Context: an optimization exercise on an open-source flow, tuned for small area. The choices shown serve that exercise and are no tape-out recipe. Where RTL was checked, it was by simulation tests only, not by an equivalence proof against the original. Not every run is shown, and edits may drop behaviour that the tests do not exercise. For runs 2 and 3, only the layout was checked, not whether the RTL still works.

==> flow/design.v <==
`timescale 1ns / 1ps
module UART_BAUDRATE_GEN #(parameter BAUD_RATE = 9600)
(
    input I_sys_clk,  
    input I_rst,
    input I_enable,
    output reg O_BaudRate_generator_tick
);
localparam BAUD_RATE_DELIMITER = ((125_000_000/(BAUD_RATE*16))-1);
reg [$clog2(BAUD_RATE_DELIMITER) - 1:0] baud_counter_reg, baud_counter_reg_next;
reg                                     O_BaudRate_generator_tick_next;
always@(posedge I_sys_clk, posedge I_rst)
begin
    if(I_rst == 1)
    begin
    baud_counter_reg          <= 0;
    O_BaudRate_generator_tick <= 0;
    end
    else
    begin
    baud_counter_reg          <= baud_counter_reg_next;
    O_BaudRate_generator_tick <= O_BaudRate_generator_tick_next;
    end
end
always@(*)
begin
    baud_counter_reg_next          = baud_counter_reg;
    O_BaudRate_generator_tick_next = 0;
    if(I_enable == 1)
    begin
          if(baud_counter_reg >= BAUD_RATE_DELIMITER) 
          begin
            baud_counter_reg_next          = 0;
            O_BaudRate_generator_tick_next = 1;
            end
          else
          begin
            baud_counter_reg_next = baud_counter_reg+1;
          end
    end
end
endmodule
`timescale 1ns / 1ps
module UART_RX 
(
    input I_sys_clk,
    input I_rst,
    input I_rx_serial_data,
    input I_baud_tick,
    output [7:0] o_read_data,
    output o_read_data_valid
);
parameter STATE_IDLE             = 3'b001;
parameter STATE_DATA             = 3'b010;
parameter STATE_STOP             = 3'b100;
parameter SAMPLING_COUNTER_LIMIT = 16;
parameter DATA_WIDTH             = 8;
reg [2:0] bit_counter,bit_counter_next;
reg [3:0] sampling_counter,sampling_counter_next;
reg [7:0] recieved_byte,recieved_byte_next;
reg [2:0] current_state,current_state_next;
reg [1:0] I_rx_serial_data_sync2;
reg       read_data_valid,read_data_valid_next;
wire I_rx_serial_data_synced;
assign I_rx_serial_data_synced  = I_rx_serial_data_sync2[1];
assign o_read_data              = recieved_byte;
assign o_read_data_valid        = read_data_valid;
always@(posedge I_sys_clk, posedge I_rst)
begin
        if(I_rst == 1)
        begin
        bit_counter            <= 0;
        sampling_counter       <= 0;
        recieved_byte          <= 0;
        I_rx_serial_data_sync2 <= 0;
        read_data_valid        <= 0;
        current_state          <= STATE_IDLE;
        end
        else 
        begin
        bit_counter            <= bit_counter_next;
        sampling_counter       <= sampling_counter_next;
        recieved_byte          <= recieved_byte_next;
        current_state          <= current_state_next;
        read_data_valid        <= read_data_valid_next;
        I_rx_serial_data_sync2 <= {I_rx_serial_data_sync2[0],I_rx_serial_data};
        end
end
always@(*)
begin
    bit_counter_next      = bit_counter;
    sampling_counter_next = sampling_counter;
    recieved_byte_next    = recieved_byte;
    current_state_next    = current_state;
    read_data_valid_next  = 0;
    case(current_state)
    STATE_IDLE:  
    begin
        if(I_rx_serial_data_synced == 0)
        begin
            if(I_baud_tick == 1)
            begin
                if(sampling_counter <(SAMPLING_COUNTER_LIMIT/2))  
                begin
                    sampling_counter_next = sampling_counter+1;
                end
                if(sampling_counter ==(SAMPLING_COUNTER_LIMIT/2)-1)
                begin
                    sampling_counter_next = 0;
                    current_state_next    = STATE_DATA;
                end
                end
        end
    end 
    STATE_DATA:  
    begin
        if(I_baud_tick == 1)
        begin
             if(sampling_counter <SAMPLING_COUNTER_LIMIT)  
             begin
                sampling_counter_next = sampling_counter+1;  
             end
             if(sampling_counter == (SAMPLING_COUNTER_LIMIT)-1)
             begin
             sampling_counter_next = 0;
             recieved_byte_next    = {I_rx_serial_data_synced,recieved_byte[DATA_WIDTH-1:1]};
                if(bit_counter == DATA_WIDTH-1)
                begin
                    current_state_next      = STATE_STOP;  
                    read_data_valid_next    = 1;
                    bit_counter_next        = 0;
                end
                else
                begin
                    bit_counter_next = bit_counter+1;  
                end
             end
         end
    end   
    STATE_STOP:  
    begin
        if(I_baud_tick == 1)
        begin
             if(sampling_counter <SAMPLING_COUNTER_LIMIT)
             begin
                sampling_counter_next = sampling_counter+1;  
             end
             if(sampling_counter == (SAMPLING_COUNTER_LIMIT)-1)
             begin
                sampling_counter_next = 0;
                current_state_next    = STATE_IDLE;
             end
        end
    end
    default:
    begin 
        current_state_next = STATE_IDLE;
    end
    endcase
end   
endmodule
`timescale 1ns / 1ps
module Wrapper_UART #(parameter BAUD_RATE = 9600)
(
input        I_sys_clk,
input        I_rst,
input        I_enable,
input        I_rx_serial_data,
output [7:0] o_read_data,
output       o_read_data_valid
);
wire wire_tick;
wire baud_rate_gen_I_sys_clk;
wire baud_rate_gen_I_rst;
wire baud_rate_gen_I_enable;
wire baud_rate_gen_O_BaudRate_generator_tick;
UART_BAUDRATE_GEN  #(.BAUD_RATE(BAUD_RATE))
M1 (
    .I_sys_clk                (baud_rate_gen_I_sys_clk),
    .I_rst                    (baud_rate_gen_I_rst),
    .I_enable                 (baud_rate_gen_I_enable),
    .O_BaudRate_generator_tick(baud_rate_gen_O_BaudRate_generator_tick)
);
wire       rx_I_sys_clk;
wire       rx_I_rst;
wire       rx_I_rx_serial_data;
wire       rx_I_baud_tick;
wire [7:0] rx_o_read_data;
wire       rx_o_read_data_valid;
UART_RX M2
(
    .I_sys_clk        (rx_I_sys_clk),
    .I_rst            (rx_I_rst),
    .I_rx_serial_data (rx_I_rx_serial_data),
    .I_baud_tick      (rx_I_baud_tick),
    .o_read_data      (rx_o_read_data),
    .o_read_data_valid(rx_o_read_data_valid)
);
assign baud_rate_gen_I_sys_clk = I_sys_clk;
assign baud_rate_gen_I_rst     = I_rst;
assign baud_rate_gen_I_enable  = 1;
assign rx_I_sys_clk            = I_sys_clk;
assign rx_I_rst                = I_rst;
assign rx_I_rx_serial_data     = I_rx_serial_data;
assign rx_I_baud_tick          = baud_rate_gen_O_BaudRate_generator_tick;
assign o_read_data             = rx_o_read_data;
assign o_read_data_valid       = rx_o_read_data_valid;
endmodule
`timescale 1ns / 1ps
module UART_Check_data
(
    input            I_sys_clk,
    input            I_rst,
    input      [7:0] I_write_data,  
    input            I_read_data_valid,
    output reg [6:0] o_write_enable
);
parameter STATE_IDLE            = 8'b00000001;
parameter STATE_LEFT_MOVEMENT   = 8'b00000010;
parameter STATE_TOP_MOVEMENT    = 8'b00000100;
parameter STATE_BOTTOM_MOVEMENT = 8'b00001000;
parameter STATE_RIGHT_MOVEMENT  = 8'b00010000;
parameter STATE_SCANNER_START   = 8'b00100000;
parameter STATE_SCANNER_RST     = 8'b01000000;
parameter STATE_USER_RST        = 8'b10000000;
reg [6:0] o_write_enable_next;
reg [7:0] current_state,current_state_next;
always@(posedge I_sys_clk, posedge I_rst)
begin
        if(I_rst == 1)
        begin
        o_write_enable[0] <=0;  
        o_write_enable[1] <=0;  
        o_write_enable[2] <=0;  
        o_write_enable[3] <=0;  
        o_write_enable[4] <=0;  
        o_write_enable[5] <=0;  
        o_write_enable[6] <=0;  
        current_state     <= STATE_IDLE;
        end
        else
        begin
        o_write_enable[0] <= o_write_enable_next[0];
        o_write_enable[1] <= o_write_enable_next[1];
        o_write_enable[2] <= o_write_enable_next[2];
        o_write_enable[3] <= o_write_enable_next[3];
        o_write_enable[4] <= o_write_enable_next[4];
        o_write_enable[5] <= o_write_enable_next[5];
        o_write_enable[6] <= o_write_enable_next[6];
        current_state     <= current_state_next;
        end
end
always@(*)
begin
    o_write_enable_next[0]  = o_write_enable[0];
    o_write_enable_next[1]  = o_write_enable[1];
    o_write_enable_next[2]  = o_write_enable[2];
    o_write_enable_next[3]  = o_write_enable[3];
    o_write_enable_next[4]  = o_write_enable[4];
    o_write_enable_next[5]  = o_write_enable[5];
    o_write_enable_next[6]  = o_write_enable[6];
    current_state_next      = current_state;
    case (current_state)
    STATE_IDLE:  
    begin
        o_write_enable_next[0] =    0;
        o_write_enable_next[1] =    0;
        o_write_enable_next[2] =    0;
        o_write_enable_next[3] =    0;
        o_write_enable_next[4] =    0;
        o_write_enable_next[5] =    0;
        o_write_enable_next[6] =    0;
        if(I_read_data_valid == 1)
        begin
            if(I_write_data == 8'b01100001)
            begin
                current_state_next = STATE_LEFT_MOVEMENT;
            end
            else if (I_write_data == 8'b01110111)
            begin
                current_state_next = STATE_TOP_MOVEMENT;
            end
            else if (I_write_data == 8'b01110011)
            begin
                current_state_next = STATE_BOTTOM_MOVEMENT;
            end
            else if (I_write_data == 8'b01100100)
            begin
                current_state_next = STATE_RIGHT_MOVEMENT;
            end
            else if (I_write_data == 8'b01100010)
            begin
                current_state_next = STATE_SCANNER_START;
            end
            else if (I_write_data == 8'b01101110)
            begin
                current_state_next = STATE_SCANNER_RST;
            end
            else if (I_write_data == 8'b01101101)
            begin
                current_state_next = STATE_USER_RST;
            end
            else
            begin
                current_state_next = STATE_IDLE;
            end
        end
    end
    STATE_LEFT_MOVEMENT:  
    begin
        o_write_enable_next[0] = 1;
        current_state_next     = STATE_IDLE;
    end
    STATE_TOP_MOVEMENT:  
    begin
        o_write_enable_next[1] = 1;
        current_state_next     = STATE_IDLE;
    end
    STATE_BOTTOM_MOVEMENT:  
    begin
        o_write_enable_next[2] = 1;
        current_state_next     = STATE_IDLE;
    end
    STATE_RIGHT_MOVEMENT:  
    begin
        o_write_enable_next[3] = 1;
        current_state_next     = STATE_IDLE;
    end
    STATE_SCANNER_START:  
    begin
        o_write_enable_next[4] = 1;
        current_state_next     = STATE_IDLE;
    end
    STATE_SCANNER_RST:  
    begin
        o_write_enable_next[5] = 1;
        current_state_next     = STATE_IDLE;
    end
    STATE_USER_RST:  
    begin
        o_write_enable_next[6] = 1;
        current_state_next     = STATE_IDLE;
    end
    default:
    begin
       current_state_next = STATE_IDLE;
    end
    endcase
end
endmodule
`timescale 1ns / 1ps
module motor_logic #(parameter count_limit = 0)
(
    input       I_servo_pwm_EN,
    input [2:0] I_duty_cycle_selected,
    input       I_clk,
    input       I_rst,
    input       I_motor_tick,
    output reg  o_servo_output,
    output      movement_done
);
reg [8:0]  counter_pwm;
reg [13:0] counter_continous_signal;
reg        movement_done_reg;
wire       counter_trigger;
assign counter_trigger = (I_servo_pwm_EN)? 1 : 0;
assign movement_done   = movement_done_reg;
always@(posedge I_clk or posedge I_rst)
begin
  if(I_rst)
  begin
    counter_pwm              <= 0;
    counter_continous_signal <= 0;
    movement_done_reg        <= 0;
    o_servo_output           <= 0;
  end
  else if(I_motor_tick)
  begin
    if(counter_pwm >= I_duty_cycle_selected)
    begin
      counter_pwm          <= 0;
      o_servo_output       <= 0;
           if(counter_continous_signal >= count_limit)
           begin
                movement_done_reg         <= 1;
                counter_continous_signal  <= 0;
           end
      end
    else if (counter_trigger == 1 || counter_pwm > 0 )
    begin
      movement_done_reg    <= 0;
      counter_pwm          <= counter_pwm+1;
      o_servo_output       <= 1;
      end
    if(counter_continous_signal < count_limit)
    begin
    counter_continous_signal <= counter_continous_signal+1;
    end
  end
end
endmodule
`timescale 1ns / 1ps
module scanner #(parameter MOTOR_CLOCK_FREQUENCY = 2000)
(
    input       I_sys_clk, 
    input       I_rst,
    input       I_rst_button,
    input       I_start_button,
    input       direction1_movement_done,
    input       direction2_movement_done,
    input       direction3_movement_done,
    input       gripping1_movement_done,
    input       gripping2_movement_done,
    input       gripping3_movement_done,
    output      o_motor_clk,
    output      o_motor_tick,
    output reg  clk_posedge_detector,
    output reg  scanner_done,
    output reg  gripper1_orientation_indicator,
    output reg  gripper2_orientation_indicator,
    output reg  gripper3_orientation_indicator,
    output reg  directional1_orientation_indicator,
    output reg  directional2_orientation_indicator,
    output reg  directional3_orientation_indicator,
    output reg  o_servo1_directional,
    output reg  o_servo2_directional,
    output reg  o_servo3_directional,
    output reg  o_servo1_gripping,
    output reg  o_servo2_gripping,
    output reg  o_servo3_gripping
);
parameter COUNT_LIMIT                   = (125_000_000/(2*MOTOR_CLOCK_FREQUENCY))-1;
parameter SCANNING_IDLE                 = 8'b00000001;
parameter SCANNING_CUBE_1ST_FACE        = 8'b00000010;
parameter SCANNING_CUBE_2ND_FACE        = 8'b00000100;
parameter SCANNING_CUBE_3RD_FACE        = 8'b00001000;
parameter SCANNING_CUBE_4TH_FACE        = 8'b00010000;
parameter SCANNING_CUBE_5TH_FACE        = 8'b00100000;
parameter SCANNING_CUBE_6TH_FACE        = 8'b01000000;
parameter SCANNING_DONE                 = 8'b10000000;
reg [$clog2(COUNT_LIMIT) - 1:0] counter;
reg                             clk_divider;
reg [12:0] key;
reg [12:0] key_next;
reg [7:0]  cube_current_position;
reg [7:0]  cube_new_position;
reg        I_scanner_clk_sync;
reg        direction1_movement_done_reg;
reg        scanner_done_combinational;
reg       o_servo1_gripping_next;
reg       o_servo2_gripping_next;
reg       o_servo3_gripping_next;
reg       o_servo1_directional_next;
reg       o_servo2_directional_next;
reg       o_servo3_directional_next;
reg       gripper1_orientation_indicator_next;
reg       gripper2_orientation_indicator_next;
reg       gripper3_orientation_indicator_next;
reg       directional1_orientation_indicator_next;
reg       directional2_orientation_indicator_next;
reg       directional3_orientation_indicator_next;
always@(posedge I_sys_clk or posedge I_rst)  
begin
  if(I_rst)
  begin
    counter                 <= 0;
    clk_divider             <= 0;
    I_scanner_clk_sync      <= 0;
    clk_posedge_detector    <= 0;
  end
  else
  begin
    counter                 <= counter + 1;
    I_scanner_clk_sync      <= clk_divider;
    clk_posedge_detector    <= (clk_divider == 1 && I_scanner_clk_sync == 0);
        if(counter == COUNT_LIMIT)
        begin
            clk_divider     <=  ~clk_divider;
            counter         <=  0;
        end
  end
end
assign  o_motor_clk = clk_divider;
assign  o_motor_tick = (counter == COUNT_LIMIT) && (clk_divider == 0);  
always@(posedge I_sys_clk or posedge I_rst)
begin
    if(I_rst)
    begin
        cube_current_position              <= SCANNING_IDLE;
        o_servo1_gripping                  <= 0;
        o_servo2_gripping                  <= 0;
        o_servo3_gripping                  <= 0;
        o_servo1_directional               <= 0;
        o_servo2_directional               <= 0;
        o_servo3_directional               <= 0;
        gripper1_orientation_indicator     <= 0; 
        gripper2_orientation_indicator     <= 0; 
        gripper3_orientation_indicator     <= 0; 
        directional1_orientation_indicator <= 0;
        directional2_orientation_indicator <= 0;
        directional3_orientation_indicator <= 0;
        key[0]                             <= 0;
        key[1]                             <= 0;
        key[2]                             <= 0;
        key[3]                             <= 0;
        key[4]                             <= 0;
        key[5]                             <= 0;
        key[6]                             <= 0;
        key[7]                             <= 0;
        key[8]                             <= 0;
        key[9]                             <= 0;
        key[10]                            <= 0;
        key[11]                            <= 0;
        key[12]                            <= 0;
        scanner_done                       <= 1;
    end
    else if(I_rst_button)
    begin
        cube_current_position              <= SCANNING_IDLE;
        o_servo1_gripping                  <= 0;
        o_servo2_gripping                  <= 0;
        o_servo3_gripping                  <= 0;
        o_servo1_directional               <= 0;
        o_servo2_directional               <= 0;
        o_servo3_directional               <= 0;
        gripper1_orientation_indicator     <= 0; 
        gripper2_orientation_indicator     <= 0; 
        gripper3_orientation_indicator     <= 0; 
        directional1_orientation_indicator <= 0;
        directional2_orientation_indicator <= 0;
        directional3_orientation_indicator <= 0;
        key[0]                             <= 0;
        key[1]                             <= 0;
        key[2]                             <= 0;
        key[3]                             <= 0;
        key[4]                             <= 0;
        key[5]                             <= 0;
        key[6]                             <= 0;
        key[7]                             <= 0;
        key[8]                             <= 0;
        key[9]                             <= 0;
        key[10]                            <= 0;
        key[11]                            <= 0;
        key[12]                            <= 0;
        scanner_done                       <= 1;
    end
    else
    begin
        cube_current_position              <= cube_new_position;
        o_servo1_gripping                  <= o_servo1_gripping_next;
        o_servo2_gripping                  <= o_servo2_gripping_next;
        o_servo3_gripping                  <= o_servo3_gripping_next;
        o_servo1_directional               <= o_servo1_directional_next;
        o_servo2_directional               <= o_servo2_directional_next;
        o_servo3_directional               <= o_servo3_directional_next;
        gripper1_orientation_indicator     <= gripper1_orientation_indicator_next;
        gripper2_orientation_indicator     <= gripper2_orientation_indicator_next;
        gripper3_orientation_indicator     <= gripper3_orientation_indicator_next;
        directional1_orientation_indicator <= directional1_orientation_indicator_next;
        directional2_orientation_indicator <= directional2_orientation_indicator_next;
        directional3_orientation_indicator <= directional3_orientation_indicator_next;
        key[0]                             <= key_next[0];
        key[1]                             <= key_next[1];
        key[2]                             <= key_next[2];
        key[3]                             <= key_next[3];
        key[4]                             <= key_next[4];
        key[5]                             <= key_next[5];
        key[6]                             <= key_next[6];
        key[7]                             <= key_next[7];
        key[8]                             <= key_next[8];
        key[9]                             <= key_next[9];
        key[10]                            <= key_next[10];
        key[11]                            <= key_next[11];
        key[12]                            <= key_next[12];
        scanner_done                       <= scanner_done_combinational;
    end
end
always@(*)
begin
    cube_new_position                       = cube_current_position;
    o_servo1_gripping_next                  = o_servo1_gripping;
    o_servo2_gripping_next                  = o_servo2_gripping;
    o_servo3_gripping_next                  = o_servo3_gripping;
    o_servo1_directional_next               = o_servo1_directional;
    o_servo2_directional_next               = o_servo2_directional;
    o_servo3_directional_next               = o_servo3_directional;
    gripper1_orientation_indicator_next     = gripper1_orientation_indicator;
    gripper2_orientation_indicator_next     = gripper2_orientation_indicator;
    gripper3_orientation_indicator_next     = gripper3_orientation_indicator;
    directional1_orientation_indicator_next = directional1_orientation_indicator;
    directional2_orientation_indicator_next = directional2_orientation_indicator;
    directional3_orientation_indicator_next = directional3_orientation_indicator;
    scanner_done_combinational              = scanner_done;
    key_next[0]                             = key[0];
    key_next[1]                             = key[1];
    key_next[2]                             = key[2];
    key_next[3]                             = key[3];
    key_next[4]                             = key[4];
    key_next[5]                             = key[5];
    key_next[6]                             = key[6];
    key_next[7]                             = key[7];
    key_next[8]                             = key[8];
    key_next[9]                             = key[9];
    key_next[10]                            = key[10];
    key_next[11]                            = key[11];
    key_next[12]                            = key[12];
    case(cube_current_position)
    SCANNING_IDLE:  
    begin
           if(I_start_button == 1)
           begin
               cube_new_position          = SCANNING_CUBE_1ST_FACE;
               scanner_done_combinational = 0;
           end
           else
           begin
               cube_new_position          = SCANNING_IDLE;
               scanner_done_combinational = 1;
           end
    end
    SCANNING_CUBE_1ST_FACE:  
    begin
        if(clk_posedge_detector == 1)
        begin
             o_servo1_gripping_next                  = 0;  
             o_servo2_gripping_next                  = 0;  
             o_servo3_gripping_next                  = 0;  
             cube_new_position                       = SCANNING_CUBE_2ND_FACE;
             key_next[0]                             = 1;
             o_servo1_directional_next               = 1;  
             o_servo2_directional_next               = 1;  
             directional1_orientation_indicator_next = 1;
             directional2_orientation_indicator_next = 1;
        end
    end
    SCANNING_CUBE_2ND_FACE:  
    begin
        if(clk_posedge_detector == 1)
        begin
            if(direction1_movement_done == 1 & key[0] == 1)
            begin
                key_next[0]                         = 0;
                key_next[1]                         = 1;
                o_servo1_directional_next           = 0;
                o_servo2_directional_next           = 0;
                o_servo3_gripping_next              = 1; 
                gripper3_orientation_indicator_next = 1;
            end
            if(gripping3_movement_done == 1 & key[1] == 1)
            begin
                key_next[1]                         = 0;
                key_next[2]                         = 1;
                o_servo1_gripping_next              = 1;  
                gripper1_orientation_indicator_next = 1;
                o_servo2_gripping_next              = 1;  
                gripper2_orientation_indicator_next = 1;
                o_servo3_gripping_next              = 0;
            end
            if(gripping1_movement_done == 1 && gripping2_movement_done == 1 && key[2] == 1)
            begin
                key_next[2]                             = 0;
                o_servo1_gripping_next                  = 0;
                o_servo2_gripping_next                  = 0;
                o_servo1_directional_next               = 1;  
                directional1_orientation_indicator_next = 0;
                o_servo2_directional_next               = 1;  
                directional2_orientation_indicator_next = 0;
                key_next[3]                             = 1;
            end
            if(direction1_movement_done == 1 && gripping3_movement_done == 1 && key[3] == 1 )
            begin
                key_next[3]                         = 0;
                o_servo1_directional_next           = 0;
                o_servo2_directional_next           = 0;
                o_servo3_gripping_next              = 0;
                cube_new_position                   = SCANNING_CUBE_3RD_FACE;
                o_servo1_gripping_next              = 1;  
                gripper1_orientation_indicator_next = 0;
                o_servo2_gripping_next              = 1;  
                gripper2_orientation_indicator_next = 0;
                key_next[12]                        = 1;
            end
        end
    end
    SCANNING_CUBE_3RD_FACE:  
    begin
        if(clk_posedge_detector == 1)
        begin
            if(key[12] == 1)
            begin
                key_next[12]           = 0;
                key_next[2]            = 1;
            end
             if(gripping1_movement_done == 1 && key[2] == 1)
             begin
                key_next[2]                         = 0;
                o_servo1_gripping_next              = 0;
                o_servo2_gripping_next              = 0;
                o_servo3_gripping_next              = 1; 
                gripper3_orientation_indicator_next = 0;
                key_next[1]                         = 1;
             end
             if(key[1] == 1)
             begin
                key_next[1] = 0;
                key_next[0] = 1;
             end
             if(gripping3_movement_done == 1 && key[0] == 1)
             begin
                o_servo3_gripping_next                  = 0;
                o_servo1_directional_next               = 1;  
                directional1_orientation_indicator_next = 1;
                o_servo2_directional_next               = 1;  
                directional2_orientation_indicator_next = 1;
                key_next[10]                            = 1;
                key_next[0]                             = 0;
             end
             if(key[10] == 1)
             begin
                key_next[10] = 0;
                key_next[11] = 1;
             end
             if(direction1_movement_done == 1 && key[11] == 1)
             begin
                o_servo3_gripping_next              = 1; 
                gripper3_orientation_indicator_next = 1;
                o_servo1_directional_next           = 0;
                o_servo2_directional_next           = 0;
                key_next[11]                        = 0;
                key_next[3]                         = 1;
             end
             if(key[3] == 1)
             begin
                key_next[3] = 0;
                key_next[4] = 1;
             end
             if(gripping3_movement_done == 1 && key[4] == 1)
             begin
                o_servo1_gripping_next              = 1;  
                gripper1_orientation_indicator_next = 1;
                o_servo2_gripping_next              = 1;  
                gripper2_orientation_indicator_next = 1;
                o_servo3_gripping_next              = 0;
                key_next[4]                         = 0;
                key_next[5]                         = 1;
             end
            if(key[5] == 1)
             begin
                key_next[5] = 0;
                key_next[6] = 1;
             end
             if(gripping1_movement_done == 1 && key[6] == 1)
             begin
                o_servo1_gripping_next                  = 0;
                o_servo2_gripping_next                  = 0;
                o_servo1_directional_next               = 1;
                directional1_orientation_indicator_next = 0;
                o_servo2_directional_next               = 1;
                directional2_orientation_indicator_next = 0;
                key_next[6]                             = 0;
                key_next[7]                             = 1;
             end
             if(key[7] == 1)
             begin
                key_next[7] = 0;
                key_next[8] = 1;
             end
             if(direction1_movement_done == 1 && key[8] == 1)
             begin
                key_next[8]                         = 0;
                o_servo1_directional_next           = 0;
                o_servo2_directional_next           = 0;
                cube_new_position                   = SCANNING_CUBE_4TH_FACE;
                o_servo1_gripping_next              = 1;  
                gripper1_orientation_indicator_next = 0;
                o_servo2_gripping_next              = 1;  
                gripper2_orientation_indicator_next = 0;
                key_next[9]                         = 1;
             end
        end
    end
    SCANNING_CUBE_4TH_FACE:  
    begin
        if(clk_posedge_detector == 1)
        begin
            if(key[9] == 1)
            begin
                key_next[9] = 0;
                key_next[2] = 1;
            end
             if(gripping1_movement_done == 1 && key[2] == 1)
             begin
                key_next[2]                         = 0;
                o_servo1_gripping_next              = 0;
                o_servo2_gripping_next              = 0;
                o_servo3_gripping_next              = 1; 
                gripper3_orientation_indicator_next = 0;
                key_next[1]                         = 1;
             end
             if(key[1] == 1)
             begin
                key_next[1] = 0;
                key_next[0] = 1;
             end
             if(gripping3_movement_done == 1 && key[0] == 1)
             begin
                o_servo3_gripping_next                  = 0;
                o_servo1_directional_next               = 1;  
                directional1_orientation_indicator_next = 1;
                o_servo2_directional_next               = 1;  
                directional2_orientation_indicator_next = 1;
                key_next[12]                            = 1;
                key_next[0]                             = 0;
             end
             if(key[12] == 1)
             begin
                key_next[12]  = 0;
                key_next[11]  = 1;
             end
             if(direction1_movement_done == 1 && key[11] == 1)
             begin
                o_servo3_gripping_next              = 1; 
                gripper3_orientation_indicator_next = 1;
                o_servo1_directional_next           = 0;
                o_servo2_directional_next           = 0;
                key_next[11]                        = 0;
                key_next[3]                         = 1;
             end
             if(key[3] == 1)
             begin
                key_next[3] = 0;
                key_next[4] = 1;
             end
             if(gripping3_movement_done == 1 && key[4] == 1)
             begin
                o_servo1_gripping_next              = 1;  
                gripper1_orientation_indicator_next = 1;
                o_servo2_gripping_next              = 1;  
                gripper2_orientation_indicator_next = 1;
                o_servo3_gripping_next              = 0;
                key_next[4]                         = 0;
                key_next[5]                         = 1;
             end
            if(key[5] == 1)
             begin
                key_next[5] = 0;
                key_next[6] = 1;
             end
             if(gripping1_movement_done == 1 && key[6] == 1)
             begin
                o_servo1_gripping_next                  = 0;
                o_servo2_gripping_next                  = 0;
                o_servo1_directional_next               = 1;
                directional1_orientation_indicator_next = 0;
                o_servo2_directional_next               = 1;
                directional2_orientation_indicator_next = 0;
                key_next[6]                             = 0;
                key_next[7]                             = 1;
             end
             if(key[7] == 1)
             begin
                key_next[7] = 0;
                key_next[8] = 1;
             end
             if(direction1_movement_done == 1 && key[8] == 1)
             begin
                key_next[8]                             = 0;
                o_servo1_directional_next               = 0;
                o_servo2_directional_next               = 0;
                cube_new_position                       = SCANNING_CUBE_5TH_FACE;
                key_next[1]                             = 1;
                o_servo3_directional_next               = 1;  
                directional3_orientation_indicator_next = 1;
             end
        end
    end
    SCANNING_CUBE_5TH_FACE:  
    begin
        if(clk_posedge_detector == 1)
        begin
            if(key[1] == 1)
            begin
                key_next[0] = 1;
                key_next[1] = 0;
            end
            if(key[0] == 1)
            begin
                key_next[0]  = 0;
                key_next[11] = 1;
            end
            if(key[11] == 1)
            begin
                key_next[11] = 0;
                key_next[8]  = 1;
            end
            if(direction3_movement_done == 1 && key[8] == 1)
            begin
                key_next[8]                         = 0;
                o_servo3_directional_next           = 0;
                o_servo1_gripping_next              = 1;  
                gripper1_orientation_indicator_next = 0;
                o_servo2_gripping_next              = 1;  
                gripper2_orientation_indicator_next = 0;
                key_next[7]                         = 1;
            end
            if(key[7] == 1)
            begin
                key_next[7] = 0;
                key_next[6] = 1;
            end
            if(gripping1_movement_done == 1 && key[6] == 1)
            begin
                o_servo1_gripping_next              = 0;
                o_servo2_gripping_next              = 0;
                o_servo3_gripping_next              = 1;  
                gripper3_orientation_indicator_next = 0;
                key_next[6]                         = 0;
                key_next[5]                         = 1;
            end
            if(key[5] == 1)
            begin
                key_next[5] = 0;
                key_next[4] = 1;
            end
            if(gripping3_movement_done == 1 && key[4] == 1)
            begin
                o_servo3_gripping_next                  = 0;
                o_servo3_directional_next               = 1;  
                directional3_orientation_indicator_next = 0;
                key_next[4]                             = 0;
                key_next[3]                             = 1;
            end
            if(key[3] == 1)
            begin
                key_next[3] = 0;
                key_next[9] = 1;
            end
            if(key[9] == 1)
            begin
                key_next[9]  = 0;
                key_next[10] = 1;
            end
            if(key[10] == 1)
            begin
                key_next[10] = 0;
                key_next[2]  = 1;
            end
            if(direction3_movement_done == 1 && key[2] == 1)
            begin
                key_next[2]                         = 0;
                o_servo3_directional_next           = 0;
                cube_new_position                   = SCANNING_CUBE_6TH_FACE;
                key_next[1]                         = 1;
                o_servo3_gripping_next              = 1;  
                gripper3_orientation_indicator_next = 1;
            end
        end
    end
    SCANNING_CUBE_6TH_FACE:  
    begin
        if(clk_posedge_detector == 1)
        begin
            if(gripping3_movement_done == 1 && key[1] == 1)
            begin
                key_next[1]                         = 0;
                o_servo3_gripping_next              = 0;
                o_servo1_gripping_next              = 1;  
                gripper1_orientation_indicator_next = 1;
                o_servo2_gripping_next              = 1;  
                gripper2_orientation_indicator_next = 1;
                key_next[8]                         = 1;
            end
            if(key[8] == 1)
            begin
                key_next[8] = 0;
                key_next[7] = 1;
            end
            if(gripping1_movement_done == 1 && key[7] == 1)
            begin
                key_next[7]                             = 0;
                o_servo1_gripping_next                  = 0;
                o_servo2_gripping_next                  = 0;
                o_servo3_directional_next               = 1;  
                directional3_orientation_indicator_next = 1;
                key_next[6]                             = 1;
            end
            if(key[6] == 1)
            begin
                key_next[6] = 0;
                key_next[9] = 1;
            end
            if(key[9] == 1)
            begin
                key_next[9]  = 0;
                key_next[10] = 1;
            end
            if(key[10] == 1)
            begin
                key_next[10] = 0;
                key_next[5]  = 1;
            end
            if(direction3_movement_done == 1 && key[5] == 1)
            begin
                o_servo3_directional_next           = 0;
                key_next[5]                         = 0;
                cube_new_position                   = SCANNING_DONE;
                key_next[6]                         = 1;
                o_servo1_gripping_next              = 1;  
                gripper1_orientation_indicator_next = 0;
                o_servo2_gripping_next              = 1;  
                gripper2_orientation_indicator_next = 0;
            end
        end
    end
    SCANNING_DONE:  
    begin
        if(clk_posedge_detector == 1)
        begin
            if(gripping1_movement_done == 1 && key[6] == 1)
            begin
                o_servo1_gripping_next              = 0;
                o_servo2_gripping_next              = 0;
                o_servo3_gripping_next              = 1;
                gripper3_orientation_indicator_next = 0;
                key_next[6]                         = 0;
                key_next[8]                         = 1;
            end
            if(key[8] == 1)
            begin
                key_next[8] = 0;
                key_next[9] = 1;
            end
            if(key[9] == 1)
            begin
                key_next[9]  = 0;
                key_next[10] = 1;
            end
            if(key[10] == 1)
            begin
                key_next[10]             = 0;
                key_next[7]              = 1;
                o_servo3_gripping_next   = 0;
            end
            if(key[7] == 1)
            begin
                key_next[7]         = 0;
                cube_new_position   = SCANNING_IDLE;
            end
        end
    end
        default:
        begin
            cube_new_position = SCANNING_IDLE;
        end
        endcase
end   
endmodule
`timescale 1ns / 1ps
module user_controller
(
    input I_sys_clk,
    input I_rst,
    input I_motor_clk,
    input motor_clk_posedge,
    input I_scanner_done,
    input I_rst_user_button,
    input I_user_movement_leftRow,
    input I_user_movement_rightRow,
    input I_user_movement_topRow,
    input I_user_movement_bottomRow,
    input direction1_movement_done_controller,
    input direction2_movement_done_controller,
    input direction3_movement_done_controller,
    input direction4_movement_done_controller,
    input gripping1_movement_done_controller,
    input gripping2_movement_done_controller,
    input gripping3_movement_done_controller,
    input gripping4_movement_done_controller,
    output reg o_write_ready,
    output reg gripper1_orientation_indicator,
    output reg gripper2_orientation_indicator,
    output reg gripper3_orientation_indicator,
    output reg gripper4_orientation_indicator,
    output reg directional1_orientation_indicator,
    output reg directional2_orientation_indicator,
    output reg directional3_orientation_indicator,
    output reg directional4_orientation_indicator,
    output reg o_servo1_directional_controller,
    output reg o_servo2_directional_controller,
    output reg o_servo3_directional_controller,
    output reg o_servo4_directional_controller,
    output reg o_servo1_gripping_controller,
    output reg o_servo2_gripping_controller,
    output reg o_servo3_gripping_controller,
    output reg o_servo4_gripping_controller
);
parameter STATE_IDLE            = 5'b00001;
parameter STATE_LEFT_MOVEMENT   = 5'b00010;
parameter STATE_TOP_MOVEMENT    = 5'b00100;
parameter STATE_BOTTOM_MOVEMENT = 5'b01000;
parameter STATE_RIGHT_MOVEMENT  = 5'b10000;
wire leftRow;
wire rightRow;
wire topRow;
wire bottomRow;
wire mtr_clk;
wire scanner_done;
assign leftRow      = (I_user_movement_leftRow)   ? 1 : 0;
assign rightRow     = (I_user_movement_rightRow)  ? 1 : 0;
assign topRow       = (I_user_movement_topRow)    ? 1 : 0;
assign bottomRow    = (I_user_movement_bottomRow) ? 1 : 0;
assign mtr_clk      = I_motor_clk;
assign scanner_done = I_scanner_done;
reg [8:0] key;
reg [8:0] key_next;
reg [4:0] current_state,current_state_next;
reg       o_write_ready_next;
reg       gripper1_orientation_indicator_next;
reg       gripper2_orientation_indicator_next;
reg       gripper3_orientation_indicator_next;
reg       gripper4_orientation_indicator_next;
reg       directional1_orientation_indicator_next;
reg       directional2_orientation_indicator_next;
reg       directional3_orientation_indicator_next;
reg       directional4_orientation_indicator_next;
reg       o_servo1_gripping_controller_next;
reg       o_servo2_gripping_controller_next;
reg       o_servo3_gripping_controller_next;
reg       o_servo4_gripping_controller_next;
reg       o_servo1_directional_controller_next;
reg       o_servo2_directional_controller_next;
reg       o_servo3_directional_controller_next;
reg       o_servo4_directional_controller_next;
always@(posedge I_sys_clk or posedge I_rst)
begin
    if(I_rst)
    begin
        o_servo1_gripping_controller       <= 0;
        o_servo2_gripping_controller       <= 0;
        o_servo3_gripping_controller       <= 0;
        o_servo4_gripping_controller       <= 0;
        o_servo1_directional_controller    <= 0;
        o_servo2_directional_controller    <= 0;
        o_servo3_directional_controller    <= 0;
        o_servo4_directional_controller    <= 0;
        gripper1_orientation_indicator     <= 0;  
        gripper2_orientation_indicator     <= 0;  
        gripper3_orientation_indicator     <= 0;  
        gripper4_orientation_indicator     <= 0;  
        directional1_orientation_indicator <= 0;
        directional2_orientation_indicator <= 0;
        directional3_orientation_indicator <= 0;
        directional4_orientation_indicator <= 0;
        key[0]                             <= 0;
        key[1]                             <= 0;
        key[2]                             <= 0;
        key[3]                             <= 0;
        key[4]                             <= 0;
        key[5]                             <= 0;
        key[6]                             <= 0;
        key[7]                             <= 0;
        key[8]                             <= 0;
        o_write_ready                      <= 1;
        current_state                      <= STATE_IDLE;
    end
    else if(I_rst_user_button)
    begin
        o_servo1_gripping_controller       <= 0;
        o_servo2_gripping_controller       <= 0;
        o_servo3_gripping_controller       <= 0;
        o_servo4_gripping_controller       <= 0;
        o_servo1_directional_controller    <= 0;
        o_servo2_directional_controller    <= 0;
        o_servo3_directional_controller    <= 0;
        o_servo4_directional_controller    <= 0;
        gripper1_orientation_indicator     <= 0;  
        gripper2_orientation_indicator     <= 0;  
        gripper3_orientation_indicator     <= 0;  
        gripper4_orientation_indicator     <= 0;  
        directional1_orientation_indicator <= 0;
        directional2_orientation_indicator <= 0;
        directional3_orientation_indicator <= 0;
        directional4_orientation_indicator <= 0;
        key[0]                             <= 0;
        key[1]                             <= 0;
        key[2]                             <= 0;
        key[3]                             <= 0;
        key[4]                             <= 0;
        key[5]                             <= 0;
        key[6]                             <= 0;
        key[7]                             <= 0;
        key[8]                             <= 0;
        o_write_ready                      <= 1;
        current_state                      <= STATE_IDLE;
    end
    else
    begin
        o_servo1_gripping_controller           <= o_servo1_gripping_controller_next;
        o_servo2_gripping_controller           <= o_servo2_gripping_controller_next;
        o_servo3_gripping_controller           <= o_servo3_gripping_controller_next;
        o_servo4_gripping_controller           <= o_servo4_gripping_controller_next;
        o_servo1_directional_controller        <= o_servo1_directional_controller_next;
        o_servo2_directional_controller        <= o_servo2_directional_controller_next;
        o_servo3_directional_controller        <= o_servo3_directional_controller_next;
        o_servo4_directional_controller        <= o_servo4_directional_controller_next;
        gripper1_orientation_indicator         <= gripper1_orientation_indicator_next;
        gripper2_orientation_indicator         <= gripper2_orientation_indicator_next;
        gripper3_orientation_indicator         <= gripper3_orientation_indicator_next;
        gripper4_orientation_indicator         <= gripper4_orientation_indicator_next;
        directional1_orientation_indicator     <= directional1_orientation_indicator_next;
        directional2_orientation_indicator     <= directional2_orientation_indicator_next;
        directional3_orientation_indicator     <= directional3_orientation_indicator_next;
        directional4_orientation_indicator     <= directional4_orientation_indicator_next;
        key[0]                                 <= key_next[0];
        key[1]                                 <= key_next[1];
        key[2]                                 <= key_next[2];
        key[3]                                 <= key_next[3];
        key[4]                                 <= key_next[4];
        key[5]                                 <= key_next[5];
        key[6]                                 <= key_next[6];
        key[7]                                 <= key_next[7];
        key[8]                                 <= key_next[8];
        o_write_ready                          <= o_write_ready_next;
        current_state                          <= current_state_next;
    end
end
always@(*)
begin
    o_servo1_gripping_controller_next          = o_servo1_gripping_controller;
    o_servo2_gripping_controller_next          = o_servo2_gripping_controller;
    o_servo3_gripping_controller_next          = o_servo3_gripping_controller;
    o_servo4_gripping_controller_next          = o_servo4_gripping_controller;
    o_servo1_directional_controller_next       = o_servo1_directional_controller;
    o_servo2_directional_controller_next       = o_servo2_directional_controller;
    o_servo3_directional_controller_next       = o_servo3_directional_controller;
    o_servo4_directional_controller_next       = o_servo4_directional_controller;
    gripper1_orientation_indicator_next        = gripper1_orientation_indicator;
    gripper2_orientation_indicator_next        = gripper2_orientation_indicator;
    gripper3_orientation_indicator_next        = gripper3_orientation_indicator;
    gripper4_orientation_indicator_next        = gripper4_orientation_indicator;
    directional1_orientation_indicator_next    = directional1_orientation_indicator;
    directional2_orientation_indicator_next    = directional2_orientation_indicator;
    directional3_orientation_indicator_next    = directional3_orientation_indicator;
    directional4_orientation_indicator_next    = directional4_orientation_indicator;
    key_next[0]                                = key[0];
    key_next[1]                                = key[1];
    key_next[2]                                = key[2];
    key_next[3]                                = key[3];
    key_next[4]                                = key[4];
    key_next[5]                                = key[5];
    key_next[6]                                = key[6];
    key_next[7]                                = key[7];
    key_next[8]                                = key[8];
    o_write_ready_next                         = o_write_ready;
    current_state_next                         = current_state;
    case(current_state)
    STATE_IDLE:  
    begin
        if(scanner_done == 1)
        begin
            if(leftRow == 1)
            begin
                directional1_orientation_indicator_next    = 0;
                o_write_ready_next                         = 0;
                key_next[0]                                = 1;
                current_state_next                         = STATE_LEFT_MOVEMENT;
            end
            if(topRow == 1)
            begin
                directional3_orientation_indicator_next    = 0;
                o_write_ready_next                         = 0;
                key_next[0]                                = 1;
                current_state_next                         = STATE_TOP_MOVEMENT;
            end
            if(bottomRow == 1)
            begin
                directional4_orientation_indicator_next    = 0;
                o_write_ready_next                         = 0;
                key_next[0]                                = 1;
                current_state_next                         = STATE_BOTTOM_MOVEMENT;
            end
            if(rightRow == 1)
            begin
                directional2_orientation_indicator_next    = 0;
                o_write_ready_next                         = 0;
                key_next[0]                                = 1;
                current_state_next                         = STATE_RIGHT_MOVEMENT;
            end
        end
    end
    STATE_LEFT_MOVEMENT:  
    begin
        if(motor_clk_posedge == 1)
        begin
            if(key[0] == 1)
            begin
                o_write_ready_next                         = 0;
                o_servo1_gripping_controller_next          = 0;
                o_servo1_directional_controller_next       = 1;  
                directional1_orientation_indicator_next    = 1;
                key_next[0]                                = 0;
                key_next[1]                                = 1;
            end
            if(key[1] == 1)
            begin
                key_next[1] = 0;
                key_next[2] = 1;
            end
            if(direction1_movement_done_controller == 1 && key[2] == 1)
            begin
                o_servo1_directional_controller_next   = 0;
                o_servo1_gripping_controller_next      = 1;  
                gripper1_orientation_indicator_next    = 1;
                key_next[2]                            = 0;
                key_next[3]                            = 1;
            end
            if(key[3] == 1)
            begin
                key_next[3] = 0;
                key_next[4] = 1;
            end
            if(gripping1_movement_done_controller == 1 && key[4] == 1)
            begin
                o_servo1_gripping_controller_next         = 0;
                o_servo1_directional_controller_next      = 1; 
                directional1_orientation_indicator_next   = 0;
                key_next[4]                               = 0;
                key_next[5]                               = 1;
            end
            if(key[5] == 1)
            begin
                key_next[5] = 0;
                key_next[6] = 1;
            end
            if(direction1_movement_done_controller == 1 && key[6] == 1)
            begin
                o_servo1_directional_controller_next   = 0;
                o_servo1_gripping_controller_next      = 1;  
                gripper1_orientation_indicator_next    = 0;
                key_next[6]                            = 0;
                key_next[7]                            = 1;
            end
            if(key[7] == 1)
            begin
                key_next[7]   = 0;
                key_next[8] = 1;
            end
            if(gripping1_movement_done_controller == 1 && key[8] == 1)
            begin
                o_servo1_gripping_controller_next   = 0;
                key_next[8]                         = 0;
                o_write_ready_next                  = 1;
                current_state_next                  = STATE_IDLE;
            end
       end
      end
    STATE_TOP_MOVEMENT:  
    begin
        if(motor_clk_posedge == 1)
        begin
            if(key[0] == 1)
            begin
                o_write_ready_next                      = 0;
                o_servo3_gripping_controller_next       = 1;  
                gripper3_orientation_indicator_next     = 1;
                o_servo3_directional_controller_next    = 0;
                key_next[0]                             = 0;
                key_next[1]                             = 1;
            end
            if(key[1] == 1)
            begin
                key_next[1] = 0;
                key_next[2] = 1;
            end
            if(gripping3_movement_done_controller == 1 && key[2] == 1)
            begin
                o_servo3_directional_controller_next      = 1; 
                directional3_orientation_indicator_next   = 1;
                o_servo3_gripping_controller_next         = 0;
                key_next[2]                               = 0;
                key_next[3]                               = 1;
            end
            if(key[3] == 1)
            begin
                key_next[3] = 0;
                key_next[4] = 1;
            end
            if(direction3_movement_done_controller == 1 && key[4] == 1)
            begin
                o_servo3_directional_controller_next   = 0;
                o_servo3_gripping_controller_next      = 1; 
                gripper3_orientation_indicator_next    = 0;
                key_next[4]                            = 0;
                key_next[5]                            = 1;
            end
            if(key[5] == 1)
            begin
                key_next[5] = 0;
                key_next[6] = 1;
            end
            if(gripping3_movement_done_controller == 1 && key[6] == 1)
            begin
                o_servo3_directional_controller_next      = 1;  
                directional3_orientation_indicator_next   = 0;
                o_servo3_gripping_controller_next         = 0;
                key_next[6]                               = 0;
                key_next[7]                               = 1;
            end
            if(key[7] == 1)
            begin
                key_next[7] = 0;
                key_next[8] = 1;
            end
            if(direction3_movement_done_controller == 1 && key[8] == 1)
            begin
                o_servo3_directional_controller_next   = 0;
                key_next[8]                            = 0;
                o_write_ready_next                     = 1;
                current_state_next                     = STATE_IDLE;
            end
        end
    end
    STATE_BOTTOM_MOVEMENT:  
    begin
        if(motor_clk_posedge == 1)
        begin
            if(key[0] == 1)
            begin
                o_write_ready_next                         = 0;
                o_servo4_gripping_controller_next          = 0;
                o_servo4_directional_controller_next       = 1;  
                directional4_orientation_indicator_next    = 1;
                key_next[0]                                = 0;
                key_next[1]                                = 1;
            end
            if(key[1] == 1)
            begin
                key_next[1] = 0;
                key_next[2] = 1;
            end
            if(direction4_movement_done_controller == 1 && key[2] == 1)
            begin
                o_servo4_directional_controller_next   = 0;
                o_servo4_gripping_controller_next      = 1;  
                gripper4_orientation_indicator_next    = 1;
                key_next[2]                            = 0;
                key_next[3]                            = 1;
            end
            if(key[3] == 1)
            begin
                key_next[3] = 0;
                key_next[4] = 1;
            end
            if(gripping4_movement_done_controller == 1 && key[4] == 1)
            begin
                o_servo4_gripping_controller_next         = 0;
                o_servo4_directional_controller_next      = 1; 
                directional4_orientation_indicator_next   = 0;
                key_next[4]                               = 0;
                key_next[5]                               = 1;
            end
            if(key[5] == 1)
            begin
                key_next[5] = 0;
                key_next[6] = 1;
            end
            if(direction4_movement_done_controller == 1 && key[6] == 1)
            begin
                o_servo4_directional_controller_next   = 0;
                o_servo4_gripping_controller_next      = 1;  
                gripper4_orientation_indicator_next    = 0;
                key_next[6]                            = 0;
                key_next[7]                            = 1;
            end
            if(key[7] == 1)
            begin
                key_next[7] = 0;
                key_next[8] = 1;
            end
            if(gripping4_movement_done_controller == 1 && key[8] == 1)
            begin
                o_servo4_gripping_controller_next      = 0;
                key_next[8]                            = 0;
                o_write_ready_next                     = 1;
                current_state_next                     = STATE_IDLE;
            end
        end
    end
    STATE_RIGHT_MOVEMENT:  
    begin
        if(motor_clk_posedge == 1)
        begin
            if(key[0] == 1)
            begin
                o_write_ready_next                         = 0;
                o_servo2_gripping_controller_next          = 0;
                o_servo2_directional_controller_next       = 1;  
                directional2_orientation_indicator_next    = 1;
                key_next[0]                                = 0;
                key_next[1]                                = 1;
            end
            if(key[1] == 1)
            begin
                key_next[1] = 0;
                key_next[2] = 1;
            end
            if(direction2_movement_done_controller == 1 && key[2] == 1)
            begin
                o_servo2_directional_controller_next   = 0;
                o_servo2_gripping_controller_next      = 1;  
                gripper2_orientation_indicator_next    = 1;
                key_next[2]                            = 0;
                key_next[3]                            = 1;
            end
            if(key[3] == 1)
            begin
                key_next[3] = 0;
                key_next[4] = 1;
            end
            if(gripping2_movement_done_controller == 1 && key[4] == 1)
            begin
                o_servo2_gripping_controller_next         = 0;
                o_servo2_directional_controller_next      = 1; 
                directional2_orientation_indicator_next   = 0;
                key_next[4]                               = 0;
                key_next[5]                               = 1;
            end
            if(key[5] == 1)
            begin
                key_next[5] = 0;
                key_next[6] = 1;
            end
            if(direction2_movement_done_controller == 1 && key[6] == 1)
            begin
                o_servo2_directional_controller_next   = 0;
                o_servo2_gripping_controller_next      = 1;  
                gripper2_orientation_indicator_next    = 0;
                key_next[6]                            = 0;
                key_next[7]                            = 1;
            end
            if(key[7] == 1)
            begin
                key_next[7] = 0;
                key_next[8] = 1;
            end
            if(gripping2_movement_done_controller == 1 && key[8] == 1)
            begin
                o_servo2_gripping_controller_next      = 0;
                key_next[8]                            = 0;
                o_write_ready_next                     = 1;
                current_state_next                     = STATE_IDLE;
            end
        end
    end
    default:
    begin
        current_state_next = STATE_IDLE;
    end
    endcase
end
endmodule
`timescale 1ns / 1ps
module Top_level
#(
    parameter BAUD_RATE             = 781250,   
    parameter MOTOR_CLOCK_FREQUENCY = 3906250,  
    parameter SERVO_COUNT_LIMIT     = 40        
)
(
    input           I_sys_clk_top,
    input           I_on_board_reset_n,
    input           I_rx_serial_data,
    output          o_servo1_directional_output_top,
    output          o_servo2_directional_output_top,
    output          o_servo3_directional_output_top,
    output          o_servo4_directional_output_top,
    output          o_servo1_gripping_output_top,
    output          o_servo2_gripping_output_top,
    output          o_servo3_gripping_output_top,
    output          o_servo4_gripping_output_top
);
wire        uart_sys_clk;
wire        uart_rst;
wire        uart_enable;
wire        uart_rx_serial_data;
wire [7:0]  uart_read_data;
wire        uart_read_data_valid;
Wrapper_UART #(.BAUD_RATE(BAUD_RATE))
uart
(
    .I_sys_clk        (uart_sys_clk),
    .I_rst            (uart_rst),
    .I_enable         (uart_enable),
    .I_rx_serial_data (uart_rx_serial_data),
    .o_read_data      (uart_read_data),
    .o_read_data_valid(uart_read_data_valid)
);
wire        uart_check_sys_clk;
wire        uart_check_rst;
wire [7:0]  uart_check_write_data;
wire        uart_check_read_valid;
wire [6:0]  uart_check_write_enable;
UART_Check_data uart_check
(
    .I_sys_clk        (uart_check_sys_clk),
    .I_rst            (uart_check_rst),
    .I_write_data     (uart_check_write_data),
    .I_read_data_valid(uart_check_read_valid),
    .o_write_enable   (uart_check_write_enable)
);
wire    cube_scanner_sys_clk;
wire    cube_scanner_rst_button;
wire    cube_scanner_start_button;
wire    cube_scanner_direction1_movement_done;
wire    cube_scanner_direction2_movement_done;
wire    cube_scanner_direction3_movement_done;
wire    cube_scanner_direction4_movement_done;
wire    cube_scanner_gripping1_movement_done;
wire    cube_scanner_gripping2_movement_done;
wire    cube_scanner_gripping3_movement_done;
wire    cube_scanner_gripping4_movement_done;
wire    cube_scanner_gripper1_orientation_indicator;
wire    cube_scanner_gripper2_orientation_indicator;
wire    cube_scanner_gripper3_orientation_indicator;
wire    cube_scanner_directional1_orientation_indicator;
wire    cube_scanner_directional2_orientation_indicator;
wire    cube_scanner_directional3_orientation_indicator;
wire    cube_scanner_servo1_directional;
wire    cube_scanner_servo2_directional;
wire    cube_scanner_servo3_directional;
wire    cube_scanner_servo1_gripping;
wire    cube_scanner_servo2_gripping;
wire    cube_scanner_servo3_gripping;
wire    cube_scanner_motor_clk;
wire    cube_scanner_motor_tick;
wire    cube_scanner_clk_posedge_detector;
wire    cube_scanner_scanner_done;
scanner #(.MOTOR_CLOCK_FREQUENCY(MOTOR_CLOCK_FREQUENCY))
cube_scanner
(
    .I_sys_clk                         (cube_scanner_sys_clk),
    .I_rst                             (I_on_board_reset_n),
    .I_rst_button                      (cube_scanner_rst_button),
    .I_start_button                    (cube_scanner_start_button),
    .direction1_movement_done          (cube_scanner_direction1_movement_done),
    .direction2_movement_done          (cube_scanner_direction2_movement_done),
    .direction3_movement_done          (cube_scanner_direction3_movement_done),
    .gripping1_movement_done           (cube_scanner_gripping1_movement_done),
    .gripping2_movement_done           (cube_scanner_gripping2_movement_done),
    .gripping3_movement_done           (cube_scanner_gripping3_movement_done),
    .gripper1_orientation_indicator    (cube_scanner_gripper1_orientation_indicator),
    .gripper2_orientation_indicator    (cube_scanner_gripper2_orientation_indicator),
    .gripper3_orientation_indicator    (cube_scanner_gripper3_orientation_indicator),
    .directional1_orientation_indicator(cube_scanner_directional1_orientation_indicator),
    .directional2_orientation_indicator(cube_scanner_directional2_orientation_indicator),
    .directional3_orientation_indicator(cube_scanner_directional3_orientation_indicator),
    .o_servo1_directional              (cube_scanner_servo1_directional),
    .o_servo2_directional              (cube_scanner_servo2_directional),
    .o_servo3_directional              (cube_scanner_servo3_directional),
    .o_servo1_gripping                 (cube_scanner_servo1_gripping),
    .o_servo2_gripping                 (cube_scanner_servo2_gripping),
    .o_servo3_gripping                 (cube_scanner_servo3_gripping),
    .o_motor_clk                       (cube_scanner_motor_clk),
    .o_motor_tick                      (cube_scanner_motor_tick),
    .clk_posedge_detector              (cube_scanner_clk_posedge_detector),
    .scanner_done                      (cube_scanner_scanner_done)
);
wire user_controller_I_sys_clk;
wire user_controller_cube_scanner_motor_clk;
wire user_controller_cube_scanner_clk_posedge_detector;
wire user_controller_scanner_done;
wire user_controller_I_rst_user_button;
wire user_controller_I_user_movement_leftRow;
wire user_controller_I_user_movement_rightRow;
wire user_controller_I_user_movement_topRow;
wire user_controller_I_user_movement_bottomRow;
wire user_controller_direction1_movement_done;
wire user_controller_direction2_movement_done;
wire user_controller_direction3_movement_done;
wire user_controller_direction4_movement_done;
wire user_controller_gripping1_movement_done;
wire user_controller_gripping2_movement_done;
wire user_controller_gripping3_movement_done;
wire user_controller_gripping4_movement_done;
wire user_controller_write_ready;
wire user_controller_gripper1_orientation_indicator;
wire user_controller_gripper2_orientation_indicator;
wire user_controller_gripper3_orientation_indicator;
wire user_controller_gripper4_orientation_indicator;
wire user_controller_directional1_orientation_indicator;
wire user_controller_directional2_orientation_indicator;
wire user_controller_directional3_orientation_indicator;
wire user_controller_directional4_orientation_indicator;
wire user_controller_o_servo1_directional;
wire user_controller_o_servo2_directional;
wire user_controller_o_servo3_directional;
wire user_controller_o_servo4_directional;
wire user_controller_o_servo1_gripping;
wire user_controller_o_servo2_gripping;
wire user_controller_o_servo3_gripping;
wire user_controller_o_servo4_gripping;
user_controller user_controller
(
    .I_sys_clk                          (user_controller_I_sys_clk),
    .I_rst                              (I_on_board_reset_n),
    .I_motor_clk                        (user_controller_cube_scanner_motor_clk),
    .motor_clk_posedge                  (user_controller_cube_scanner_clk_posedge_detector),
    .I_scanner_done                     (user_controller_scanner_done),
    .I_rst_user_button                  (user_controller_I_rst_user_button),
    .I_user_movement_leftRow            (user_controller_I_user_movement_leftRow),
    .I_user_movement_rightRow           (user_controller_I_user_movement_rightRow),
    .I_user_movement_topRow             (user_controller_I_user_movement_topRow),
    .I_user_movement_bottomRow          (user_controller_I_user_movement_bottomRow),
    .direction1_movement_done_controller(user_controller_direction1_movement_done),
    .direction2_movement_done_controller(user_controller_direction2_movement_done),
    .direction3_movement_done_controller(user_controller_direction3_movement_done),
    .direction4_movement_done_controller(user_controller_direction4_movement_done),
    .gripping1_movement_done_controller (user_controller_gripping1_movement_done),
    .gripping2_movement_done_controller (user_controller_gripping2_movement_done),
    .gripping3_movement_done_controller (user_controller_gripping3_movement_done),
    .gripping4_movement_done_controller (user_controller_gripping4_movement_done),
    .o_write_ready                      (user_controller_write_ready),
    .gripper1_orientation_indicator     (user_controller_gripper1_orientation_indicator),
    .gripper2_orientation_indicator     (user_controller_gripper2_orientation_indicator),
    .gripper3_orientation_indicator     (user_controller_gripper3_orientation_indicator),
    .gripper4_orientation_indicator     (user_controller_gripper4_orientation_indicator),
    .directional1_orientation_indicator (user_controller_directional1_orientation_indicator),
    .directional2_orientation_indicator (user_controller_directional2_orientation_indicator),
    .directional3_orientation_indicator (user_controller_directional3_orientation_indicator),
    .directional4_orientation_indicator (user_controller_directional4_orientation_indicator),
    .o_servo1_directional_controller    (user_controller_o_servo1_directional),
    .o_servo2_directional_controller    (user_controller_o_servo2_directional),
    .o_servo3_directional_controller    (user_controller_o_servo3_directional),
    .o_servo4_directional_controller    (user_controller_o_servo4_directional),
    .o_servo1_gripping_controller       (user_controller_o_servo1_gripping),
    .o_servo2_gripping_controller       (user_controller_o_servo2_gripping),
    .o_servo3_gripping_controller       (user_controller_o_servo3_gripping),
    .o_servo4_gripping_controller       (user_controller_o_servo4_gripping)
);
wire       motor_logic_direction1_movement_done;
wire       motor_logic_direction2_movement_done;
wire       motor_logic_direction3_movement_done;
wire       motor_logic_direction4_movement_done;
wire       motor_logic_gripping1_movement_done;
wire       motor_logic_gripping2_movement_done;
wire       motor_logic_gripping3_movement_done;
wire       motor_logic_gripping4_movement_done;
wire       motor_logic_directional1_duty_select;
wire       motor_logic_directional2_duty_select;
wire       motor_logic_directional3_duty_select;
wire       motor_logic_directional4_duty_select;
wire       motor_logic_grip1_duty_select;
wire       motor_logic_grip2_duty_select;
wire       motor_logic_grip3_duty_select;
wire       motor_logic_grip4_duty_select;
wire [2:0] motor_logic_directional1_duty_cycle_selected;
wire [2:0] motor_logic_directional2_duty_cycle_selected;
wire [2:0] motor_logic_directional3_duty_cycle_selected;
wire [2:0] motor_logic_directional4_duty_cycle_selected;
wire [2:0] motor_logic_grip1_duty_cycle_selected;
wire [2:0] motor_logic_grip2_duty_cycle_selected;
wire [2:0] motor_logic_grip3_duty_cycle_selected;
wire [2:0] motor_logic_grip4_duty_cycle_selected;
wire       motor_logic_o_servo1_directional_top;
wire       motor_logic_o_servo2_directional_top;
wire       motor_logic_o_servo3_directional_top;
wire       motor_logic_o_servo4_directional_top;
wire       motor_logic_o_servo1_gripping_top;
wire       motor_logic_o_servo2_gripping_top;
wire       motor_logic_o_servo3_gripping_top;
wire       motor_logic_o_servo4_gripping_top;
motor_logic #(.count_limit(SERVO_COUNT_LIMIT))
S_directional_1
(
    .I_servo_pwm_EN         (motor_logic_o_servo1_directional_top),
    .I_clk                  (I_sys_clk_top),
    .I_rst                  (I_on_board_reset_n),
    .I_motor_tick           (cube_scanner_motor_tick),
    .I_duty_cycle_selected  (motor_logic_directional1_duty_cycle_selected),
    .o_servo_output         (o_servo1_directional_output_top),
    .movement_done          (motor_logic_direction1_movement_done)
);
motor_logic #(.count_limit(SERVO_COUNT_LIMIT))
S_directional_2
(
    .I_servo_pwm_EN         (motor_logic_o_servo2_directional_top),
    .I_clk                  (I_sys_clk_top),
    .I_rst                  (I_on_board_reset_n),
    .I_motor_tick           (cube_scanner_motor_tick),
    .I_duty_cycle_selected  (motor_logic_directional2_duty_cycle_selected),
    .o_servo_output         (o_servo2_directional_output_top),
    .movement_done          (motor_logic_direction2_movement_done)
);
motor_logic #(.count_limit(SERVO_COUNT_LIMIT))
S_directional_3
(
    .I_servo_pwm_EN         (motor_logic_o_servo3_directional_top),
    .I_clk                  (I_sys_clk_top),
    .I_rst                  (I_on_board_reset_n),
    .I_motor_tick           (cube_scanner_motor_tick),
    .I_duty_cycle_selected  (motor_logic_directional3_duty_cycle_selected),
    .o_servo_output         (o_servo3_directional_output_top),
    .movement_done          (motor_logic_direction3_movement_done)
);
motor_logic #(.count_limit(SERVO_COUNT_LIMIT))
S_directional_4
(
    .I_servo_pwm_EN         (motor_logic_o_servo4_directional_top),
    .I_clk                  (I_sys_clk_top),
    .I_rst                  (I_on_board_reset_n),
    .I_motor_tick           (cube_scanner_motor_tick),
    .I_duty_cycle_selected  (motor_logic_directional4_duty_cycle_selected),
    .o_servo_output         (o_servo4_directional_output_top),
    .movement_done          (motor_logic_direction4_movement_done)
);
motor_logic #(.count_limit(SERVO_COUNT_LIMIT))
S_gripping_1
(
    .I_servo_pwm_EN         (motor_logic_o_servo1_gripping_top),
    .I_clk                  (I_sys_clk_top),
    .I_rst                  (I_on_board_reset_n),
    .I_motor_tick           (cube_scanner_motor_tick),
    .I_duty_cycle_selected  (motor_logic_grip1_duty_cycle_selected),
    .o_servo_output         (o_servo1_gripping_output_top),
    .movement_done          (motor_logic_gripping1_movement_done)
);
motor_logic #(.count_limit(SERVO_COUNT_LIMIT))
S_gripping_2
(
    .I_servo_pwm_EN         (motor_logic_o_servo2_gripping_top),
    .I_clk                  (I_sys_clk_top),
    .I_rst                  (I_on_board_reset_n),
    .I_motor_tick           (cube_scanner_motor_tick),
    .I_duty_cycle_selected  (motor_logic_grip2_duty_cycle_selected),
    .o_servo_output         (o_servo2_gripping_output_top),
    .movement_done          (motor_logic_gripping2_movement_done)
);
motor_logic #(.count_limit(SERVO_COUNT_LIMIT))
S_gripping_3
(
    .I_servo_pwm_EN         (motor_logic_o_servo3_gripping_top),
    .I_clk                  (I_sys_clk_top),
    .I_rst                  (I_on_board_reset_n),
    .I_motor_tick           (cube_scanner_motor_tick),
    .I_duty_cycle_selected  (motor_logic_grip3_duty_cycle_selected),
    .o_servo_output         (o_servo3_gripping_output_top),
    .movement_done          (motor_logic_gripping3_movement_done)
);
motor_logic #(.count_limit(SERVO_COUNT_LIMIT))
S_gripping_4
(
    .I_servo_pwm_EN         (motor_logic_o_servo4_gripping_top),
    .I_clk                  (I_sys_clk_top),
    .I_rst                  (I_on_board_reset_n),
    .I_motor_tick           (cube_scanner_motor_tick),
    .I_duty_cycle_selected  (motor_logic_grip4_duty_cycle_selected),
    .o_servo_output         (o_servo4_gripping_output_top),
    .movement_done          (motor_logic_gripping4_movement_done)
);
assign uart_sys_clk                             = I_sys_clk_top;
assign uart_rst                                 = I_on_board_reset_n;
assign uart_enable                              = user_controller_write_ready;
assign uart_rx_serial_data                      = I_rx_serial_data;
assign uart_check_sys_clk                       = I_sys_clk_top;
assign uart_check_rst                           = I_on_board_reset_n;
assign uart_check_write_data                    = uart_read_data;
assign uart_check_read_valid                    = uart_read_data_valid;
assign I_user_movement_leftRow_top              = uart_check_write_enable[0];
assign I_user_movement_topRow_top               = uart_check_write_enable[1];
assign I_user_movement_bottomRow_top            = uart_check_write_enable[2];
assign I_user_movement_rightRow_top             = uart_check_write_enable[3];
assign I_start_button_top                       = uart_check_write_enable[4];
assign I_rst_button_top                         = uart_check_write_enable[5];
assign I_rst_user_button_top                    = uart_check_write_enable[6];
wire I_user_movement_leftRow_top;
wire I_user_movement_topRow_top;
wire I_user_movement_bottomRow_top;
wire I_user_movement_rightRow_top;
wire I_start_button_top;
wire I_rst_button_top;
wire I_rst_user_button_top;
wire mux_select;
assign mux_select                = cube_scanner_scanner_done;
assign cube_scanner_sys_clk      = I_sys_clk_top;
assign cube_scanner_rst_button   = I_rst_button_top;
assign cube_scanner_start_button = I_start_button_top;
assign user_controller_I_sys_clk                         = I_sys_clk_top;
assign user_controller_cube_scanner_motor_clk            = cube_scanner_motor_clk;
assign user_controller_cube_scanner_clk_posedge_detector = cube_scanner_clk_posedge_detector;
assign user_controller_scanner_done                      = cube_scanner_scanner_done;
assign user_controller_I_rst_user_button                 = I_rst_user_button_top;
assign user_controller_I_user_movement_leftRow           = I_user_movement_leftRow_top;
assign user_controller_I_user_movement_rightRow          = I_user_movement_rightRow_top;
assign user_controller_I_user_movement_topRow            = I_user_movement_topRow_top;
assign user_controller_I_user_movement_bottomRow         = I_user_movement_bottomRow_top;
assign motor_logic_o_servo1_directional_top              = (mux_select) ? user_controller_o_servo1_directional                  : cube_scanner_servo1_directional;
assign motor_logic_o_servo2_directional_top              = (mux_select) ? user_controller_o_servo2_directional                  : cube_scanner_servo2_directional;
assign motor_logic_o_servo3_directional_top              = (mux_select) ? user_controller_o_servo3_directional                  : cube_scanner_servo3_directional;
assign motor_logic_o_servo4_directional_top              = (mux_select) ? user_controller_o_servo4_directional                  : 0;
assign motor_logic_o_servo1_gripping_top                 = (mux_select) ? user_controller_o_servo1_gripping                     : cube_scanner_servo1_gripping;
assign motor_logic_o_servo2_gripping_top                 = (mux_select) ? user_controller_o_servo2_gripping                     : cube_scanner_servo2_gripping;
assign motor_logic_o_servo3_gripping_top                 = (mux_select) ? user_controller_o_servo3_gripping                     : cube_scanner_servo3_gripping;
assign motor_logic_o_servo4_gripping_top                 = (mux_select) ? user_controller_o_servo4_gripping                     : 0;
assign motor_logic_directional1_duty_select              = (mux_select) ? user_controller_directional1_orientation_indicator    : cube_scanner_directional1_orientation_indicator;
assign motor_logic_directional2_duty_select              = (mux_select) ? user_controller_directional2_orientation_indicator    : cube_scanner_directional2_orientation_indicator;
assign motor_logic_directional3_duty_select              = (mux_select) ? user_controller_directional3_orientation_indicator    : cube_scanner_directional3_orientation_indicator;
assign motor_logic_directional4_duty_select              = (mux_select) ? user_controller_directional4_orientation_indicator    : 0;
assign motor_logic_grip1_duty_select                     = (mux_select) ? user_controller_gripper1_orientation_indicator        : cube_scanner_gripper1_orientation_indicator;
assign motor_logic_grip2_duty_select                     = (mux_select) ? user_controller_gripper2_orientation_indicator        : cube_scanner_gripper2_orientation_indicator;
assign motor_logic_grip3_duty_select                     = (mux_select) ? user_controller_gripper3_orientation_indicator        : cube_scanner_gripper3_orientation_indicator;
assign motor_logic_grip4_duty_select                     = (mux_select) ? user_controller_gripper4_orientation_indicator        : 0;
assign motor_logic_directional1_duty_cycle_selected      = (motor_logic_directional1_duty_select == 0) ? 'd3   : 'd1;
assign motor_logic_directional2_duty_cycle_selected      = (motor_logic_directional2_duty_select == 0) ? 'd3   : 'd1;
assign motor_logic_directional3_duty_cycle_selected      = (motor_logic_directional3_duty_select == 0) ? 'd3   : 'd1;
assign motor_logic_directional4_duty_cycle_selected      = (motor_logic_directional4_duty_select == 0) ? 'd3   : 'd1;
assign motor_logic_grip1_duty_cycle_selected             = (motor_logic_grip1_duty_select == 0)        ? 'd1   : 'd2;
assign motor_logic_grip2_duty_cycle_selected             = (motor_logic_grip2_duty_select == 0)        ? 'd1   : 'd2;
assign motor_logic_grip3_duty_cycle_selected             = (motor_logic_grip3_duty_select == 0)        ? 'd2   : 'd1;
assign motor_logic_grip4_duty_cycle_selected             = (motor_logic_grip4_duty_select == 0)        ? 'd1   : 'd2;
assign cube_scanner_direction1_movement_done            = (mux_select==0) ? motor_logic_direction1_movement_done : 0;
assign cube_scanner_direction2_movement_done            = (mux_select==0) ? motor_logic_direction2_movement_done : 0;
assign cube_scanner_direction3_movement_done            = (mux_select==0) ? motor_logic_direction3_movement_done : 0;
assign cube_scanner_direction4_movement_done            = (mux_select==0) ? motor_logic_direction4_movement_done : 0;
assign user_controller_direction1_movement_done         = (mux_select==1) ? motor_logic_direction1_movement_done : 0;
assign user_controller_direction2_movement_done         = (mux_select==1) ? motor_logic_direction2_movement_done : 0;
assign user_controller_direction3_movement_done         = (mux_select==1) ? motor_logic_direction3_movement_done : 0;
assign user_controller_direction4_movement_done         = (mux_select==1) ? motor_logic_direction4_movement_done : 0;
assign cube_scanner_gripping1_movement_done             = (mux_select==0) ? motor_logic_gripping1_movement_done  : 0;
assign cube_scanner_gripping2_movement_done             = (mux_select==0) ? motor_logic_gripping2_movement_done  : 0;
assign cube_scanner_gripping3_movement_done             = (mux_select==0) ? motor_logic_gripping3_movement_done  : 0;
assign cube_scanner_gripping4_movement_done             = (mux_select==0) ? motor_logic_gripping4_movement_done  : 0;
assign user_controller_gripping1_movement_done          = (mux_select==1) ? motor_logic_gripping1_movement_done  : 0;
assign user_controller_gripping2_movement_done          = (mux_select==1) ? motor_logic_gripping2_movement_done  : 0;
assign user_controller_gripping3_movement_done          = (mux_select==1) ? motor_logic_gripping3_movement_done  : 0;
assign user_controller_gripping4_movement_done          = (mux_select==1) ? motor_logic_gripping4_movement_done  : 0;
endmodule
==> flow/run.sh <==
#!/bin/bash
# synth_recipe.tcl (not shown) runs the flow's synth.tcl, then flattens the netlist and writes it again
# the make line also repeats each setting of config.mk as NAME=value (left out here)
make -C /OpenROAD-flow-scripts/flow DESIGN_CONFIG=/design/flow/config.mk WORK_HOME=/design/flow/orfs CLKGATE_MAP_FILE= SYNTH_SCRIPT=/design/flow/synth_recipe.tcl finish
==> flow/config.mk <==
export PLATFORM = sky130hd
export DESIGN_NAME = Top_level
export DESIGN_NICKNAME = Top_level
export VERILOG_FILES = /design/flow/design.v
export SDC_FILE = /design/flow/constraint.sdc
export NUM_CORES = 4
export LEC_CHECK = 0
export CAP_MARGIN = 20
export CORE_MARGIN = 2
export CORE_UTILIZATION = 40
export SLEW_MARGIN = 20
==> flow/constraint.sdc <==
create_clock -name core_clock -period 8.0 [get_ports {I_sys_clk_top}]
set_input_delay 1.6000 -clock core_clock [delete_from_list [all_inputs] [get_ports {I_sys_clk_top}]]
set_output_delay 1.6000 -clock core_clock [all_outputs]
set_load 0.01 [all_outputs]
==> impl_metrics.json, run 1 <==
{
  "synth_top_family_by_area": "simple AND/OR/NAND/NOR gates",
  "grt_max_degree": 151,
  "drtIter0Drc": 901,
  "met3RoutedLength_um": 2230,
  "dpl_worst_slack_ps": 4620,
  "layoutNonFillerInstCount": 2238,
  "io_pins": 11,
  "finalInstanceArea_mm2": 0.0178,
  "slew_viol_final": 0,
  "wl_met1_um": 17600,
  "dr.pass1.iters": 5,
  "slowest_delay_ps": 670,
  "post_cts_buffers": 0,
  "bufAreaShareNonClock_pct": 1.38,
  "synth_edf_count": 0,
  "area_delta_synth_final_pct": 11.6,
  "reg2reg_depth": 9,
  "slew_headroom_pct": 37.4,
  "path_cells": "buf_4, nand2_1, ha_1, or4_1, a211oi_1, a211oi_1, nand3_1, xor2_1, nor2_1",
  "status": "no timing/DRC/antenna violations",
  "initial_core_util_pct": 40.3,
  "critPathKind": "reg2reg",
  "r2r_setup_slack_ps": 4590,
  "grt_overflow": 0,
  "worst_pin_slew_ps": 928,
  "top_layer": "met4",
  "path_depth": 9,
  "wirelength_um": 37800,
  "synth_top_area_share_pct": 47.9,
  "crit_start": "cube_scanner.scanner_done",
  "antenna_found_initial": 0,
  "synth-compound-area-share_pct": 16.6,
  "seq_area_share_pct": 43.7,
  "yosysTopAreaCell": "dfrtp_1",
  "grt-busiest-layer": "met2",
  "wl_per_cell_um": 16.9,
  "cts_max_level": 2,
  "syn-num-nets": 1748,
  "ctsResizeCount": 0,
  "avgSynthCellArea_um2": 9.40,
  "crit_end": "S_gripping_4.counter_continous_signal[4]",
  "rsz0062_at_grt": "no",
  "dpl.cell_count": 2173,
  "grt_use_met3_pct": 3.90,
  "yosys_warnings": 6,
  "ys_top_cells_by_count": "305 x dfrtp_1, 229 x nor2_1, 104 x a21oi_1, 102 x nand2_1, 99 x o21ai_0",
  "syn_area_mm2": 0.0159,
  "dieArea_mm2": 0.0414,
  "sequential_cell_total": 310,
  "synth_xor_xnor_area_share_pct": 1.43,
  "drc": 0,
  "synthArstFlopShare_pct": 100,
  "cap_violations": 0,
  "cp_top_family": "compound AO/OA/AOI/OAI gates",
  "grt_pass1_wl_um": 63700,
  "synthAdderAreaFrac_pct": 4.01
}
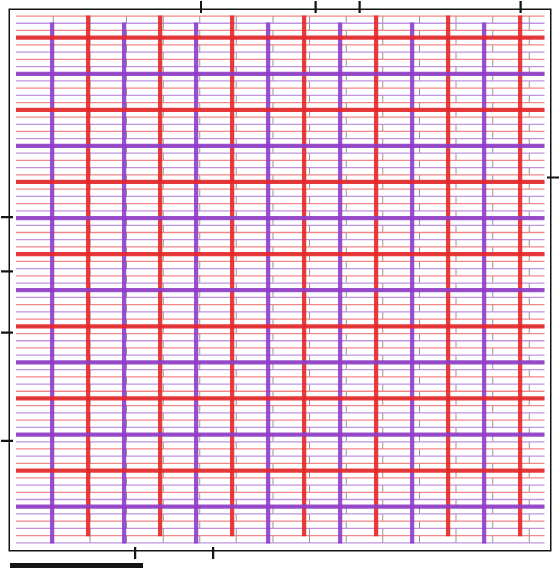
Fig. 1. Floorplan with the power grid (run 1).
The bar under the picture is 50 µm long. Pins as bars on the die edge. Tap cells in gray.
- purple: VSS
- red: VDD
- met4 straps: 14
- met1 rails: 74
- tap cells: 525
- met5 straps: 14

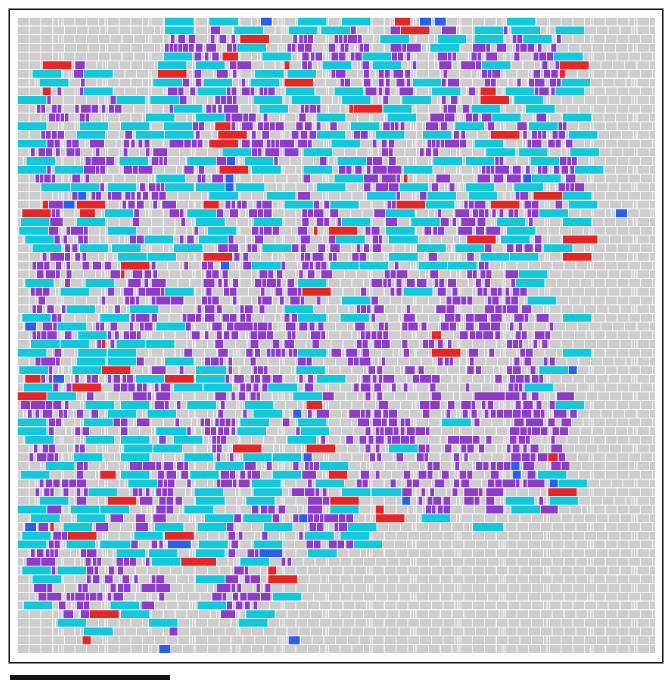
Fig. 2. Placed cells, one color a class (run 1).
The bar under the picture is 50 µm long. Fill, decap, tap and diode cells in gray.
- cyan: flip-flops (cells 310; share of their area 45%)
- purple: all other logic (cells 1312; share of their area 46%)
- red: clock drivers and dummy loads (cells 65; share of their area 7.2%)
- blue: other buffers and delay cells (cells 26; share of their area 1.4%)

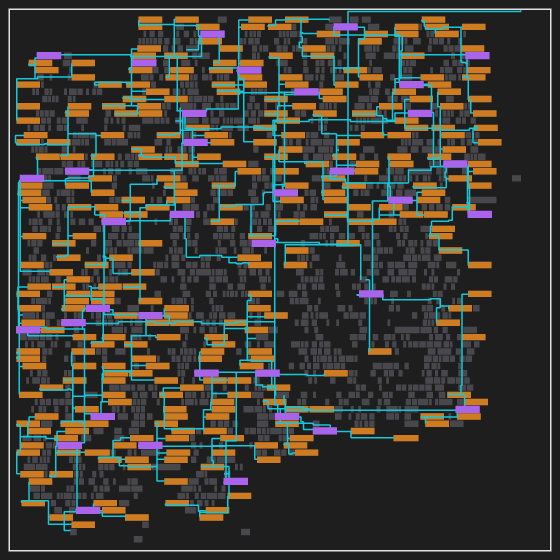
Fig. 3. Clock network drawn from the DEF (run 1).
- purple: cells driving clock nets (count 36)
- orange: flip-flops (count 310)
- cyan: clock wires (length 4380 µm)
- flops lie: all over the die

Fig. 4: run 1, cell outlines without signal wires
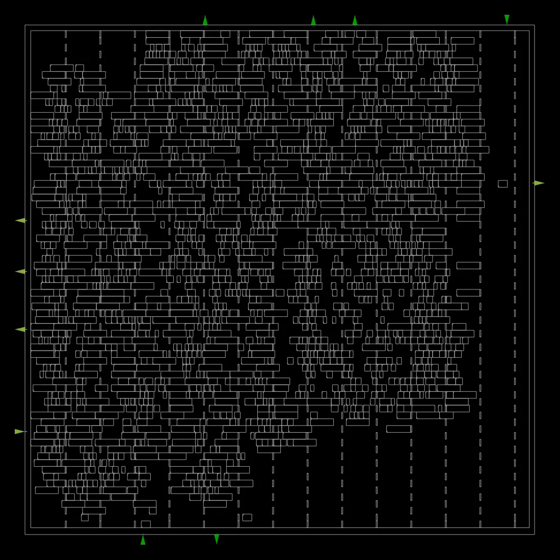

--- run 2 (changed files replaced; the others as in run 1) ---
==> flow/design.v <==
module UART_BAUDRATE_GEN
(
    input  I_sys_clk,
    input  I_rst,
    output O_tick,       
    output O_phase3      
);
reg [3:0] b;
always @(posedge I_sys_clk or posedge I_rst)
begin
    if (I_rst)
        b <= 4'd10;
    else begin
        b[0] <= ~b[0];
        b[1] <= (b[1] ^ b[0]) & ~b[3];
        b[2] <= b[2] ^ (b[1] & b[0]);
        b[3] <= (b[2] & b[1] & b[0]) | (b[3] & ~b[1] & ~b[0]);
    end
end
assign O_tick   = b[3] & ~b[1] & ~b[0];    
assign O_phase3 = (b == 4'd3);
endmodule
module UART_RX
(
    input        I_sys_clk,
    input        I_rst,
    input        I_rx_serial_data,
    input        I_baud_tick,
    output [2:0] o_code,
    output       o_stop_start    
);
reg [3:0] u;
reg [3:0] sp;
reg [2:0] S;
wire line = I_rx_serial_data;    
wire idle = u[3] & u[0];
always @(posedge I_sys_clk or posedge I_rst)
begin
    if (I_rst) begin
        u    <= 4'd9;
        sp   <= 4'd0;
        S    <= 3'd0;
    end else begin
        if (I_baud_tick) begin
            if (idle) begin
                if (!line) begin
                    if (sp[2:0] == 3'd7) begin
                        u  <= 4'd0;
                        sp <= 4'd0;
                    end else
                        sp <= sp + 4'd1;
                end
            end else begin
                {u, sp} <= {u, sp} + 8'd1;
                if (!u[3] && sp == 4'd15) begin
                    case (u[2:0])
                    3'd0, 3'd1, 3'd2: S <= {line, S[2:1]};
                    3'd3: if (line != (S[2] & (S[0] ^ S[1]))) S <= 3'd0;
                    3'd4: if (line != (S[0] & S[1]))           S <= 3'd0;
                    3'd5, 3'd6: if (!line)                     S <= 3'd0;
                    default:    if (line)                      S <= 3'd0;
                    endcase
                end
            end
        end
    end
end
assign o_code       = S;
assign o_stop_start = u[3] & ~u[0] & (sp == 4'd0);
endmodule
module Wrapper_UART
(
    input        I_sys_clk,
    input        I_rst,
    input        I_rx_serial_data,
    output [7:0] o_cmd
);
wire       tick, phase3, stop_start;
wire [2:0] code;
UART_BAUDRATE_GEN M1 (.I_sys_clk(I_sys_clk), .I_rst(I_rst), .O_tick(tick), .O_phase3(phase3));
UART_RX M2 (.I_sys_clk(I_sys_clk), .I_rst(I_rst), .I_rx_serial_data(I_rx_serial_data),
            .I_baud_tick(tick), .o_code(code), .o_stop_start(stop_start));
UART_Check_data M3 (.I_code(code), .I_valid2(stop_start & phase3), .o_write_enable(o_cmd[6:0]));
assign o_cmd[7] = 1'b0;
endmodule
module UART_Check_data
(
    input  [2:0] I_code,
    input        I_valid2,
    output [6:0] o_write_enable
);
assign o_write_enable[0] = I_valid2 & (I_code == 3'b001);  
assign o_write_enable[1] = I_valid2 & (I_code == 3'b111);  
assign o_write_enable[2] = I_valid2 & (I_code == 3'b011);  
assign o_write_enable[3] = I_valid2 & (I_code == 3'b100);  
assign o_write_enable[4] = I_valid2 & (I_code == 3'b010);  
assign o_write_enable[5] = I_valid2 & (I_code == 3'b110);  
assign o_write_enable[6] = I_valid2 & (I_code == 3'b101);  
endmodule
module motor_logic #(parameter count_limit = 40)
(
    input   I_clk,
    input   I_rst,
    input   I_motor_tick,
    input   I_servo_pwm_EN,
    input   I_ind,
    output  o_servo_output,
    output  movement_done
);
localparam CW = $clog2(count_limit + 1);
reg [1:0]    pwm;
reg          dn;
reg [CW-1:0] cnt;
wire T    = I_motor_tick;
wire sat  = ((cnt & count_limit) == count_limit);
wire hi   = |pwm;
wire pend = I_ind ? hi : &pwm;
wire stop = T & pend;                     
wire step = T & ~pend & (I_servo_pwm_EN | hi);
wire clr  = stop & sat;
wire [CW-1:0] cnt_inc = cnt + {{(CW-1){1'b0}}, T & ~sat};
always @(posedge I_clk or posedge I_rst)
begin
    if (I_rst) begin
        pwm <= 2'd0;
        dn  <= 1'b0;
        cnt <= {CW{1'b0}};
    end else begin
        pwm <= stop ? 2'd0 : pwm + {1'b0, step};
        dn  <= clr | (dn & ~step);
        cnt <= cnt_inc & ~({CW{clr}} & count_limit);
    end
end
assign o_servo_output = hi;
assign movement_done  = dn;
endmodule
module motor_logic_grip #(parameter count_limit = 40, parameter REV = 0)
(
    input   I_clk,
    input   I_rst,
    input   I_motor_tick,
    input   I_servo_pwm_EN,
    input   I_ind,
    output  o_servo_output,
    output  movement_done
);
localparam CW = $clog2(count_limit + 1);
reg [1:0]    q;
reg [CW-1:0] cnt;
wire T    = I_motor_tick;
wire sat  = ((cnt & count_limit) == count_limit);
wire two  = REV ? ~I_ind : I_ind;         
wire pend = q[1] & (q[0] | ~two);
wire stop = T & pend;
wire step = T & ~pend & (I_servo_pwm_EN | q[1]);
wire clr  = stop & sat;
wire [CW-1:0] cnt_inc = cnt + {{(CW-1){1'b0}}, T & ~sat};
always @(posedge I_clk or posedge I_rst)
begin
    if (I_rst) begin
        q   <= 2'b00;
        cnt <= {CW{1'b0}};
    end else begin
        if (stop)      q <= {1'b0, sat};
        else if (step) q <= {1'b1, q[1]};
        cnt <= cnt_inc & ~({CW{clr}} & count_limit);
    end
end
assign o_servo_output = q[1];
assign movement_done  = ~q[1] & q[0];
endmodule
module scanner
(
    input        I_sys_clk,
    input        I_rst,
    input        I_rst_button,
    input        I_start_button,
    input        det,
    input        D1,
    input        D3,
    input        G1,
    input        G2,
    input        G3,
    output       scanner_done,
    output [7:0] outs           
);
reg  [5:0] s;
reg        di3;
wire       cond;
wire [6:0] tab;
wire       di3_set, di3_clr;
scanner_table table_i (.s(s), .D1(D1), .D3(D3), .G1(G1), .G2(G2), .G3(G3),
                       .cond(cond), .outs(tab), .di3_set(di3_set), .di3_clr(di3_clr));
wire idle  = (s == 6'd0) | (s == 6'd63);
wire adv   = det & cond;
always @(posedge I_sys_clk or posedge I_rst)
begin
    if (I_rst) begin
        s   <= 6'd0;
        di3 <= 1'b0;
    end else if (I_rst_button) begin
        s   <= 6'd0;
        di3 <= 1'b0;
    end else begin
        if (idle) begin
            if (I_start_button) s <= 6'd10;
            else                s <= 6'd0;
        end else if (adv) begin
            s <= s + 6'd1;
            if (di3_set) di3 <= 1'b1;
            if (di3_clr) di3 <= 1'b0;
        end
    end
end
assign scanner_done = (s == 6'd0);
assign outs = {di3 & ~scanner_done, tab};    
endmodule
module scanner_table(input [5:0] s, input D1, input D3, input G1, input G2, input G3,
    output reg cond, output reg [6:0] outs, output di3_set, output di3_clr);
always @(*) begin
    case (s)
    6'd10: begin cond = 1'b1; outs = 7'b0000000; end  
    6'd11: begin cond = D1; outs = 7'b0001100; end  
    6'd12: begin cond = G3; outs = 7'b0111000; end  
    6'd13: begin cond = G1 & G2; outs = 7'b0101011; end  
    6'd14: begin cond = D1 & G3; outs = 7'b0100110; end  
    6'd15: begin cond = 1'b1; outs = 7'b0100001; end  
    6'd16: begin cond = G1; outs = 7'b0100001; end  
    6'd17: begin cond = 1'b1; outs = 7'b0010000; end  
    6'd18: begin cond = G3; outs = 7'b0010000; end  
    6'd19: begin cond = 1'b1; outs = 7'b0001100; end  
    6'd20: begin cond = D1; outs = 7'b0001100; end  
    6'd21: begin cond = 1'b1; outs = 7'b0111000; end  
    6'd22: begin cond = G3; outs = 7'b0111000; end  
    6'd23: begin cond = 1'b1; outs = 7'b0101011; end  
    6'd24: begin cond = G1; outs = 7'b0101011; end  
    6'd25: begin cond = 1'b1; outs = 7'b0100110; end  
    6'd26: begin cond = D1; outs = 7'b0100110; end  
    6'd27: begin cond = 1'b1; outs = 7'b0100001; end  
    6'd28: begin cond = G1; outs = 7'b0100001; end  
    6'd29: begin cond = 1'b1; outs = 7'b0010000; end  
    6'd30: begin cond = G3; outs = 7'b0010000; end  
    6'd31: begin cond = 1'b1; outs = 7'b0001100; end  
    6'd32: begin cond = D1; outs = 7'b0001100; end  
    6'd33: begin cond = 1'b1; outs = 7'b0111000; end  
    6'd34: begin cond = G3; outs = 7'b0111000; end  
    6'd35: begin cond = 1'b1; outs = 7'b0101011; end  
    6'd36: begin cond = G1; outs = 7'b0101011; end  
    6'd37: begin cond = 1'b1; outs = 7'b0100110; end  
    6'd38: begin cond = D1; outs = 7'b0100110; end  
    6'd39: begin cond = 1'b1; outs = 7'b1100010; end  
    6'd40: begin cond = 1'b1; outs = 7'b1100010; end  
    6'd41: begin cond = 1'b1; outs = 7'b1100010; end  
    6'd42: begin cond = D3; outs = 7'b1100010; end  
    6'd43: begin cond = 1'b1; outs = 7'b0100001; end  
    6'd44: begin cond = G1; outs = 7'b0100001; end  
    6'd45: begin cond = 1'b1; outs = 7'b0010000; end  
    6'd46: begin cond = G3; outs = 7'b0010000; end  
    6'd47: begin cond = 1'b1; outs = 7'b1000000; end  
    6'd48: begin cond = 1'b1; outs = 7'b1000000; end  
    6'd49: begin cond = 1'b1; outs = 7'b1000000; end  
    6'd50: begin cond = D3; outs = 7'b1000000; end  
    6'd51: begin cond = G3; outs = 7'b0110000; end  
    6'd52: begin cond = 1'b1; outs = 7'b0100011; end  
    6'd53: begin cond = G1; outs = 7'b0100011; end  
    6'd54: begin cond = 1'b1; outs = 7'b1100010; end  
    6'd55: begin cond = 1'b1; outs = 7'b1100010; end  
    6'd56: begin cond = 1'b1; outs = 7'b1100010; end  
    6'd57: begin cond = D3; outs = 7'b1100010; end  
    6'd58: begin cond = G1; outs = 7'b0100001; end  
    6'd59: begin cond = 1'b1; outs = 7'b0010000; end  
    6'd60: begin cond = 1'b1; outs = 7'b0010000; end  
    6'd61: begin cond = 1'b1; outs = 7'b0010000; end  
    6'd62: begin cond = 1'b1; outs = 7'b0000000; end  
    default: begin cond = 1'b1; outs = 7'b0000000; end
    endcase
end
assign di3_set = (s == 6'd38) | (s == 6'd53);
assign di3_clr = (s == 6'd46);
endmodule
module user_controller
(
    input        I_sys_clk,
    input        I_rst,
    input        I_rst_user_button,
    input  [3:0] I_move,         
    input        det,
    input        scanner_done,
    input  [7:0] done,           
    output [3:0] o_d,
    output [3:0] o_g,
    output [3:0] o_di,
    output [3:0] o_gi
);
reg [3:0] st;
reg [1:0] arm;    
wire idle = (st == 4'd0);
wire top  = (arm == 2'd2);
wire dA   = scanner_done & done[arm];
wire gA   = scanner_done & done[{1'b1, arm}];
wire cond = (top ^ st[1]) ? gA : dA;
always @(posedge I_sys_clk or posedge I_rst)
begin
    if (I_rst) begin
        st  <= 4'd0;
        arm <= 2'd0;
    end else if (I_rst_user_button) begin
        st  <= 4'd0;
        arm <= 2'd0;
    end else if (idle) begin
        if (scanner_done & (|I_move)) begin
            st  <= 4'b0111;
            arm <= {I_move[1] | I_move[2], I_move[3] | I_move[2]};
        end
    end else if (det & (~st[3] | ~st[0] | cond)) begin
        st <= st + 4'd1;
    end
end
wire act = st[3];
wire p1  = st[2];
wire p0  = st[1];
wire gv  = top ? ~p0 : p0;
wire dv  = ~gv;
wire giv = top ? ~p1 : (p1 ^ p0);
wire div = top ? (p1 ^ p0) : ~p1;
genvar i;
generate
for (i = 0; i < 4; i = i + 1) begin : arms
    wire sel = act & scanner_done & (arm == i);
    assign o_g[i]  = sel & gv;
    assign o_d[i]  = sel & dv;
    assign o_gi[i] = sel & giv;
    assign o_di[i] = sel & div;
end
endgenerate
endmodule
module Top_level
#(
    parameter BAUD_RATE             = 781250,   
    parameter MOTOR_CLOCK_FREQUENCY = 3906250,  
    parameter SERVO_COUNT_LIMIT     = 40        
)
(
    input           I_sys_clk_top,
    input           I_on_board_reset_n,
    input           I_rx_serial_data,
    output          o_servo1_directional_output_top,
    output          o_servo2_directional_output_top,
    output          o_servo3_directional_output_top,
    output          o_servo4_directional_output_top,
    output          o_servo1_gripping_output_top,
    output          o_servo2_gripping_output_top,
    output          o_servo3_gripping_output_top,
    output          o_servo4_gripping_output_top
);
wire clk = I_sys_clk_top;
wire rst = I_on_board_reset_n;
reg  [4:0] mc;
always @(posedge clk or posedge rst)
    if (rst) mc <= 5'd0;
    else     mc <= mc + 5'd1;
wire motor_tick = (mc == 5'd15);
wire motor_det  = (mc == 5'd17);
wire [7:0] cmd;
Wrapper_UART uart
(
    .I_sys_clk        (clk),
    .I_rst            (rst),
    .I_rx_serial_data (I_rx_serial_data),
    .o_cmd            (cmd)
);
wire       sc_done;
wire [7:0] sc_outs;    
wire [7:0] done;       
scanner cube_scanner
(
    .I_sys_clk  (clk),
    .I_rst      (rst),
    .I_rst_button(cmd[5]),
    .I_start_button(cmd[4]),
    .det        (motor_det),
    .D1         (done[0]),
    .D3         (done[2]),
    .G1         (done[4]),
    .G2         (done[5]),
    .G3         (done[6]),
    .scanner_done(sc_done),
    .outs       (sc_outs)
);
wire [3:0] u_d, u_g, u_di, u_gi;
user_controller user_ctrl
(
    .I_sys_clk  (clk),
    .I_rst      (rst),
    .I_rst_user_button(cmd[6]),
    .I_move     (cmd[3:0]),
    .det        (motor_det),
    .scanner_done(sc_done),
    .done       (done),
    .o_d        (u_d),
    .o_g        (u_g),
    .o_di       (u_di),
    .o_gi       (u_gi)
);
wire [3:0] en_d  = u_d  | {1'b0, sc_outs[6], sc_outs[2], sc_outs[2]};
wire [3:0] en_g  = u_g  | {1'b0, sc_outs[4], sc_outs[0], sc_outs[0]};
wire [3:0] ind_d = u_di | {1'b0, sc_outs[7], sc_outs[3], sc_outs[3]};
wire [3:0] ind_g = u_gi | {1'b0, sc_outs[5], sc_outs[1], sc_outs[1]};
wire [7:0] pwm_out;
genvar i;
generate
for (i = 0; i < 4; i = i + 1) begin : servo
    motor_logic #(.count_limit(SERVO_COUNT_LIMIT)) S_directional
    (
        .I_clk(clk), .I_rst(rst), .I_motor_tick(motor_tick),
        .I_servo_pwm_EN(en_d[i]), .I_ind(ind_d[i]),
        .o_servo_output(pwm_out[i]), .movement_done(done[i])
    );
    motor_logic_grip #(.count_limit(SERVO_COUNT_LIMIT), .REV(i == 2)) S_gripping
    (
        .I_clk(clk), .I_rst(rst), .I_motor_tick(motor_tick),
        .I_servo_pwm_EN(en_g[i]), .I_ind(ind_g[i]),
        .o_servo_output(pwm_out[4+i]), .movement_done(done[4+i])
    );
end
endgenerate
assign o_servo1_directional_output_top = pwm_out[0];
assign o_servo2_directional_output_top = pwm_out[1];
assign o_servo3_directional_output_top = pwm_out[2];
assign o_servo4_directional_output_top = pwm_out[3];
assign o_servo1_gripping_output_top    = pwm_out[4];
assign o_servo2_gripping_output_top    = pwm_out[5];
assign o_servo3_gripping_output_top    = pwm_out[6];
assign o_servo4_gripping_output_top    = pwm_out[7];
endmodule
==> flow/config.mk <==
export PLATFORM = sky130hd
export DESIGN_NAME = Top_level
export DESIGN_NICKNAME = Top_level
export VERILOG_FILES = /design/flow/design.v
export SDC_FILE = /design/flow/constraint.sdc
export NUM_CORES = 4
export LEC_CHECK = 0
export ABC_AREA = 1
export CAP_MARGIN = 20
export CORE_MARGIN = 2
export CORE_UTILIZATION = 70
export PLACE_DENSITY = 0.85
export SLEW_MARGIN = 20
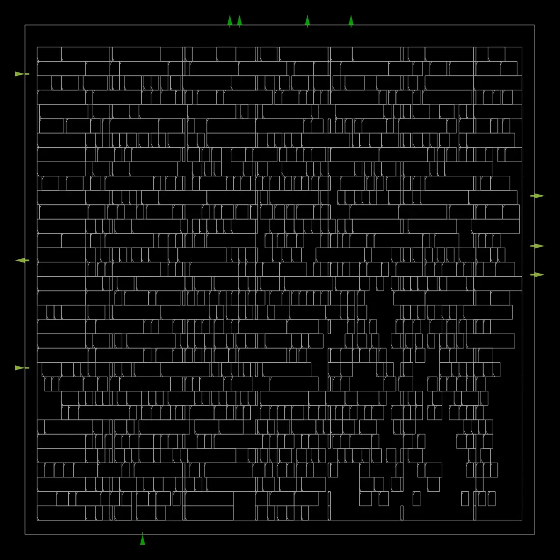
Fig. 5. Cell outlines without signal wires (run 2).
# fillers: 598
core box area: 0.00826 mm²

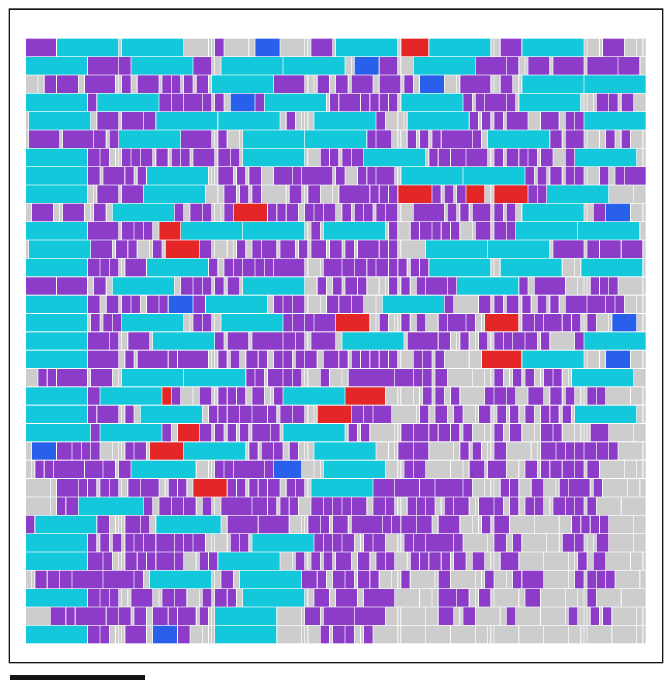
Fig. 6. Placed cells, one color a class (run 2).
The bar under the picture is 20 µm long. Fill, decap, tap and diode cells in gray.
Seq/total area: 39.6%
Site Rows: 33

==> run 2 against run 1 <==
  * Critical path depth decreased by 6
  * Synthesized cell count decreased by 55%
  * Die area decreased by 77%
  * Register-to-register slack improved by 340 ps
  * Synthesized area decreased by 62%
  * Flip-flop and latch count decreased by 209
  * Sequential share of layout area decreased by 4.1 points
  * First-iteration DRC count decreased by 61%
  * Global-route usage increased by 11 points
  * Utilization increased by 33 points
  * Critical endpoint is now o_servo1_directional_output_top
  * Largest cell class is now multi-input gates
==> impl_metrics.json, run 2 <==
{
  "finalInstanceArea_mm2": 0.00640,
  "initial_core_util_pct": 72.8,
  "reg2reg_depth": 12,
  "grt.total_usage_pct": 29.4,
  "synthAdderAreaFrac_pct": 7.91,
  "slew_headroom_pct": 50.8,
  "r2r-end": "servo[2].S_directional.cnt[5]",
  "ys_top_cells_by_count": "166 x nand2_1, 123 x inv_1, 97 x dfrtp_1, 74 x nand3_1, 73 x nor2_1",
  "slowest_delay_ps": 570,
  "synth_top_area_share_pct": 40.4,
  "root_buffer": "clkbuf_8",
  "inverters": 128,
  "clock_buffers": 10,
  "rr_startpoint": "mc[0]",
  "wirelength_um": 13100,
  "avgSynthCellArea_um2": 7.82,
  "top_layer": "met4",
  "path_clk_slew_ps": 110,
  "crit_fanout": 5,
  "multi_input_cells": 529,
  "synthMuxAreaShare_pct": 0,
  "worst_pin_slew_ps": 738,
  "top_regs": "servo.S_directional.cnt (24), servo.S_gripping.cnt (24)",
  "ctsResizeCount": 0,
  "hpwl_um": 9870,
  "r2r_setup_slack_ps": 4930,
  "path_cells": "inv_1, nand2_1, clkdlybuf4s50_1",
  "antenna_found_initial": 0,
  "synth-compound-area-share_pct": 7.76,
  "clockBufferDepth": 2,
  "finalNetCount": 821,
  "layoutNonFillerInstCount": 890,
  "grt_max_degree": 84,
  "worstSetupStartpointType": "flop",
  "crit_end": "o_servo1_directional_output_top",
  "cap_violations": 0,
  "slowest_stage": "clkdlybuf4s50_1",
  "grt_use_met3_pct": 5.85,
  "status": "no timing/DRC/antenna violations",
  "critPathKind": "reg2out",
  "required_ps": 6400,
  "yosys.area_share.simple_pct": 27.6,
  "synthArstFlopShare_pct": 100,
  "cp_top_family": "buffers and inverters",
  "drc": 0,
  "num_vias": 5091,
  "crit_start": "servo[0].S_directional.pwm[1]",
  "dominant_cells": "multi-input gates",
  "dieArea_mm2": 0.00935,
  "synth_most_common_cell": "nand2_1",
  "grt_overflow": 0,
  "holdPathEnd": "uart.M1.b[0]",
  "syn-num-nets": 810,
  "dr.pass1.iters": 5,
  "synth_top_family_by_area": "simple AND/OR/NAND/NOR gates",
  "dpl_worst_slack_ps": 4700,
  "critPathBufInv": 2,
  "dpl.cell_count": 874,
  "synth_xor_xnor_area_share_pct": 5.68,
  "wl_per_cell_um": 14.8,
  "final_cell_mix": "166 x nand2_1, 122 x inv_1, 97 x dfrtp_1",
  "wl_met1_um": 5520,
  "cts_tree": "done",
  "arrival_ps": 1530,
  "clock_latency_ps": 380,
  "grt.met1_usage_pct": 35.8,
  "final_util_pct": 77.5,
  "yosysUniqueCellTypes": 43,
  "yosysTopAreaCell": "dfrtp_1",
  "fin_hold_ws_ps": 472,
  "synth_edf_count": 0,
  "met2_usage_pct": 52.4,
  "grt_pass1_wl_um": 22900,
  "syn_area_mm2": 0.00601,
  "post_cts_buffers": 0,
  "met3RoutedLength_um": 648,
  "whs_path_depth": 1,
  "path_depth": 3,
  "cp-end-kind": "output pin",
  "slew_viol_final": 0,
  "yosys_warnings": 9,
  "io_pins": 11,
  "drtIter0Drc": 347,
  "clock-sinks": 101,
  "area_delta_synth_final_pct": 6.41,
  "yosysSeqAreaShare_pct": 42.1,
  "cts_max_level": 3,
  "hold_violations": 0,
  "sequential_cell_total": 101,
  "grt-busiest-layer": "met2",
  "bufAreaShareNonClock_pct": 1.74,
  "port_buffers": 10,
  "vias_per_cell": 5.72,
  "cts-buffers-inserted": 9,
  "rsz0062_at_grt": "no"
}
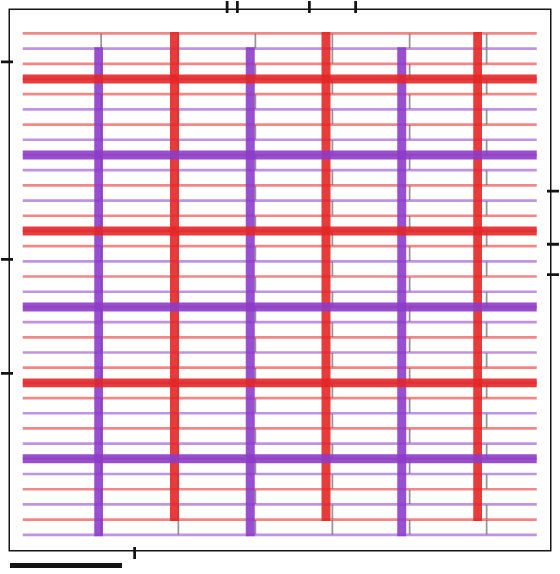
Fig. 7. Floorplan with the power grid (run 2).
The bar under the picture is 20 µm long. Pins as bars on the die edge. Tap cells in gray.
Chip Height: 96.7 µm
overall die width: 96.7 µm

Fig. 8: run 2, clock network drawn from the DEF
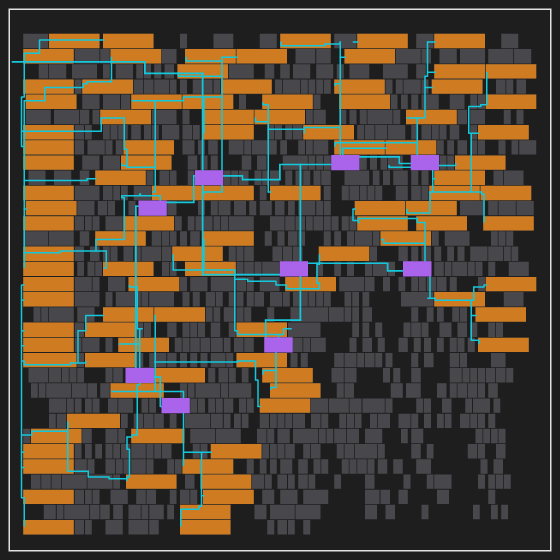

==> inputs of run 3 (changes only) <==
--- a/flow/config.mk
+++ b/flow/config.mk
@@ -8,6 +8,5 @@
 export ABC_AREA = 1
 export CAP_MARGIN = 20
 export CORE_MARGIN = 2
-export CORE_UTILIZATION = 70
-export PLACE_DENSITY = 0.85
+export CORE_UTILIZATION = 55
 export SLEW_MARGIN = 20
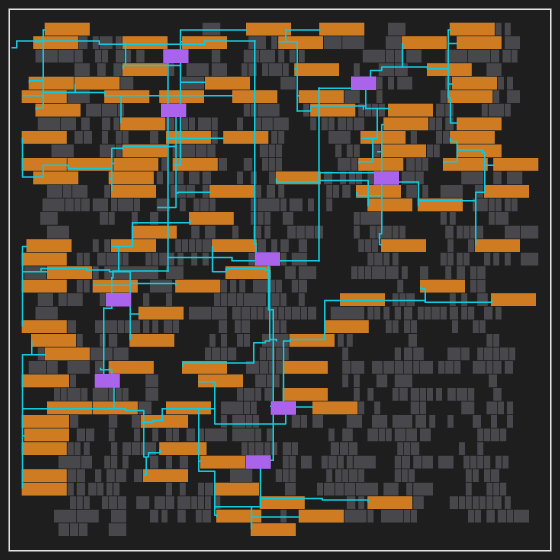
Fig. 9. Clock network drawn from the DEF (run 3).
- orange: flip-flops (count 101)
- cyan: clock wires (length 1230 µm)
- purple: cells driving clock nets (count 9)
- flops lie: all over the die

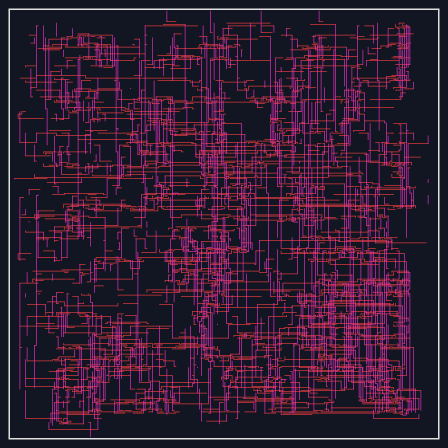
Fig. 10. Wiring by layer (run 3).
Only two layers are drawn.
- magenta: met2 (wire length 5800 µm)
- red: met1 (wire length 6040 µm)

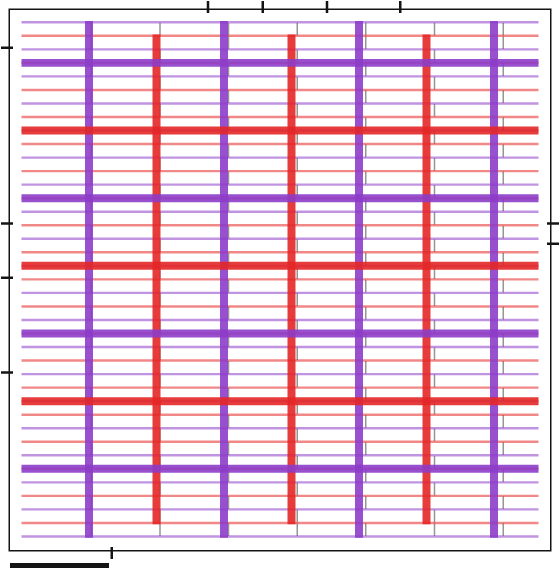
Fig. 11. Floorplan with the power grid (run 3).
The bar under the picture is 20 µm long. Pins as bars on the die edge. Tap cells in gray.
- purple: VSS
- red: VDD
- met4 straps: 7
- rows: 38
- met1 rails: 39
- tap cells: 140
- met5 straps: 7

==> run 3 against run 2 <==
  * Still clean on timing, DRC and antenna
  * Clock skew down 3.9 ps
  * Maximum frequency grew 0.19%
  * Synthesized cell count is the same
  * Critical endpoint is now o_servo2_directional_output_top
==> impl_metrics.json, run 3 <==
{
  "synth_top_family_by_area": "simple AND/OR/NAND/NOR gates",
  "grt_pass1_wl_um": 21700,
  "yosys_warnings": 9,
  "required_ps": 6400,
  "status": "no timing/DRC/antenna violations",
  "die_h_um": 109,
  "cts_max_level": 3,
  "finalInstanceArea_mm2": 0.00643,
  "port_buffers": 10,
  "fp.dieW_um": 109,
  "ctsResizeCount": 0,
  "worst_pin_slew_ps": 819,
  "synthArstFlopShare_pct": 100,
  "dpl.cell_count": 909,
  "num_vias": 4908,
  "rr_startpoint": "mc[0]",
  "clockBufferDepth": 2,
  "post_cts_buffers": 0,
  "dominant_cells": "multi-input gates",
  "syn-num-nets": 810,
  "synth_xor_xnor_area_share_pct": 5.68,
  "layoutNonFillerInstCount": 925,
  "wirelength_um": 12500,
  "syn_area_mm2": 0.00601,
  "wl_met1_um": 6040,
  "cp_top_family": "buffers and inverters",
  "holdPathEnd": "uart.M1.b[0]",
  "r2r_setup_slack_ps": 5050,
  "critPathBufInv": 2,
  "slew_viol_final": 0,
  "sequential_cell_total": 101,
  "ys_top_cells_by_count": "166 x nand2_1, 123 x inv_1, 97 x dfrtp_1, 74 x nand3_1, 73 x nor2_1",
  "fillers": 993,
  "slew_headroom_pct": 45.4,
  "finalNetCount": 821,
  "drtIter0Drc": 374,
  "avgSynthCellArea_um2": 7.82,
  "synth_edf_count": 0,
  "crit_end": "o_servo2_directional_output_top",
  "yosys.area_share.simple_pct": 27.6,
  "synth-compound-area-share_pct": 7.76,
  "drc": 0,
  "final_util_pct": 59.9,
  "root_buffer": "clkbuf_8",
  "dpl_worst_slack_ps": 4660,
  "grt.total_usage_pct": 23.5,
  "final_cell_mix": "166 x nand2_1, 122 x inv_1, 97 x dfrtp_1",
  "core_area_mm2": 0.0107,
  "hold_violations": 0,
  "slowest_stage": "clkdlybuf4s50_1",
  "antenna_found_initial": 0,
  "io_pins": 11,
  "hpwl_um": 9270,
  "fp-row-count": 38,
  "whs_path_depth": 1,
  "multi_input_cells": 529,
  "initial_core_util_pct": 56.0,
  "vias_per_cell": 5.31,
  "rsz0062_at_grt": "no",
  "clock_latency_ps": 380,
  "cp-end-kind": "output pin",
  "grt_max_degree": 67,
  "arrival_ps": 1530,
  "yosysUniqueCellTypes": 43
}
Fig. 12: run 3, placed cells, one color a class
The bar under the picture is 20 µm long. Fill, decap, tap and diode cells in gray.
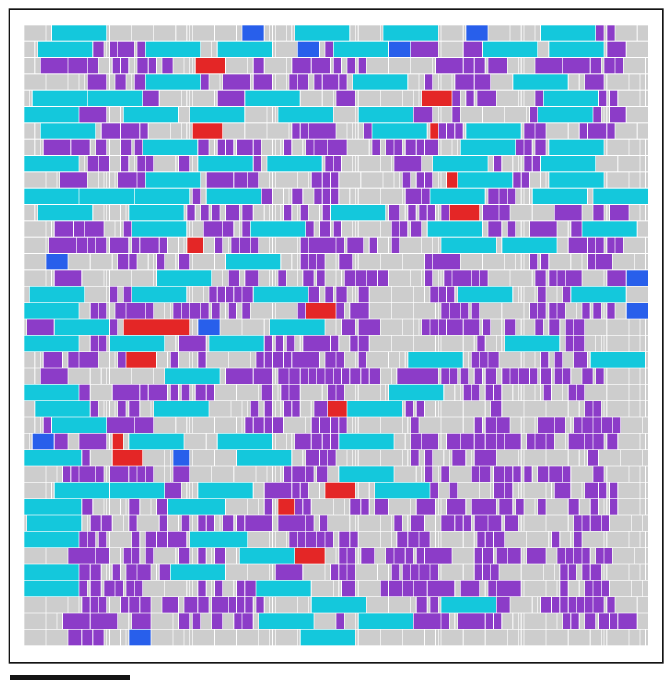

==> inputs of run 4 (changes only) <==
--- a/flow/design.v
+++ b/flow/design.v
@@ -2,7 +2,7 @@
 (
     input  I_sys_clk,
     input  I_rst,
-    output O_tick,       
+    output O_tick,
     output O_phase3      
 );
 reg [3:0] b;
@@ -17,7 +17,7 @@
         b[3] <= (b[2] & b[1] & b[0]) | (b[3] & ~b[1] & ~b[0]);
     end
 end
-assign O_tick   = b[3] & ~b[1] & ~b[0];    
+assign O_tick   = (b == 4'd0);
 assign O_phase3 = (b == 4'd3);
 endmodule
 module UART_RX
@@ -29,18 +29,21 @@
     output [2:0] o_code,
     output       o_stop_start    
 );
+reg [1:0] sync;
 reg [3:0] u;
 reg [3:0] sp;
 reg [2:0] S;
-wire line = I_rx_serial_data;    
+wire line = sync[1];
 wire idle = u[3] & u[0];
 always @(posedge I_sys_clk or posedge I_rst)
 begin
     if (I_rst) begin
+        sync <= 2'b00;
         u    <= 4'd9;
         sp   <= 4'd0;
         S    <= 3'd0;
     end else begin
+        sync <= {sync[0], I_rx_serial_data};
         if (I_baud_tick) begin
             if (idle) begin
                 if (!line) begin
@@ -97,78 +100,49 @@
 assign o_write_enable[5] = I_valid2 & (I_code == 3'b110);  
 assign o_write_enable[6] = I_valid2 & (I_code == 3'b101);  
 endmodule
-module motor_logic #(parameter count_limit = 40)
+module motor_logic #(parameter count_limit = 40, parameter KIND = 0)
 (
     input   I_clk,
     input   I_rst,
     input   I_motor_tick,
     input   I_servo_pwm_EN,
-    input   I_ind,
+    input   I_ind,             
     output  o_servo_output,
     output  movement_done
 );
 localparam CW = $clog2(count_limit + 1);
 reg [1:0]    pwm;
-reg          dn;
 reg [CW-1:0] cnt;
-wire T    = I_motor_tick;
-wire sat  = ((cnt & count_limit) == count_limit);
-wire hi   = |pwm;
-wire pend = I_ind ? hi : &pwm;
-wire stop = T & pend;                     
-wire step = T & ~pend & (I_servo_pwm_EN | hi);
-wire clr  = stop & sat;
-wire [CW-1:0] cnt_inc = cnt + {{(CW-1){1'b0}}, T & ~sat};
+reg          dn;
+wire sat = ((cnt & count_limit) == count_limit);
+wire hi  = |pwm;
+wire pend = (KIND == 0) ? (I_ind ? hi      : &pwm)    :    
+            (KIND == 1) ? (I_ind ? pwm[1]  : hi)      :    
+                          (I_ind ? hi      : pwm[1]);      
 always @(posedge I_clk or posedge I_rst)
 begin
     if (I_rst) begin
         pwm <= 2'd0;
-        dn  <= 1'b0;
         cnt <= {CW{1'b0}};
-    end else begin
-        pwm <= stop ? 2'd0 : pwm + {1'b0, step};
-        dn  <= clr | (dn & ~step);
-        cnt <= cnt_inc & ~({CW{clr}} & count_limit);
+        dn  <= 1'b0;
+    end else if (I_motor_tick) begin
+        if (pend) begin
+            pwm <= 2'd0;
+            if (sat) begin
+                dn  <= 1'b1;
+                cnt <= {CW{1'b0}};
+            end
+        end else if (I_servo_pwm_EN || hi) begin
+            dn  <= 1'b0;
+            pwm <= pwm + 2'd1;
+        end
+        if (!sat)
+            cnt <= cnt + 1'b1;
     end
 end
 assign o_servo_output = hi;
 assign movement_done  = dn;
 endmodule
-module motor_logic_grip #(parameter count_limit = 40, parameter REV = 0)
-(
-    input   I_clk,
-    input   I_rst,
-    input   I_motor_tick,
-    input   I_servo_pwm_EN,
-    input   I_ind,
-    output  o_servo_output,
-    output  movement_done
-);
-localparam CW = $clog2(count_limit + 1);
-reg [1:0]    q;
-reg [CW-1:0] cnt;
-wire T    = I_motor_tick;
-wire sat  = ((cnt & count_limit) == count_limit);
-wire two  = REV ? ~I_ind : I_ind;         
-wire pend = q[1] & (q[0] | ~two);
-wire stop = T & pend;
-wire step = T & ~pend & (I_servo_pwm_EN | q[1]);
-wire clr  = stop & sat;
-wire [CW-1:0] cnt_inc = cnt + {{(CW-1){1'b0}}, T & ~sat};
-always @(posedge I_clk or posedge I_rst)
-begin
-    if (I_rst) begin
-        q   <= 2'b00;
-        cnt <= {CW{1'b0}};
-    end else begin
-        if (stop)      q <= {1'b0, sat};
-        else if (step) q <= {1'b1, q[1]};
-        cnt <= cnt_inc & ~({CW{clr}} & count_limit);
-    end
-end
-assign o_servo_output = q[1];
-assign movement_done  = ~q[1] & q[0];
-endmodule
 module scanner
 (
     input        I_sys_clk,
@@ -213,7 +187,7 @@
     end
 end
 assign scanner_done = (s == 6'd0);
-assign outs = {di3 & ~scanner_done, tab};    
+assign outs = {di3, tab};
 endmodule
 module scanner_table(input [5:0] s, input D1, input D3, input G1, input G2, input G3,
     output reg cond, output reg [6:0] outs, output di3_set, output di3_clr);
@@ -326,7 +300,7 @@
 genvar i;
 generate
 for (i = 0; i < 4; i = i + 1) begin : arms
-    wire sel = act & scanner_done & (arm == i);
+    wire sel = act & (arm == i);
     assign o_g[i]  = sel & gv;
     assign o_d[i]  = sel & dv;
     assign o_gi[i] = sel & giv;
@@ -402,21 +376,21 @@
     .o_di       (u_di),
     .o_gi       (u_gi)
 );
-wire [3:0] en_d  = u_d  | {1'b0, sc_outs[6], sc_outs[2], sc_outs[2]};
-wire [3:0] en_g  = u_g  | {1'b0, sc_outs[4], sc_outs[0], sc_outs[0]};
-wire [3:0] ind_d = u_di | {1'b0, sc_outs[7], sc_outs[3], sc_outs[3]};
-wire [3:0] ind_g = u_gi | {1'b0, sc_outs[5], sc_outs[1], sc_outs[1]};
+wire [3:0] en_d  = sc_done ? u_d  : {1'b0, sc_outs[6], sc_outs[2], sc_outs[2]};
+wire [3:0] en_g  = sc_done ? u_g  : {1'b0, sc_outs[4], sc_outs[0], sc_outs[0]};
+wire [3:0] ind_d = sc_done ? u_di : {1'b0, sc_outs[7], sc_outs[3], sc_outs[3]};
+wire [3:0] ind_g = sc_done ? u_gi : {1'b0, sc_outs[5], sc_outs[1], sc_outs[1]};
 wire [7:0] pwm_out;
 genvar i;
 generate
 for (i = 0; i < 4; i = i + 1) begin : servo
-    motor_logic #(.count_limit(SERVO_COUNT_LIMIT)) S_directional
+    motor_logic #(.count_limit(SERVO_COUNT_LIMIT), .KIND(0)) S_directional
     (
         .I_clk(clk), .I_rst(rst), .I_motor_tick(motor_tick),
         .I_servo_pwm_EN(en_d[i]), .I_ind(ind_d[i]),
         .o_servo_output(pwm_out[i]), .movement_done(done[i])
     );
-    motor_logic_grip #(.count_limit(SERVO_COUNT_LIMIT), .REV(i == 2)) S_gripping
+    motor_logic #(.count_limit(SERVO_COUNT_LIMIT), .KIND(i == 2 ? 2 : 1)) S_gripping
     (
         .I_clk(clk), .I_rst(rst), .I_motor_tick(motor_tick),
         .I_servo_pwm_EN(en_g[i]), .I_ind(ind_g[i]),
--- a/flow/config.mk
+++ b/flow/config.mk
@@ -5,8 +5,7 @@
 export SDC_FILE = /design/flow/constraint.sdc
 export NUM_CORES = 4
 export LEC_CHECK = 0
-export ABC_AREA = 1
 export CAP_MARGIN = 20
 export CORE_MARGIN = 2
-export CORE_UTILIZATION = 55
+export CORE_UTILIZATION = 40
 export SLEW_MARGIN = 20
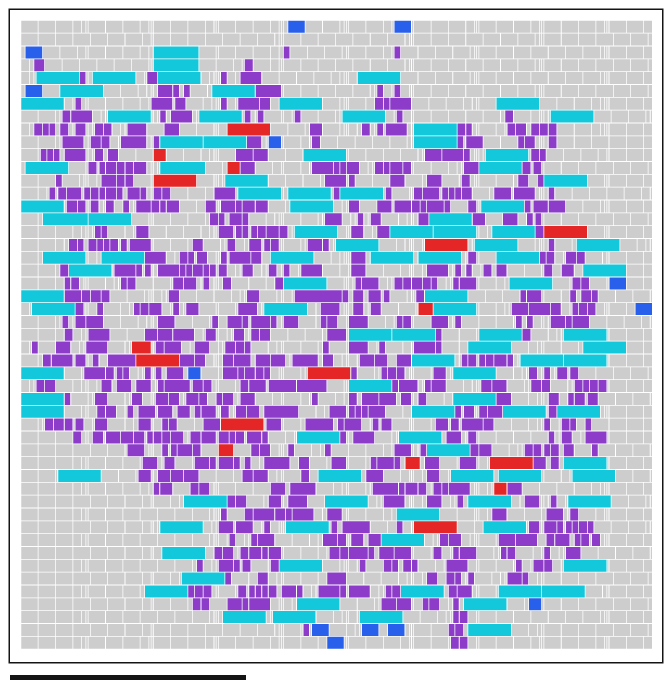
Fig. 13. Placed cells, one color a class (run 4).
The bar under the picture is 50 µm long. Fill, decap, tap and diode cells in gray.
- purple: all other logic (cells 674; share of their area 58%)
- red: clock drivers and dummy loads (cells 16; share of their area 3.8%)
- cyan: flip-flops (cells 107; share of their area 36%)
- blue: other buffers and delay cells (cells 13; share of their area 1.6%)

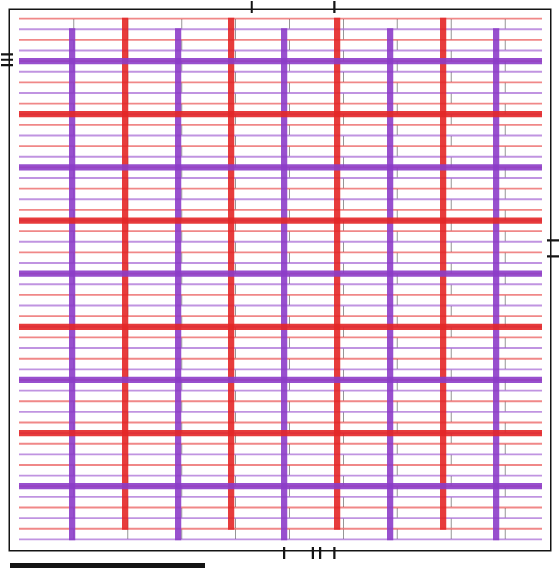
Fig. 14. Floorplan with the power grid (run 4).
The bar under the picture is 50 µm long. Pins as bars on the die edge. Tap cells in gray.
- red: VDD
- purple: VSS
- tap cells: 229
- signal pins: 11
- rows: 49
- met1 rails: 50
- met4 straps: 9

==> run 4 against run 3 <==
  * Critical path depth increased by 6
  * Utilization decreased by 17 points
  * Still clean on timing, DRC and antenna
  * Register-to-register slack got worse by 510 ps
  * Highest routed layer unchanged
==> impl_metrics.json, run 4 <==
{
  "area_delta_synth_final_pct": 7.19,
  "rsz0062_at_grt": "no",
  "synth_top_area_share_pct": 35.8,
  "yosys_warnings": 9,
  "reg2reg_depth": 9,
  "slew_viol_final": 0,
  "dieArea_mm2": 0.0191,
  "grt.met1_usage_pct": 25.8,
  "fillers": 1747,
  "r2r_setup_slack_ps": 4540,
  "grt_use_met3_pct": 2.98,
  "r2r-end": "servo[2].S_gripping.cnt[4]",
  "cts-buffers-inserted": 9,
  "vias_per_cell": 5.78,
  "port_buffers": 10,
  "clock_latency_ps": 370,
  "fp.dieW_um": 138,
  "required_ps": 8280,
  "root_buffer": "clkbuf_16",
  "path_cells": "ha_1, and3_1, ha_2, buf_4, clkinv_1, a21oi_1, nand4_1, xor2_1, a41oi_1",
  "path_clk_slew_ps": 80,
  "sequential_cell_total": 107,
  "crit_start": "mc[0]",
  "cts_max_level": 3,
  "drc": 0,
  "worstSetupStartpointType": "flop",
  "status": "no timing/DRC/antenna violations",
  "final_cell_mix": "103 x dfrtp_1, 96 x nand2_1, 68 x inv_1",
  "finalNetCount": 848,
  "dominant_cells": "multi-input gates",
  "dr.pass1.iters": 5,
  "layoutNonFillerInstCount": 1039,
  "bufAreaShareNonClock_pct": 1.59,
  "post_cts_buffers": 0,
  "cp-end-kind": "flop",
  "holdPathEnd": "uart.M2.sync[1]",
  "grt.total_usage_pct": 17.5,
  "cap_violations": 0,
  "clockBufferDepth": 2,
  "met2_usage_pct": 26.4,
  "core_area_mm2": 0.0178,
  "crit_end": "servo[2].S_gripping.cnt[4]",
  "cts_tree": "done",
  "hold_violations": 0,
  "slowest_delay_ps": 800,
  "fin_hold_ws_ps": 356,
  "synth_most_common_cell": "dfrtp_1",
  "syn-num-nets": 861,
  "synth_xor_xnor_area_share_pct": 1.22,
  "wl_per_cell_um": 16.0,
  "hpwl_um": 11400,
  "initial_core_util_pct": 40.4,
  "met3RoutedLength_um": 671,
  "antenna_found_initial": 0,
  "yosysSeqAreaShare_pct": 37.2,
  "worst_pin_slew_ps": 968
}
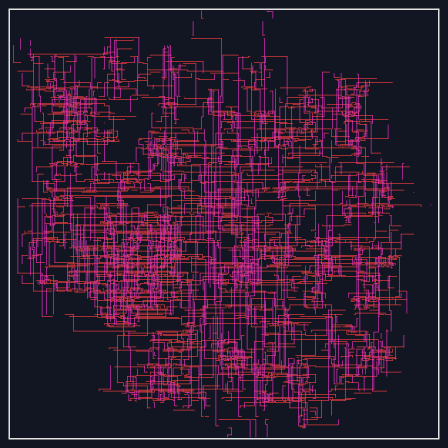
Fig. 15. Wiring by layer (run 4).
Only two layers are drawn.
- magenta: met2 (wire length 7280 µm)
- red: met1 (wire length 8350 µm)

Fig. 16: run 4, cell outlines without signal wires
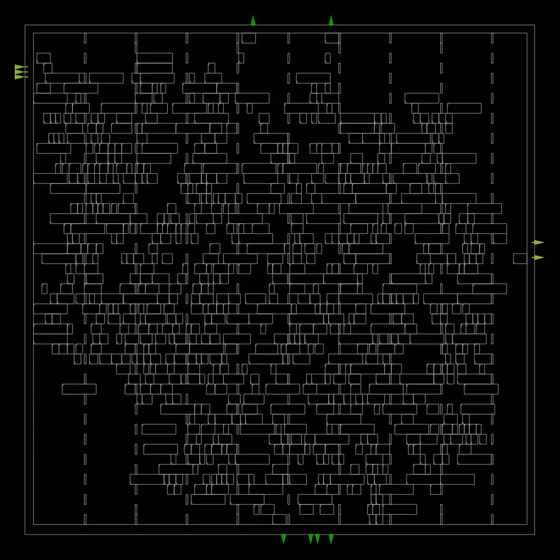

## Run 5: files that changed since run 4, shown whole
removed: flow/run.sh
==> flow/design.v <==
module UART_BAUDRATE_GEN
(
    input  I_sys_clk,
    input  I_rst,
    output O_tick,       
    output O_phase3      
);
reg [3:0] b;
always @(posedge I_sys_clk or posedge I_rst)
begin
    if (I_rst)
        b <= 4'd10;
    else begin
        b[0] <= ~b[0];
        b[1] <= (b[1] ^ b[0]) & ~b[3];
        b[2] <= b[2] ^ (b[1] & b[0]);
        b[3] <= (b[2] & b[1] & b[0]) | (b[3] & ~b[1] & ~b[0]);
    end
end
assign O_tick   = b[3] & ~b[1] & ~b[0];    
assign O_phase3 = (b == 4'd3);
endmodule
module UART_RX
(
    input        I_sys_clk,
    input        I_rst,
    input        I_rx_serial_data,
    input        I_baud_tick,
    output [2:0] o_code,
    output       o_stop_start    
);
reg [3:0] u;
reg [3:0] sp;
reg [2:0] S;
wire line = I_rx_serial_data;    
wire idle = u[3] & u[0];
always @(posedge I_sys_clk or posedge I_rst)
begin
    if (I_rst) begin
        u    <= 4'd9;
        sp   <= 4'd0;
        S    <= 3'd0;
    end else begin
        if (I_baud_tick) begin
            if (idle) begin
                if (!line) begin
                    if (sp[2:0] == 3'd7) begin
                        u  <= 4'd0;
                        sp <= 4'd0;
                    end else
                        sp <= sp + 4'd1;
                end
            end else begin
                {u, sp} <= {u, sp} + 8'd1;
                if (!u[3] && sp == 4'd15) begin
                    case (u[2:0])
                    3'd0, 3'd1, 3'd2: S <= {line, S[2:1]};
                    3'd3: if (line != (S[2] & (S[0] ^ S[1]))) S <= 3'd0;
                    3'd4: if (line != (S[0] & S[1]))           S <= 3'd0;
                    3'd5, 3'd6: if (!line)                     S <= 3'd0;
                    default:    if (line)                      S <= 3'd0;
                    endcase
                end
            end
        end
    end
end
assign o_code       = S;
assign o_stop_start = u[3] & ~u[0] & (sp == 4'd0);
endmodule
module Wrapper_UART
(
    input        I_sys_clk,
    input        I_rst,
    input        I_rx_serial_data,
    output [7:0] o_cmd
);
wire       tick, phase3, stop_start;
wire [2:0] code;
UART_BAUDRATE_GEN M1 (.I_sys_clk(I_sys_clk), .I_rst(I_rst), .O_tick(tick), .O_phase3(phase3));
UART_RX M2 (.I_sys_clk(I_sys_clk), .I_rst(I_rst), .I_rx_serial_data(I_rx_serial_data),
            .I_baud_tick(tick), .o_code(code), .o_stop_start(stop_start));
UART_Check_data M3 (.I_code(code), .I_valid2(stop_start & phase3), .o_write_enable(o_cmd[6:0]));
assign o_cmd[7] = 1'b0;
endmodule
module UART_Check_data
(
    input  [2:0] I_code,
    input        I_valid2,
    output [6:0] o_write_enable
);
assign o_write_enable[0] = I_valid2 & (I_code == 3'b001);  
assign o_write_enable[1] = I_valid2 & (I_code == 3'b111);  
assign o_write_enable[2] = I_valid2 & (I_code == 3'b011);  
assign o_write_enable[3] = I_valid2 & (I_code == 3'b100);  
assign o_write_enable[4] = I_valid2 & (I_code == 3'b010);  
assign o_write_enable[5] = I_valid2 & (I_code == 3'b110);  
assign o_write_enable[6] = I_valid2 & (I_code == 3'b101);  
endmodule
module motor_logic #(parameter count_limit = 40)
(
    input   I_clk,
    input   I_rst,
    input   I_motor_tick,
    input   I_servo_pwm_EN,
    input   I_ind,
    output  o_servo_output,
    output  movement_done
);
localparam CW = $clog2(count_limit + 1);
reg [1:0]    pwm;
reg          dn;
reg [CW-1:0] cnt;
wire T    = I_motor_tick;
wire sat  = ((cnt & count_limit) == count_limit);
wire hi   = |pwm;
wire pend = I_ind ? hi : &pwm;
wire stop = T & pend;                     
wire step = T & ~pend & (I_servo_pwm_EN | hi);
wire clr  = stop & sat;
wire [CW-1:0] cnt_inc = cnt + {{(CW-1){1'b0}}, T & ~sat};
always @(posedge I_clk or posedge I_rst)
begin
    if (I_rst) begin
        pwm <= 2'd0;
        dn  <= 1'b0;
        cnt <= {CW{1'b0}};
    end else begin
        pwm <= stop ? 2'd0 : pwm + {1'b0, step};
        dn  <= clr | (dn & ~step);
        cnt <= cnt_inc & ~({CW{clr}} & count_limit);
    end
end
assign o_servo_output = hi;
assign movement_done  = dn;
endmodule
module motor_logic_grip #(parameter count_limit = 40, parameter REV = 0)
(
    input   I_clk,
    input   I_rst,
    input   I_motor_tick,
    input   I_servo_pwm_EN,
    input   I_ind,
    output  o_servo_output,
    output  movement_done
);
localparam CW = $clog2(count_limit + 1);
reg [1:0]    q;
reg [CW-1:0] cnt;
wire T    = I_motor_tick;
wire sat  = ((cnt & count_limit) == count_limit);
wire two  = REV ? ~I_ind : I_ind;         
wire pend = q[1] & (q[0] | ~two);
wire stop = T & pend;
wire step = T & ~pend & (I_servo_pwm_EN | q[1]);
wire clr  = stop & sat;
wire [CW-1:0] cnt_inc = cnt + {{(CW-1){1'b0}}, T & ~sat};
always @(posedge I_clk or posedge I_rst)
begin
    if (I_rst) begin
        q   <= 2'b00;
        cnt <= {CW{1'b0}};
    end else begin
        if (stop)      q <= {1'b0, sat};
        else if (step) q <= {1'b1, q[1]};
        cnt <= cnt_inc & ~({CW{clr}} & count_limit);
    end
end
assign o_servo_output = q[1];
assign movement_done  = ~q[1] & q[0];
endmodule
module scanner
(
    input        I_sys_clk,
    input        I_rst,
    input        I_rst_button,
    input        I_start_button,
    input        det,
    input        D1,
    input        D3,
    input        G1,
    input        G2,
    input        G3,
    output       scanner_done,
    output [7:0] outs           
);
localparam [5:0] IDLE0 = 6'd8;
localparam [5:0] IDLE1 = 6'd9;
localparam [5:0] FIRST = 6'd19;
reg  [5:0] s;
reg        di3;
wire       cond;
wire [6:0] tab;
wire       di3_set, di3_clr;
scanner_table table_i (.s(s), .D1(D1), .D3(D3), .G1(G1), .G2(G2), .G3(G3),
                       .cond(cond), .outs(tab), .di3_set(di3_set), .di3_clr(di3_clr));
wire i0   = (s == IDLE0);
wire i1   = (s == IDLE1);
wire adv  = i0 | (~i1 & det & cond);
always @(posedge I_sys_clk or posedge I_rst)
begin
    if (I_rst) begin
        s   <= IDLE1;
        di3 <= 1'b0;
    end else if (I_rst_button) begin
        s   <= IDLE1;
        di3 <= 1'b0;
    end else begin
        if ((i0 | i1) & I_start_button) s <= FIRST;
        else                            s <= s + {5'd0, adv};
        if (adv & di3_set) di3 <= 1'b1;
        if (adv & di3_clr) di3 <= 1'b0;
    end
end
assign scanner_done = i1;
assign outs = {di3 & ~i1, tab};    
endmodule
module scanner_table(input [5:0] s, input D1, input D3, input G1, input G2, input G3,
    output reg cond, output reg [6:0] outs, output di3_set, output di3_clr);
always @(*) begin
    case (s)
    6'd19: begin cond = 1'b1; outs = 7'b0000000; end  
    6'd20: begin cond = D1; outs = 7'b0001100; end  
    6'd21: begin cond = G3; outs = 7'b0111000; end  
    6'd22: begin cond = G1 & G2; outs = 7'b0101011; end  
    6'd23: begin cond = D1 & G3; outs = 7'b0100110; end  
    6'd24: begin cond = 1'b1; outs = 7'b0100001; end  
    6'd25: begin cond = G1; outs = 7'b0100001; end  
    6'd26: begin cond = 1'b1; outs = 7'b0010000; end  
    6'd27: begin cond = G3; outs = 7'b0010000; end  
    6'd28: begin cond = 1'b1; outs = 7'b0001100; end  
    6'd29: begin cond = D1; outs = 7'b0001100; end  
    6'd30: begin cond = 1'b1; outs = 7'b0111000; end  
    6'd31: begin cond = G3; outs = 7'b0111000; end  
    6'd32: begin cond = 1'b1; outs = 7'b0101011; end  
    6'd33: begin cond = G1; outs = 7'b0101011; end  
    6'd34: begin cond = 1'b1; outs = 7'b0100110; end  
    6'd35: begin cond = D1; outs = 7'b0100110; end  
    6'd36: begin cond = 1'b1; outs = 7'b0100001; end  
    6'd37: begin cond = G1; outs = 7'b0100001; end  
    6'd38: begin cond = 1'b1; outs = 7'b0010000; end  
    6'd39: begin cond = G3; outs = 7'b0010000; end  
    6'd40: begin cond = 1'b1; outs = 7'b0001100; end  
    6'd41: begin cond = D1; outs = 7'b0001100; end  
    6'd42: begin cond = 1'b1; outs = 7'b0111000; end  
    6'd43: begin cond = G3; outs = 7'b0111000; end  
    6'd44: begin cond = 1'b1; outs = 7'b0101011; end  
    6'd45: begin cond = G1; outs = 7'b0101011; end  
    6'd46: begin cond = 1'b1; outs = 7'b0100110; end  
    6'd47: begin cond = D1; outs = 7'b0100110; end  
    6'd48: begin cond = 1'b1; outs = 7'b1100010; end  
    6'd49: begin cond = 1'b1; outs = 7'b1100010; end  
    6'd50: begin cond = 1'b1; outs = 7'b1100010; end  
    6'd51: begin cond = D3; outs = 7'b1100010; end  
    6'd52: begin cond = 1'b1; outs = 7'b0100001; end  
    6'd53: begin cond = G1; outs = 7'b0100001; end  
    6'd54: begin cond = 1'b1; outs = 7'b0010000; end  
    6'd55: begin cond = G3; outs = 7'b0010000; end  
    6'd56: begin cond = 1'b1; outs = 7'b1000000; end  
    6'd57: begin cond = 1'b1; outs = 7'b1000000; end  
    6'd58: begin cond = 1'b1; outs = 7'b1000000; end  
    6'd59: begin cond = D3; outs = 7'b1000000; end  
    6'd60: begin cond = G3; outs = 7'b0110000; end  
    6'd61: begin cond = 1'b1; outs = 7'b0100011; end  
    6'd62: begin cond = G1; outs = 7'b0100011; end  
    6'd63: begin cond = 1'b1; outs = 7'b1100010; end  
    6'd0: begin cond = 1'b1; outs = 7'b1100010; end  
    6'd1: begin cond = 1'b1; outs = 7'b1100010; end  
    6'd2: begin cond = D3; outs = 7'b1100010; end  
    6'd3: begin cond = G1; outs = 7'b0100001; end  
    6'd4: begin cond = 1'b1; outs = 7'b0010000; end  
    6'd5: begin cond = 1'b1; outs = 7'b0010000; end  
    6'd6: begin cond = 1'b1; outs = 7'b0010000; end  
    6'd7: begin cond = 1'b1; outs = 7'b0000000; end  
    default: begin cond = 1'b1; outs = 7'b0000000; end
    endcase
end
assign di3_set = (s == 6'd47) | (s == 6'd62);
assign di3_clr = (s == 6'd55);
endmodule
module user_controller
(
    input        I_sys_clk,
    input        I_rst,
    input        I_rst_user_button,
    input  [3:0] I_move,         
    input        det,
    input        scanner_done,
    input  [7:0] done,           
    output [3:0] o_d,
    output [3:0] o_g,
    output [3:0] o_di,
    output [3:0] o_gi
);
reg [3:0] st;
reg [1:0] arm;    
wire idle = (st == 4'd0);
wire top  = (arm == 2'd2);
wire dA   = scanner_done & done[arm];
wire gA   = scanner_done & done[{1'b1, arm}];
wire cond = (top ^ st[1]) ? gA : dA;
always @(posedge I_sys_clk or posedge I_rst)
begin
    if (I_rst) begin
        st  <= 4'd0;
        arm <= 2'd0;
    end else if (I_rst_user_button) begin
        st  <= 4'd0;
        arm <= 2'd0;
    end else if (idle) begin
        if (scanner_done & (|I_move)) begin
            st  <= 4'b0111;
            arm <= {I_move[1] | I_move[2], I_move[3] | I_move[2]};
        end
    end else if (det & (~st[3] | ~st[0] | cond)) begin
        st <= st + 4'd1;
    end
end
wire act = st[3];
wire p1  = st[2];
wire p0  = st[1];
wire gv  = top ? ~p0 : p0;
wire dv  = ~gv;
wire giv = top ? ~p1 : (p1 ^ p0);
wire div = top ? (p1 ^ p0) : ~p1;
genvar i;
generate
for (i = 0; i < 4; i = i + 1) begin : arms
    wire sel = act & scanner_done & (arm == i);
    assign o_g[i]  = sel & gv;
    assign o_d[i]  = sel & dv;
    assign o_gi[i] = sel & giv;
    assign o_di[i] = sel & div;
end
endgenerate
endmodule
module Top_level
#(
    parameter BAUD_RATE             = 781250,   
    parameter MOTOR_CLOCK_FREQUENCY = 3906250,  
    parameter SERVO_COUNT_LIMIT     = 40        
)
(
    input           I_sys_clk_top,
    input           I_on_board_reset_n,
    input           I_rx_serial_data,
    output          o_servo1_directional_output_top,
    output          o_servo2_directional_output_top,
    output          o_servo3_directional_output_top,
    output          o_servo4_directional_output_top,
    output          o_servo1_gripping_output_top,
    output          o_servo2_gripping_output_top,
    output          o_servo3_gripping_output_top,
    output          o_servo4_gripping_output_top
);
wire clk = I_sys_clk_top;
wire rst = I_on_board_reset_n;
reg  [4:0] mc;
always @(posedge clk or posedge rst)
    if (rst) mc <= 5'd0;
    else     mc <= mc + 5'd1;
wire motor_tick = (mc == 5'd15);
wire motor_det  = (mc == 5'd17);
wire [7:0] cmd;
Wrapper_UART uart
(
    .I_sys_clk        (clk),
    .I_rst            (rst),
    .I_rx_serial_data (I_rx_serial_data),
    .o_cmd            (cmd)
);
wire       sc_done;
wire [7:0] sc_outs;    
wire [7:0] done;       
scanner cube_scanner
(
    .I_sys_clk  (clk),
    .I_rst      (rst),
    .I_rst_button(cmd[5]),
    .I_start_button(cmd[4]),
    .det        (motor_det),
    .D1         (done[0]),
    .D3         (done[2]),
    .G1         (done[4]),
    .G2         (done[5]),
    .G3         (done[6]),
    .scanner_done(sc_done),
    .outs       (sc_outs)
);
wire [3:0] u_d, u_g, u_di, u_gi;
user_controller user_ctrl
(
    .I_sys_clk  (clk),
    .I_rst      (rst),
    .I_rst_user_button(cmd[6]),
    .I_move     (cmd[3:0]),
    .det        (motor_det),
    .scanner_done(sc_done),
    .done       (done),
    .o_d        (u_d),
    .o_g        (u_g),
    .o_di       (u_di),
    .o_gi       (u_gi)
);
wire [3:0] en_d  = u_d  | {1'b0, sc_outs[6], sc_outs[2], sc_outs[2]};
wire [3:0] en_g  = u_g  | {1'b0, sc_outs[4], sc_outs[0], sc_outs[0]};
wire [3:0] ind_d = u_di | {1'b0, sc_outs[7], sc_outs[3], sc_outs[3]};
wire [3:0] ind_g = u_gi | {1'b0, sc_outs[5], sc_outs[1], sc_outs[1]};
wire [7:0] pwm_out;
genvar i;
generate
for (i = 0; i < 4; i = i + 1) begin : servo
    motor_logic #(.count_limit(SERVO_COUNT_LIMIT)) S_directional
    (
        .I_clk(clk), .I_rst(rst), .I_motor_tick(motor_tick),
        .I_servo_pwm_EN(en_d[i]), .I_ind(ind_d[i]),
        .o_servo_output(pwm_out[i]), .movement_done(done[i])
    );
    motor_logic_grip #(.count_limit(SERVO_COUNT_LIMIT), .REV(i == 2)) S_gripping
    (
        .I_clk(clk), .I_rst(rst), .I_motor_tick(motor_tick),
        .I_servo_pwm_EN(en_g[i]), .I_ind(ind_g[i]),
        .o_servo_output(pwm_out[4+i]), .movement_done(done[4+i])
    );
end
endgenerate
assign o_servo1_directional_output_top = pwm_out[0];
assign o_servo2_directional_output_top = pwm_out[1];
assign o_servo3_directional_output_top = pwm_out[2];
assign o_servo4_directional_output_top = pwm_out[3];
assign o_servo1_gripping_output_top    = pwm_out[4];
assign o_servo2_gripping_output_top    = pwm_out[5];
assign o_servo3_gripping_output_top    = pwm_out[6];
assign o_servo4_gripping_output_top    = pwm_out[7];
endmodule
==> flow/flow/run.sh <==
#!/bin/bash
# Layout flow: the standard flow (standard.sh), with the synthesis's final
# technology mapping done by an area-oriented abc script (flow/area.script)
# instead of ORFS's, and without ORFS's adder extraction. Everything before the
# mapping, and so every register, is as in the standard synthesis.
set -euo pipefail
HERE=$(pwd)
sed "s|^  log_cmd abc {\*}\$abc_args|  log_cmd abc -script $HERE/flow/area.script {*}[lrange \$abc_args 2 end]|" \
    "$FLOW_HOME/scripts/synth.tcl" > "$HERE/synth_area.tcl"
grep -q "flow/area.script" "$HERE/synth_area.tcl"
sed "s|^source \$::env(SCRIPTS_DIR)/synth.tcl|source $HERE/synth_area.tcl|" \
    "$HERE/synth_recipe.tcl" > "$HERE/synth_top.tcl"
grep -q "synth_area.tcl" "$HERE/synth_top.tcl"
bash "$HERE/standard.sh" SYNTH_SCRIPT="$HERE/synth_top.tcl" ADDER_MAP_FILE= finish > "$HERE/flow_make.log" 2>&1
==> flow/flow/area.script <==
strash
&get -n
&st
&synch2
&dch -f
&nf -a
&put
mfs2
strash
dch -f
amap
==> flow/standard.sh <==
#!/bin/bash
# synth_recipe.tcl (not shown) runs the flow's synth.tcl, then flattens the netlist and writes it again
# the make line also repeats each setting of config.mk as NAME=value (left out here)
make -C /OpenROAD-flow-scripts/flow DESIGN_CONFIG=/design/flow/config.mk WORK_HOME=/design/flow/orfs CLKGATE_MAP_FILE= SYNTH_SCRIPT=/design/flow/synth_recipe.tcl "${@:-finish}"
==> flow/config.mk <==
export PLATFORM = sky130hd
export DESIGN_NAME = Top_level
export DESIGN_NICKNAME = Top_level
export VERILOG_FILES = /design/flow/design.v
export SDC_FILE = /design/flow/constraint.sdc
export NUM_CORES = 4
export LEC_CHECK = 0
export ABC_AREA = 1
export CAP_MARGIN = 20
export CORE_MARGIN = 2
export CORE_UTILIZATION = 65
export PLACE_DENSITY = 0.8
export SLEW_MARGIN = 20
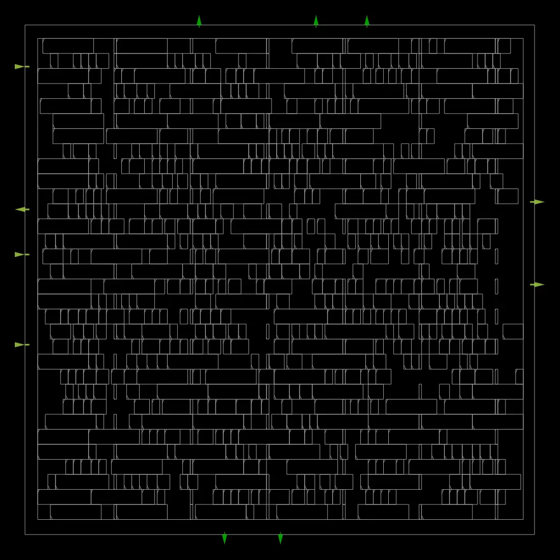
Fig. 17. Cell outlines without signal wires (run 5).
seq_cells: 101
Seq/total area: 45.9%
# fillers: 587

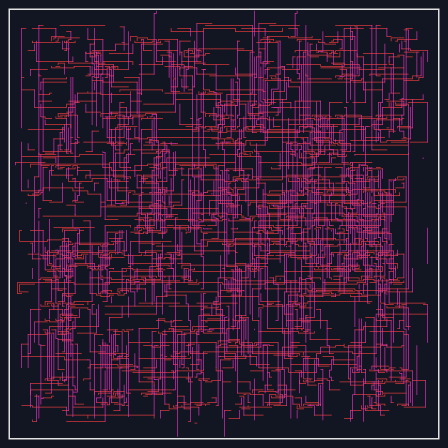
Fig. 18. Wiring by layer (run 5).
Only two layers are drawn.
gr usage total: 27.7%
via count: 4430
final WL: 10800 µm

==> run 5 against run 4 <==
  * Maximum frequency decreased by 3.0%
  * Cell count decreased by 28%
  * Worst hold slack gained 120 ps
  * Global-route usage up 10 points
  * Flip-flop and latch count fell by 6
  * Utilization rose by 29 points
  * Non-clock buffer count down 1
  * Sequential share of layout area is 11 points higher
  * Via count is 26% lower
  * Cell area shrank 28%
  * Critical path depth unchanged
  * Critical path type is now in2reg
  * Highest routed layer unchanged
==> impl_metrics.json, run 5 <==
{
  "arrival_ps": 3850,
  "hpwl_um": 7900,
  "path_cells": "clkdlybuf4s50_1, a31oi_1, and3_1, nand2_1, nor3_1, o21ai_0, a221oi_1, nand3_1, o21ai_0",
  "layoutNonFillerInstCount": 752,
  "fin_hold_ws_ps": 480,
  "dpl.cell_count": 736,
  "vias_per_cell": 5.89,
  "grt_overflow": 0,
  "synth_top_family_by_area": "simple AND/OR/NAND/NOR gates",
  "port_buffers": 10,
  "top_layer": "met4",
  "path_depth": 9,
  "finalNetCount": 648,
  "dpl_worst_slack_ps": 4090,
  "slowest_stage": "a221oi_1",
  "drtIter0Drc": 333,
  "synth_most_common_cell": "nor2_1",
  "yosys_warnings": 9,
  "cp-end-kind": "flop",
  "synth_top_area_share_pct": 47.0,
  "crit_end": "uart.M2.S[1]",
  "area_delta_synth_final_pct": 9.23,
  "wl_per_cell_um": 14.4,
  "synth-compound-area-share_pct": 19.4,
  "status": "no timing/DRC/antenna violations",
  "hold_violations": 0,
  "clockBufferDepth": 2,
  "ctsResizeCount": 0,
  "critPathKind": "in2reg",
  "die_h_um": 92.2,
  "grt-busiest-layer": "met2",
  "grt_max_degree": 66,
  "synth_edf_count": 0,
  "dominant_cells": "flip-flops and latches",
  "r2r_setup_slack_ps": 4440,
  "worstSetupStartpointType": "primary input",
  "core_area_mm2": 0.00765,
  "clock-sinks": 101,
  "holdPathEnd": "servo[0].S_gripping.cnt[4]",
  "dr.pass1.iters": 5,
  "cts_max_level": 3,
  "finalInstanceArea_mm2": 0.00552,
  "crit_fanout": 6,
  "syn_area_mm2": 0.00506,
  "syn-num-nets": 625,
  "dieArea_mm2": 0.00850,
  "required_ps": 8290,
  "synthArstFlopShare_pct": 100,
  "initial_core_util_pct": 66.1,
  "cap_violations": 0,
  "grt.met1_usage_pct": 35.8,
  "slew_headroom_pct": 33.0,
  "met2_usage_pct": 47.4,
  "synthAdderAreaFrac_pct": 0,
  "worst_pin_slew_ps": 979,
  "clock_buffers": 10,
  "top_regs": "servo.S_directional.cnt (24), servo.S_gripping.cnt (24)",
  "cts_tree": "done",
  "slew_viol_final": 0,
  "io_pins": 11,
  "avgSynthCellArea_um2": 8.13,
  "drc": 0,
  "grt_use_met3_pct": 3.78,
  "rr_startpoint": "cube_scanner.s[3]",
  "yosysUniqueCellTypes": 36,
  "final_cell_mix": "158 x nor2_1, 95 x dfrtp_1, 89 x clkinv_1",
  "crit_start": "I_rx_serial_data",
  "antenna_found_initial": 0,
  "path_clk_slew_ps": 100,
  "bufAreaShareNonClock_pct": 2.08,
  "critPathBufInv": 1,
  "wl_met1_um": 4800,
  "fp-row-count": 32,
  "yosys.area_share.simple_pct": 23.8,
  "cp_top_family": "compound AO/OA/AOI/OAI gates",
  "yosysTopAreaCell": "dfrtp_1",
  "yosysSeqAreaShare_pct": 50.1,
  "inverters": 90,
  "reg2reg_depth": 12,
  "synth_xor_xnor_area_share_pct": 0,
  "ys_top_cells_by_count": "158 x nor2_1, 95 x dfrtp_1, 90 x clkinv_1, 46 x nand2_1, 36 x o21ai_0",
  "slowest_delay_ps": 500,
  "grt_pass1_wl_um": 18800,
  "multi_input_cells": 431,
  "final_util_pct": 72.2,
  "fp.dieW_um": 92.2,
  "r2r-end": "servo[3].S_directional.cnt[5]",
  "clock_latency_ps": 360
}
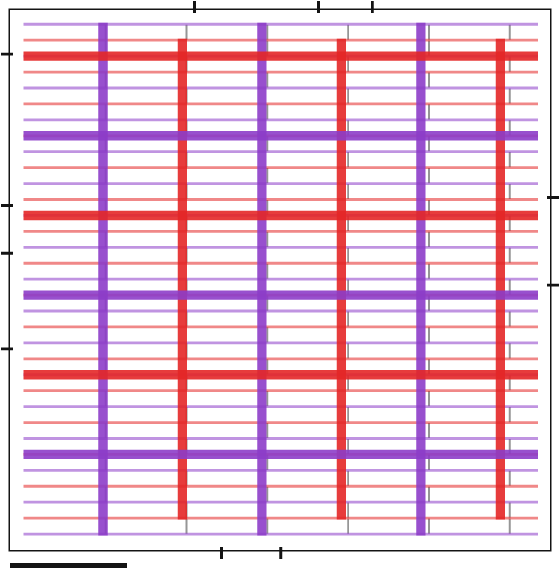
Fig. 19. Floorplan with the power grid (run 5).
The bar under the picture is 20 µm long. Pins as bars on the die edge. Tap cells in gray.
- red: VDD
- purple: VSS
- met1 rails: 33
- rows: 32
- met4 straps: 6
- signal pins: 11

Fig. 20: run 5, clock network drawn from the DEF
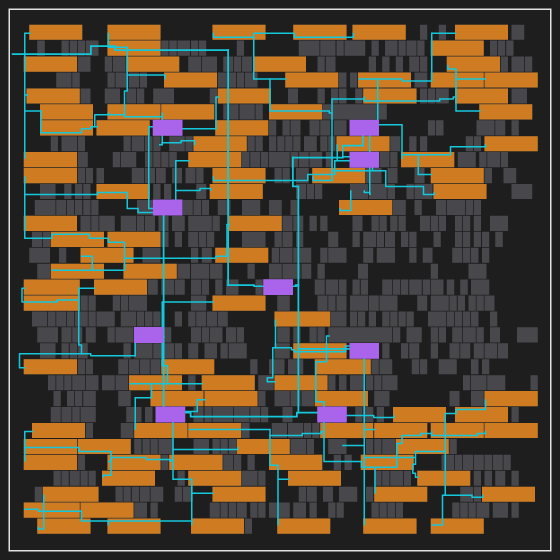

==> inputs of run 6 (changes only) <==
==> flow/flow/area.script (replaced) <==
strash
&get -n
&st
&deepsyn -T 60
&st
&dch -f
&nf -a
&put
mfs2
strash
&get -n
&st
&deepsyn -T 60
&st
&dch -f
&nf -a
&put
mfs2
strash
dch -f
amap
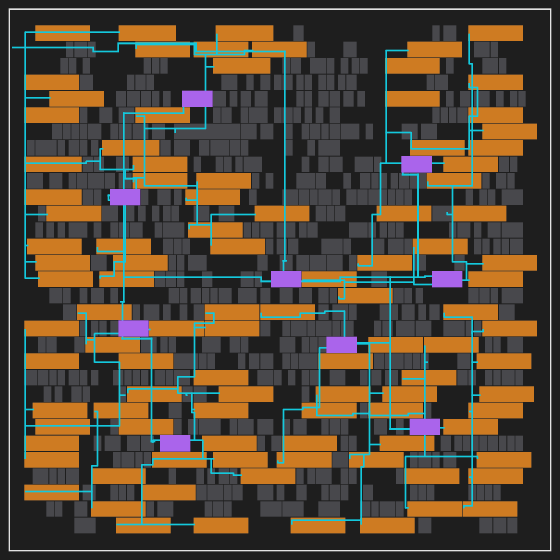
Fig. 21. Clock network drawn from the DEF (run 6).
Final Skew: 9.06 ps
clock latency (worst-skew pair): 370 ps

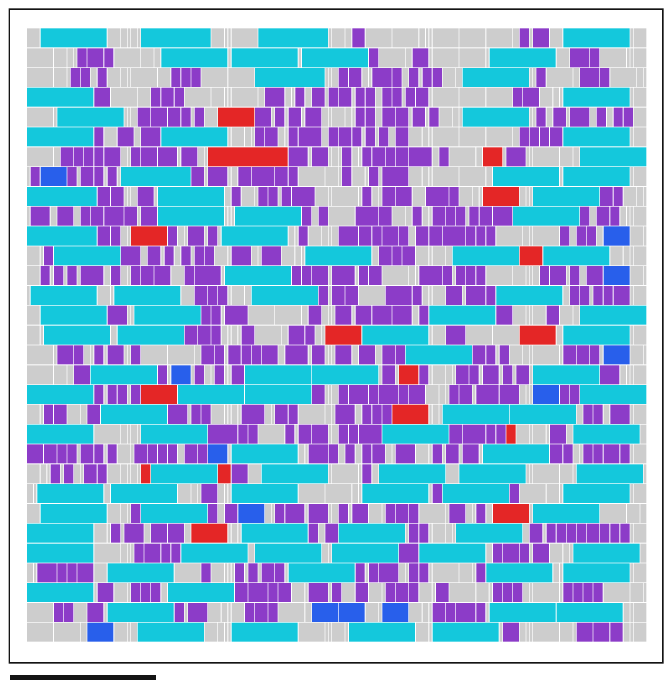
Fig. 22. Placed cells, one color a class (run 6).
The bar under the picture is 20 µm long. Fill, decap, tap and diode cells in gray.
- red: clock drivers and dummy loads (cells 16; share of their area 3.8%)
- purple: all other logic (cells 454; share of their area 44%)
- cyan: flip-flops (cells 101; share of their area 50%)
- blue: other buffers and delay cells (cells 12; share of their area 2.3%)

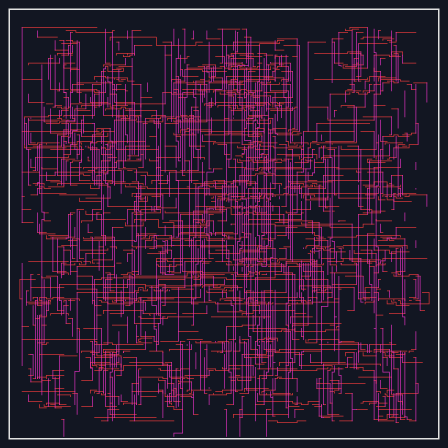
Fig. 23. Wiring by layer (run 6).
Only two layers are drawn.
- magenta: met2 (wire length 4770 µm)
- red: met1 (wire length 4180 µm)

==> run 6 against run 5 <==
  * Routed wire length fell by 12%
  * Die area fell by 5.8%
  * Register-to-register slack got worse by 200 ps
  * Cell count fell by 9.3%
  * First-iteration DRC count fell by 9.0%
  * Non-clock buffer count did not move
==> impl_metrics.json, run 6 <==
{
  "slew_viol_final": 0,
  "die_h_um": 89.5,
  "synth_top_area_share_pct": 50.0,
  "crit_fanout": 5,
  "synthMuxAreaShare_pct": 0,
  "fp.dieW_um": 89.5,
  "dieArea_mm2": 0.00801,
  "synth-compound-area-share_pct": 18.9,
  "cp_top_family": "simple AND/OR/NAND/NOR gates",
  "post_cts_buffers": 0,
  "core_area_mm2": 0.00718,
  "synth_xor_xnor_area_share_pct": 0,
  "met2_usage_pct": 43.6,
  "cts_tree": "done",
  "initial_core_util_pct": 66.2,
  "num_vias": 3894,
  "cts_max_level": 3,
  "holdPathEnd": "servo[1].S_directional.cnt[4]",
  "dpl.cell_count": 666,
  "clock_buffers": 11,
  "hold_violations": 0,
  "seq_area_share_pct": 48.9,
  "yosys.area_share.simple_pct": 21.9,
  "path_depth": 20,
  "dr.pass1.iters": 5,
  "cts-buffers-inserted": 9,
  "layoutNonFillerInstCount": 682,
  "synth_top_family_by_area": "simple AND/OR/NAND/NOR gates",
  "path_clk_slew_ps": 90,
  "antenna_found_initial": 0,
  "rr_startpoint": "cube_scanner.s[2]",
  "vias_per_cell": 5.71,
  "grt_max_degree": 75,
  "worstSetupStartpointType": "flop",
  "synth_most_common_cell": "nor2_1",
  "worst_pin_slew_ps": 921,
  "yosysTopAreaCell": "dfrtp_1",
  "synth_edf_count": 0,
  "synthAdderAreaFrac_pct": 0,
  "root_buffer": "clkbuf_8",
  "final_util_pct": 72.3,
  "reg2reg_depth": 20,
  "clock-sinks": 101,
  "crit_end": "cube_scanner.s[5]",
  "syn-num-nets": 558,
  "grt_pass1_wl_um": 15700,
  "slew_headroom_pct": 38.4,
  "yosysUniqueCellTypes": 39,
  "hpwl_um": 7100,
  "slowest_delay_ps": 440,
  "sequential_cell_total": 101,
  "dpl_worst_slack_ps": 4370,
  "final_cell_mix": "130 x nor2_1, 95 x dfrtp_1, 73 x clkinv_1",
  "drtIter0Drc": 303,
  "fin_hold_ws_ps": 471,
  "drc": 0,
  "r2r_setup_slack_ps": 4240,
  "top_layer": "met4",
  "grt-busiest-layer": "met2",
  "top_regs": "servo.S_directional.cnt (24), servo.S_gripping.cnt (24)",
  "ctsResizeCount": 0,
  "crit_start": "cube_scanner.s[2]",
  "wl_per_cell_um": 14.0,
  "ys_top_cells_by_count": "130 x nor2_1, 95 x dfrtp_1, 74 x clkinv_1, 42 x nand2_1, 35 x o21ai_0",
  "dominant_cells": "flip-flops and latches",
  "bufAreaShareNonClock_pct": 2.22,
  "wl_met1_um": 4180,
  "finalInstanceArea_mm2": 0.00518,
  "synth_flop_cell": "dfrtp_1",
  "critPathBufInv": 5,
  "io_pins": 11,
  "fillers": 560,
  "wirelength_um": 9560,
  "grt_use_met3_pct": 5.36,
  "grt.met1_usage_pct": 32.6,
  "yosysSeqAreaShare_pct": 53.3,
  "area_delta_synth_final_pct": 9.11,
  "synthArstFlopShare_pct": 100,
  "rsz0062_at_grt": "no",
  "critPathKind": "reg2reg",
  "met3RoutedLength_um": 415,
  "fp-row-count": 31,
  "yosys_warnings": 9,
  "syn_area_mm2": 0.00475,
  "whs_path_depth": 1,
  "arrival_ps": 4000,
  "grt_overflow": 0,
  "required_ps": 8240,
  "port_buffers": 10,
  "status": "no timing/DRC/antenna violations"
}
Fig. 24: run 6, cell outlines without signal wires
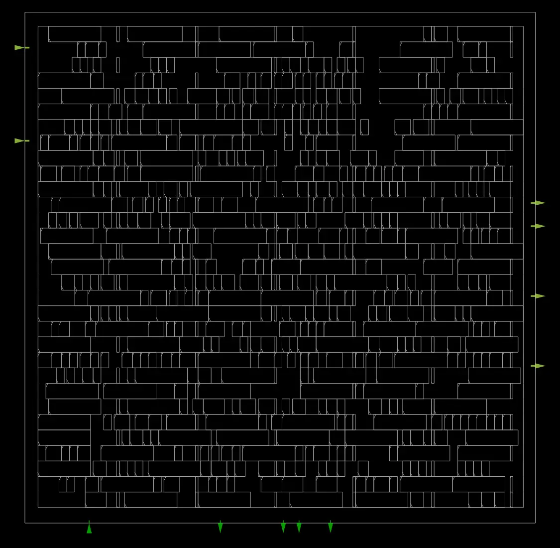

==> inputs of run 7 (changes only) <==
--- a/flow/design.v
+++ b/flow/design.v
@@ -184,9 +184,9 @@
     output       scanner_done,
     output [7:0] outs           
 );
-localparam [5:0] IDLE0 = 6'd8;
-localparam [5:0] IDLE1 = 6'd9;
-localparam [5:0] FIRST = 6'd19;
+localparam [5:0] IDLE0 = 6'd24;
+localparam [5:0] IDLE1 = 6'd25;
+localparam [5:0] FIRST = 6'd27;
 reg  [5:0] s;
 reg        di3;
 wire       cond;
@@ -197,6 +197,7 @@
 wire i0   = (s == IDLE0);
 wire i1   = (s == IDLE1);
 wire adv  = i0 | (~i1 & det & cond);
+wire wrap = s[5] & (s[3:0] == 4'd11);    
 always @(posedge I_sys_clk or posedge I_rst)
 begin
     if (I_rst) begin
@@ -207,6 +208,7 @@
         di3 <= 1'b0;
     end else begin
         if ((i0 | i1) & I_start_button) s <= FIRST;
+        else if (adv & wrap)            s <= {~s[4], ~s[4], 4'd0};
         else                            s <= s + {5'd0, adv};
         if (adv & di3_set) di3 <= 1'b1;
         if (adv & di3_clr) di3 <= 1'b0;
@@ -219,64 +221,64 @@
     output reg cond, output reg [6:0] outs, output di3_set, output di3_clr);
 always @(*) begin
     case (s)
-    6'd19: begin cond = 1'b1; outs = 7'b0000000; end  
-    6'd20: begin cond = D1; outs = 7'b0001100; end  
-    6'd21: begin cond = G3; outs = 7'b0111000; end  
-    6'd22: begin cond = G1 & G2; outs = 7'b0101011; end  
-    6'd23: begin cond = D1 & G3; outs = 7'b0100110; end  
-    6'd24: begin cond = 1'b1; outs = 7'b0100001; end  
-    6'd25: begin cond = G1; outs = 7'b0100001; end  
-    6'd26: begin cond = 1'b1; outs = 7'b0010000; end  
-    6'd27: begin cond = G3; outs = 7'b0010000; end  
-    6'd28: begin cond = 1'b1; outs = 7'b0001100; end  
-    6'd29: begin cond = D1; outs = 7'b0001100; end  
-    6'd30: begin cond = 1'b1; outs = 7'b0111000; end  
-    6'd31: begin cond = G3; outs = 7'b0111000; end  
-    6'd32: begin cond = 1'b1; outs = 7'b0101011; end  
-    6'd33: begin cond = G1; outs = 7'b0101011; end  
-    6'd34: begin cond = 1'b1; outs = 7'b0100110; end  
-    6'd35: begin cond = D1; outs = 7'b0100110; end  
-    6'd36: begin cond = 1'b1; outs = 7'b0100001; end  
-    6'd37: begin cond = G1; outs = 7'b0100001; end  
-    6'd38: begin cond = 1'b1; outs = 7'b0010000; end  
-    6'd39: begin cond = G3; outs = 7'b0010000; end  
-    6'd40: begin cond = 1'b1; outs = 7'b0001100; end  
-    6'd41: begin cond = D1; outs = 7'b0001100; end  
-    6'd42: begin cond = 1'b1; outs = 7'b0111000; end  
-    6'd43: begin cond = G3; outs = 7'b0111000; end  
-    6'd44: begin cond = 1'b1; outs = 7'b0101011; end  
-    6'd45: begin cond = G1; outs = 7'b0101011; end  
-    6'd46: begin cond = 1'b1; outs = 7'b0100110; end  
-    6'd47: begin cond = D1; outs = 7'b0100110; end  
-    6'd48: begin cond = 1'b1; outs = 7'b1100010; end  
-    6'd49: begin cond = 1'b1; outs = 7'b1100010; end  
-    6'd50: begin cond = 1'b1; outs = 7'b1100010; end  
-    6'd51: begin cond = D3; outs = 7'b1100010; end  
-    6'd52: begin cond = 1'b1; outs = 7'b0100001; end  
-    6'd53: begin cond = G1; outs = 7'b0100001; end  
-    6'd54: begin cond = 1'b1; outs = 7'b0010000; end  
-    6'd55: begin cond = G3; outs = 7'b0010000; end  
-    6'd56: begin cond = 1'b1; outs = 7'b1000000; end  
-    6'd57: begin cond = 1'b1; outs = 7'b1000000; end  
-    6'd58: begin cond = 1'b1; outs = 7'b1000000; end  
-    6'd59: begin cond = D3; outs = 7'b1000000; end  
-    6'd60: begin cond = G3; outs = 7'b0110000; end  
-    6'd61: begin cond = 1'b1; outs = 7'b0100011; end  
-    6'd62: begin cond = G1; outs = 7'b0100011; end  
-    6'd63: begin cond = 1'b1; outs = 7'b1100010; end  
+    6'd27: begin cond = 1'b1; outs = 7'b0000000; end  
+    6'd28: begin cond = D1; outs = 7'b0001100; end  
+    6'd29: begin cond = G3; outs = 7'b0111000; end  
+    6'd30: begin cond = G1 & G2; outs = 7'b0101011; end  
+    6'd31: begin cond = D1 & G3; outs = 7'b0100110; end  
+    6'd32: begin cond = 1'b1; outs = 7'b0100001; end  
+    6'd33: begin cond = G1; outs = 7'b0100001; end  
+    6'd34: begin cond = 1'b1; outs = 7'b0010000; end  
+    6'd35: begin cond = G3; outs = 7'b0010000; end  
+    6'd36: begin cond = 1'b1; outs = 7'b0001100; end  
+    6'd37: begin cond = D1; outs = 7'b0001100; end  
+    6'd38: begin cond = 1'b1; outs = 7'b0111000; end  
+    6'd39: begin cond = G3; outs = 7'b0111000; end  
+    6'd40: begin cond = 1'b1; outs = 7'b0101011; end  
+    6'd41: begin cond = G1; outs = 7'b0101011; end  
+    6'd42: begin cond = 1'b1; outs = 7'b0100110; end  
+    6'd43: begin cond = D1; outs = 7'b0100110; end  
+    6'd48: begin cond = 1'b1; outs = 7'b0100001; end  
+    6'd49: begin cond = G1; outs = 7'b0100001; end  
+    6'd50: begin cond = 1'b1; outs = 7'b0010000; end  
+    6'd51: begin cond = G3; outs = 7'b0010000; end  
+    6'd52: begin cond = 1'b1; outs = 7'b0001100; end  
+    6'd53: begin cond = D1; outs = 7'b0001100; end  
+    6'd54: begin cond = 1'b1; outs = 7'b0111000; end  
+    6'd55: begin cond = G3; outs = 7'b0111000; end  
+    6'd56: begin cond = 1'b1; outs = 7'b0101011; end  
+    6'd57: begin cond = G1; outs = 7'b0101011; end  
+    6'd58: begin cond = 1'b1; outs = 7'b0100110; end  
+    6'd59: begin cond = D1; outs = 7'b0100110; end  
     6'd0: begin cond = 1'b1; outs = 7'b1100010; end  
     6'd1: begin cond = 1'b1; outs = 7'b1100010; end  
-    6'd2: begin cond = D3; outs = 7'b1100010; end  
-    6'd3: begin cond = G1; outs = 7'b0100001; end  
-    6'd4: begin cond = 1'b1; outs = 7'b0010000; end  
-    6'd5: begin cond = 1'b1; outs = 7'b0010000; end  
+    6'd2: begin cond = 1'b1; outs = 7'b1100010; end  
+    6'd3: begin cond = D3; outs = 7'b1100010; end  
+    6'd4: begin cond = 1'b1; outs = 7'b0100001; end  
+    6'd5: begin cond = G1; outs = 7'b0100001; end  
     6'd6: begin cond = 1'b1; outs = 7'b0010000; end  
-    6'd7: begin cond = 1'b1; outs = 7'b0000000; end  
+    6'd7: begin cond = G3; outs = 7'b0010000; end  
+    6'd8: begin cond = 1'b1; outs = 7'b1000000; end  
+    6'd9: begin cond = 1'b1; outs = 7'b1000000; end  
+    6'd10: begin cond = 1'b1; outs = 7'b1000000; end  
+    6'd11: begin cond = D3; outs = 7'b1000000; end  
+    6'd12: begin cond = G3; outs = 7'b0110000; end  
+    6'd13: begin cond = 1'b1; outs = 7'b0100011; end  
+    6'd14: begin cond = G1; outs = 7'b0100011; end  
+    6'd15: begin cond = 1'b1; outs = 7'b1100010; end  
+    6'd16: begin cond = 1'b1; outs = 7'b1100010; end  
+    6'd17: begin cond = 1'b1; outs = 7'b1100010; end  
+    6'd18: begin cond = D3; outs = 7'b1100010; end  
+    6'd19: begin cond = G1; outs = 7'b0100001; end  
+    6'd20: begin cond = 1'b1; outs = 7'b0010000; end  
+    6'd21: begin cond = 1'b1; outs = 7'b0010000; end  
+    6'd22: begin cond = 1'b1; outs = 7'b0010000; end  
+    6'd23: begin cond = 1'b1; outs = 7'b0000000; end  
     default: begin cond = 1'b1; outs = 7'b0000000; end
     endcase
 end
-assign di3_set = (s == 6'd47) | (s == 6'd62);
-assign di3_clr = (s == 6'd55);
+assign di3_set = (s == 6'd59) | (s == 6'd14);
+assign di3_clr = (s == 6'd7);
 endmodule
 module user_controller
 (
--- a/flow/flow/run.sh
+++ b/flow/flow/run.sh
@@ -11,4 +11,4 @@
 sed "s|^source \$::env(SCRIPTS_DIR)/synth.tcl|source $HERE/synth_area.tcl|" \
     "$HERE/synth_recipe.tcl" > "$HERE/synth_top.tcl"
 grep -q "synth_area.tcl" "$HERE/synth_top.tcl"
-bash "$HERE/standard.sh" SYNTH_SCRIPT="$HERE/synth_top.tcl" ADDER_MAP_FILE= finish > "$HERE/flow_make.log" 2>&1
+bash "$HERE/standard.sh" SYNTH_SCRIPT="$HERE/synth_top.tcl" ADDER_MAP_FILE= BUFFER_PORTS_ARGS="-buffer_cell sky130_fd_sc_hd__buf_1" finish > "$HERE/flow_make.log" 2>&1
--- a/flow/config.mk
+++ b/flow/config.mk
@@ -8,6 +8,8 @@
 export ABC_AREA = 1
 export CAP_MARGIN = 20
 export CORE_MARGIN = 2
-export CORE_UTILIZATION = 65
-export PLACE_DENSITY = 0.8
+export CORE_UTILIZATION = 75
+export CTS_CLUSTER_DIAMETER = 100
+export CTS_CLUSTER_SIZE = 40
+export PLACE_DENSITY = 0.85
 export SLEW_MARGIN = 20
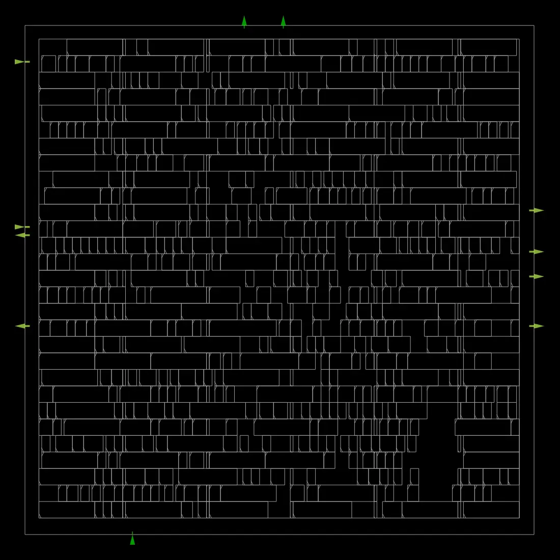
Fig. 25. Cell outlines without signal wires (run 7).
Tapcells: 77
Seq/total area: 49.2%

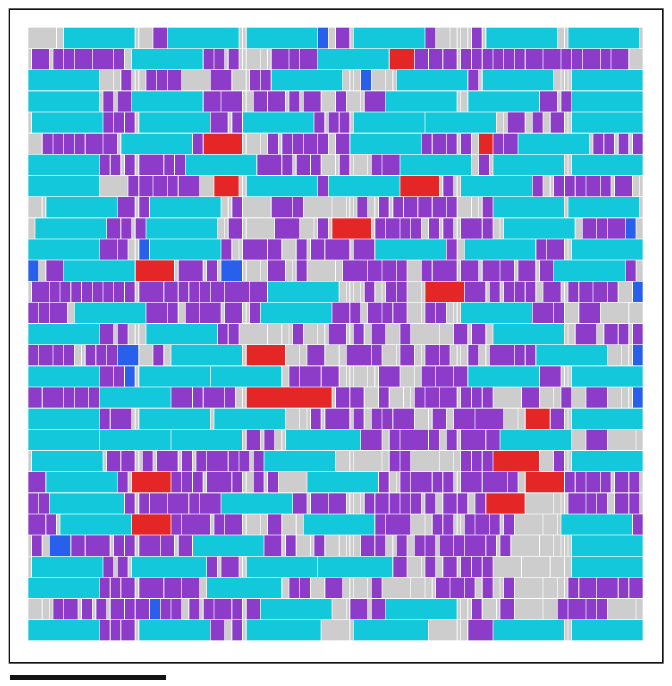
Fig. 26. Placed cells, one color a class (run 7).
The bar under the picture is 20 µm long. Fill, decap, tap and diode cells in gray.
- purple: all other logic (cells 467; share of their area 44%)
- cyan: flip-flops (cells 101; share of their area 50%)
- blue: other buffers and delay cells (cells 13; share of their area 1.2%)
- red: clock drivers and dummy loads (cells 16; share of their area 4.3%)

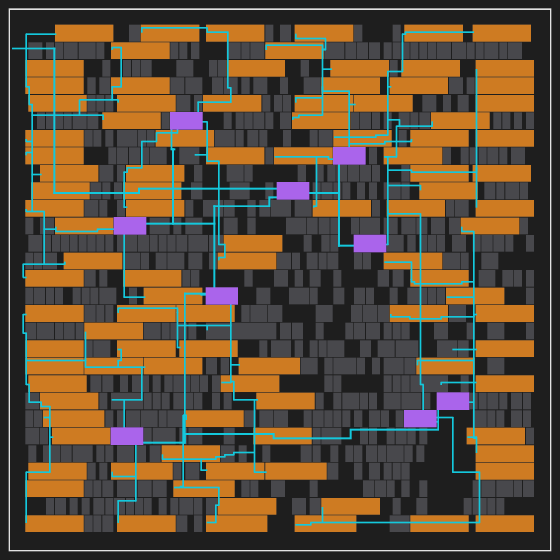
Fig. 27. Clock network drawn from the DEF (run 7).
Final Skew: 7.51 ps

==> run 7 against run 6 <==
  * Utilization is 10 points higher
  * Critical path depth fell by 10
  * Register-to-register slack improved by 280 ps
  * Maximum frequency grew 8.0%
  * Setup slack better by 280 ps
  * Die area decreased by 12%
  * Sequential share of layout area is 0.31 points higher
==> impl_metrics.json, run 7 <==
{
  "status": "no timing/DRC/antenna violations",
  "dominant_cells": "flip-flops and latches",
  "synth_top_area_share_pct": 49.2,
  "worst_pin_slew_ps": 800,
  "cp_top_family": "simple AND/OR/NAND/NOR gates",
  "grt_pass1_wl_um": 18300,
  "clock_buffers": 10,
  "grt_max_degree": 63,
  "slew_headroom_pct": 46.0,
  "critPathKind": "reg2reg",
  "core_area_mm2": 0.00624,
  "path_depth": 10,
  "cts_tree": "done",
  "ys_top_cells_by_count": "145 x nor2_1, 94 x dfrtp_1, 84 x clkinv_1, 40 x nand2_1, 32 x o21ai_0",
  "required_ps": 8290,
  "io_pins": 11,
  "dr.pass1.iters": 5,
  "r2r-end": "servo[3].S_gripping.cnt[3]",
  "ctsResizeCount": 0,
  "crit_fanout": 8,
  "hpwl_um": 7770,
  "syn-num-nets": 571,
  "cts_max_level": 3,
  "post_cts_buffers": 0,
  "area_delta_synth_final_pct": 7.83,
  "grt-busiest-layer": "met2",
  "synthAdderAreaFrac_pct": 0,
  "slowest_delay_ps": 700,
  "synth_top_family_by_area": "simple AND/OR/NAND/NOR gates",
  "synthArstFlopShare_pct": 100,
  "rr_startpoint": "cube_scanner.s[3]",
  "dieArea_mm2": 0.00703,
  "fillers": 372,
  "syn_area_mm2": 0.00478,
  "grt_use_met3_pct": 7.52,
  "yosys.area_share.simple_pct": 22.5,
  "avgSynthCellArea_um2": 8.42,
  "yosys_warnings": 9,
  "dpl_worst_slack_ps": 4700
}
==> inputs of run 8 (changes only) <==
--- a/flow/config.mk
+++ b/flow/config.mk
@@ -9,7 +9,5 @@
 export CAP_MARGIN = 20
 export CORE_MARGIN = 2
 export CORE_UTILIZATION = 75
-export CTS_CLUSTER_DIAMETER = 100
-export CTS_CLUSTER_SIZE = 40
 export PLACE_DENSITY = 0.85
 export SLEW_MARGIN = 20
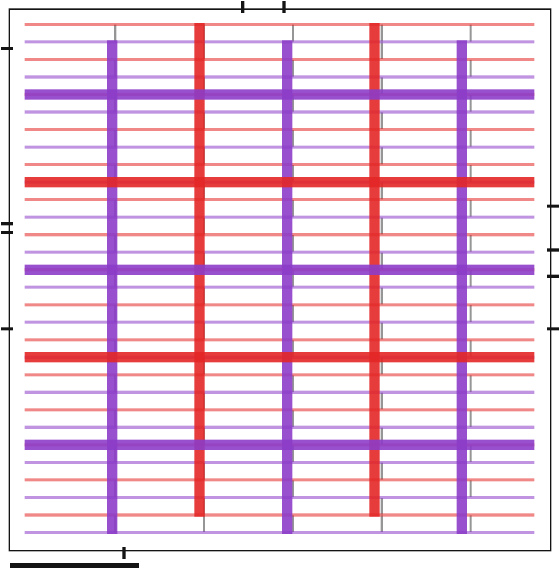
Fig. 28. Floorplan with the power grid (run 8).
The bar under the picture is 20 µm long. Pins as bars on the die edge. Tap cells in gray.
- purple: VSS
- red: VDD
- signal pins: 11
- rows: 29
- met5 straps: 5
- met1 rails: 30

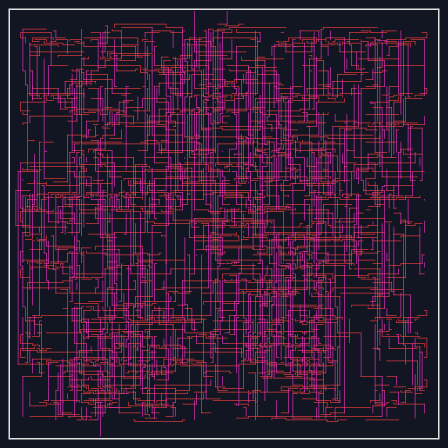
Fig. 29. Wiring by layer (run 8).
Only two layers are drawn.
- magenta: met2 (wire length 5170 µm)
- red: met1 (wire length 4480 µm)

==> run 8 against run 7 <==
  * Sequential share of layout area stayed put
  * Synthesized area stayed put
  * Critical path depth did not move
  * Maximum frequency is the same
  * Die area is the same
  * Global-route usage unchanged
==> impl_metrics.json, run 8 <==
{
  "final_util_pct": 82.6,
  "critPathKind": "reg2reg",
  "clock_latency_ps": 370,
  "fillers": 372,
  "num_vias": 4151,
  "sequential_cell_total": 101,
  "bufAreaShareNonClock_pct": 1.17,
  "grt_overflow": 0,
  "synth_xor_xnor_area_share_pct": 0,
  "path_clk_slew_ps": 100,
  "wirelength_um": 10500,
  "fp.dieW_um": 83.8,
  "r2r-end": "servo[3].S_gripping.cnt[3]",
  "antenna_found_initial": 0,
  "synthAdderAreaFrac_pct": 0,
  "wl_met1_um": 4480,
  "layoutNonFillerInstCount": 674,
  "slew_headroom_pct": 46.0,
  "yosysUniqueCellTypes": 36,
  "fp-row-count": 29,
  "cts_max_level": 3,
  "grt_max_degree": 63,
  "path_depth": 10,
  "drtIter0Drc": 378,
  "arrival_ps": 3770,
  "rsz0062_at_grt": "no",
  "path_cells": "clkinv_1, nor3_1, nand2_1, nor2_1, clkinv_1, nor3_1, clkinv_1, o311ai_0, nor2_1, o32ai_1",
  "synthArstFlopShare_pct": 100,
  "syn-num-nets": 571,
  "cp_top_family": "simple AND/OR/NAND/NOR gates",
  "seq_area_share_pct": 49.2,
  "grt-busiest-layer": "met2",
  "dominant_cells": "flip-flops and latches",
  "hold_violations": 0,
  "core_area_mm2": 0.00624,
  "r2r_setup_slack_ps": 4520,
  "crit_start": "cube_scanner.s[3]",
  "cts_tree": "done",
  "reg2reg_depth": 10,
  "syn_area_mm2": 0.00478,
  "synth-compound-area-share_pct": 17.8,
  "met3RoutedLength_um": 610,
  "finalNetCount": 595,
  "nWellTaps": 77,
  "area_delta_synth_final_pct": 7.83,
  "dpl.cell_count": 658,
  "grt.met1_usage_pct": 42.4,
  "synth_top_family_by_area": "simple AND/OR/NAND/NOR gates",
  "cap_violations": 0,
  "clock_buffers": 10,
  "port_buffers": 10,
  "rr_startpoint": "cube_scanner.s[3]",
  "yosys.area_share.simple_pct": 22.5,
  "fin_hold_ws_ps": 477,
  "top_regs": "servo.S_directional.cnt (24), servo.S_gripping.cnt (24)",
  "vias_per_cell": 6.16,
  "dieArea_mm2": 0.00703,
  "dpl_worst_slack_ps": 4700,
  "wl_per_cell_um": 15.6,
  "yosysSeqAreaShare_pct": 53.0,
  "crit_fanout": 8,
  "clockBufferDepth": 2,
  "slowest_stage": "o311ai_0",
  "whs_path_depth": 1,
  "worst_pin_slew_ps": 800,
  "status": "no timing/DRC/antenna violations",
  "synth_top_area_share_pct": 49.2,
  "synth_most_common_cell": "nor2_1",
  "initial_core_util_pct": 76.6,
  "skew_ps": 7.51,
  "critPathBufInv": 3,
  "synthMuxAreaShare_pct": 0,
  "final_cell_mix": "145 x nor2_1, 94 x dfrtp_1, 83 x clkinv_1",
  "worstSetupStartpointType": "flop",
  "io_pins": 11,
  "root_buffer": "clkbuf_8",
  "met2_usage_pct": 53.9,
  "finalInstanceArea_mm2": 0.00515,
  "multi_input_cells": 383,
  "post_cts_buffers": 0,
  "inverters": 84,
  "holdPathEnd": "servo[0].S_gripping.cnt[4]",
  "synth_flop_cell": "dfrtp_1",
  "ys_top_cells_by_count": "145 x nor2_1, 94 x dfrtp_1, 84 x clkinv_1, 40 x nand2_1, 32 x o21ai_0"
}
==> inputs of run 9 (changes only) <==
--- a/flow/flow/run.sh
+++ b/flow/flow/run.sh
@@ -11,4 +11,4 @@
 sed "s|^source \$::env(SCRIPTS_DIR)/synth.tcl|source $HERE/synth_area.tcl|" \
     "$HERE/synth_recipe.tcl" > "$HERE/synth_top.tcl"
 grep -q "synth_area.tcl" "$HERE/synth_top.tcl"
-bash "$HERE/standard.sh" SYNTH_SCRIPT="$HERE/synth_top.tcl" ADDER_MAP_FILE= BUFFER_PORTS_ARGS="-buffer_cell sky130_fd_sc_hd__buf_1" finish > "$HERE/flow_make.log" 2>&1
+bash "$HERE/standard.sh" SYNTH_SCRIPT="$HERE/synth_top.tcl" ADDER_MAP_FILE= BUFFER_PORTS_ARGS="-buffer_cell sky130_fd_sc_hd__buf_1" CTS_ARGS="${CTS_ARGS_OVERRIDE:--sink_clustering_enable -repair_clock_nets -dont_use_dummy_load}" finish > "$HERE/flow_make.log" 2>&1
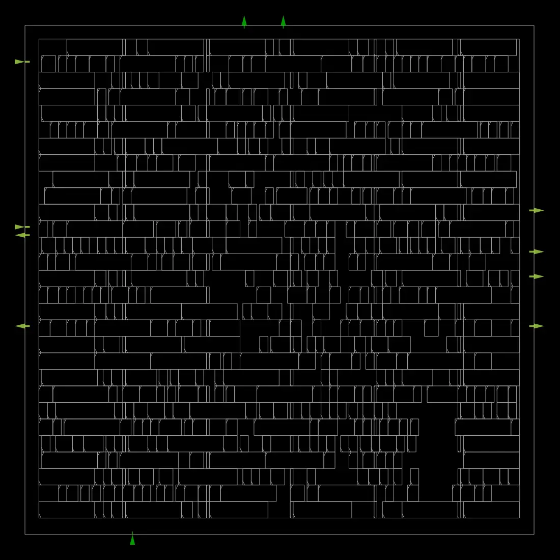
Fig. 30. Cell outlines without signal wires (run 9).
Site Rows: 29
core box area: 0.00624 mm²
# fillers: 385

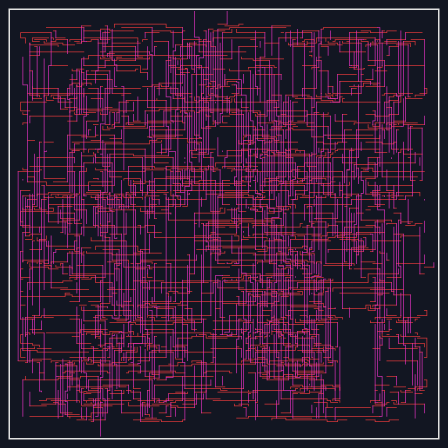
Fig. 31. Wiring by layer (run 9).
Only two layers are drawn.
- magenta: met2 (wire length 5060 µm)
- red: met1 (wire length 4430 µm)

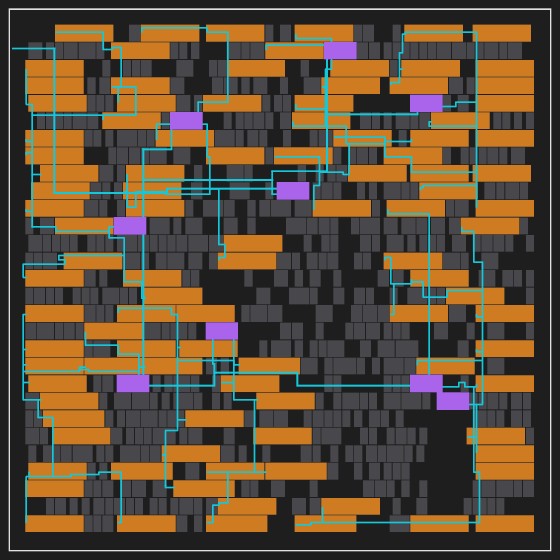
Fig. 32. Clock network drawn from the DEF (run 9).
- orange: flip-flops (count 101)
- cyan: clock wires (length 1050 µm)
- purple: cells driving clock nets (count 9)
- routed clock nets: 10
- flops lie: all over the die

==> run 9 against run 8 <==
  * Global-route usage fell by 0.36 points
  * Worst hold slack lost 4.3 ps
  * Routed wire length shrank 1.5%
  * Critical path type unchanged
  * Critical endpoint unchanged
  * Largest cell class unchanged
==> impl_metrics.json, run 9 <==
{
  "status": "no timing/DRC/antenna violations",
  "holdPathEnd": "servo[0].S_gripping.cnt[4]",
  "worst_pin_slew_ps": 765,
  "path_clk_slew_ps": 100,
  "num_vias": 4120,
  "slew_headroom_pct": 48.6,
  "arrival_ps": 3710,
  "multi_input_cells": 383,
  "dr.pass1.iters": 6,
  "slew_viol_final": 0,
  "required_ps": 8290,
  "layoutNonFillerInstCount": 667,
  "grt.total_usage_pct": 32.2,
  "ys_top_cells_by_count": "145 x nor2_1, 94 x dfrtp_1, 84 x clkinv_1, 40 x nand2_1, 32 x o21ai_0",
  "clock-sinks": 101,
  "yosysSeqAreaShare_pct": 53.0,
  "dieArea_mm2": 0.00703,
  "yosysTopAreaCell": "dfrtp_1",
  "synth_top_area_share_pct": 49.2,
  "slowest_stage": "o311ai_0",
  "met3RoutedLength_um": 581,
  "grt_overflow": 0,
  "cts-buffers-inserted": 9,
  "slowest_delay_ps": 640,
  "cts_tree": "done",
  "grt_use_met3_pct": 7.91,
  "synth_top_family_by_area": "simple AND/OR/NAND/NOR gates",
  "clock_buffers": 9,
  "top_regs": "servo.S_directional.cnt (24), servo.S_gripping.cnt (24)",
  "reg2reg_depth": 10,
  "top_layer": "met4",
  "avgSynthCellArea_um2": 8.42,
  "inverters": 84,
  "wl_met1_um": 4430,
  "synth_edf_count": 0,
  "synth_xor_xnor_area_share_pct": 0,
  "finalInstanceArea_mm2": 0.00506,
  "cp-end-kind": "flop",
  "hold_violations": 0,
  "vias_per_cell": 6.18,
  "met2_usage_pct": 52.8,
  "io_pins": 11,
  "post_cts_buffers": 0,
  "seq_area_share_pct": 50.1,
  "grt_pass1_wl_um": 18100,
  "drtIter0Drc": 375,
  "dpl.cell_count": 658,
  "cap_violations": 0,
  "critPathBufInv": 3,
  "synth-compound-area-share_pct": 17.8,
  "antenna_found_initial": 0,
  "synthAdderAreaFrac_pct": 0,
  "cts_max_level": 3,
  "path_depth": 10,
  "grt_max_degree": 63,
  "sequential_cell_total": 101,
  "synth_most_common_cell": "nor2_1",
  "drc": 0,
  "path_cells": "clkinv_1, nor3_1, nand2_1, nor2_1, clkinv_1, nor3_1, clkinv_1, o311ai_0, nor2_1, o32ai_1",
  "r2r_setup_slack_ps": 4580,
  "clockBufferDepth": 2,
  "port_buffers": 10,
  "crit_start": "cube_scanner.s[3]",
  "rr_startpoint": "cube_scanner.s[3]",
  "wl_per_cell_um": 15.5,
  "nWellTaps": 77,
  "final_util_pct": 81.1,
  "finalNetCount": 595,
  "root_buffer": "clkbuf_8",
  "skew_ps": 34.7,
  "crit_fanout": 8,
  "dpl_worst_slack_ps": 4700,
  "crit_end": "servo[3].S_gripping.cnt[3]"
}
Fig. 33: run 9, placed cells, one color a class
The bar under the picture is 20 µm long. Fill, decap, tap and diode cells in gray.
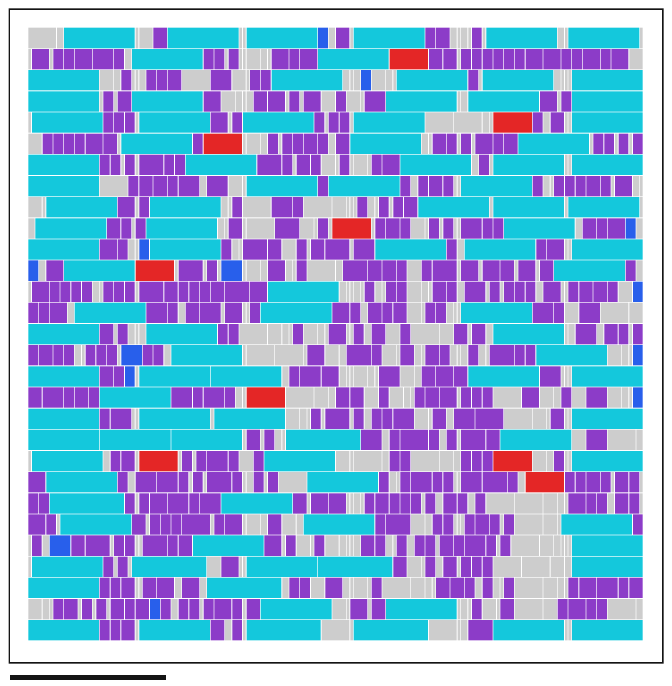

==> inputs of run 10 (changes only) <==
--- a/flow/flow/run.sh
+++ b/flow/flow/run.sh
@@ -4,6 +4,7 @@
 # instead of ORFS's, and without ORFS's adder extraction. Everything before the
 # mapping, and so every register, is as in the standard synthesis.
 set -euo pipefail
+CTS_ARGS_OVERRIDE="-sink_clustering_enable -repair_clock_nets -dont_use_dummy_load -buf_list {sky130_fd_sc_hd__clkbuf_4 sky130_fd_sc_hd__clkbuf_8}"
 HERE=$(pwd)
 sed "s|^  log_cmd abc {\*}\$abc_args|  log_cmd abc -script $HERE/flow/area.script {*}[lrange \$abc_args 2 end]|" \
     "$FLOW_HOME/scripts/synth.tcl" > "$HERE/synth_area.tcl"
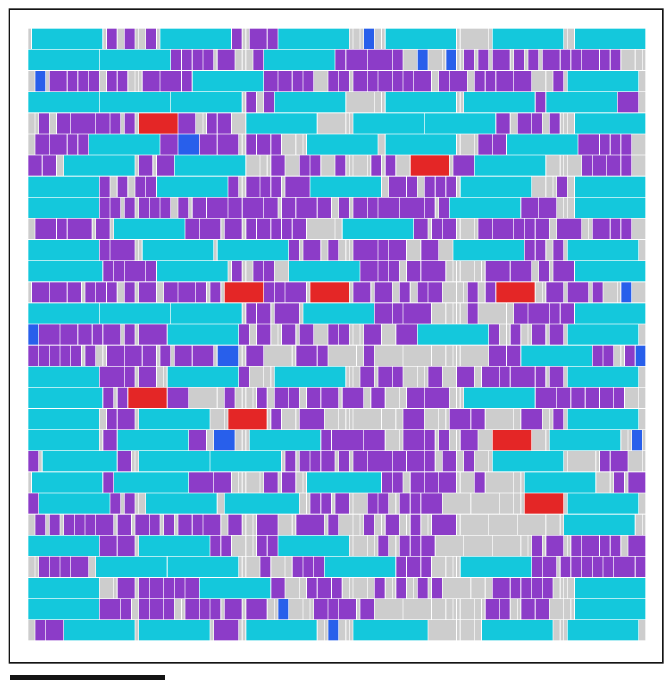
Fig. 34. Placed cells, one color a class (run 10).
The bar under the picture is 20 µm long. Fill, decap, tap and diode cells in gray.
- purple: all other logic (cells 459; share of their area 45%)
- cyan: flip-flops (cells 101; share of their area 51%)
- blue: other buffers and delay cells (cells 13; share of their area 1.2%)
- red: cells driving clock nets (cells 9; share of their area 2.5%)

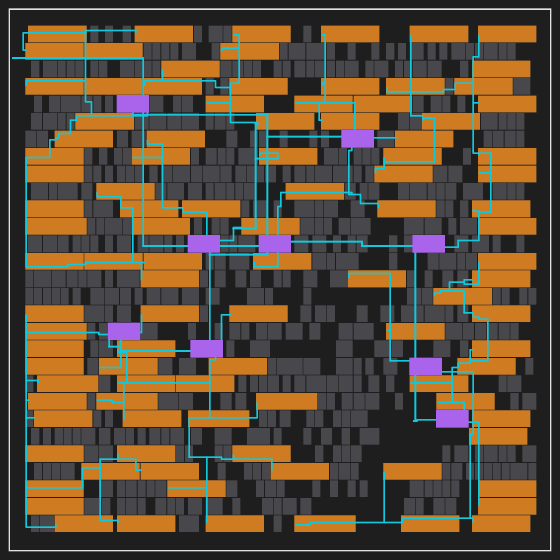
Fig. 35. Clock network drawn from the DEF (run 10).
- purple: cells driving clock nets (count 9)
- cyan: clock wires (length 1030 µm)
- orange: flip-flops (count 101)
- routed clock nets: 10

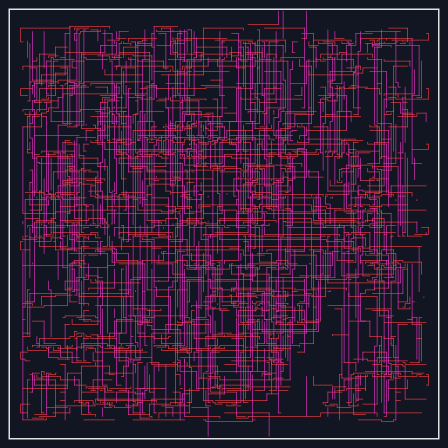
Fig. 36. Wiring by layer (run 10).
Only two layers are drawn.
- magenta: met2 (wire length 5470 µm)
- red: met1 (wire length 4440 µm)

==> run 10 against run 9 <==
  * Clock skew down 0.75 ps
  * Sequential share of layout area decreased by 0.14 points
  * Synthesized cell count shrank 1.4%
  * Cell area rose by 0.27%
  * Non-clock buffer count unchanged
  * Worst hold slack worse by 0.56 ps
  * Setup slack worse by 330 ps
  * Synthesized area is 0.29% higher
  * Critical path type unchanged
==> impl_metrics.json, run 10 <==
{
  "status": "no timing/DRC/antenna violations",
  "worst_pin_slew_ps": 742,
  "worstSetupStartpointType": "flop",
  "drtIter0Drc": 341,
  "path_clk_slew_ps": 80,
  "drc": 0,
  "yosysTopAreaCell": "dfrtp_1",
  "yosysUniqueCellTypes": 36,
  "synthMuxAreaShare_pct": 0,
  "nWellTaps": 77,
  "syn_area_mm2": 0.00479,
  "crit_fanout": 7,
  "grt_overflow": 0,
  "die_h_um": 84.0,
  "inverters": 70,
  "dr.pass1.iters": 8,
  "port_buffers": 10,
  "dpl.cell_count": 650,
  "slowest_stage": "a2111oi_0",
  "whs_path_depth": 1,
  "fin_hold_ws_ps": 472,
  "fp.dieW_um": 84.0,
  "yosysSeqAreaShare_pct": 52.9,
  "top_regs": "servo.S_directional.cnt (24), servo.S_gripping.cnt (24)",
  "cp-end-kind": "flop",
  "synth_top_family_by_area": "simple AND/OR/NAND/NOR gates",
  "ctsResizeCount": 0,
  "rsz0062_at_grt": "no",
  "wl_per_cell_um": 16.1,
  "grt-busiest-layer": "met2",
  "synth-compound-area-share_pct": 17.8,
  "num_vias": 4012,
  "met3RoutedLength_um": 454,
  "r2r_setup_slack_ps": 4250,
  "hold_violations": 0,
  "slowest_delay_ps": 640,
  "dominant_cells": "flip-flops and latches",
  "grt_use_met3_pct": 6.82,
  "critPathBufInv": 2,
  "crit_end": "cube_scanner.s[5]",
  "grt_max_degree": 54,
  "synth_flop_cell": "dfrtp_1",
  "cts_tree": "done",
  "finalNetCount": 587,
  "core_area_mm2": 0.00628,
  "synth_edf_count": 0
}
==> inputs of run 11 (changes only) <==
--- a/flow/flow/run.sh
+++ b/flow/flow/run.sh
@@ -4,7 +4,7 @@
 # instead of ORFS's, and without ORFS's adder extraction. Everything before the
 # mapping, and so every register, is as in the standard synthesis.
 set -euo pipefail
-CTS_ARGS_OVERRIDE="-sink_clustering_enable -repair_clock_nets -dont_use_dummy_load -buf_list {sky130_fd_sc_hd__clkbuf_4 sky130_fd_sc_hd__clkbuf_8}"
+CTS_ARGS_OVERRIDE="-sink_clustering_enable -repair_clock_nets -dont_use_dummy_load -buf_list sky130_fd_sc_hd__clkbuf_8 -sink_clustering_size 18 -sink_clustering_max_diameter 60"
 HERE=$(pwd)
 sed "s|^  log_cmd abc {\*}\$abc_args|  log_cmd abc -script $HERE/flow/area.script {*}[lrange \$abc_args 2 end]|" \
     "$FLOW_HOME/scripts/synth.tcl" > "$HERE/synth_area.tcl"
==> run 11 against run 10 <==
  * Register-to-register slack improved by 330 ps
  * Synthesized area decreased by 0.29%
  * Routed wire length decreased by 2.3%
  * Count of clock-buffer cells in the layout unchanged
  * Utilization increased by 0.25 points
  * Synthesized cell count increased by 1.4%
  * Worst hold slack improved by 0.56 ps
  * Global-route usage increased by 0.13 points
  * Largest cell class unchanged
  * Highest routed layer unchanged
==> impl_metrics.json, run 11 <==
{
  "slew_viol_final": 0,
  "fin_hold_ws_ps": 473,
  "clock_buffers": 9,
  "post_cts_buffers": 0,
  "synthArstFlopShare_pct": 100,
  "syn_area_mm2": 0.00478,
  "drtIter0Drc": 375,
  "status": "no timing/DRC/antenna violations",
  "hold_violations": 0,
  "yosysUniqueCellTypes": 36,
  "multi_input_cells": 383,
  "cap_violations": 0,
  "yosys.area_share.simple_pct": 22.5,
  "slew_headroom_pct": 48.6,
  "arrival_ps": 3710,
  "grt_overflow": 0,
  "grt.total_usage_pct": 32.2,
  "avgSynthCellArea_um2": 8.42,
  "bufAreaShareNonClock_pct": 1.19,
  "synth_most_common_cell": "nor2_1",
  "synthAdderAreaFrac_pct": 0,
  "seq_area_share_pct": 50.1,
  "clock-sinks": 101,
  "rsz0062_at_grt": "no",
  "io_pins": 11,
  "synth_xor_xnor_area_share_pct": 0,
  "slowest_stage": "o311ai_0",
  "cp-end-kind": "flop",
  "wl_met1_um": 4430,
  "final_util_pct": 81.1,
  "antenna_found_initial": 0,
  "crit_start": "cube_scanner.s[3]",
  "critPathBufInv": 3,
  "r2r_setup_slack_ps": 4580,
  "grt_pass1_wl_um": 18100,
  "whs_path_depth": 1,
  "top_regs": "servo.S_directional.cnt (24), servo.S_gripping.cnt (24)",
  "grt_use_met3_pct": 7.91,
  "sequential_cell_total": 101,
  "ys_top_cells_by_count": "145 x nor2_1, 94 x dfrtp_1, 84 x clkinv_1, 40 x nand2_1, 32 x o21ai_0",
  "synth-compound-area-share_pct": 17.8,
  "synth_top_family_by_area": "simple AND/OR/NAND/NOR gates",
  "area_delta_synth_final_pct": 5.91,
  "finalNetCount": 595,
  "grt.met1_usage_pct": 41.6,
  "port_buffers": 10,
  "cp_top_family": "simple AND/OR/NAND/NOR gates",
  "path_cells": "clkinv_1, nor3_1, nand2_1, nor2_1, clkinv_1, nor3_1, clkinv_1, o311ai_0, nor2_1, o32ai_1",
  "r2r-end": "servo[3].S_gripping.cnt[3]",
  "syn-num-nets": 571,
  "finalInstanceArea_mm2": 0.00506,
  "num_vias": 4120,
  "layoutNonFillerInstCount": 667,
  "fillers": 385,
  "slowest_delay_ps": 640,
  "met3RoutedLength_um": 581,
  "initial_core_util_pct": 76.6,
  "fp.dieW_um": 83.8,
  "grt_max_degree": 63,
  "final_cell_mix": "145 x nor2_1, 94 x dfrtp_1, 83 x clkinv_1",
  "yosys_warnings": 9,
  "clock_latency_ps": 380,
  "wirelength_um": 10400,
  "clockBufferDepth": 2,
  "rr_startpoint": "cube_scanner.s[3]",
  "dominant_cells": "flip-flops and latches",
  "yosysSeqAreaShare_pct": 53.0,
  "die_h_um": 83.8,
  "dr.pass1.iters": 6,
  "cts_max_level": 3,
  "path_clk_slew_ps": 100,
  "top_layer": "met4",
  "synthMuxAreaShare_pct": 0,
  "skew_ps": 34.7,
  "critPathKind": "reg2reg",
  "ctsResizeCount": 0,
  "drc": 0,
  "nWellTaps": 77,
  "dieArea_mm2": 0.00703,
  "synth_edf_count": 0,
  "yosysTopAreaCell": "dfrtp_1",
  "reg2reg_depth": 10
}
==> inputs of run 12 (changes only) <==
--- a/flow/flow/run.sh
+++ b/flow/flow/run.sh
@@ -4,7 +4,7 @@
 # instead of ORFS's, and without ORFS's adder extraction. Everything before the
 # mapping, and so every register, is as in the standard synthesis.
 set -euo pipefail
-CTS_ARGS_OVERRIDE="-sink_clustering_enable -repair_clock_nets -dont_use_dummy_load -buf_list sky130_fd_sc_hd__clkbuf_8 -sink_clustering_size 18 -sink_clustering_max_diameter 60"
+CTS_ARGS_OVERRIDE="-sink_clustering_enable -repair_clock_nets -dont_use_dummy_load -buf_list sky130_fd_sc_hd__clkbuf_16 -sink_clustering_size 30 -sink_clustering_max_diameter 80"
 HERE=$(pwd)
 sed "s|^  log_cmd abc {\*}\$abc_args|  log_cmd abc -script $HERE/flow/area.script {*}[lrange \$abc_args 2 end]|" \
     "$FLOW_HOME/scripts/synth.tcl" > "$HERE/synth_area.tcl"
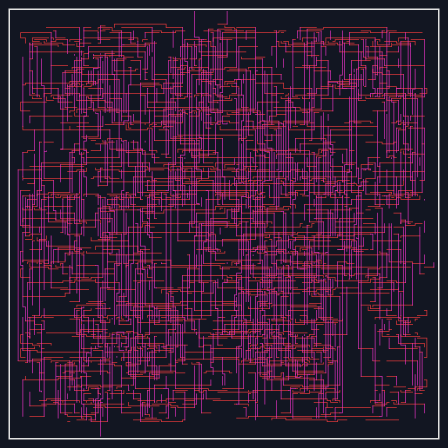
Fig. 37. Wiring by layer (run 12).
Only two layers are drawn.
- red: met1 (wire length 4590 µm)
- magenta: met2 (wire length 5400 µm)

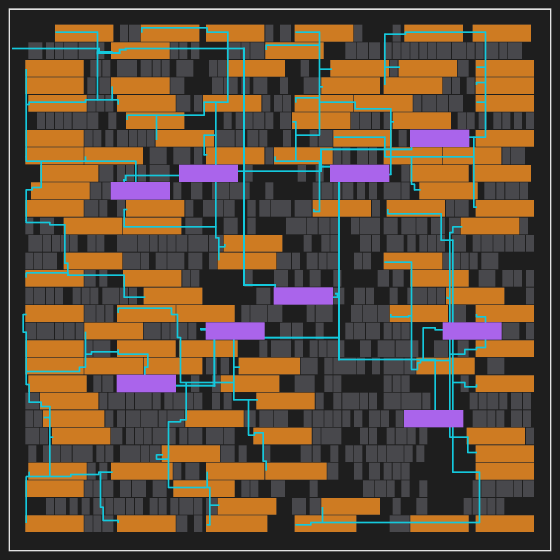
Fig. 38. Clock network drawn from the DEF (run 12).
- purple: cells driving clock nets (count 9)
- cyan: clock wires (length 1040 µm)
- orange: flip-flops (count 101)
- routed clock nets: 10
- flops lie: all over the die

==> run 12 against run 11 <==
  * Highest routed layer unchanged
  * First-iteration DRC count fell by 4.5%
  * Still clean on timing, DRC and antenna
  * Utilization is 1.6 points higher
  * Setup slack worse by 140 ps
==> impl_metrics.json, run 12 <==
{
  "final_cell_mix": "145 x nor2_1, 94 x dfrtp_1, 83 x clkinv_1",
  "grt-busiest-layer": "met2",
  "critPathBufInv": 3,
  "grt_pass1_wl_um": 18700,
  "path_depth": 10,
  "grt_max_degree": 63,
  "synthArstFlopShare_pct": 100,
  "bufAreaShareNonClock_pct": 1.16,
  "wl_met1_um": 4590,
  "yosys.area_share.simple_pct": 22.5,
  "nWellTaps": 77,
  "synth_most_common_cell": "nor2_1",
  "cts_tree": "done",
  "synthMuxAreaShare_pct": 0,
  "post_cts_buffers": 0,
  "synth_top_area_share_pct": 49.2,
  "synth_xor_xnor_area_share_pct": 0,
  "dieArea_mm2": 0.00703,
  "hold_violations": 0,
  "initial_core_util_pct": 76.6,
  "crit_start": "cube_scanner.s[3]",
  "antenna_found_initial": 0,
  "yosys_warnings": 9,
  "worstSetupStartpointType": "flop",
  "dominant_cells": "flip-flops and latches",
  "slew_headroom_pct": 42.9,
  "clock_latency_ps": 340,
  "synth_edf_count": 0,
  "worst_pin_slew_ps": 845,
  "cp_top_family": "simple AND/OR/NAND/NOR gates",
  "arrival_ps": 3810,
  "core_area_mm2": 0.00624,
  "cp-end-kind": "flop",
  "status": "no timing/DRC/antenna violations",
  "root_buffer": "clkbuf_16",
  "synth_flop_cell": "dfrtp_1",
  "yosysUniqueCellTypes": 36,
  "num_vias": 4172,
  "synth-compound-area-share_pct": 17.8,
  "finalNetCount": 595,
  "whs_path_depth": 1,
  "syn-num-nets": 571,
  "die_h_um": 83.8,
  "wl_per_cell_um": 16.1,
  "slew_viol_final": 0,
  "cts_max_level": 3,
  "met3RoutedLength_um": 530,
  "required_ps": 8250,
  "top_layer": "met4",
  "finalInstanceArea_mm2": 0.00516,
  "cts-buffers-inserted": 9,
  "r2r-end": "servo[3].S_gripping.cnt[3]",
  "grt_use_met3_pct": 7.81,
  "top_regs": "servo.S_directional.cnt (24), servo.S_gripping.cnt (24)",
  "inverters": 84,
  "rsz0062_at_grt": "no"
}
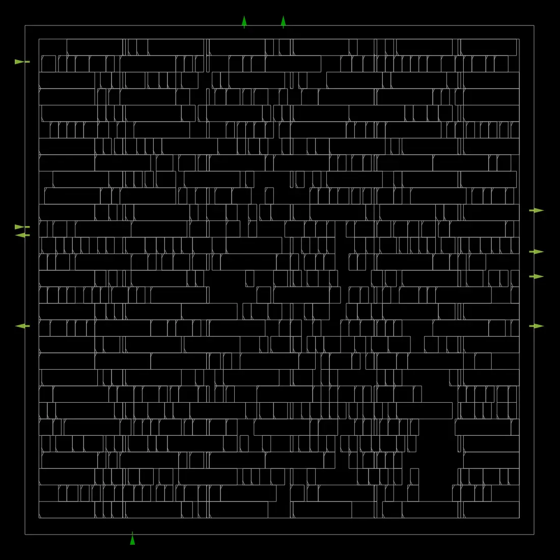
Fig. 39. Cell outlines without signal wires (run 12).
final core utilization: 82.8%
# fillers: 374
fin cells: 667

Fig. 40: run 12, placed cells, one color a class
The bar under the picture is 20 µm long. Fill, decap, tap and diode cells in gray.
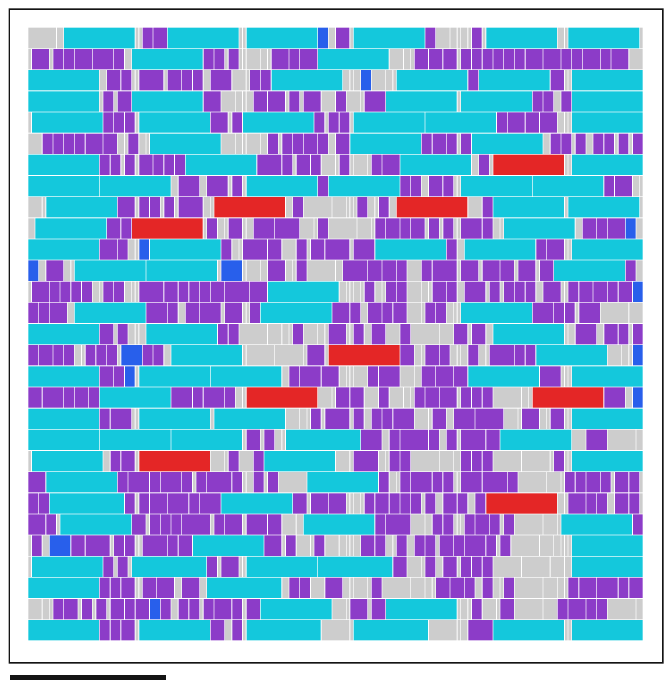

==> inputs of run 13 (changes only) <==
--- a/flow/flow/run.sh
+++ b/flow/flow/run.sh
@@ -4,7 +4,6 @@
 # instead of ORFS's, and without ORFS's adder extraction. Everything before the
 # mapping, and so every register, is as in the standard synthesis.
 set -euo pipefail
-CTS_ARGS_OVERRIDE="-sink_clustering_enable -repair_clock_nets -dont_use_dummy_load -buf_list sky130_fd_sc_hd__clkbuf_16 -sink_clustering_size 30 -sink_clustering_max_diameter 80"
 HERE=$(pwd)
 sed "s|^  log_cmd abc {\*}\$abc_args|  log_cmd abc -script $HERE/flow/area.script {*}[lrange \$abc_args 2 end]|" \
     "$FLOW_HOME/scripts/synth.tcl" > "$HERE/synth_area.tcl"
--- a/flow/config.mk
+++ b/flow/config.mk
@@ -8,6 +8,6 @@
 export ABC_AREA = 1
 export CAP_MARGIN = 20
 export CORE_MARGIN = 2
-export CORE_UTILIZATION = 75
-export PLACE_DENSITY = 0.85
+export CORE_UTILIZATION = 85
+export PLACE_DENSITY = 0.93
 export SLEW_MARGIN = 20
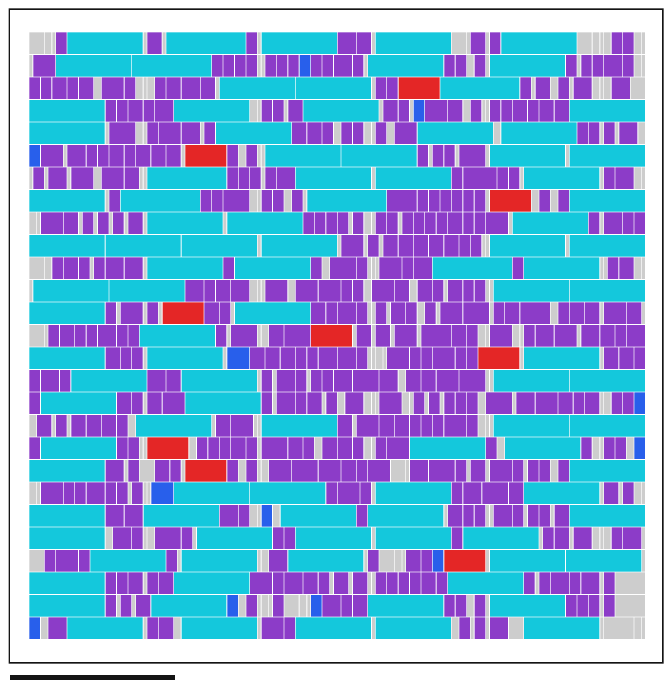
Fig. 41. Placed cells, one color a class (run 13).
The bar under the picture is 20 µm long. Fill, decap, tap and diode cells in gray.
Seq/total area: 50.4%
cell area after layout: 0.00503 mm²
final core utilization: 91.9%

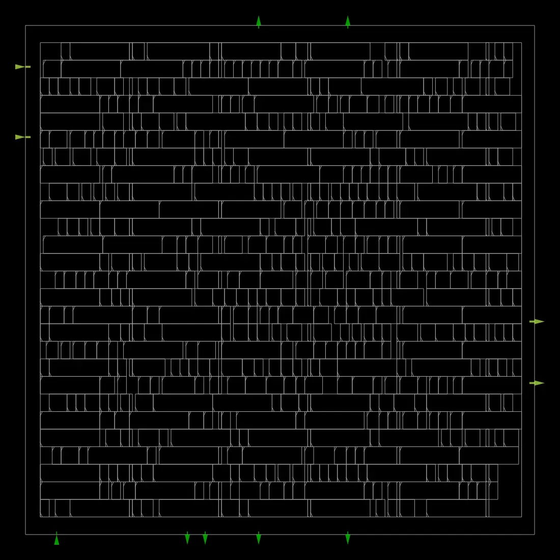
Fig. 42. Cell outlines without signal wires (run 13).
core box area: 0.00547 mm²
# fillers: 221

==> run 13 against run 12 <==
  * Die area shrank 12%
  * Still clean
  * Register-to-register slack got worse by 180 ps
  * Critical path type unchanged
  * Critical path depth rose by 7
==> impl_metrics.json, run 13 <==
{
  "slowest_delay_ps": 580,
  "wl_met1_um": 4250,
  "r2r_setup_slack_ps": 4260,
  "multi_input_cells": 385,
  "skew_ps": 23.9,
  "cp_top_family": "compound AO/OA/AOI/OAI gates",
  "reg2reg_depth": 17,
  "finalNetCount": 586,
  "synth_xor_xnor_area_share_pct": 0,
  "arrival_ps": 3990,
  "top_regs": "servo.S_directional.cnt (24), servo.S_gripping.cnt (24)",
  "syn_area_mm2": 0.00476,
  "cts_tree": "done",
  "critPathKind": "reg2reg",
  "grt_pass1_wl_um": 18600,
  "period_share_pct": 46.8,
  "path_depth": 17,
  "ctsResizeCount": 0,
  "clockBufferDepth": 2,
  "synth-compound-area-share_pct": 17.9,
  "grt_overflow": 0,
  "final_cell_mix": "144 x nor2_1, 94 x dfrtp_1, 73 x clkinv_1",
  "crit_end": "cube_scanner.s[5]",
  "vias_per_cell": 6.60,
  "whs_path_depth": 1,
  "slowest_stage": "dfstp_2",
  "antenna_found_initial": 0,
  "inverters": 74,
  "grt.total_usage_pct": 38.7,
  "synthAdderAreaFrac_pct": 0,
  "post_cts_buffers": 0,
  "root_buffer": "clkbuf_8",
  "synthMuxAreaShare_pct": 0,
  "initial_core_util_pct": 86.9,
  "required_ps": 8240,
  "synthCells": 560,
  "rsz0062_at_grt": "no",
  "crit_start": "cube_scanner.s[3]",
  "nWellTaps": 72,
  "dieArea_mm2": 0.00621,
  "slew_viol_final": 0,
  "wl_per_cell_um": 17.1,
  "yosys_warnings": 9,
  "wirelength_um": 11200,
  "synth_flop_cell": "dfrtp_1",
  "dpl.cell_count": 644,
  "hold_violations": 0,
  "hpwl_um": 7810,
  "yosys.area_share.simple_pct": 23.0,
  "fp-row-count": 27,
  "status": "no timing/DRC/antenna violations",
  "grt_use_met3_pct": 8.52,
  "synth_top_family_by_area": "simple AND/OR/NAND/NOR gates",
  "cap_violations": 0,
  "synth_edf_count": 0,
  "grt.met1_usage_pct": 48.2,
  "cts-buffers-inserted": 9,
  "crit_fanout": 12,
  "clock_buffers": 9,
  "yosysSeqAreaShare_pct": 53.3,
  "holdPathEnd": "servo[3].S_gripping.cnt[4]",
  "dr.pass1.iters": 8,
  "synth_most_common_cell": "nor2_1",
  "grt_max_degree": 57,
  "drtIter0Drc": 506,
  "worstSetupStartpointType": "flop",
  "synth_top_area_share_pct": 49.4,
  "path_clk_slew_ps": 90,
  "critPathBufInv": 4,
  "fin_hold_ws_ps": 475,
  "grt-busiest-layer": "met2",
  "avgSynthCellArea_um2": 8.50,
  "path_cells": "clkinv_1, nor2_1, nand2_1, o221ai_1, clkinv_1, o31ai_1, o21ai_0, nor4_1, a211oi_1, o21a_1, nor2_1, clkinv_1, nor2_1, o21ai_0, clkinv_1, nand2_1, a222oi_1",
  "area_delta_synth_final_pct": 5.65,
  "top_layer": "met4",
  "met3RoutedLength_um": 961,
  "r2r-end": "cube_scanner.s[5]",
  "syn-num-nets": 563,
  "port_buffers": 10,
  "layoutNonFillerInstCount": 653,
  "placed_area_mm2": 0.00490,
  "rr_startpoint": "cube_scanner.s[3]",
  "met2_usage_pct": 65.7,
  "dpl_worst_slack_ps": 4410,
  "bufAreaShareNonClock_pct": 1.05,
  "slew_headroom_pct": 37.7,
  "ys_top_cells_by_count": "144 x nor2_1, 94 x dfrtp_1, 74 x clkinv_1, 38 x o21ai_0, 37 x nand2_1",
  "sequential_cell_total": 101,
  "cp-end-kind": "flop",
  "yosysUniqueCellTypes": 37,
  "die_h_um": 78.8
}
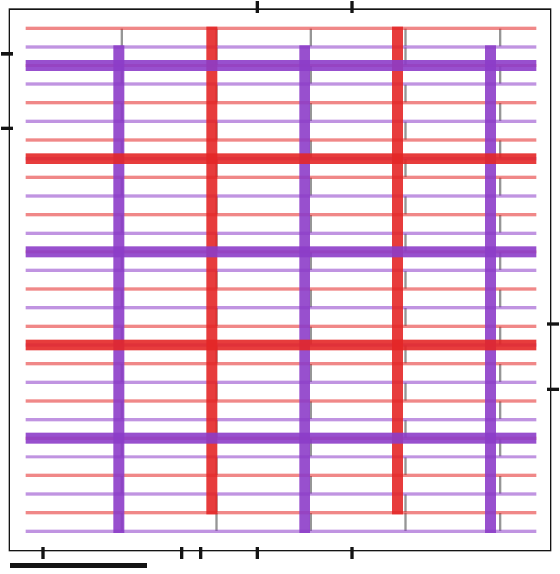
Fig. 43. Floorplan with the power grid (run 13).
The bar under the picture is 20 µm long. Pins as bars on the die edge. Tap cells in gray.
- purple: VSS
- red: VDD
- rows: 27
- signal pins: 11

Fig. 44: run 13, clock network drawn from the DEF
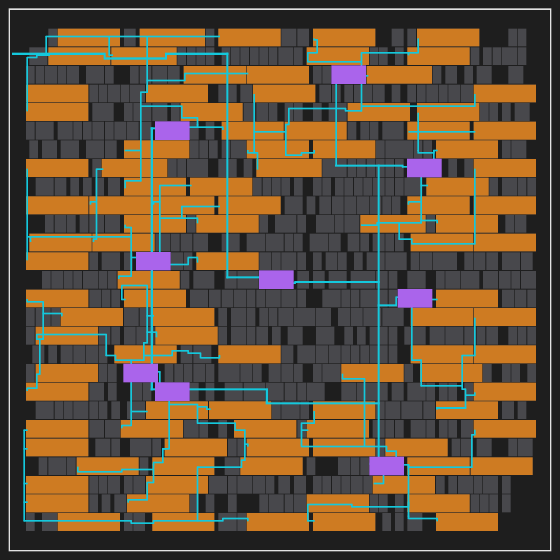

==> inputs of run 14 (changes only) <==
--- a/flow/flow/area.script
+++ b/flow/flow/area.script
@@ -1,3 +1,12 @@
+strash
+&get -n
+&st
+&deepsyn -T 60
+&st
+&dch -f
+&nf -a
+&put
+mfs2
 strash
 &get -n
 &st
--- a/flow/config.mk
+++ b/flow/config.mk
@@ -6,8 +6,8 @@
 export NUM_CORES = 4
 export LEC_CHECK = 0
 export ABC_AREA = 1
-export CAP_MARGIN = 20
+export CAP_MARGIN = 0
 export CORE_MARGIN = 2
-export CORE_UTILIZATION = 85
-export PLACE_DENSITY = 0.93
-export SLEW_MARGIN = 20
+export CORE_UTILIZATION = 75
+export PLACE_DENSITY = 0.85
+export SLEW_MARGIN = 0
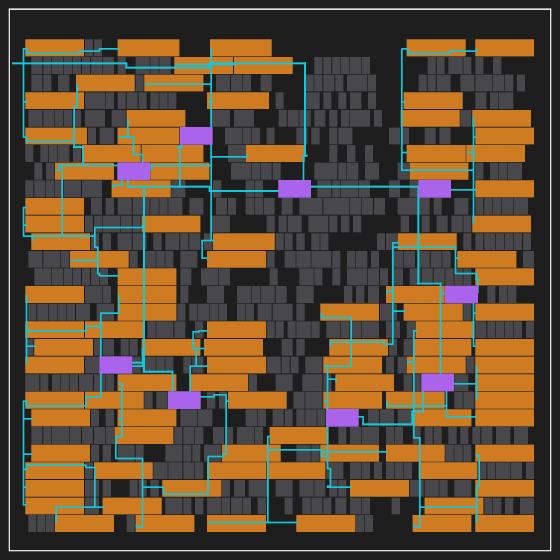
Fig. 45. Clock network drawn from the DEF (run 14).
- cyan: clock wires (length 944 µm)
- purple: cells driving clock nets (count 9)
- orange: flip-flops (count 101)
- routed clock nets: 10
- flops lie: all over the die

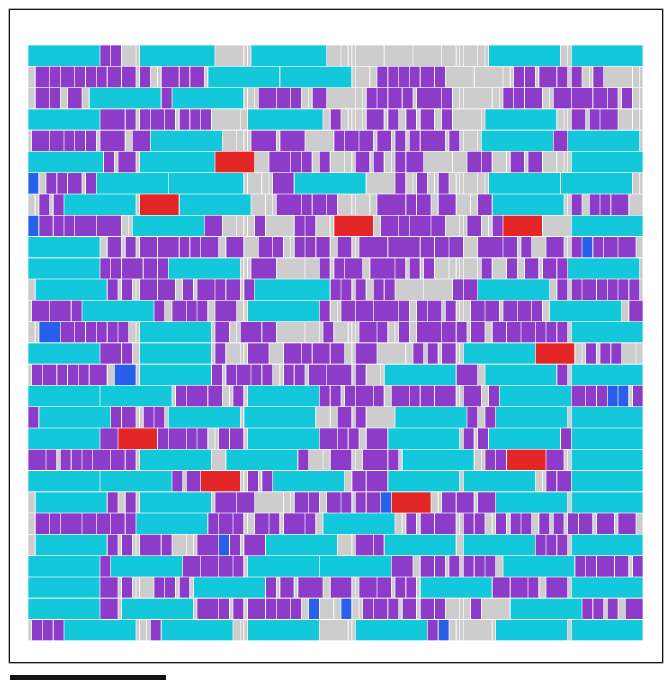
Fig. 46. Placed cells, one color a class (run 14).
The bar under the picture is 20 µm long. Fill, decap, tap and diode cells in gray.
Site Rows: 28
cell area after layout: 0.00500 mm²
Seq/total area: 50.8%

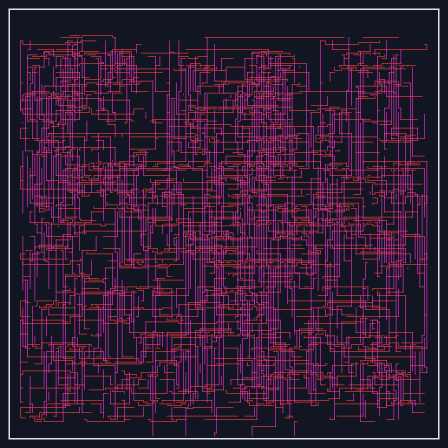
Fig. 47. Wiring by layer (run 14).
Only two layers are drawn.
- red: met1 (wire length 4300 µm)
- magenta: met2 (wire length 5210 µm)

==> run 14 against run 13 <==
  * Setup slack lost 0.73 ps
  * Via count shrank 6.7%
  * Cell area shrank 0.62%
  * Non-clock buffer count is the same
  * Utilization shrank 8.5 points
  * Synthesized area shrank 0.74%
  * Clock skew grew 6.3 ps
  * Critical endpoint unchanged
  * Flip-flop and latch count is the same
==> impl_metrics.json, run 14 <==
{
  "clockBufferDepth": 2,
  "syn-num-nets": 561,
  "core_area_mm2": 0.00599,
  "crit_end": "cube_scanner.s[5]",
  "yosys_warnings": 9,
  "port_buffers": 10,
  "dr.pass1.iters": 5,
  "period_share_pct": 46.8,
  "path_cells": "clkinv_1, nor3_1, nand2_1, clkinv_1, nor4_1, a311oi_1, clkinv_1, nor2_1, nand3_1, o21ai_0, a32o_1, o21ai_0, a21oi_1, nand2_1, clkinv_1, o21ai_0, nor2_1, a21oi_1, a311oi_1",
  "skew_ps": 30.2,
  "worst_pin_slew_ps": 893,
  "finalNetCount": 584,
  "layoutNonFillerInstCount": 654,
  "fillers": 357,
  "status": "no timing/DRC/antenna violations",
  "wirelength_um": 10200,
  "syn_area_mm2": 0.00472,
  "synth_top_area_share_pct": 49.8,
  "vias_per_cell": 6.14,
  "slowest_delay_ps": 630,
  "slew_viol_final": 0,
  "rsz0062_at_grt": "no",
  "ys_top_cells_by_count": "139 x nor2_1, 94 x dfrtp_1, 78 x clkinv_1, 39 x nand2_1, 35 x a21oi_1",
  "clock-sinks": 101,
  "final_cell_mix": "139 x nor2_1, 94 x dfrtp_1, 77 x clkinv_1",
  "worstSetupStartpointType": "flop",
  "hpwl_um": 7370,
  "num_vias": 4018,
  "yosysTopAreaCell": "dfrtp_1",
  "nWellTaps": 75,
  "r2r-end": "cube_scanner.s[5]",
  "grt_max_degree": 66,
  "wl_per_cell_um": 15.5,
  "clock_latency_ps": 360,
  "grt_overflow": 0,
  "drtIter0Drc": 280,
  "slowest_stage": "dfstp_2",
  "r2r_setup_slack_ps": 4250,
  "post_cts_buffers": 0,
  "synth_edf_count": 0,
  "grt_use_met3_pct": 5.77,
  "antenna_found_initial": 0,
  "rr_startpoint": "cube_scanner.s[3]",
  "cp-end-kind": "flop",
  "drc": 0,
  "grt_pass1_wl_um": 17400,
  "path_clk_slew_ps": 70,
  "hold_violations": 0,
  "crit_fanout": 9,
  "clock_buffers": 9,
  "synth_xor_xnor_area_share_pct": 0,
  "dpl_worst_slack_ps": 4350,
  "cap_violations": 0,
  "ctsResizeCount": 0,
  "met2_usage_pct": 53.6,
  "synth_top_family_by_area": "simple AND/OR/NAND/NOR gates",
  "top_layer": "met4",
  "cts-buffers-inserted": 9,
  "grt.total_usage_pct": 31.1,
  "sequential_cell_total": 101,
  "reg2reg_depth": 19,
  "path_depth": 19,
  "wl_met1_um": 4300,
  "dominant_cells": "flip-flops and latches",
  "yosysSeqAreaShare_pct": 53.7
}
Fig. 48: run 14, floorplan with the power grid
The bar under the picture is 20 µm long. Pins as bars on the die edge. Tap cells in gray.
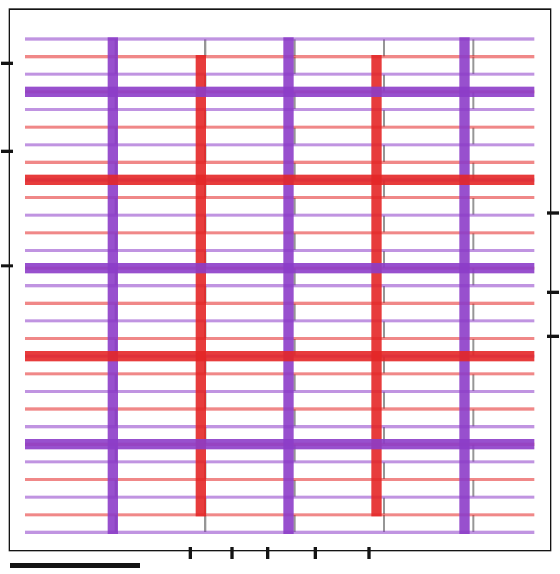

==> inputs of run 15 (changes only) <==
==> flow/flow/area.script (replaced) <==
strash
&get -n
&st
&deepsyn -T 60
&st
&dch -f
&nf -a
&put
mfs2
strash
&get -n
&st
&deepsyn -T 60
&st
&dch -f
&nf -a
&put
mfs2
strash
dch -f
amap
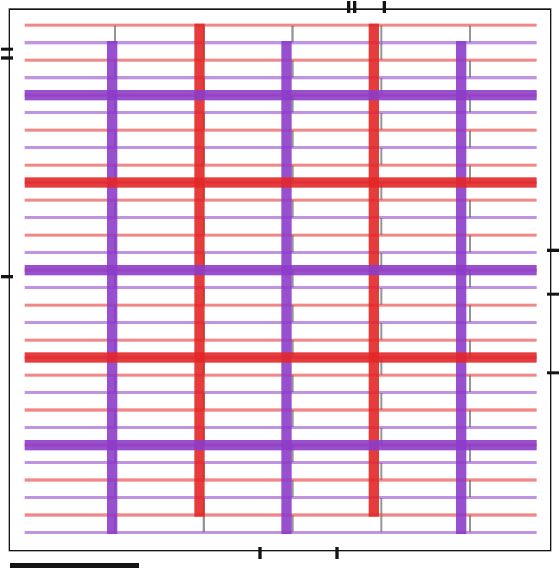
Fig. 49. Floorplan with the power grid (run 15).
The bar under the picture is 20 µm long. Pins as bars on the die edge. Tap cells in gray.
- purple: VSS
- red: VDD
- met4 straps: 5
- rows: 29

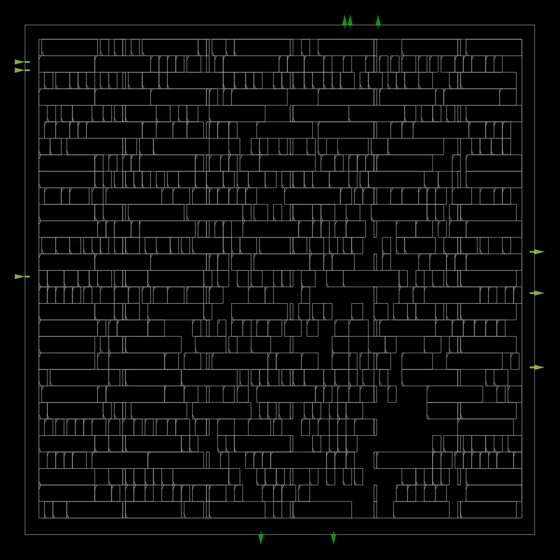
Fig. 50. Cell outlines without signal wires (run 15).
final core utilization: 80.9%
core box area: 0.00628 mm²
Seq/total area: 50.0%
Site Rows: 29

==> run 15 against run 14 <==
  * Worst hold slack got worse by 3.3 ps
  * Maximum frequency barely moved
  * Non-clock buffer count rose by 1
  * Clock skew rose by 3.7 ps
  * Synthesized area rose by 1.5%
  * Largest cell class unchanged
  * Sequential share of layout area fell by 0.81 points
  * Cell count rose by 0.76%
==> impl_metrics.json, run 15 <==
{
  "rr_startpoint": "cube_scanner.s[0]",
  "crit_end": "cube_scanner.s[5]",
  "io_pins": 11,
  "crit_fanout": 7,
  "clockBufferDepth": 2,
  "synth_xor_xnor_area_share_pct": 0,
  "holdPathEnd": "servo[1].S_directional.cnt[4]",
  "yosysSeqAreaShare_pct": 52.9,
  "die_h_um": 84.0,
  "synthMuxAreaShare_pct": 0,
  "grt_overflow": 0,
  "synth-compound-area-share_pct": 17.8,
  "period_share_pct": 46.9,
  "placed_area_mm2": 0.00495,
  "hold_violations": 0,
  "worstSetupStartpointType": "flop",
  "synthCells": 560,
  "clock-sinks": 101,
  "slowest_delay_ps": 640,
  "status": "no timing/DRC/antenna violations",
  "avgSynthCellArea_um2": 8.56,
  "fin_hold_ws_ps": 472,
  "reg2reg_depth": 18,
  "ys_top_cells_by_count": "146 x nor2_1, 94 x dfrtp_1, 70 x clkinv_1, 29 x o21ai_0, 28 x nor3_1",
  "met3RoutedLength_um": 454,
  "initial_core_util_pct": 76.4,
  "path_clk_slew_ps": 80,
  "dpl_worst_slack_ps": 4380,
  "drtIter0Drc": 341,
  "path_depth": 18,
  "worst_pin_slew_ps": 742,
  "fp.dieW_um": 84.0,
  "rsz0062_at_grt": "no",
  "dr.pass1.iters": 8,
  "slew_headroom_pct": 49.9,
  "required_ps": 8250,
  "root_buffer": "clkbuf_8",
  "path_cells": "clkinv_1, o21a_1, nor2_1, nor2_1, o22ai_1, a21oi_1, o211ai_1, a21oi_1, a2111oi_0, o31ai_1, a21oi_1, nor2_1, nand2_1, clkinv_1, o21ai_0, nor2_1, a21oi_1, nor2_1",
  "grt_max_degree": 54,
  "whs_path_depth": 1,
  "synth_top_family_by_area": "simple AND/OR/NAND/NOR gates",
  "skew_ps": 33.9,
  "grt_use_met3_pct": 6.82,
  "synthAdderAreaFrac_pct": 0,
  "clock_latency_ps": 370,
  "cts-buffers-inserted": 9,
  "dominant_cells": "flip-flops and latches"
}
==> inputs of run 16 (changes only) <==
==> flow/flow/run.sh (replaced) <==
#!/bin/bash
# Layout flow: the standard flow (standard.sh), with these changes:
# - synthesis: the final technology mapping is done by area-oriented abc
#   scripts (flow/area*.script, tried in turn by flow/abc_multi.tcl, smallest
#   kept) instead of ORFS's, and without ORFS's adder extraction; everything
#   before the mapping, and so every register, is as in the standard synthesis;
# - port buffers are buf_1 cells;
# - clock tree synthesis without dummy loads.
set -euo pipefail
HERE=$(pwd)
sed "s|^  log_cmd abc {\*}\$abc_args|  source $HERE/flow/abc_multi.tcl|" \
    "$FLOW_HOME/scripts/synth.tcl" > "$HERE/synth_area.tcl"
grep -q "flow/abc_multi.tcl" "$HERE/synth_area.tcl"
sed "s|^source \$::env(SCRIPTS_DIR)/synth.tcl|source $HERE/synth_area.tcl|" \
    "$HERE/synth_recipe.tcl" > "$HERE/synth_top.tcl"
grep -q "synth_area.tcl" "$HERE/synth_top.tcl"
bash "$HERE/standard.sh" SYNTH_SCRIPT="$HERE/synth_top.tcl" ADDER_MAP_FILE= \
    BUFFER_PORTS_ARGS="-buffer_cell sky130_fd_sc_hd__buf_1" \
    CTS_ARGS="-sink_clustering_enable -repair_clock_nets -dont_use_dummy_load" \
    finish > "$HERE/flow_make.log" 2>&1
==> flow/flow/abc_multi.tcl (new file) <==
# Technology mapping, multi-start: map the design with each area script
# (deepsyn with different seeds) and keep the smallest result. Only the
# combinational logic changes; the registers are those of the standard synthesis.
set abc_dir [file dirname [file normalize [info script]]]
design -save pre_abc
set best_area 1e18
foreach scr [lsort [glob $abc_dir/area*.script]] {
  design -load pre_abc
  log_cmd abc -script $scr {*}[lrange $abc_args 2 end]
  set st [tee -q -s result.string stat {*}$lib_args]
  if { ![regexp {Chip area for module [^:]*: ([0-9.]+)} $st -> area] } {
    error "no area from stat"
  }
  puts "abc_multi: $scr area $area"
  if { $area < $best_area } {
    set best_area $area
    design -save best_abc
  }
}
design -load best_abc
puts "abc_multi: kept area $best_area"
==> flow/flow/area1.script (new file) <==
strash
&get -n
&st
&deepsyn -T 45 -S 11
&st
&dch -f
&nf -a
&put
mfs2
strash
&get -n
&st
&deepsyn -T 45 -S 11
&st
&dch -f
&nf -a
&put
mfs2
strash
&get -n
&st
&deepsyn -T 45 -S 11
&st
&dch -f
&nf -a
&put
mfs2
strash
dch -f
amap
==> flow/flow/area2.script (new file) <==
strash
&get -n
&st
&deepsyn -T 45 -S 22
&st
&dch -f
&nf -a
&put
mfs2
strash
&get -n
&st
&deepsyn -T 45 -S 22
&st
&dch -f
&nf -a
&put
mfs2
strash
&get -n
&st
&deepsyn -T 45 -S 22
&st
&dch -f
&nf -a
&put
mfs2
strash
dch -f
amap
==> flow/flow/area3.script (new file) <==
strash
&get -n
&st
&deepsyn -T 45 -S 33
&st
&dch -f
&nf -a
&put
mfs2
strash
&get -n
&st
&deepsyn -T 45 -S 33
&st
&dch -f
&nf -a
&put
mfs2
strash
&get -n
&st
&deepsyn -T 45 -S 33
&st
&dch -f
&nf -a
&put
mfs2
strash
dch -f
amap
==> flow/flow/area4.script (new file) <==
strash
&get -n
&st
&deepsyn -T 45 -S 44
&st
&dch -f
&nf -a
&put
mfs2
strash
&get -n
&st
&deepsyn -T 45 -S 44
&st
&dch -f
&nf -a
&put
mfs2
strash
&get -n
&st
&deepsyn -T 45 -S 44
&st
&dch -f
&nf -a
&put
mfs2
strash
dch -f
amap
--- a/flow/config.mk
+++ b/flow/config.mk
@@ -6,8 +6,8 @@
 export NUM_CORES = 4
 export LEC_CHECK = 0
 export ABC_AREA = 1
-export CAP_MARGIN = 0
+export CAP_MARGIN = 20
 export CORE_MARGIN = 2
 export CORE_UTILIZATION = 75
 export PLACE_DENSITY = 0.85
-export SLEW_MARGIN = 0
+export SLEW_MARGIN = 20
removed: flow/flow/area.script
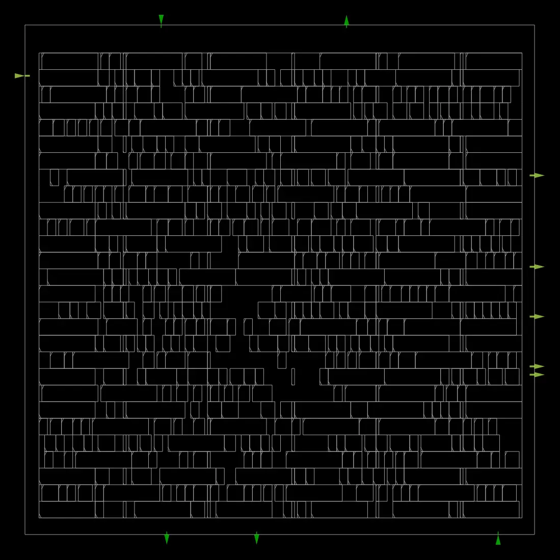
Fig. 51. Cell outlines without signal wires (run 16).
core box area: 0.00603 mm²
fin cells: 653

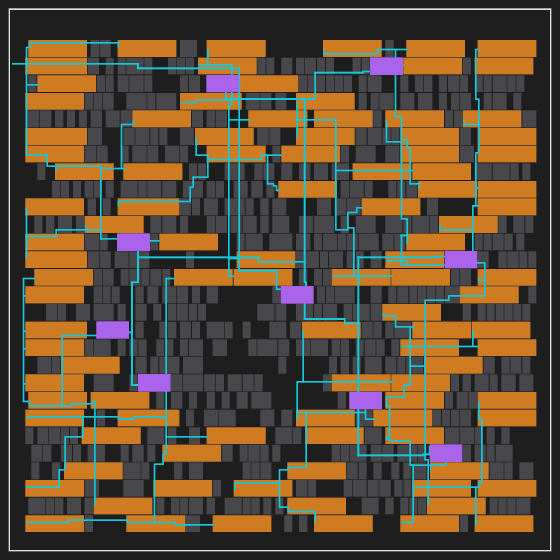
Fig. 52. Clock network drawn from the DEF (run 16).
- orange: flip-flops (count 101)
- purple: cells driving clock nets (count 9)
- cyan: clock wires (length 1100 µm)
- routed clock nets: 10
- flops lie: all over the die

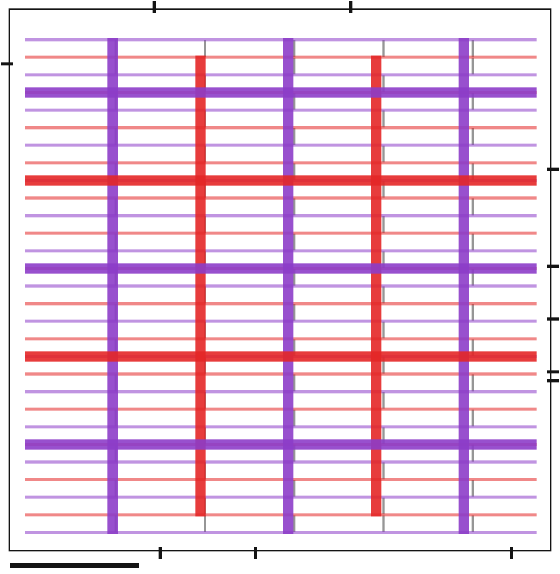
Fig. 53. Floorplan with the power grid (run 16).
The bar under the picture is 20 µm long. Pins as bars on the die edge. Tap cells in gray.
- purple: VSS
- red: VDD
- met5 straps: 5
- signal pins: 11
- met1 rails: 29
- rows: 28
- tap cells: 75

==> run 16 against run 15 <==
  * Still clean on timing, DRC and antenna
  * Die area fell by 1.2%
  * Global-route usage increased by 0.65 points
  * Count of clock-buffer cells in the layout unchanged
  * Worst hold slack better by 1.3 ps
  * Sequential share of layout area rose by 0.69 points
  * First-iteration DRC count grew 18%
  * Synthesized cell count shrank 0.54%
  * Register-to-register slack improved by 300 ps
  * Critical endpoint is now user_ctrl.st[3]
==> impl_metrics.json, run 16 <==
{
  "worstSetupStartpointType": "flop",
  "bufAreaShareNonClock_pct": 1.05,
  "grt.met1_usage_pct": 42.1,
  "slew_headroom_pct": 40.5,
  "num_vias": 4128,
  "final_cell_mix": "139 x nor2_1, 94 x dfrtp_1, 72 x clkinv_1",
  "top_layer": "met4",
  "met3RoutedLength_um": 580,
  "crit_fanout": 9,
  "drtIter0Drc": 404,
  "seq_area_share_pct": 50.6,
  "synth_flop_cell": "dfrtp_1",
  "drc": 0,
  "grt_use_met3_pct": 6.92,
  "wirelength_um": 10400,
  "fillers": 375,
  "fin_hold_ws_ps": 474,
  "cts-buffers-inserted": 9,
  "finalNetCount": 583,
  "dominant_cells": "flip-flops and latches",
  "clock-sinks": 101,
  "avgSynthCellArea_um2": 8.50,
  "cp-end-kind": "flop",
  "cap_violations": 0,
  "synth_top_family_by_area": "simple AND/OR/NAND/NOR gates",
  "ctsResizeCount": 0,
  "dpl.cell_count": 644,
  "dieArea_mm2": 0.00697,
  "synth_most_common_cell": "nor2_1",
  "r2r-end": "user_ctrl.st[3]",
  "path_clk_slew_ps": 90,
  "status": "no timing/DRC/antenna violations",
  "worst_pin_slew_ps": 884,
  "placed_area_mm2": 0.00488,
  "slew_viol_final": 0,
  "grt_pass1_wl_um": 18100,
  "vias_per_cell": 6.32,
  "syn_area_mm2": 0.00474,
  "r2r_setup_slack_ps": 4550,
  "io_pins": 11,
  "grt.total_usage_pct": 32.7,
  "yosys.area_share.simple_pct": 24.3,
  "dr.pass1.iters": 5,
  "period_share_pct": 43.2,
  "path_depth": 11,
  "synth-compound-area-share_pct": 16.4,
  "finalInstanceArea_mm2": 0.00501,
  "rr_startpoint": "cube_scanner.s[3]",
  "yosysTopAreaCell": "dfrtp_1",
  "synth_top_area_share_pct": 49.7,
  "synthArstFlopShare_pct": 100,
  "skew_ps": 29.0,
  "crit_start": "cube_scanner.s[3]",
  "synth_edf_count": 0,
  "cts_max_level": 3,
  "post_cts_buffers": 0,
  "die_h_um": 83.5,
  "cts_tree": "done"
}
Fig. 54: run 16, wiring by layer
Only two layers are drawn.
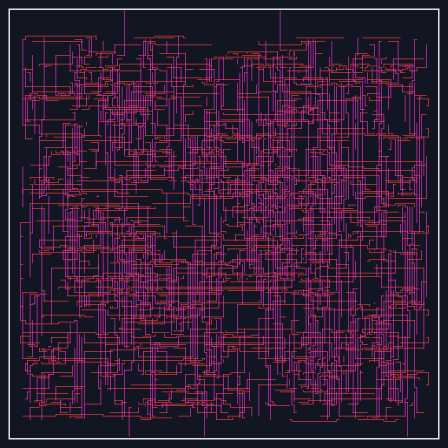

==> inputs of run 17 (changes only) <==
==> flow/flow/area1.script (replaced) <==
strash
&get -n
&st
&deepsyn -T 60
&st
&dch -f
&nf -a
&put
mfs2
strash
&get -n
&st
&deepsyn -T 60
&st
&dch -f
&nf -a
&put
mfs2
strash
&get -n
&st
&deepsyn -T 60
&st
&dch -f
&nf -a
&put
mfs2
strash
dch -f
amap
==> flow/flow/area2.script (replaced) <==
strash
&get -n
&st
&deepsyn -T 60 -S 11
&st
&dch -f
&nf -a
&put
mfs2
strash
&get -n
&st
&deepsyn -T 60 -S 11
&st
&dch -f
&nf -a
&put
mfs2
strash
&get -n
&st
&deepsyn -T 60 -S 11
&st
&dch -f
&nf -a
&put
mfs2
strash
dch -f
amap
==> flow/flow/area3.script (replaced) <==
strash
&get -n
&st
&deepsyn -T 60 -S 22
&st
&dch -f
&nf -a
&put
mfs2
strash
&get -n
&st
&deepsyn -T 60 -S 22
&st
&dch -f
&nf -a
&put
mfs2
strash
&get -n
&st
&deepsyn -T 60 -S 22
&st
&dch -f
&nf -a
&put
mfs2
strash
dch -f
amap
removed: flow/flow/area4.script
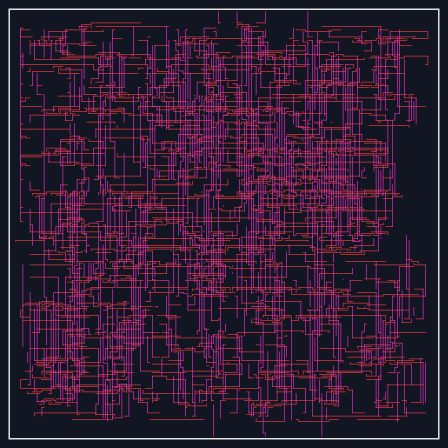
Fig. 55. Wiring by layer (run 17).
Only two layers are drawn.
via count: 4012
final WL: 10000 µm
WL per Instance: 15.2 µm

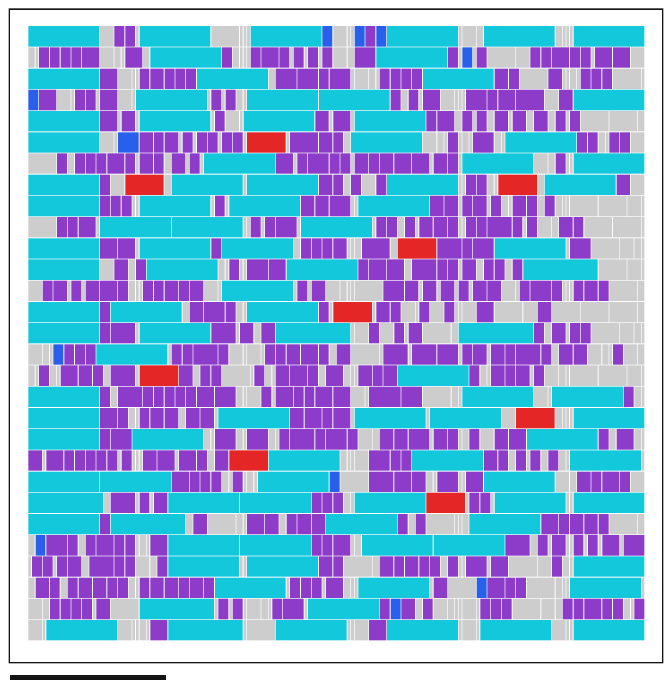
Fig. 56. Placed cells, one color a class (run 17).
The bar under the picture is 20 µm long. Fill, decap, tap and diode cells in gray.
- red: cells driving clock nets (cells 9; share of their area 2.5%)
- blue: other buffers and delay cells (cells 11; share of their area 0.91%)
- purple: all other logic (cells 463; share of their area 45%)
- cyan: flip-flops (cells 101; share of their area 51%)

==> run 17 against run 16 <==
  * Still clean
  * Worst hold slack improved by 1.4 ps
  * Non-clock buffer count decreased by 1
  * Setup slack got worse by 610 ps
  * First-iteration DRC count decreased by 15%
  * Highest routed layer unchanged
==> impl_metrics.json, run 17 <==
{
  "status": "no timing/DRC/antenna violations",
  "yosys.area_share.simple_pct": 24.0,
  "whs_path_depth": 1,
  "grt_overflow": 0,
  "seqCellArea_mm2": 0.00254,
  "fp.dieW_um": 83.6,
  "path_depth": 16,
  "avgSynthCellArea_um2": 8.43,
  "final_cell_mix": "150 x nor2_1, 94 x dfrtp_1, 74 x clkinv_1",
  "grt.met1_usage_pct": 41.8,
  "syn-num-nets": 567,
  "synth_edf_count": 0,
  "inverters": 75,
  "clock-sinks": 101,
  "arrival_ps": 4320,
  "cp-end-kind": "flop",
  "period_share_pct": 50.7,
  "syn_area_mm2": 0.00475,
  "synth_top_family_by_area": "simple AND/OR/NAND/NOR gates",
  "dr.pass1.iters": 6,
  "crit_start": "cube_scanner.s[3]",
  "synthMuxAreaShare_pct": 0,
  "die_h_um": 83.6,
  "vias_per_cell": 6.07,
  "post_cts_buffers": 0,
  "synth_top_area_share_pct": 49.5,
  "worst_pin_slew_ps": 959,
  "path_cells": "clkinv_1, nor2_1, nand2_1, o211ai_1, clkinv_1, nand2_1, o221ai_1, nor4_1, clkinv_1, a2111oi_0, o41ai_1, nor2_1, nand2_1, nor3_1, clkinv_1, o221ai_1",
  "met3RoutedLength_um": 629,
  "bufAreaShareNonClock_pct": 0.897,
  "met2_usage_pct": 49.5,
  "yosysUniqueCellTypes": 37,
  "critPathKind": "reg2reg",
  "synth_xor_xnor_area_share_pct": 0,
  "required_ps": 8260,
  "fp-row-count": 29,
  "rr_startpoint": "cube_scanner.s[3]",
  "synthCells": 564,
  "area_delta_synth_final_pct": 5.63,
  "critPathBufInv": 4,
  "rsz0062_at_grt": "no",
  "worstSetupStartpointType": "flop",
  "fin_hold_ws_ps": 475,
  "grt_use_met3_pct": 6.53,
  "dieArea_mm2": 0.00699,
  "io_pins": 11,
  "top_layer": "met4",
  "clock_buffers": 9,
  "yosysTopAreaCell": "dfrtp_1",
  "antenna_found_initial": 0,
  "crit_fanout": 9,
  "synthAdderAreaFrac_pct": 0,
  "synth_most_common_cell": "nor2_1",
  "drtIter0Drc": 343,
  "hold_violations": 0,
  "initial_core_util_pct": 76.2,
  "finalNetCount": 589,
  "crit_end": "cube_scanner.s[4]",
  "path_clk_slew_ps": 70,
  "cp_top_family": "simple AND/OR/NAND/NOR gates",
  "reg2reg_depth": 16,
  "r2r_setup_slack_ps": 3940,
  "holdPathEnd": "uart.M1.b[0]",
  "port_buffers": 10,
  "drc": 0,
  "yosys-top-cells-area": "dfrtp_1 49%, nor2_1 12%, clkinv_1 5.9%",
  "synth-compound-area-share_pct": 16.7,
  "skew_ps": 28.7,
  "dpl_worst_slack_ps": 4100,
  "wl_met1_um": 4240,
  "ys_top_cells_by_count": "150 x nor2_1, 94 x dfrtp_1, 75 x clkinv_1, 34 x nand2_1, 31 x o21ai_0",
  "nWellTaps": 77,
  "cts_tree": "done",
  "ant_nets": 0,
  "slowest_stage": "dfstp_2",
  "final_util_pct": 80.5,
  "cts-buffers-inserted": 9,
  "r2r-end": "cube_scanner.s[4]",
  "placed_area_mm2": 0.00490,
  "slew_headroom_pct": 35.9,
  "root_buffer": "clkbuf_8",
  "yosysSeqAreaShare_pct": 53.3,
  "grt_pass1_wl_um": 17500,
  "dpl.cell_count": 652,
  "yosys_warnings": 9,
  "hpwl_um": 7410,
  "sequential_cell_total": 101,
  "ctsResizeCount": 0,
  "slew_viol_final": 0,
  "synth_flop_cell": "dfrtp_1",
  "synthArstFlopShare_pct": 100,
  "finalInstanceArea_mm2": 0.00502,
  "multi_input_cells": 388
}
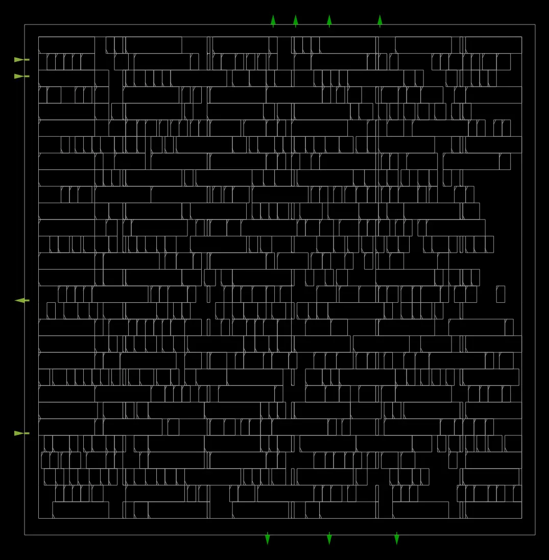
Fig. 57. Cell outlines without signal wires (run 17).
# fillers: 393
core box area: 0.00624 mm²
Seq/total area: 50.5%
fin cells: 661


## Gallery

Wiring by layer.
Only two layers are drawn.
image #1
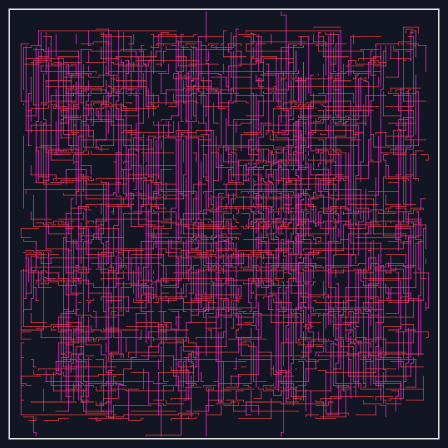
image #2
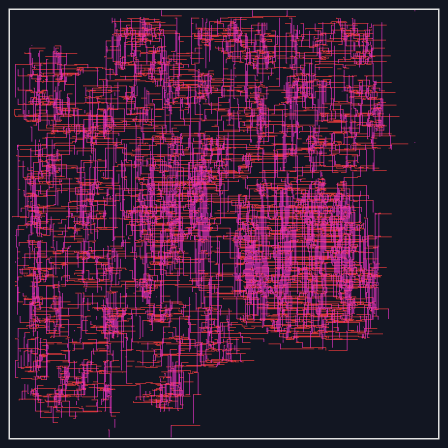
image #3
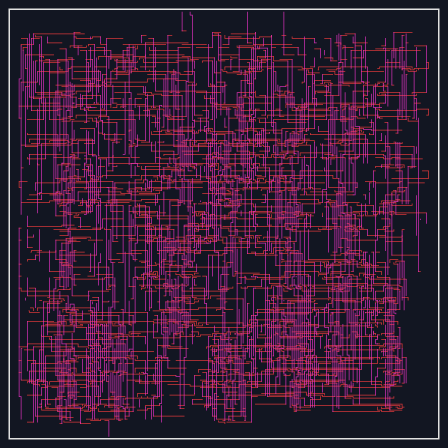
| from | picture |
|---|---|
| run 13 | image #1 |
| run 1 | image #2 |
| run 2 | image #3 |

Key to image #1:
- magenta: met2 (wire length 5470 µm)
- red: met1 (wire length 4250 µm)

static timing again, ports no longer ideal:
No port has a modelled driver above. Below, the same layouts with a new extraction and two added sets of constraints.
Step 1: set_driving_cell puts a clkbuf_16 on I_sys_clk_top and a buf_2 on each other input, an assumption about the parent block.
Step 2, shift: input delay + t, output delay - t, t = (earliest + latest rising clock arrival at the registers) / 2. This alone moves slack from input paths to output paths.
Slacks: ideal / step 1 / step 2; pairs: ideal / step 1.
| run | shift t [ns] | slack for setup (ns) | worst data-port slew with drivers (ns) |
|---|---|---|---|
| run 1 | 0.586 | 4.594 / 4.594 / 4.594 | 0.03 |
| run 2 | 0.402 | 4.866 / 4.831 / 4.692 | 0.03 |
| run 3 | 0.405 | 4.872 / 4.838 / 4.627 | 0.03 |
| run 4 | 0.409 | 4.542 / 4.542 / 4.542 | 0.03 |
| run 5 | 0.392 | 4.435 / 4.445 / 4.054 | 0.03 |
| run 6 | 0.398 | 4.239 / 4.239 / 4.239 | 0.03 |
| run 7 | 0.399 | 4.518 / 4.518 / 4.518 | 0.03 |
| run 8 | 0.399 | 4.518 / 4.518 / 4.518 | 0.03 |
| run 9 | 0.389 | 4.582 / 4.582 / 4.582 | 0.03 |
| run 10 | 0.382 | 4.251 / 4.251 / 4.251 | 0.03 |
| run 11 | 0.389 | 4.582 / 4.582 / 4.582 | 0.03 |
| run 12 | 0.371 | 4.440 / 4.440 / 4.440 | 0.03 |
| run 13 | 0.386 | 4.256 / 4.256 / 4.256 | 0.03 |
| run 14 | 0.378 | 4.255 / 4.255 / 4.255 | 0.03 |
| run 15 | 0.382 | 4.251 / 4.251 / 4.251 | 0.03 |
| run 16 | 0.392 | 4.547 / 4.547 / 4.547 | 0.03 |
| run 17 | 0.386 | 3.941 / 3.941 / 3.941 | 0.03 |
After both steps setup and hold are still met in every run listed. The setup slack of run 5, which loses most, moves by +0.010 ns with the drivers and by -0.381 ns with both steps.
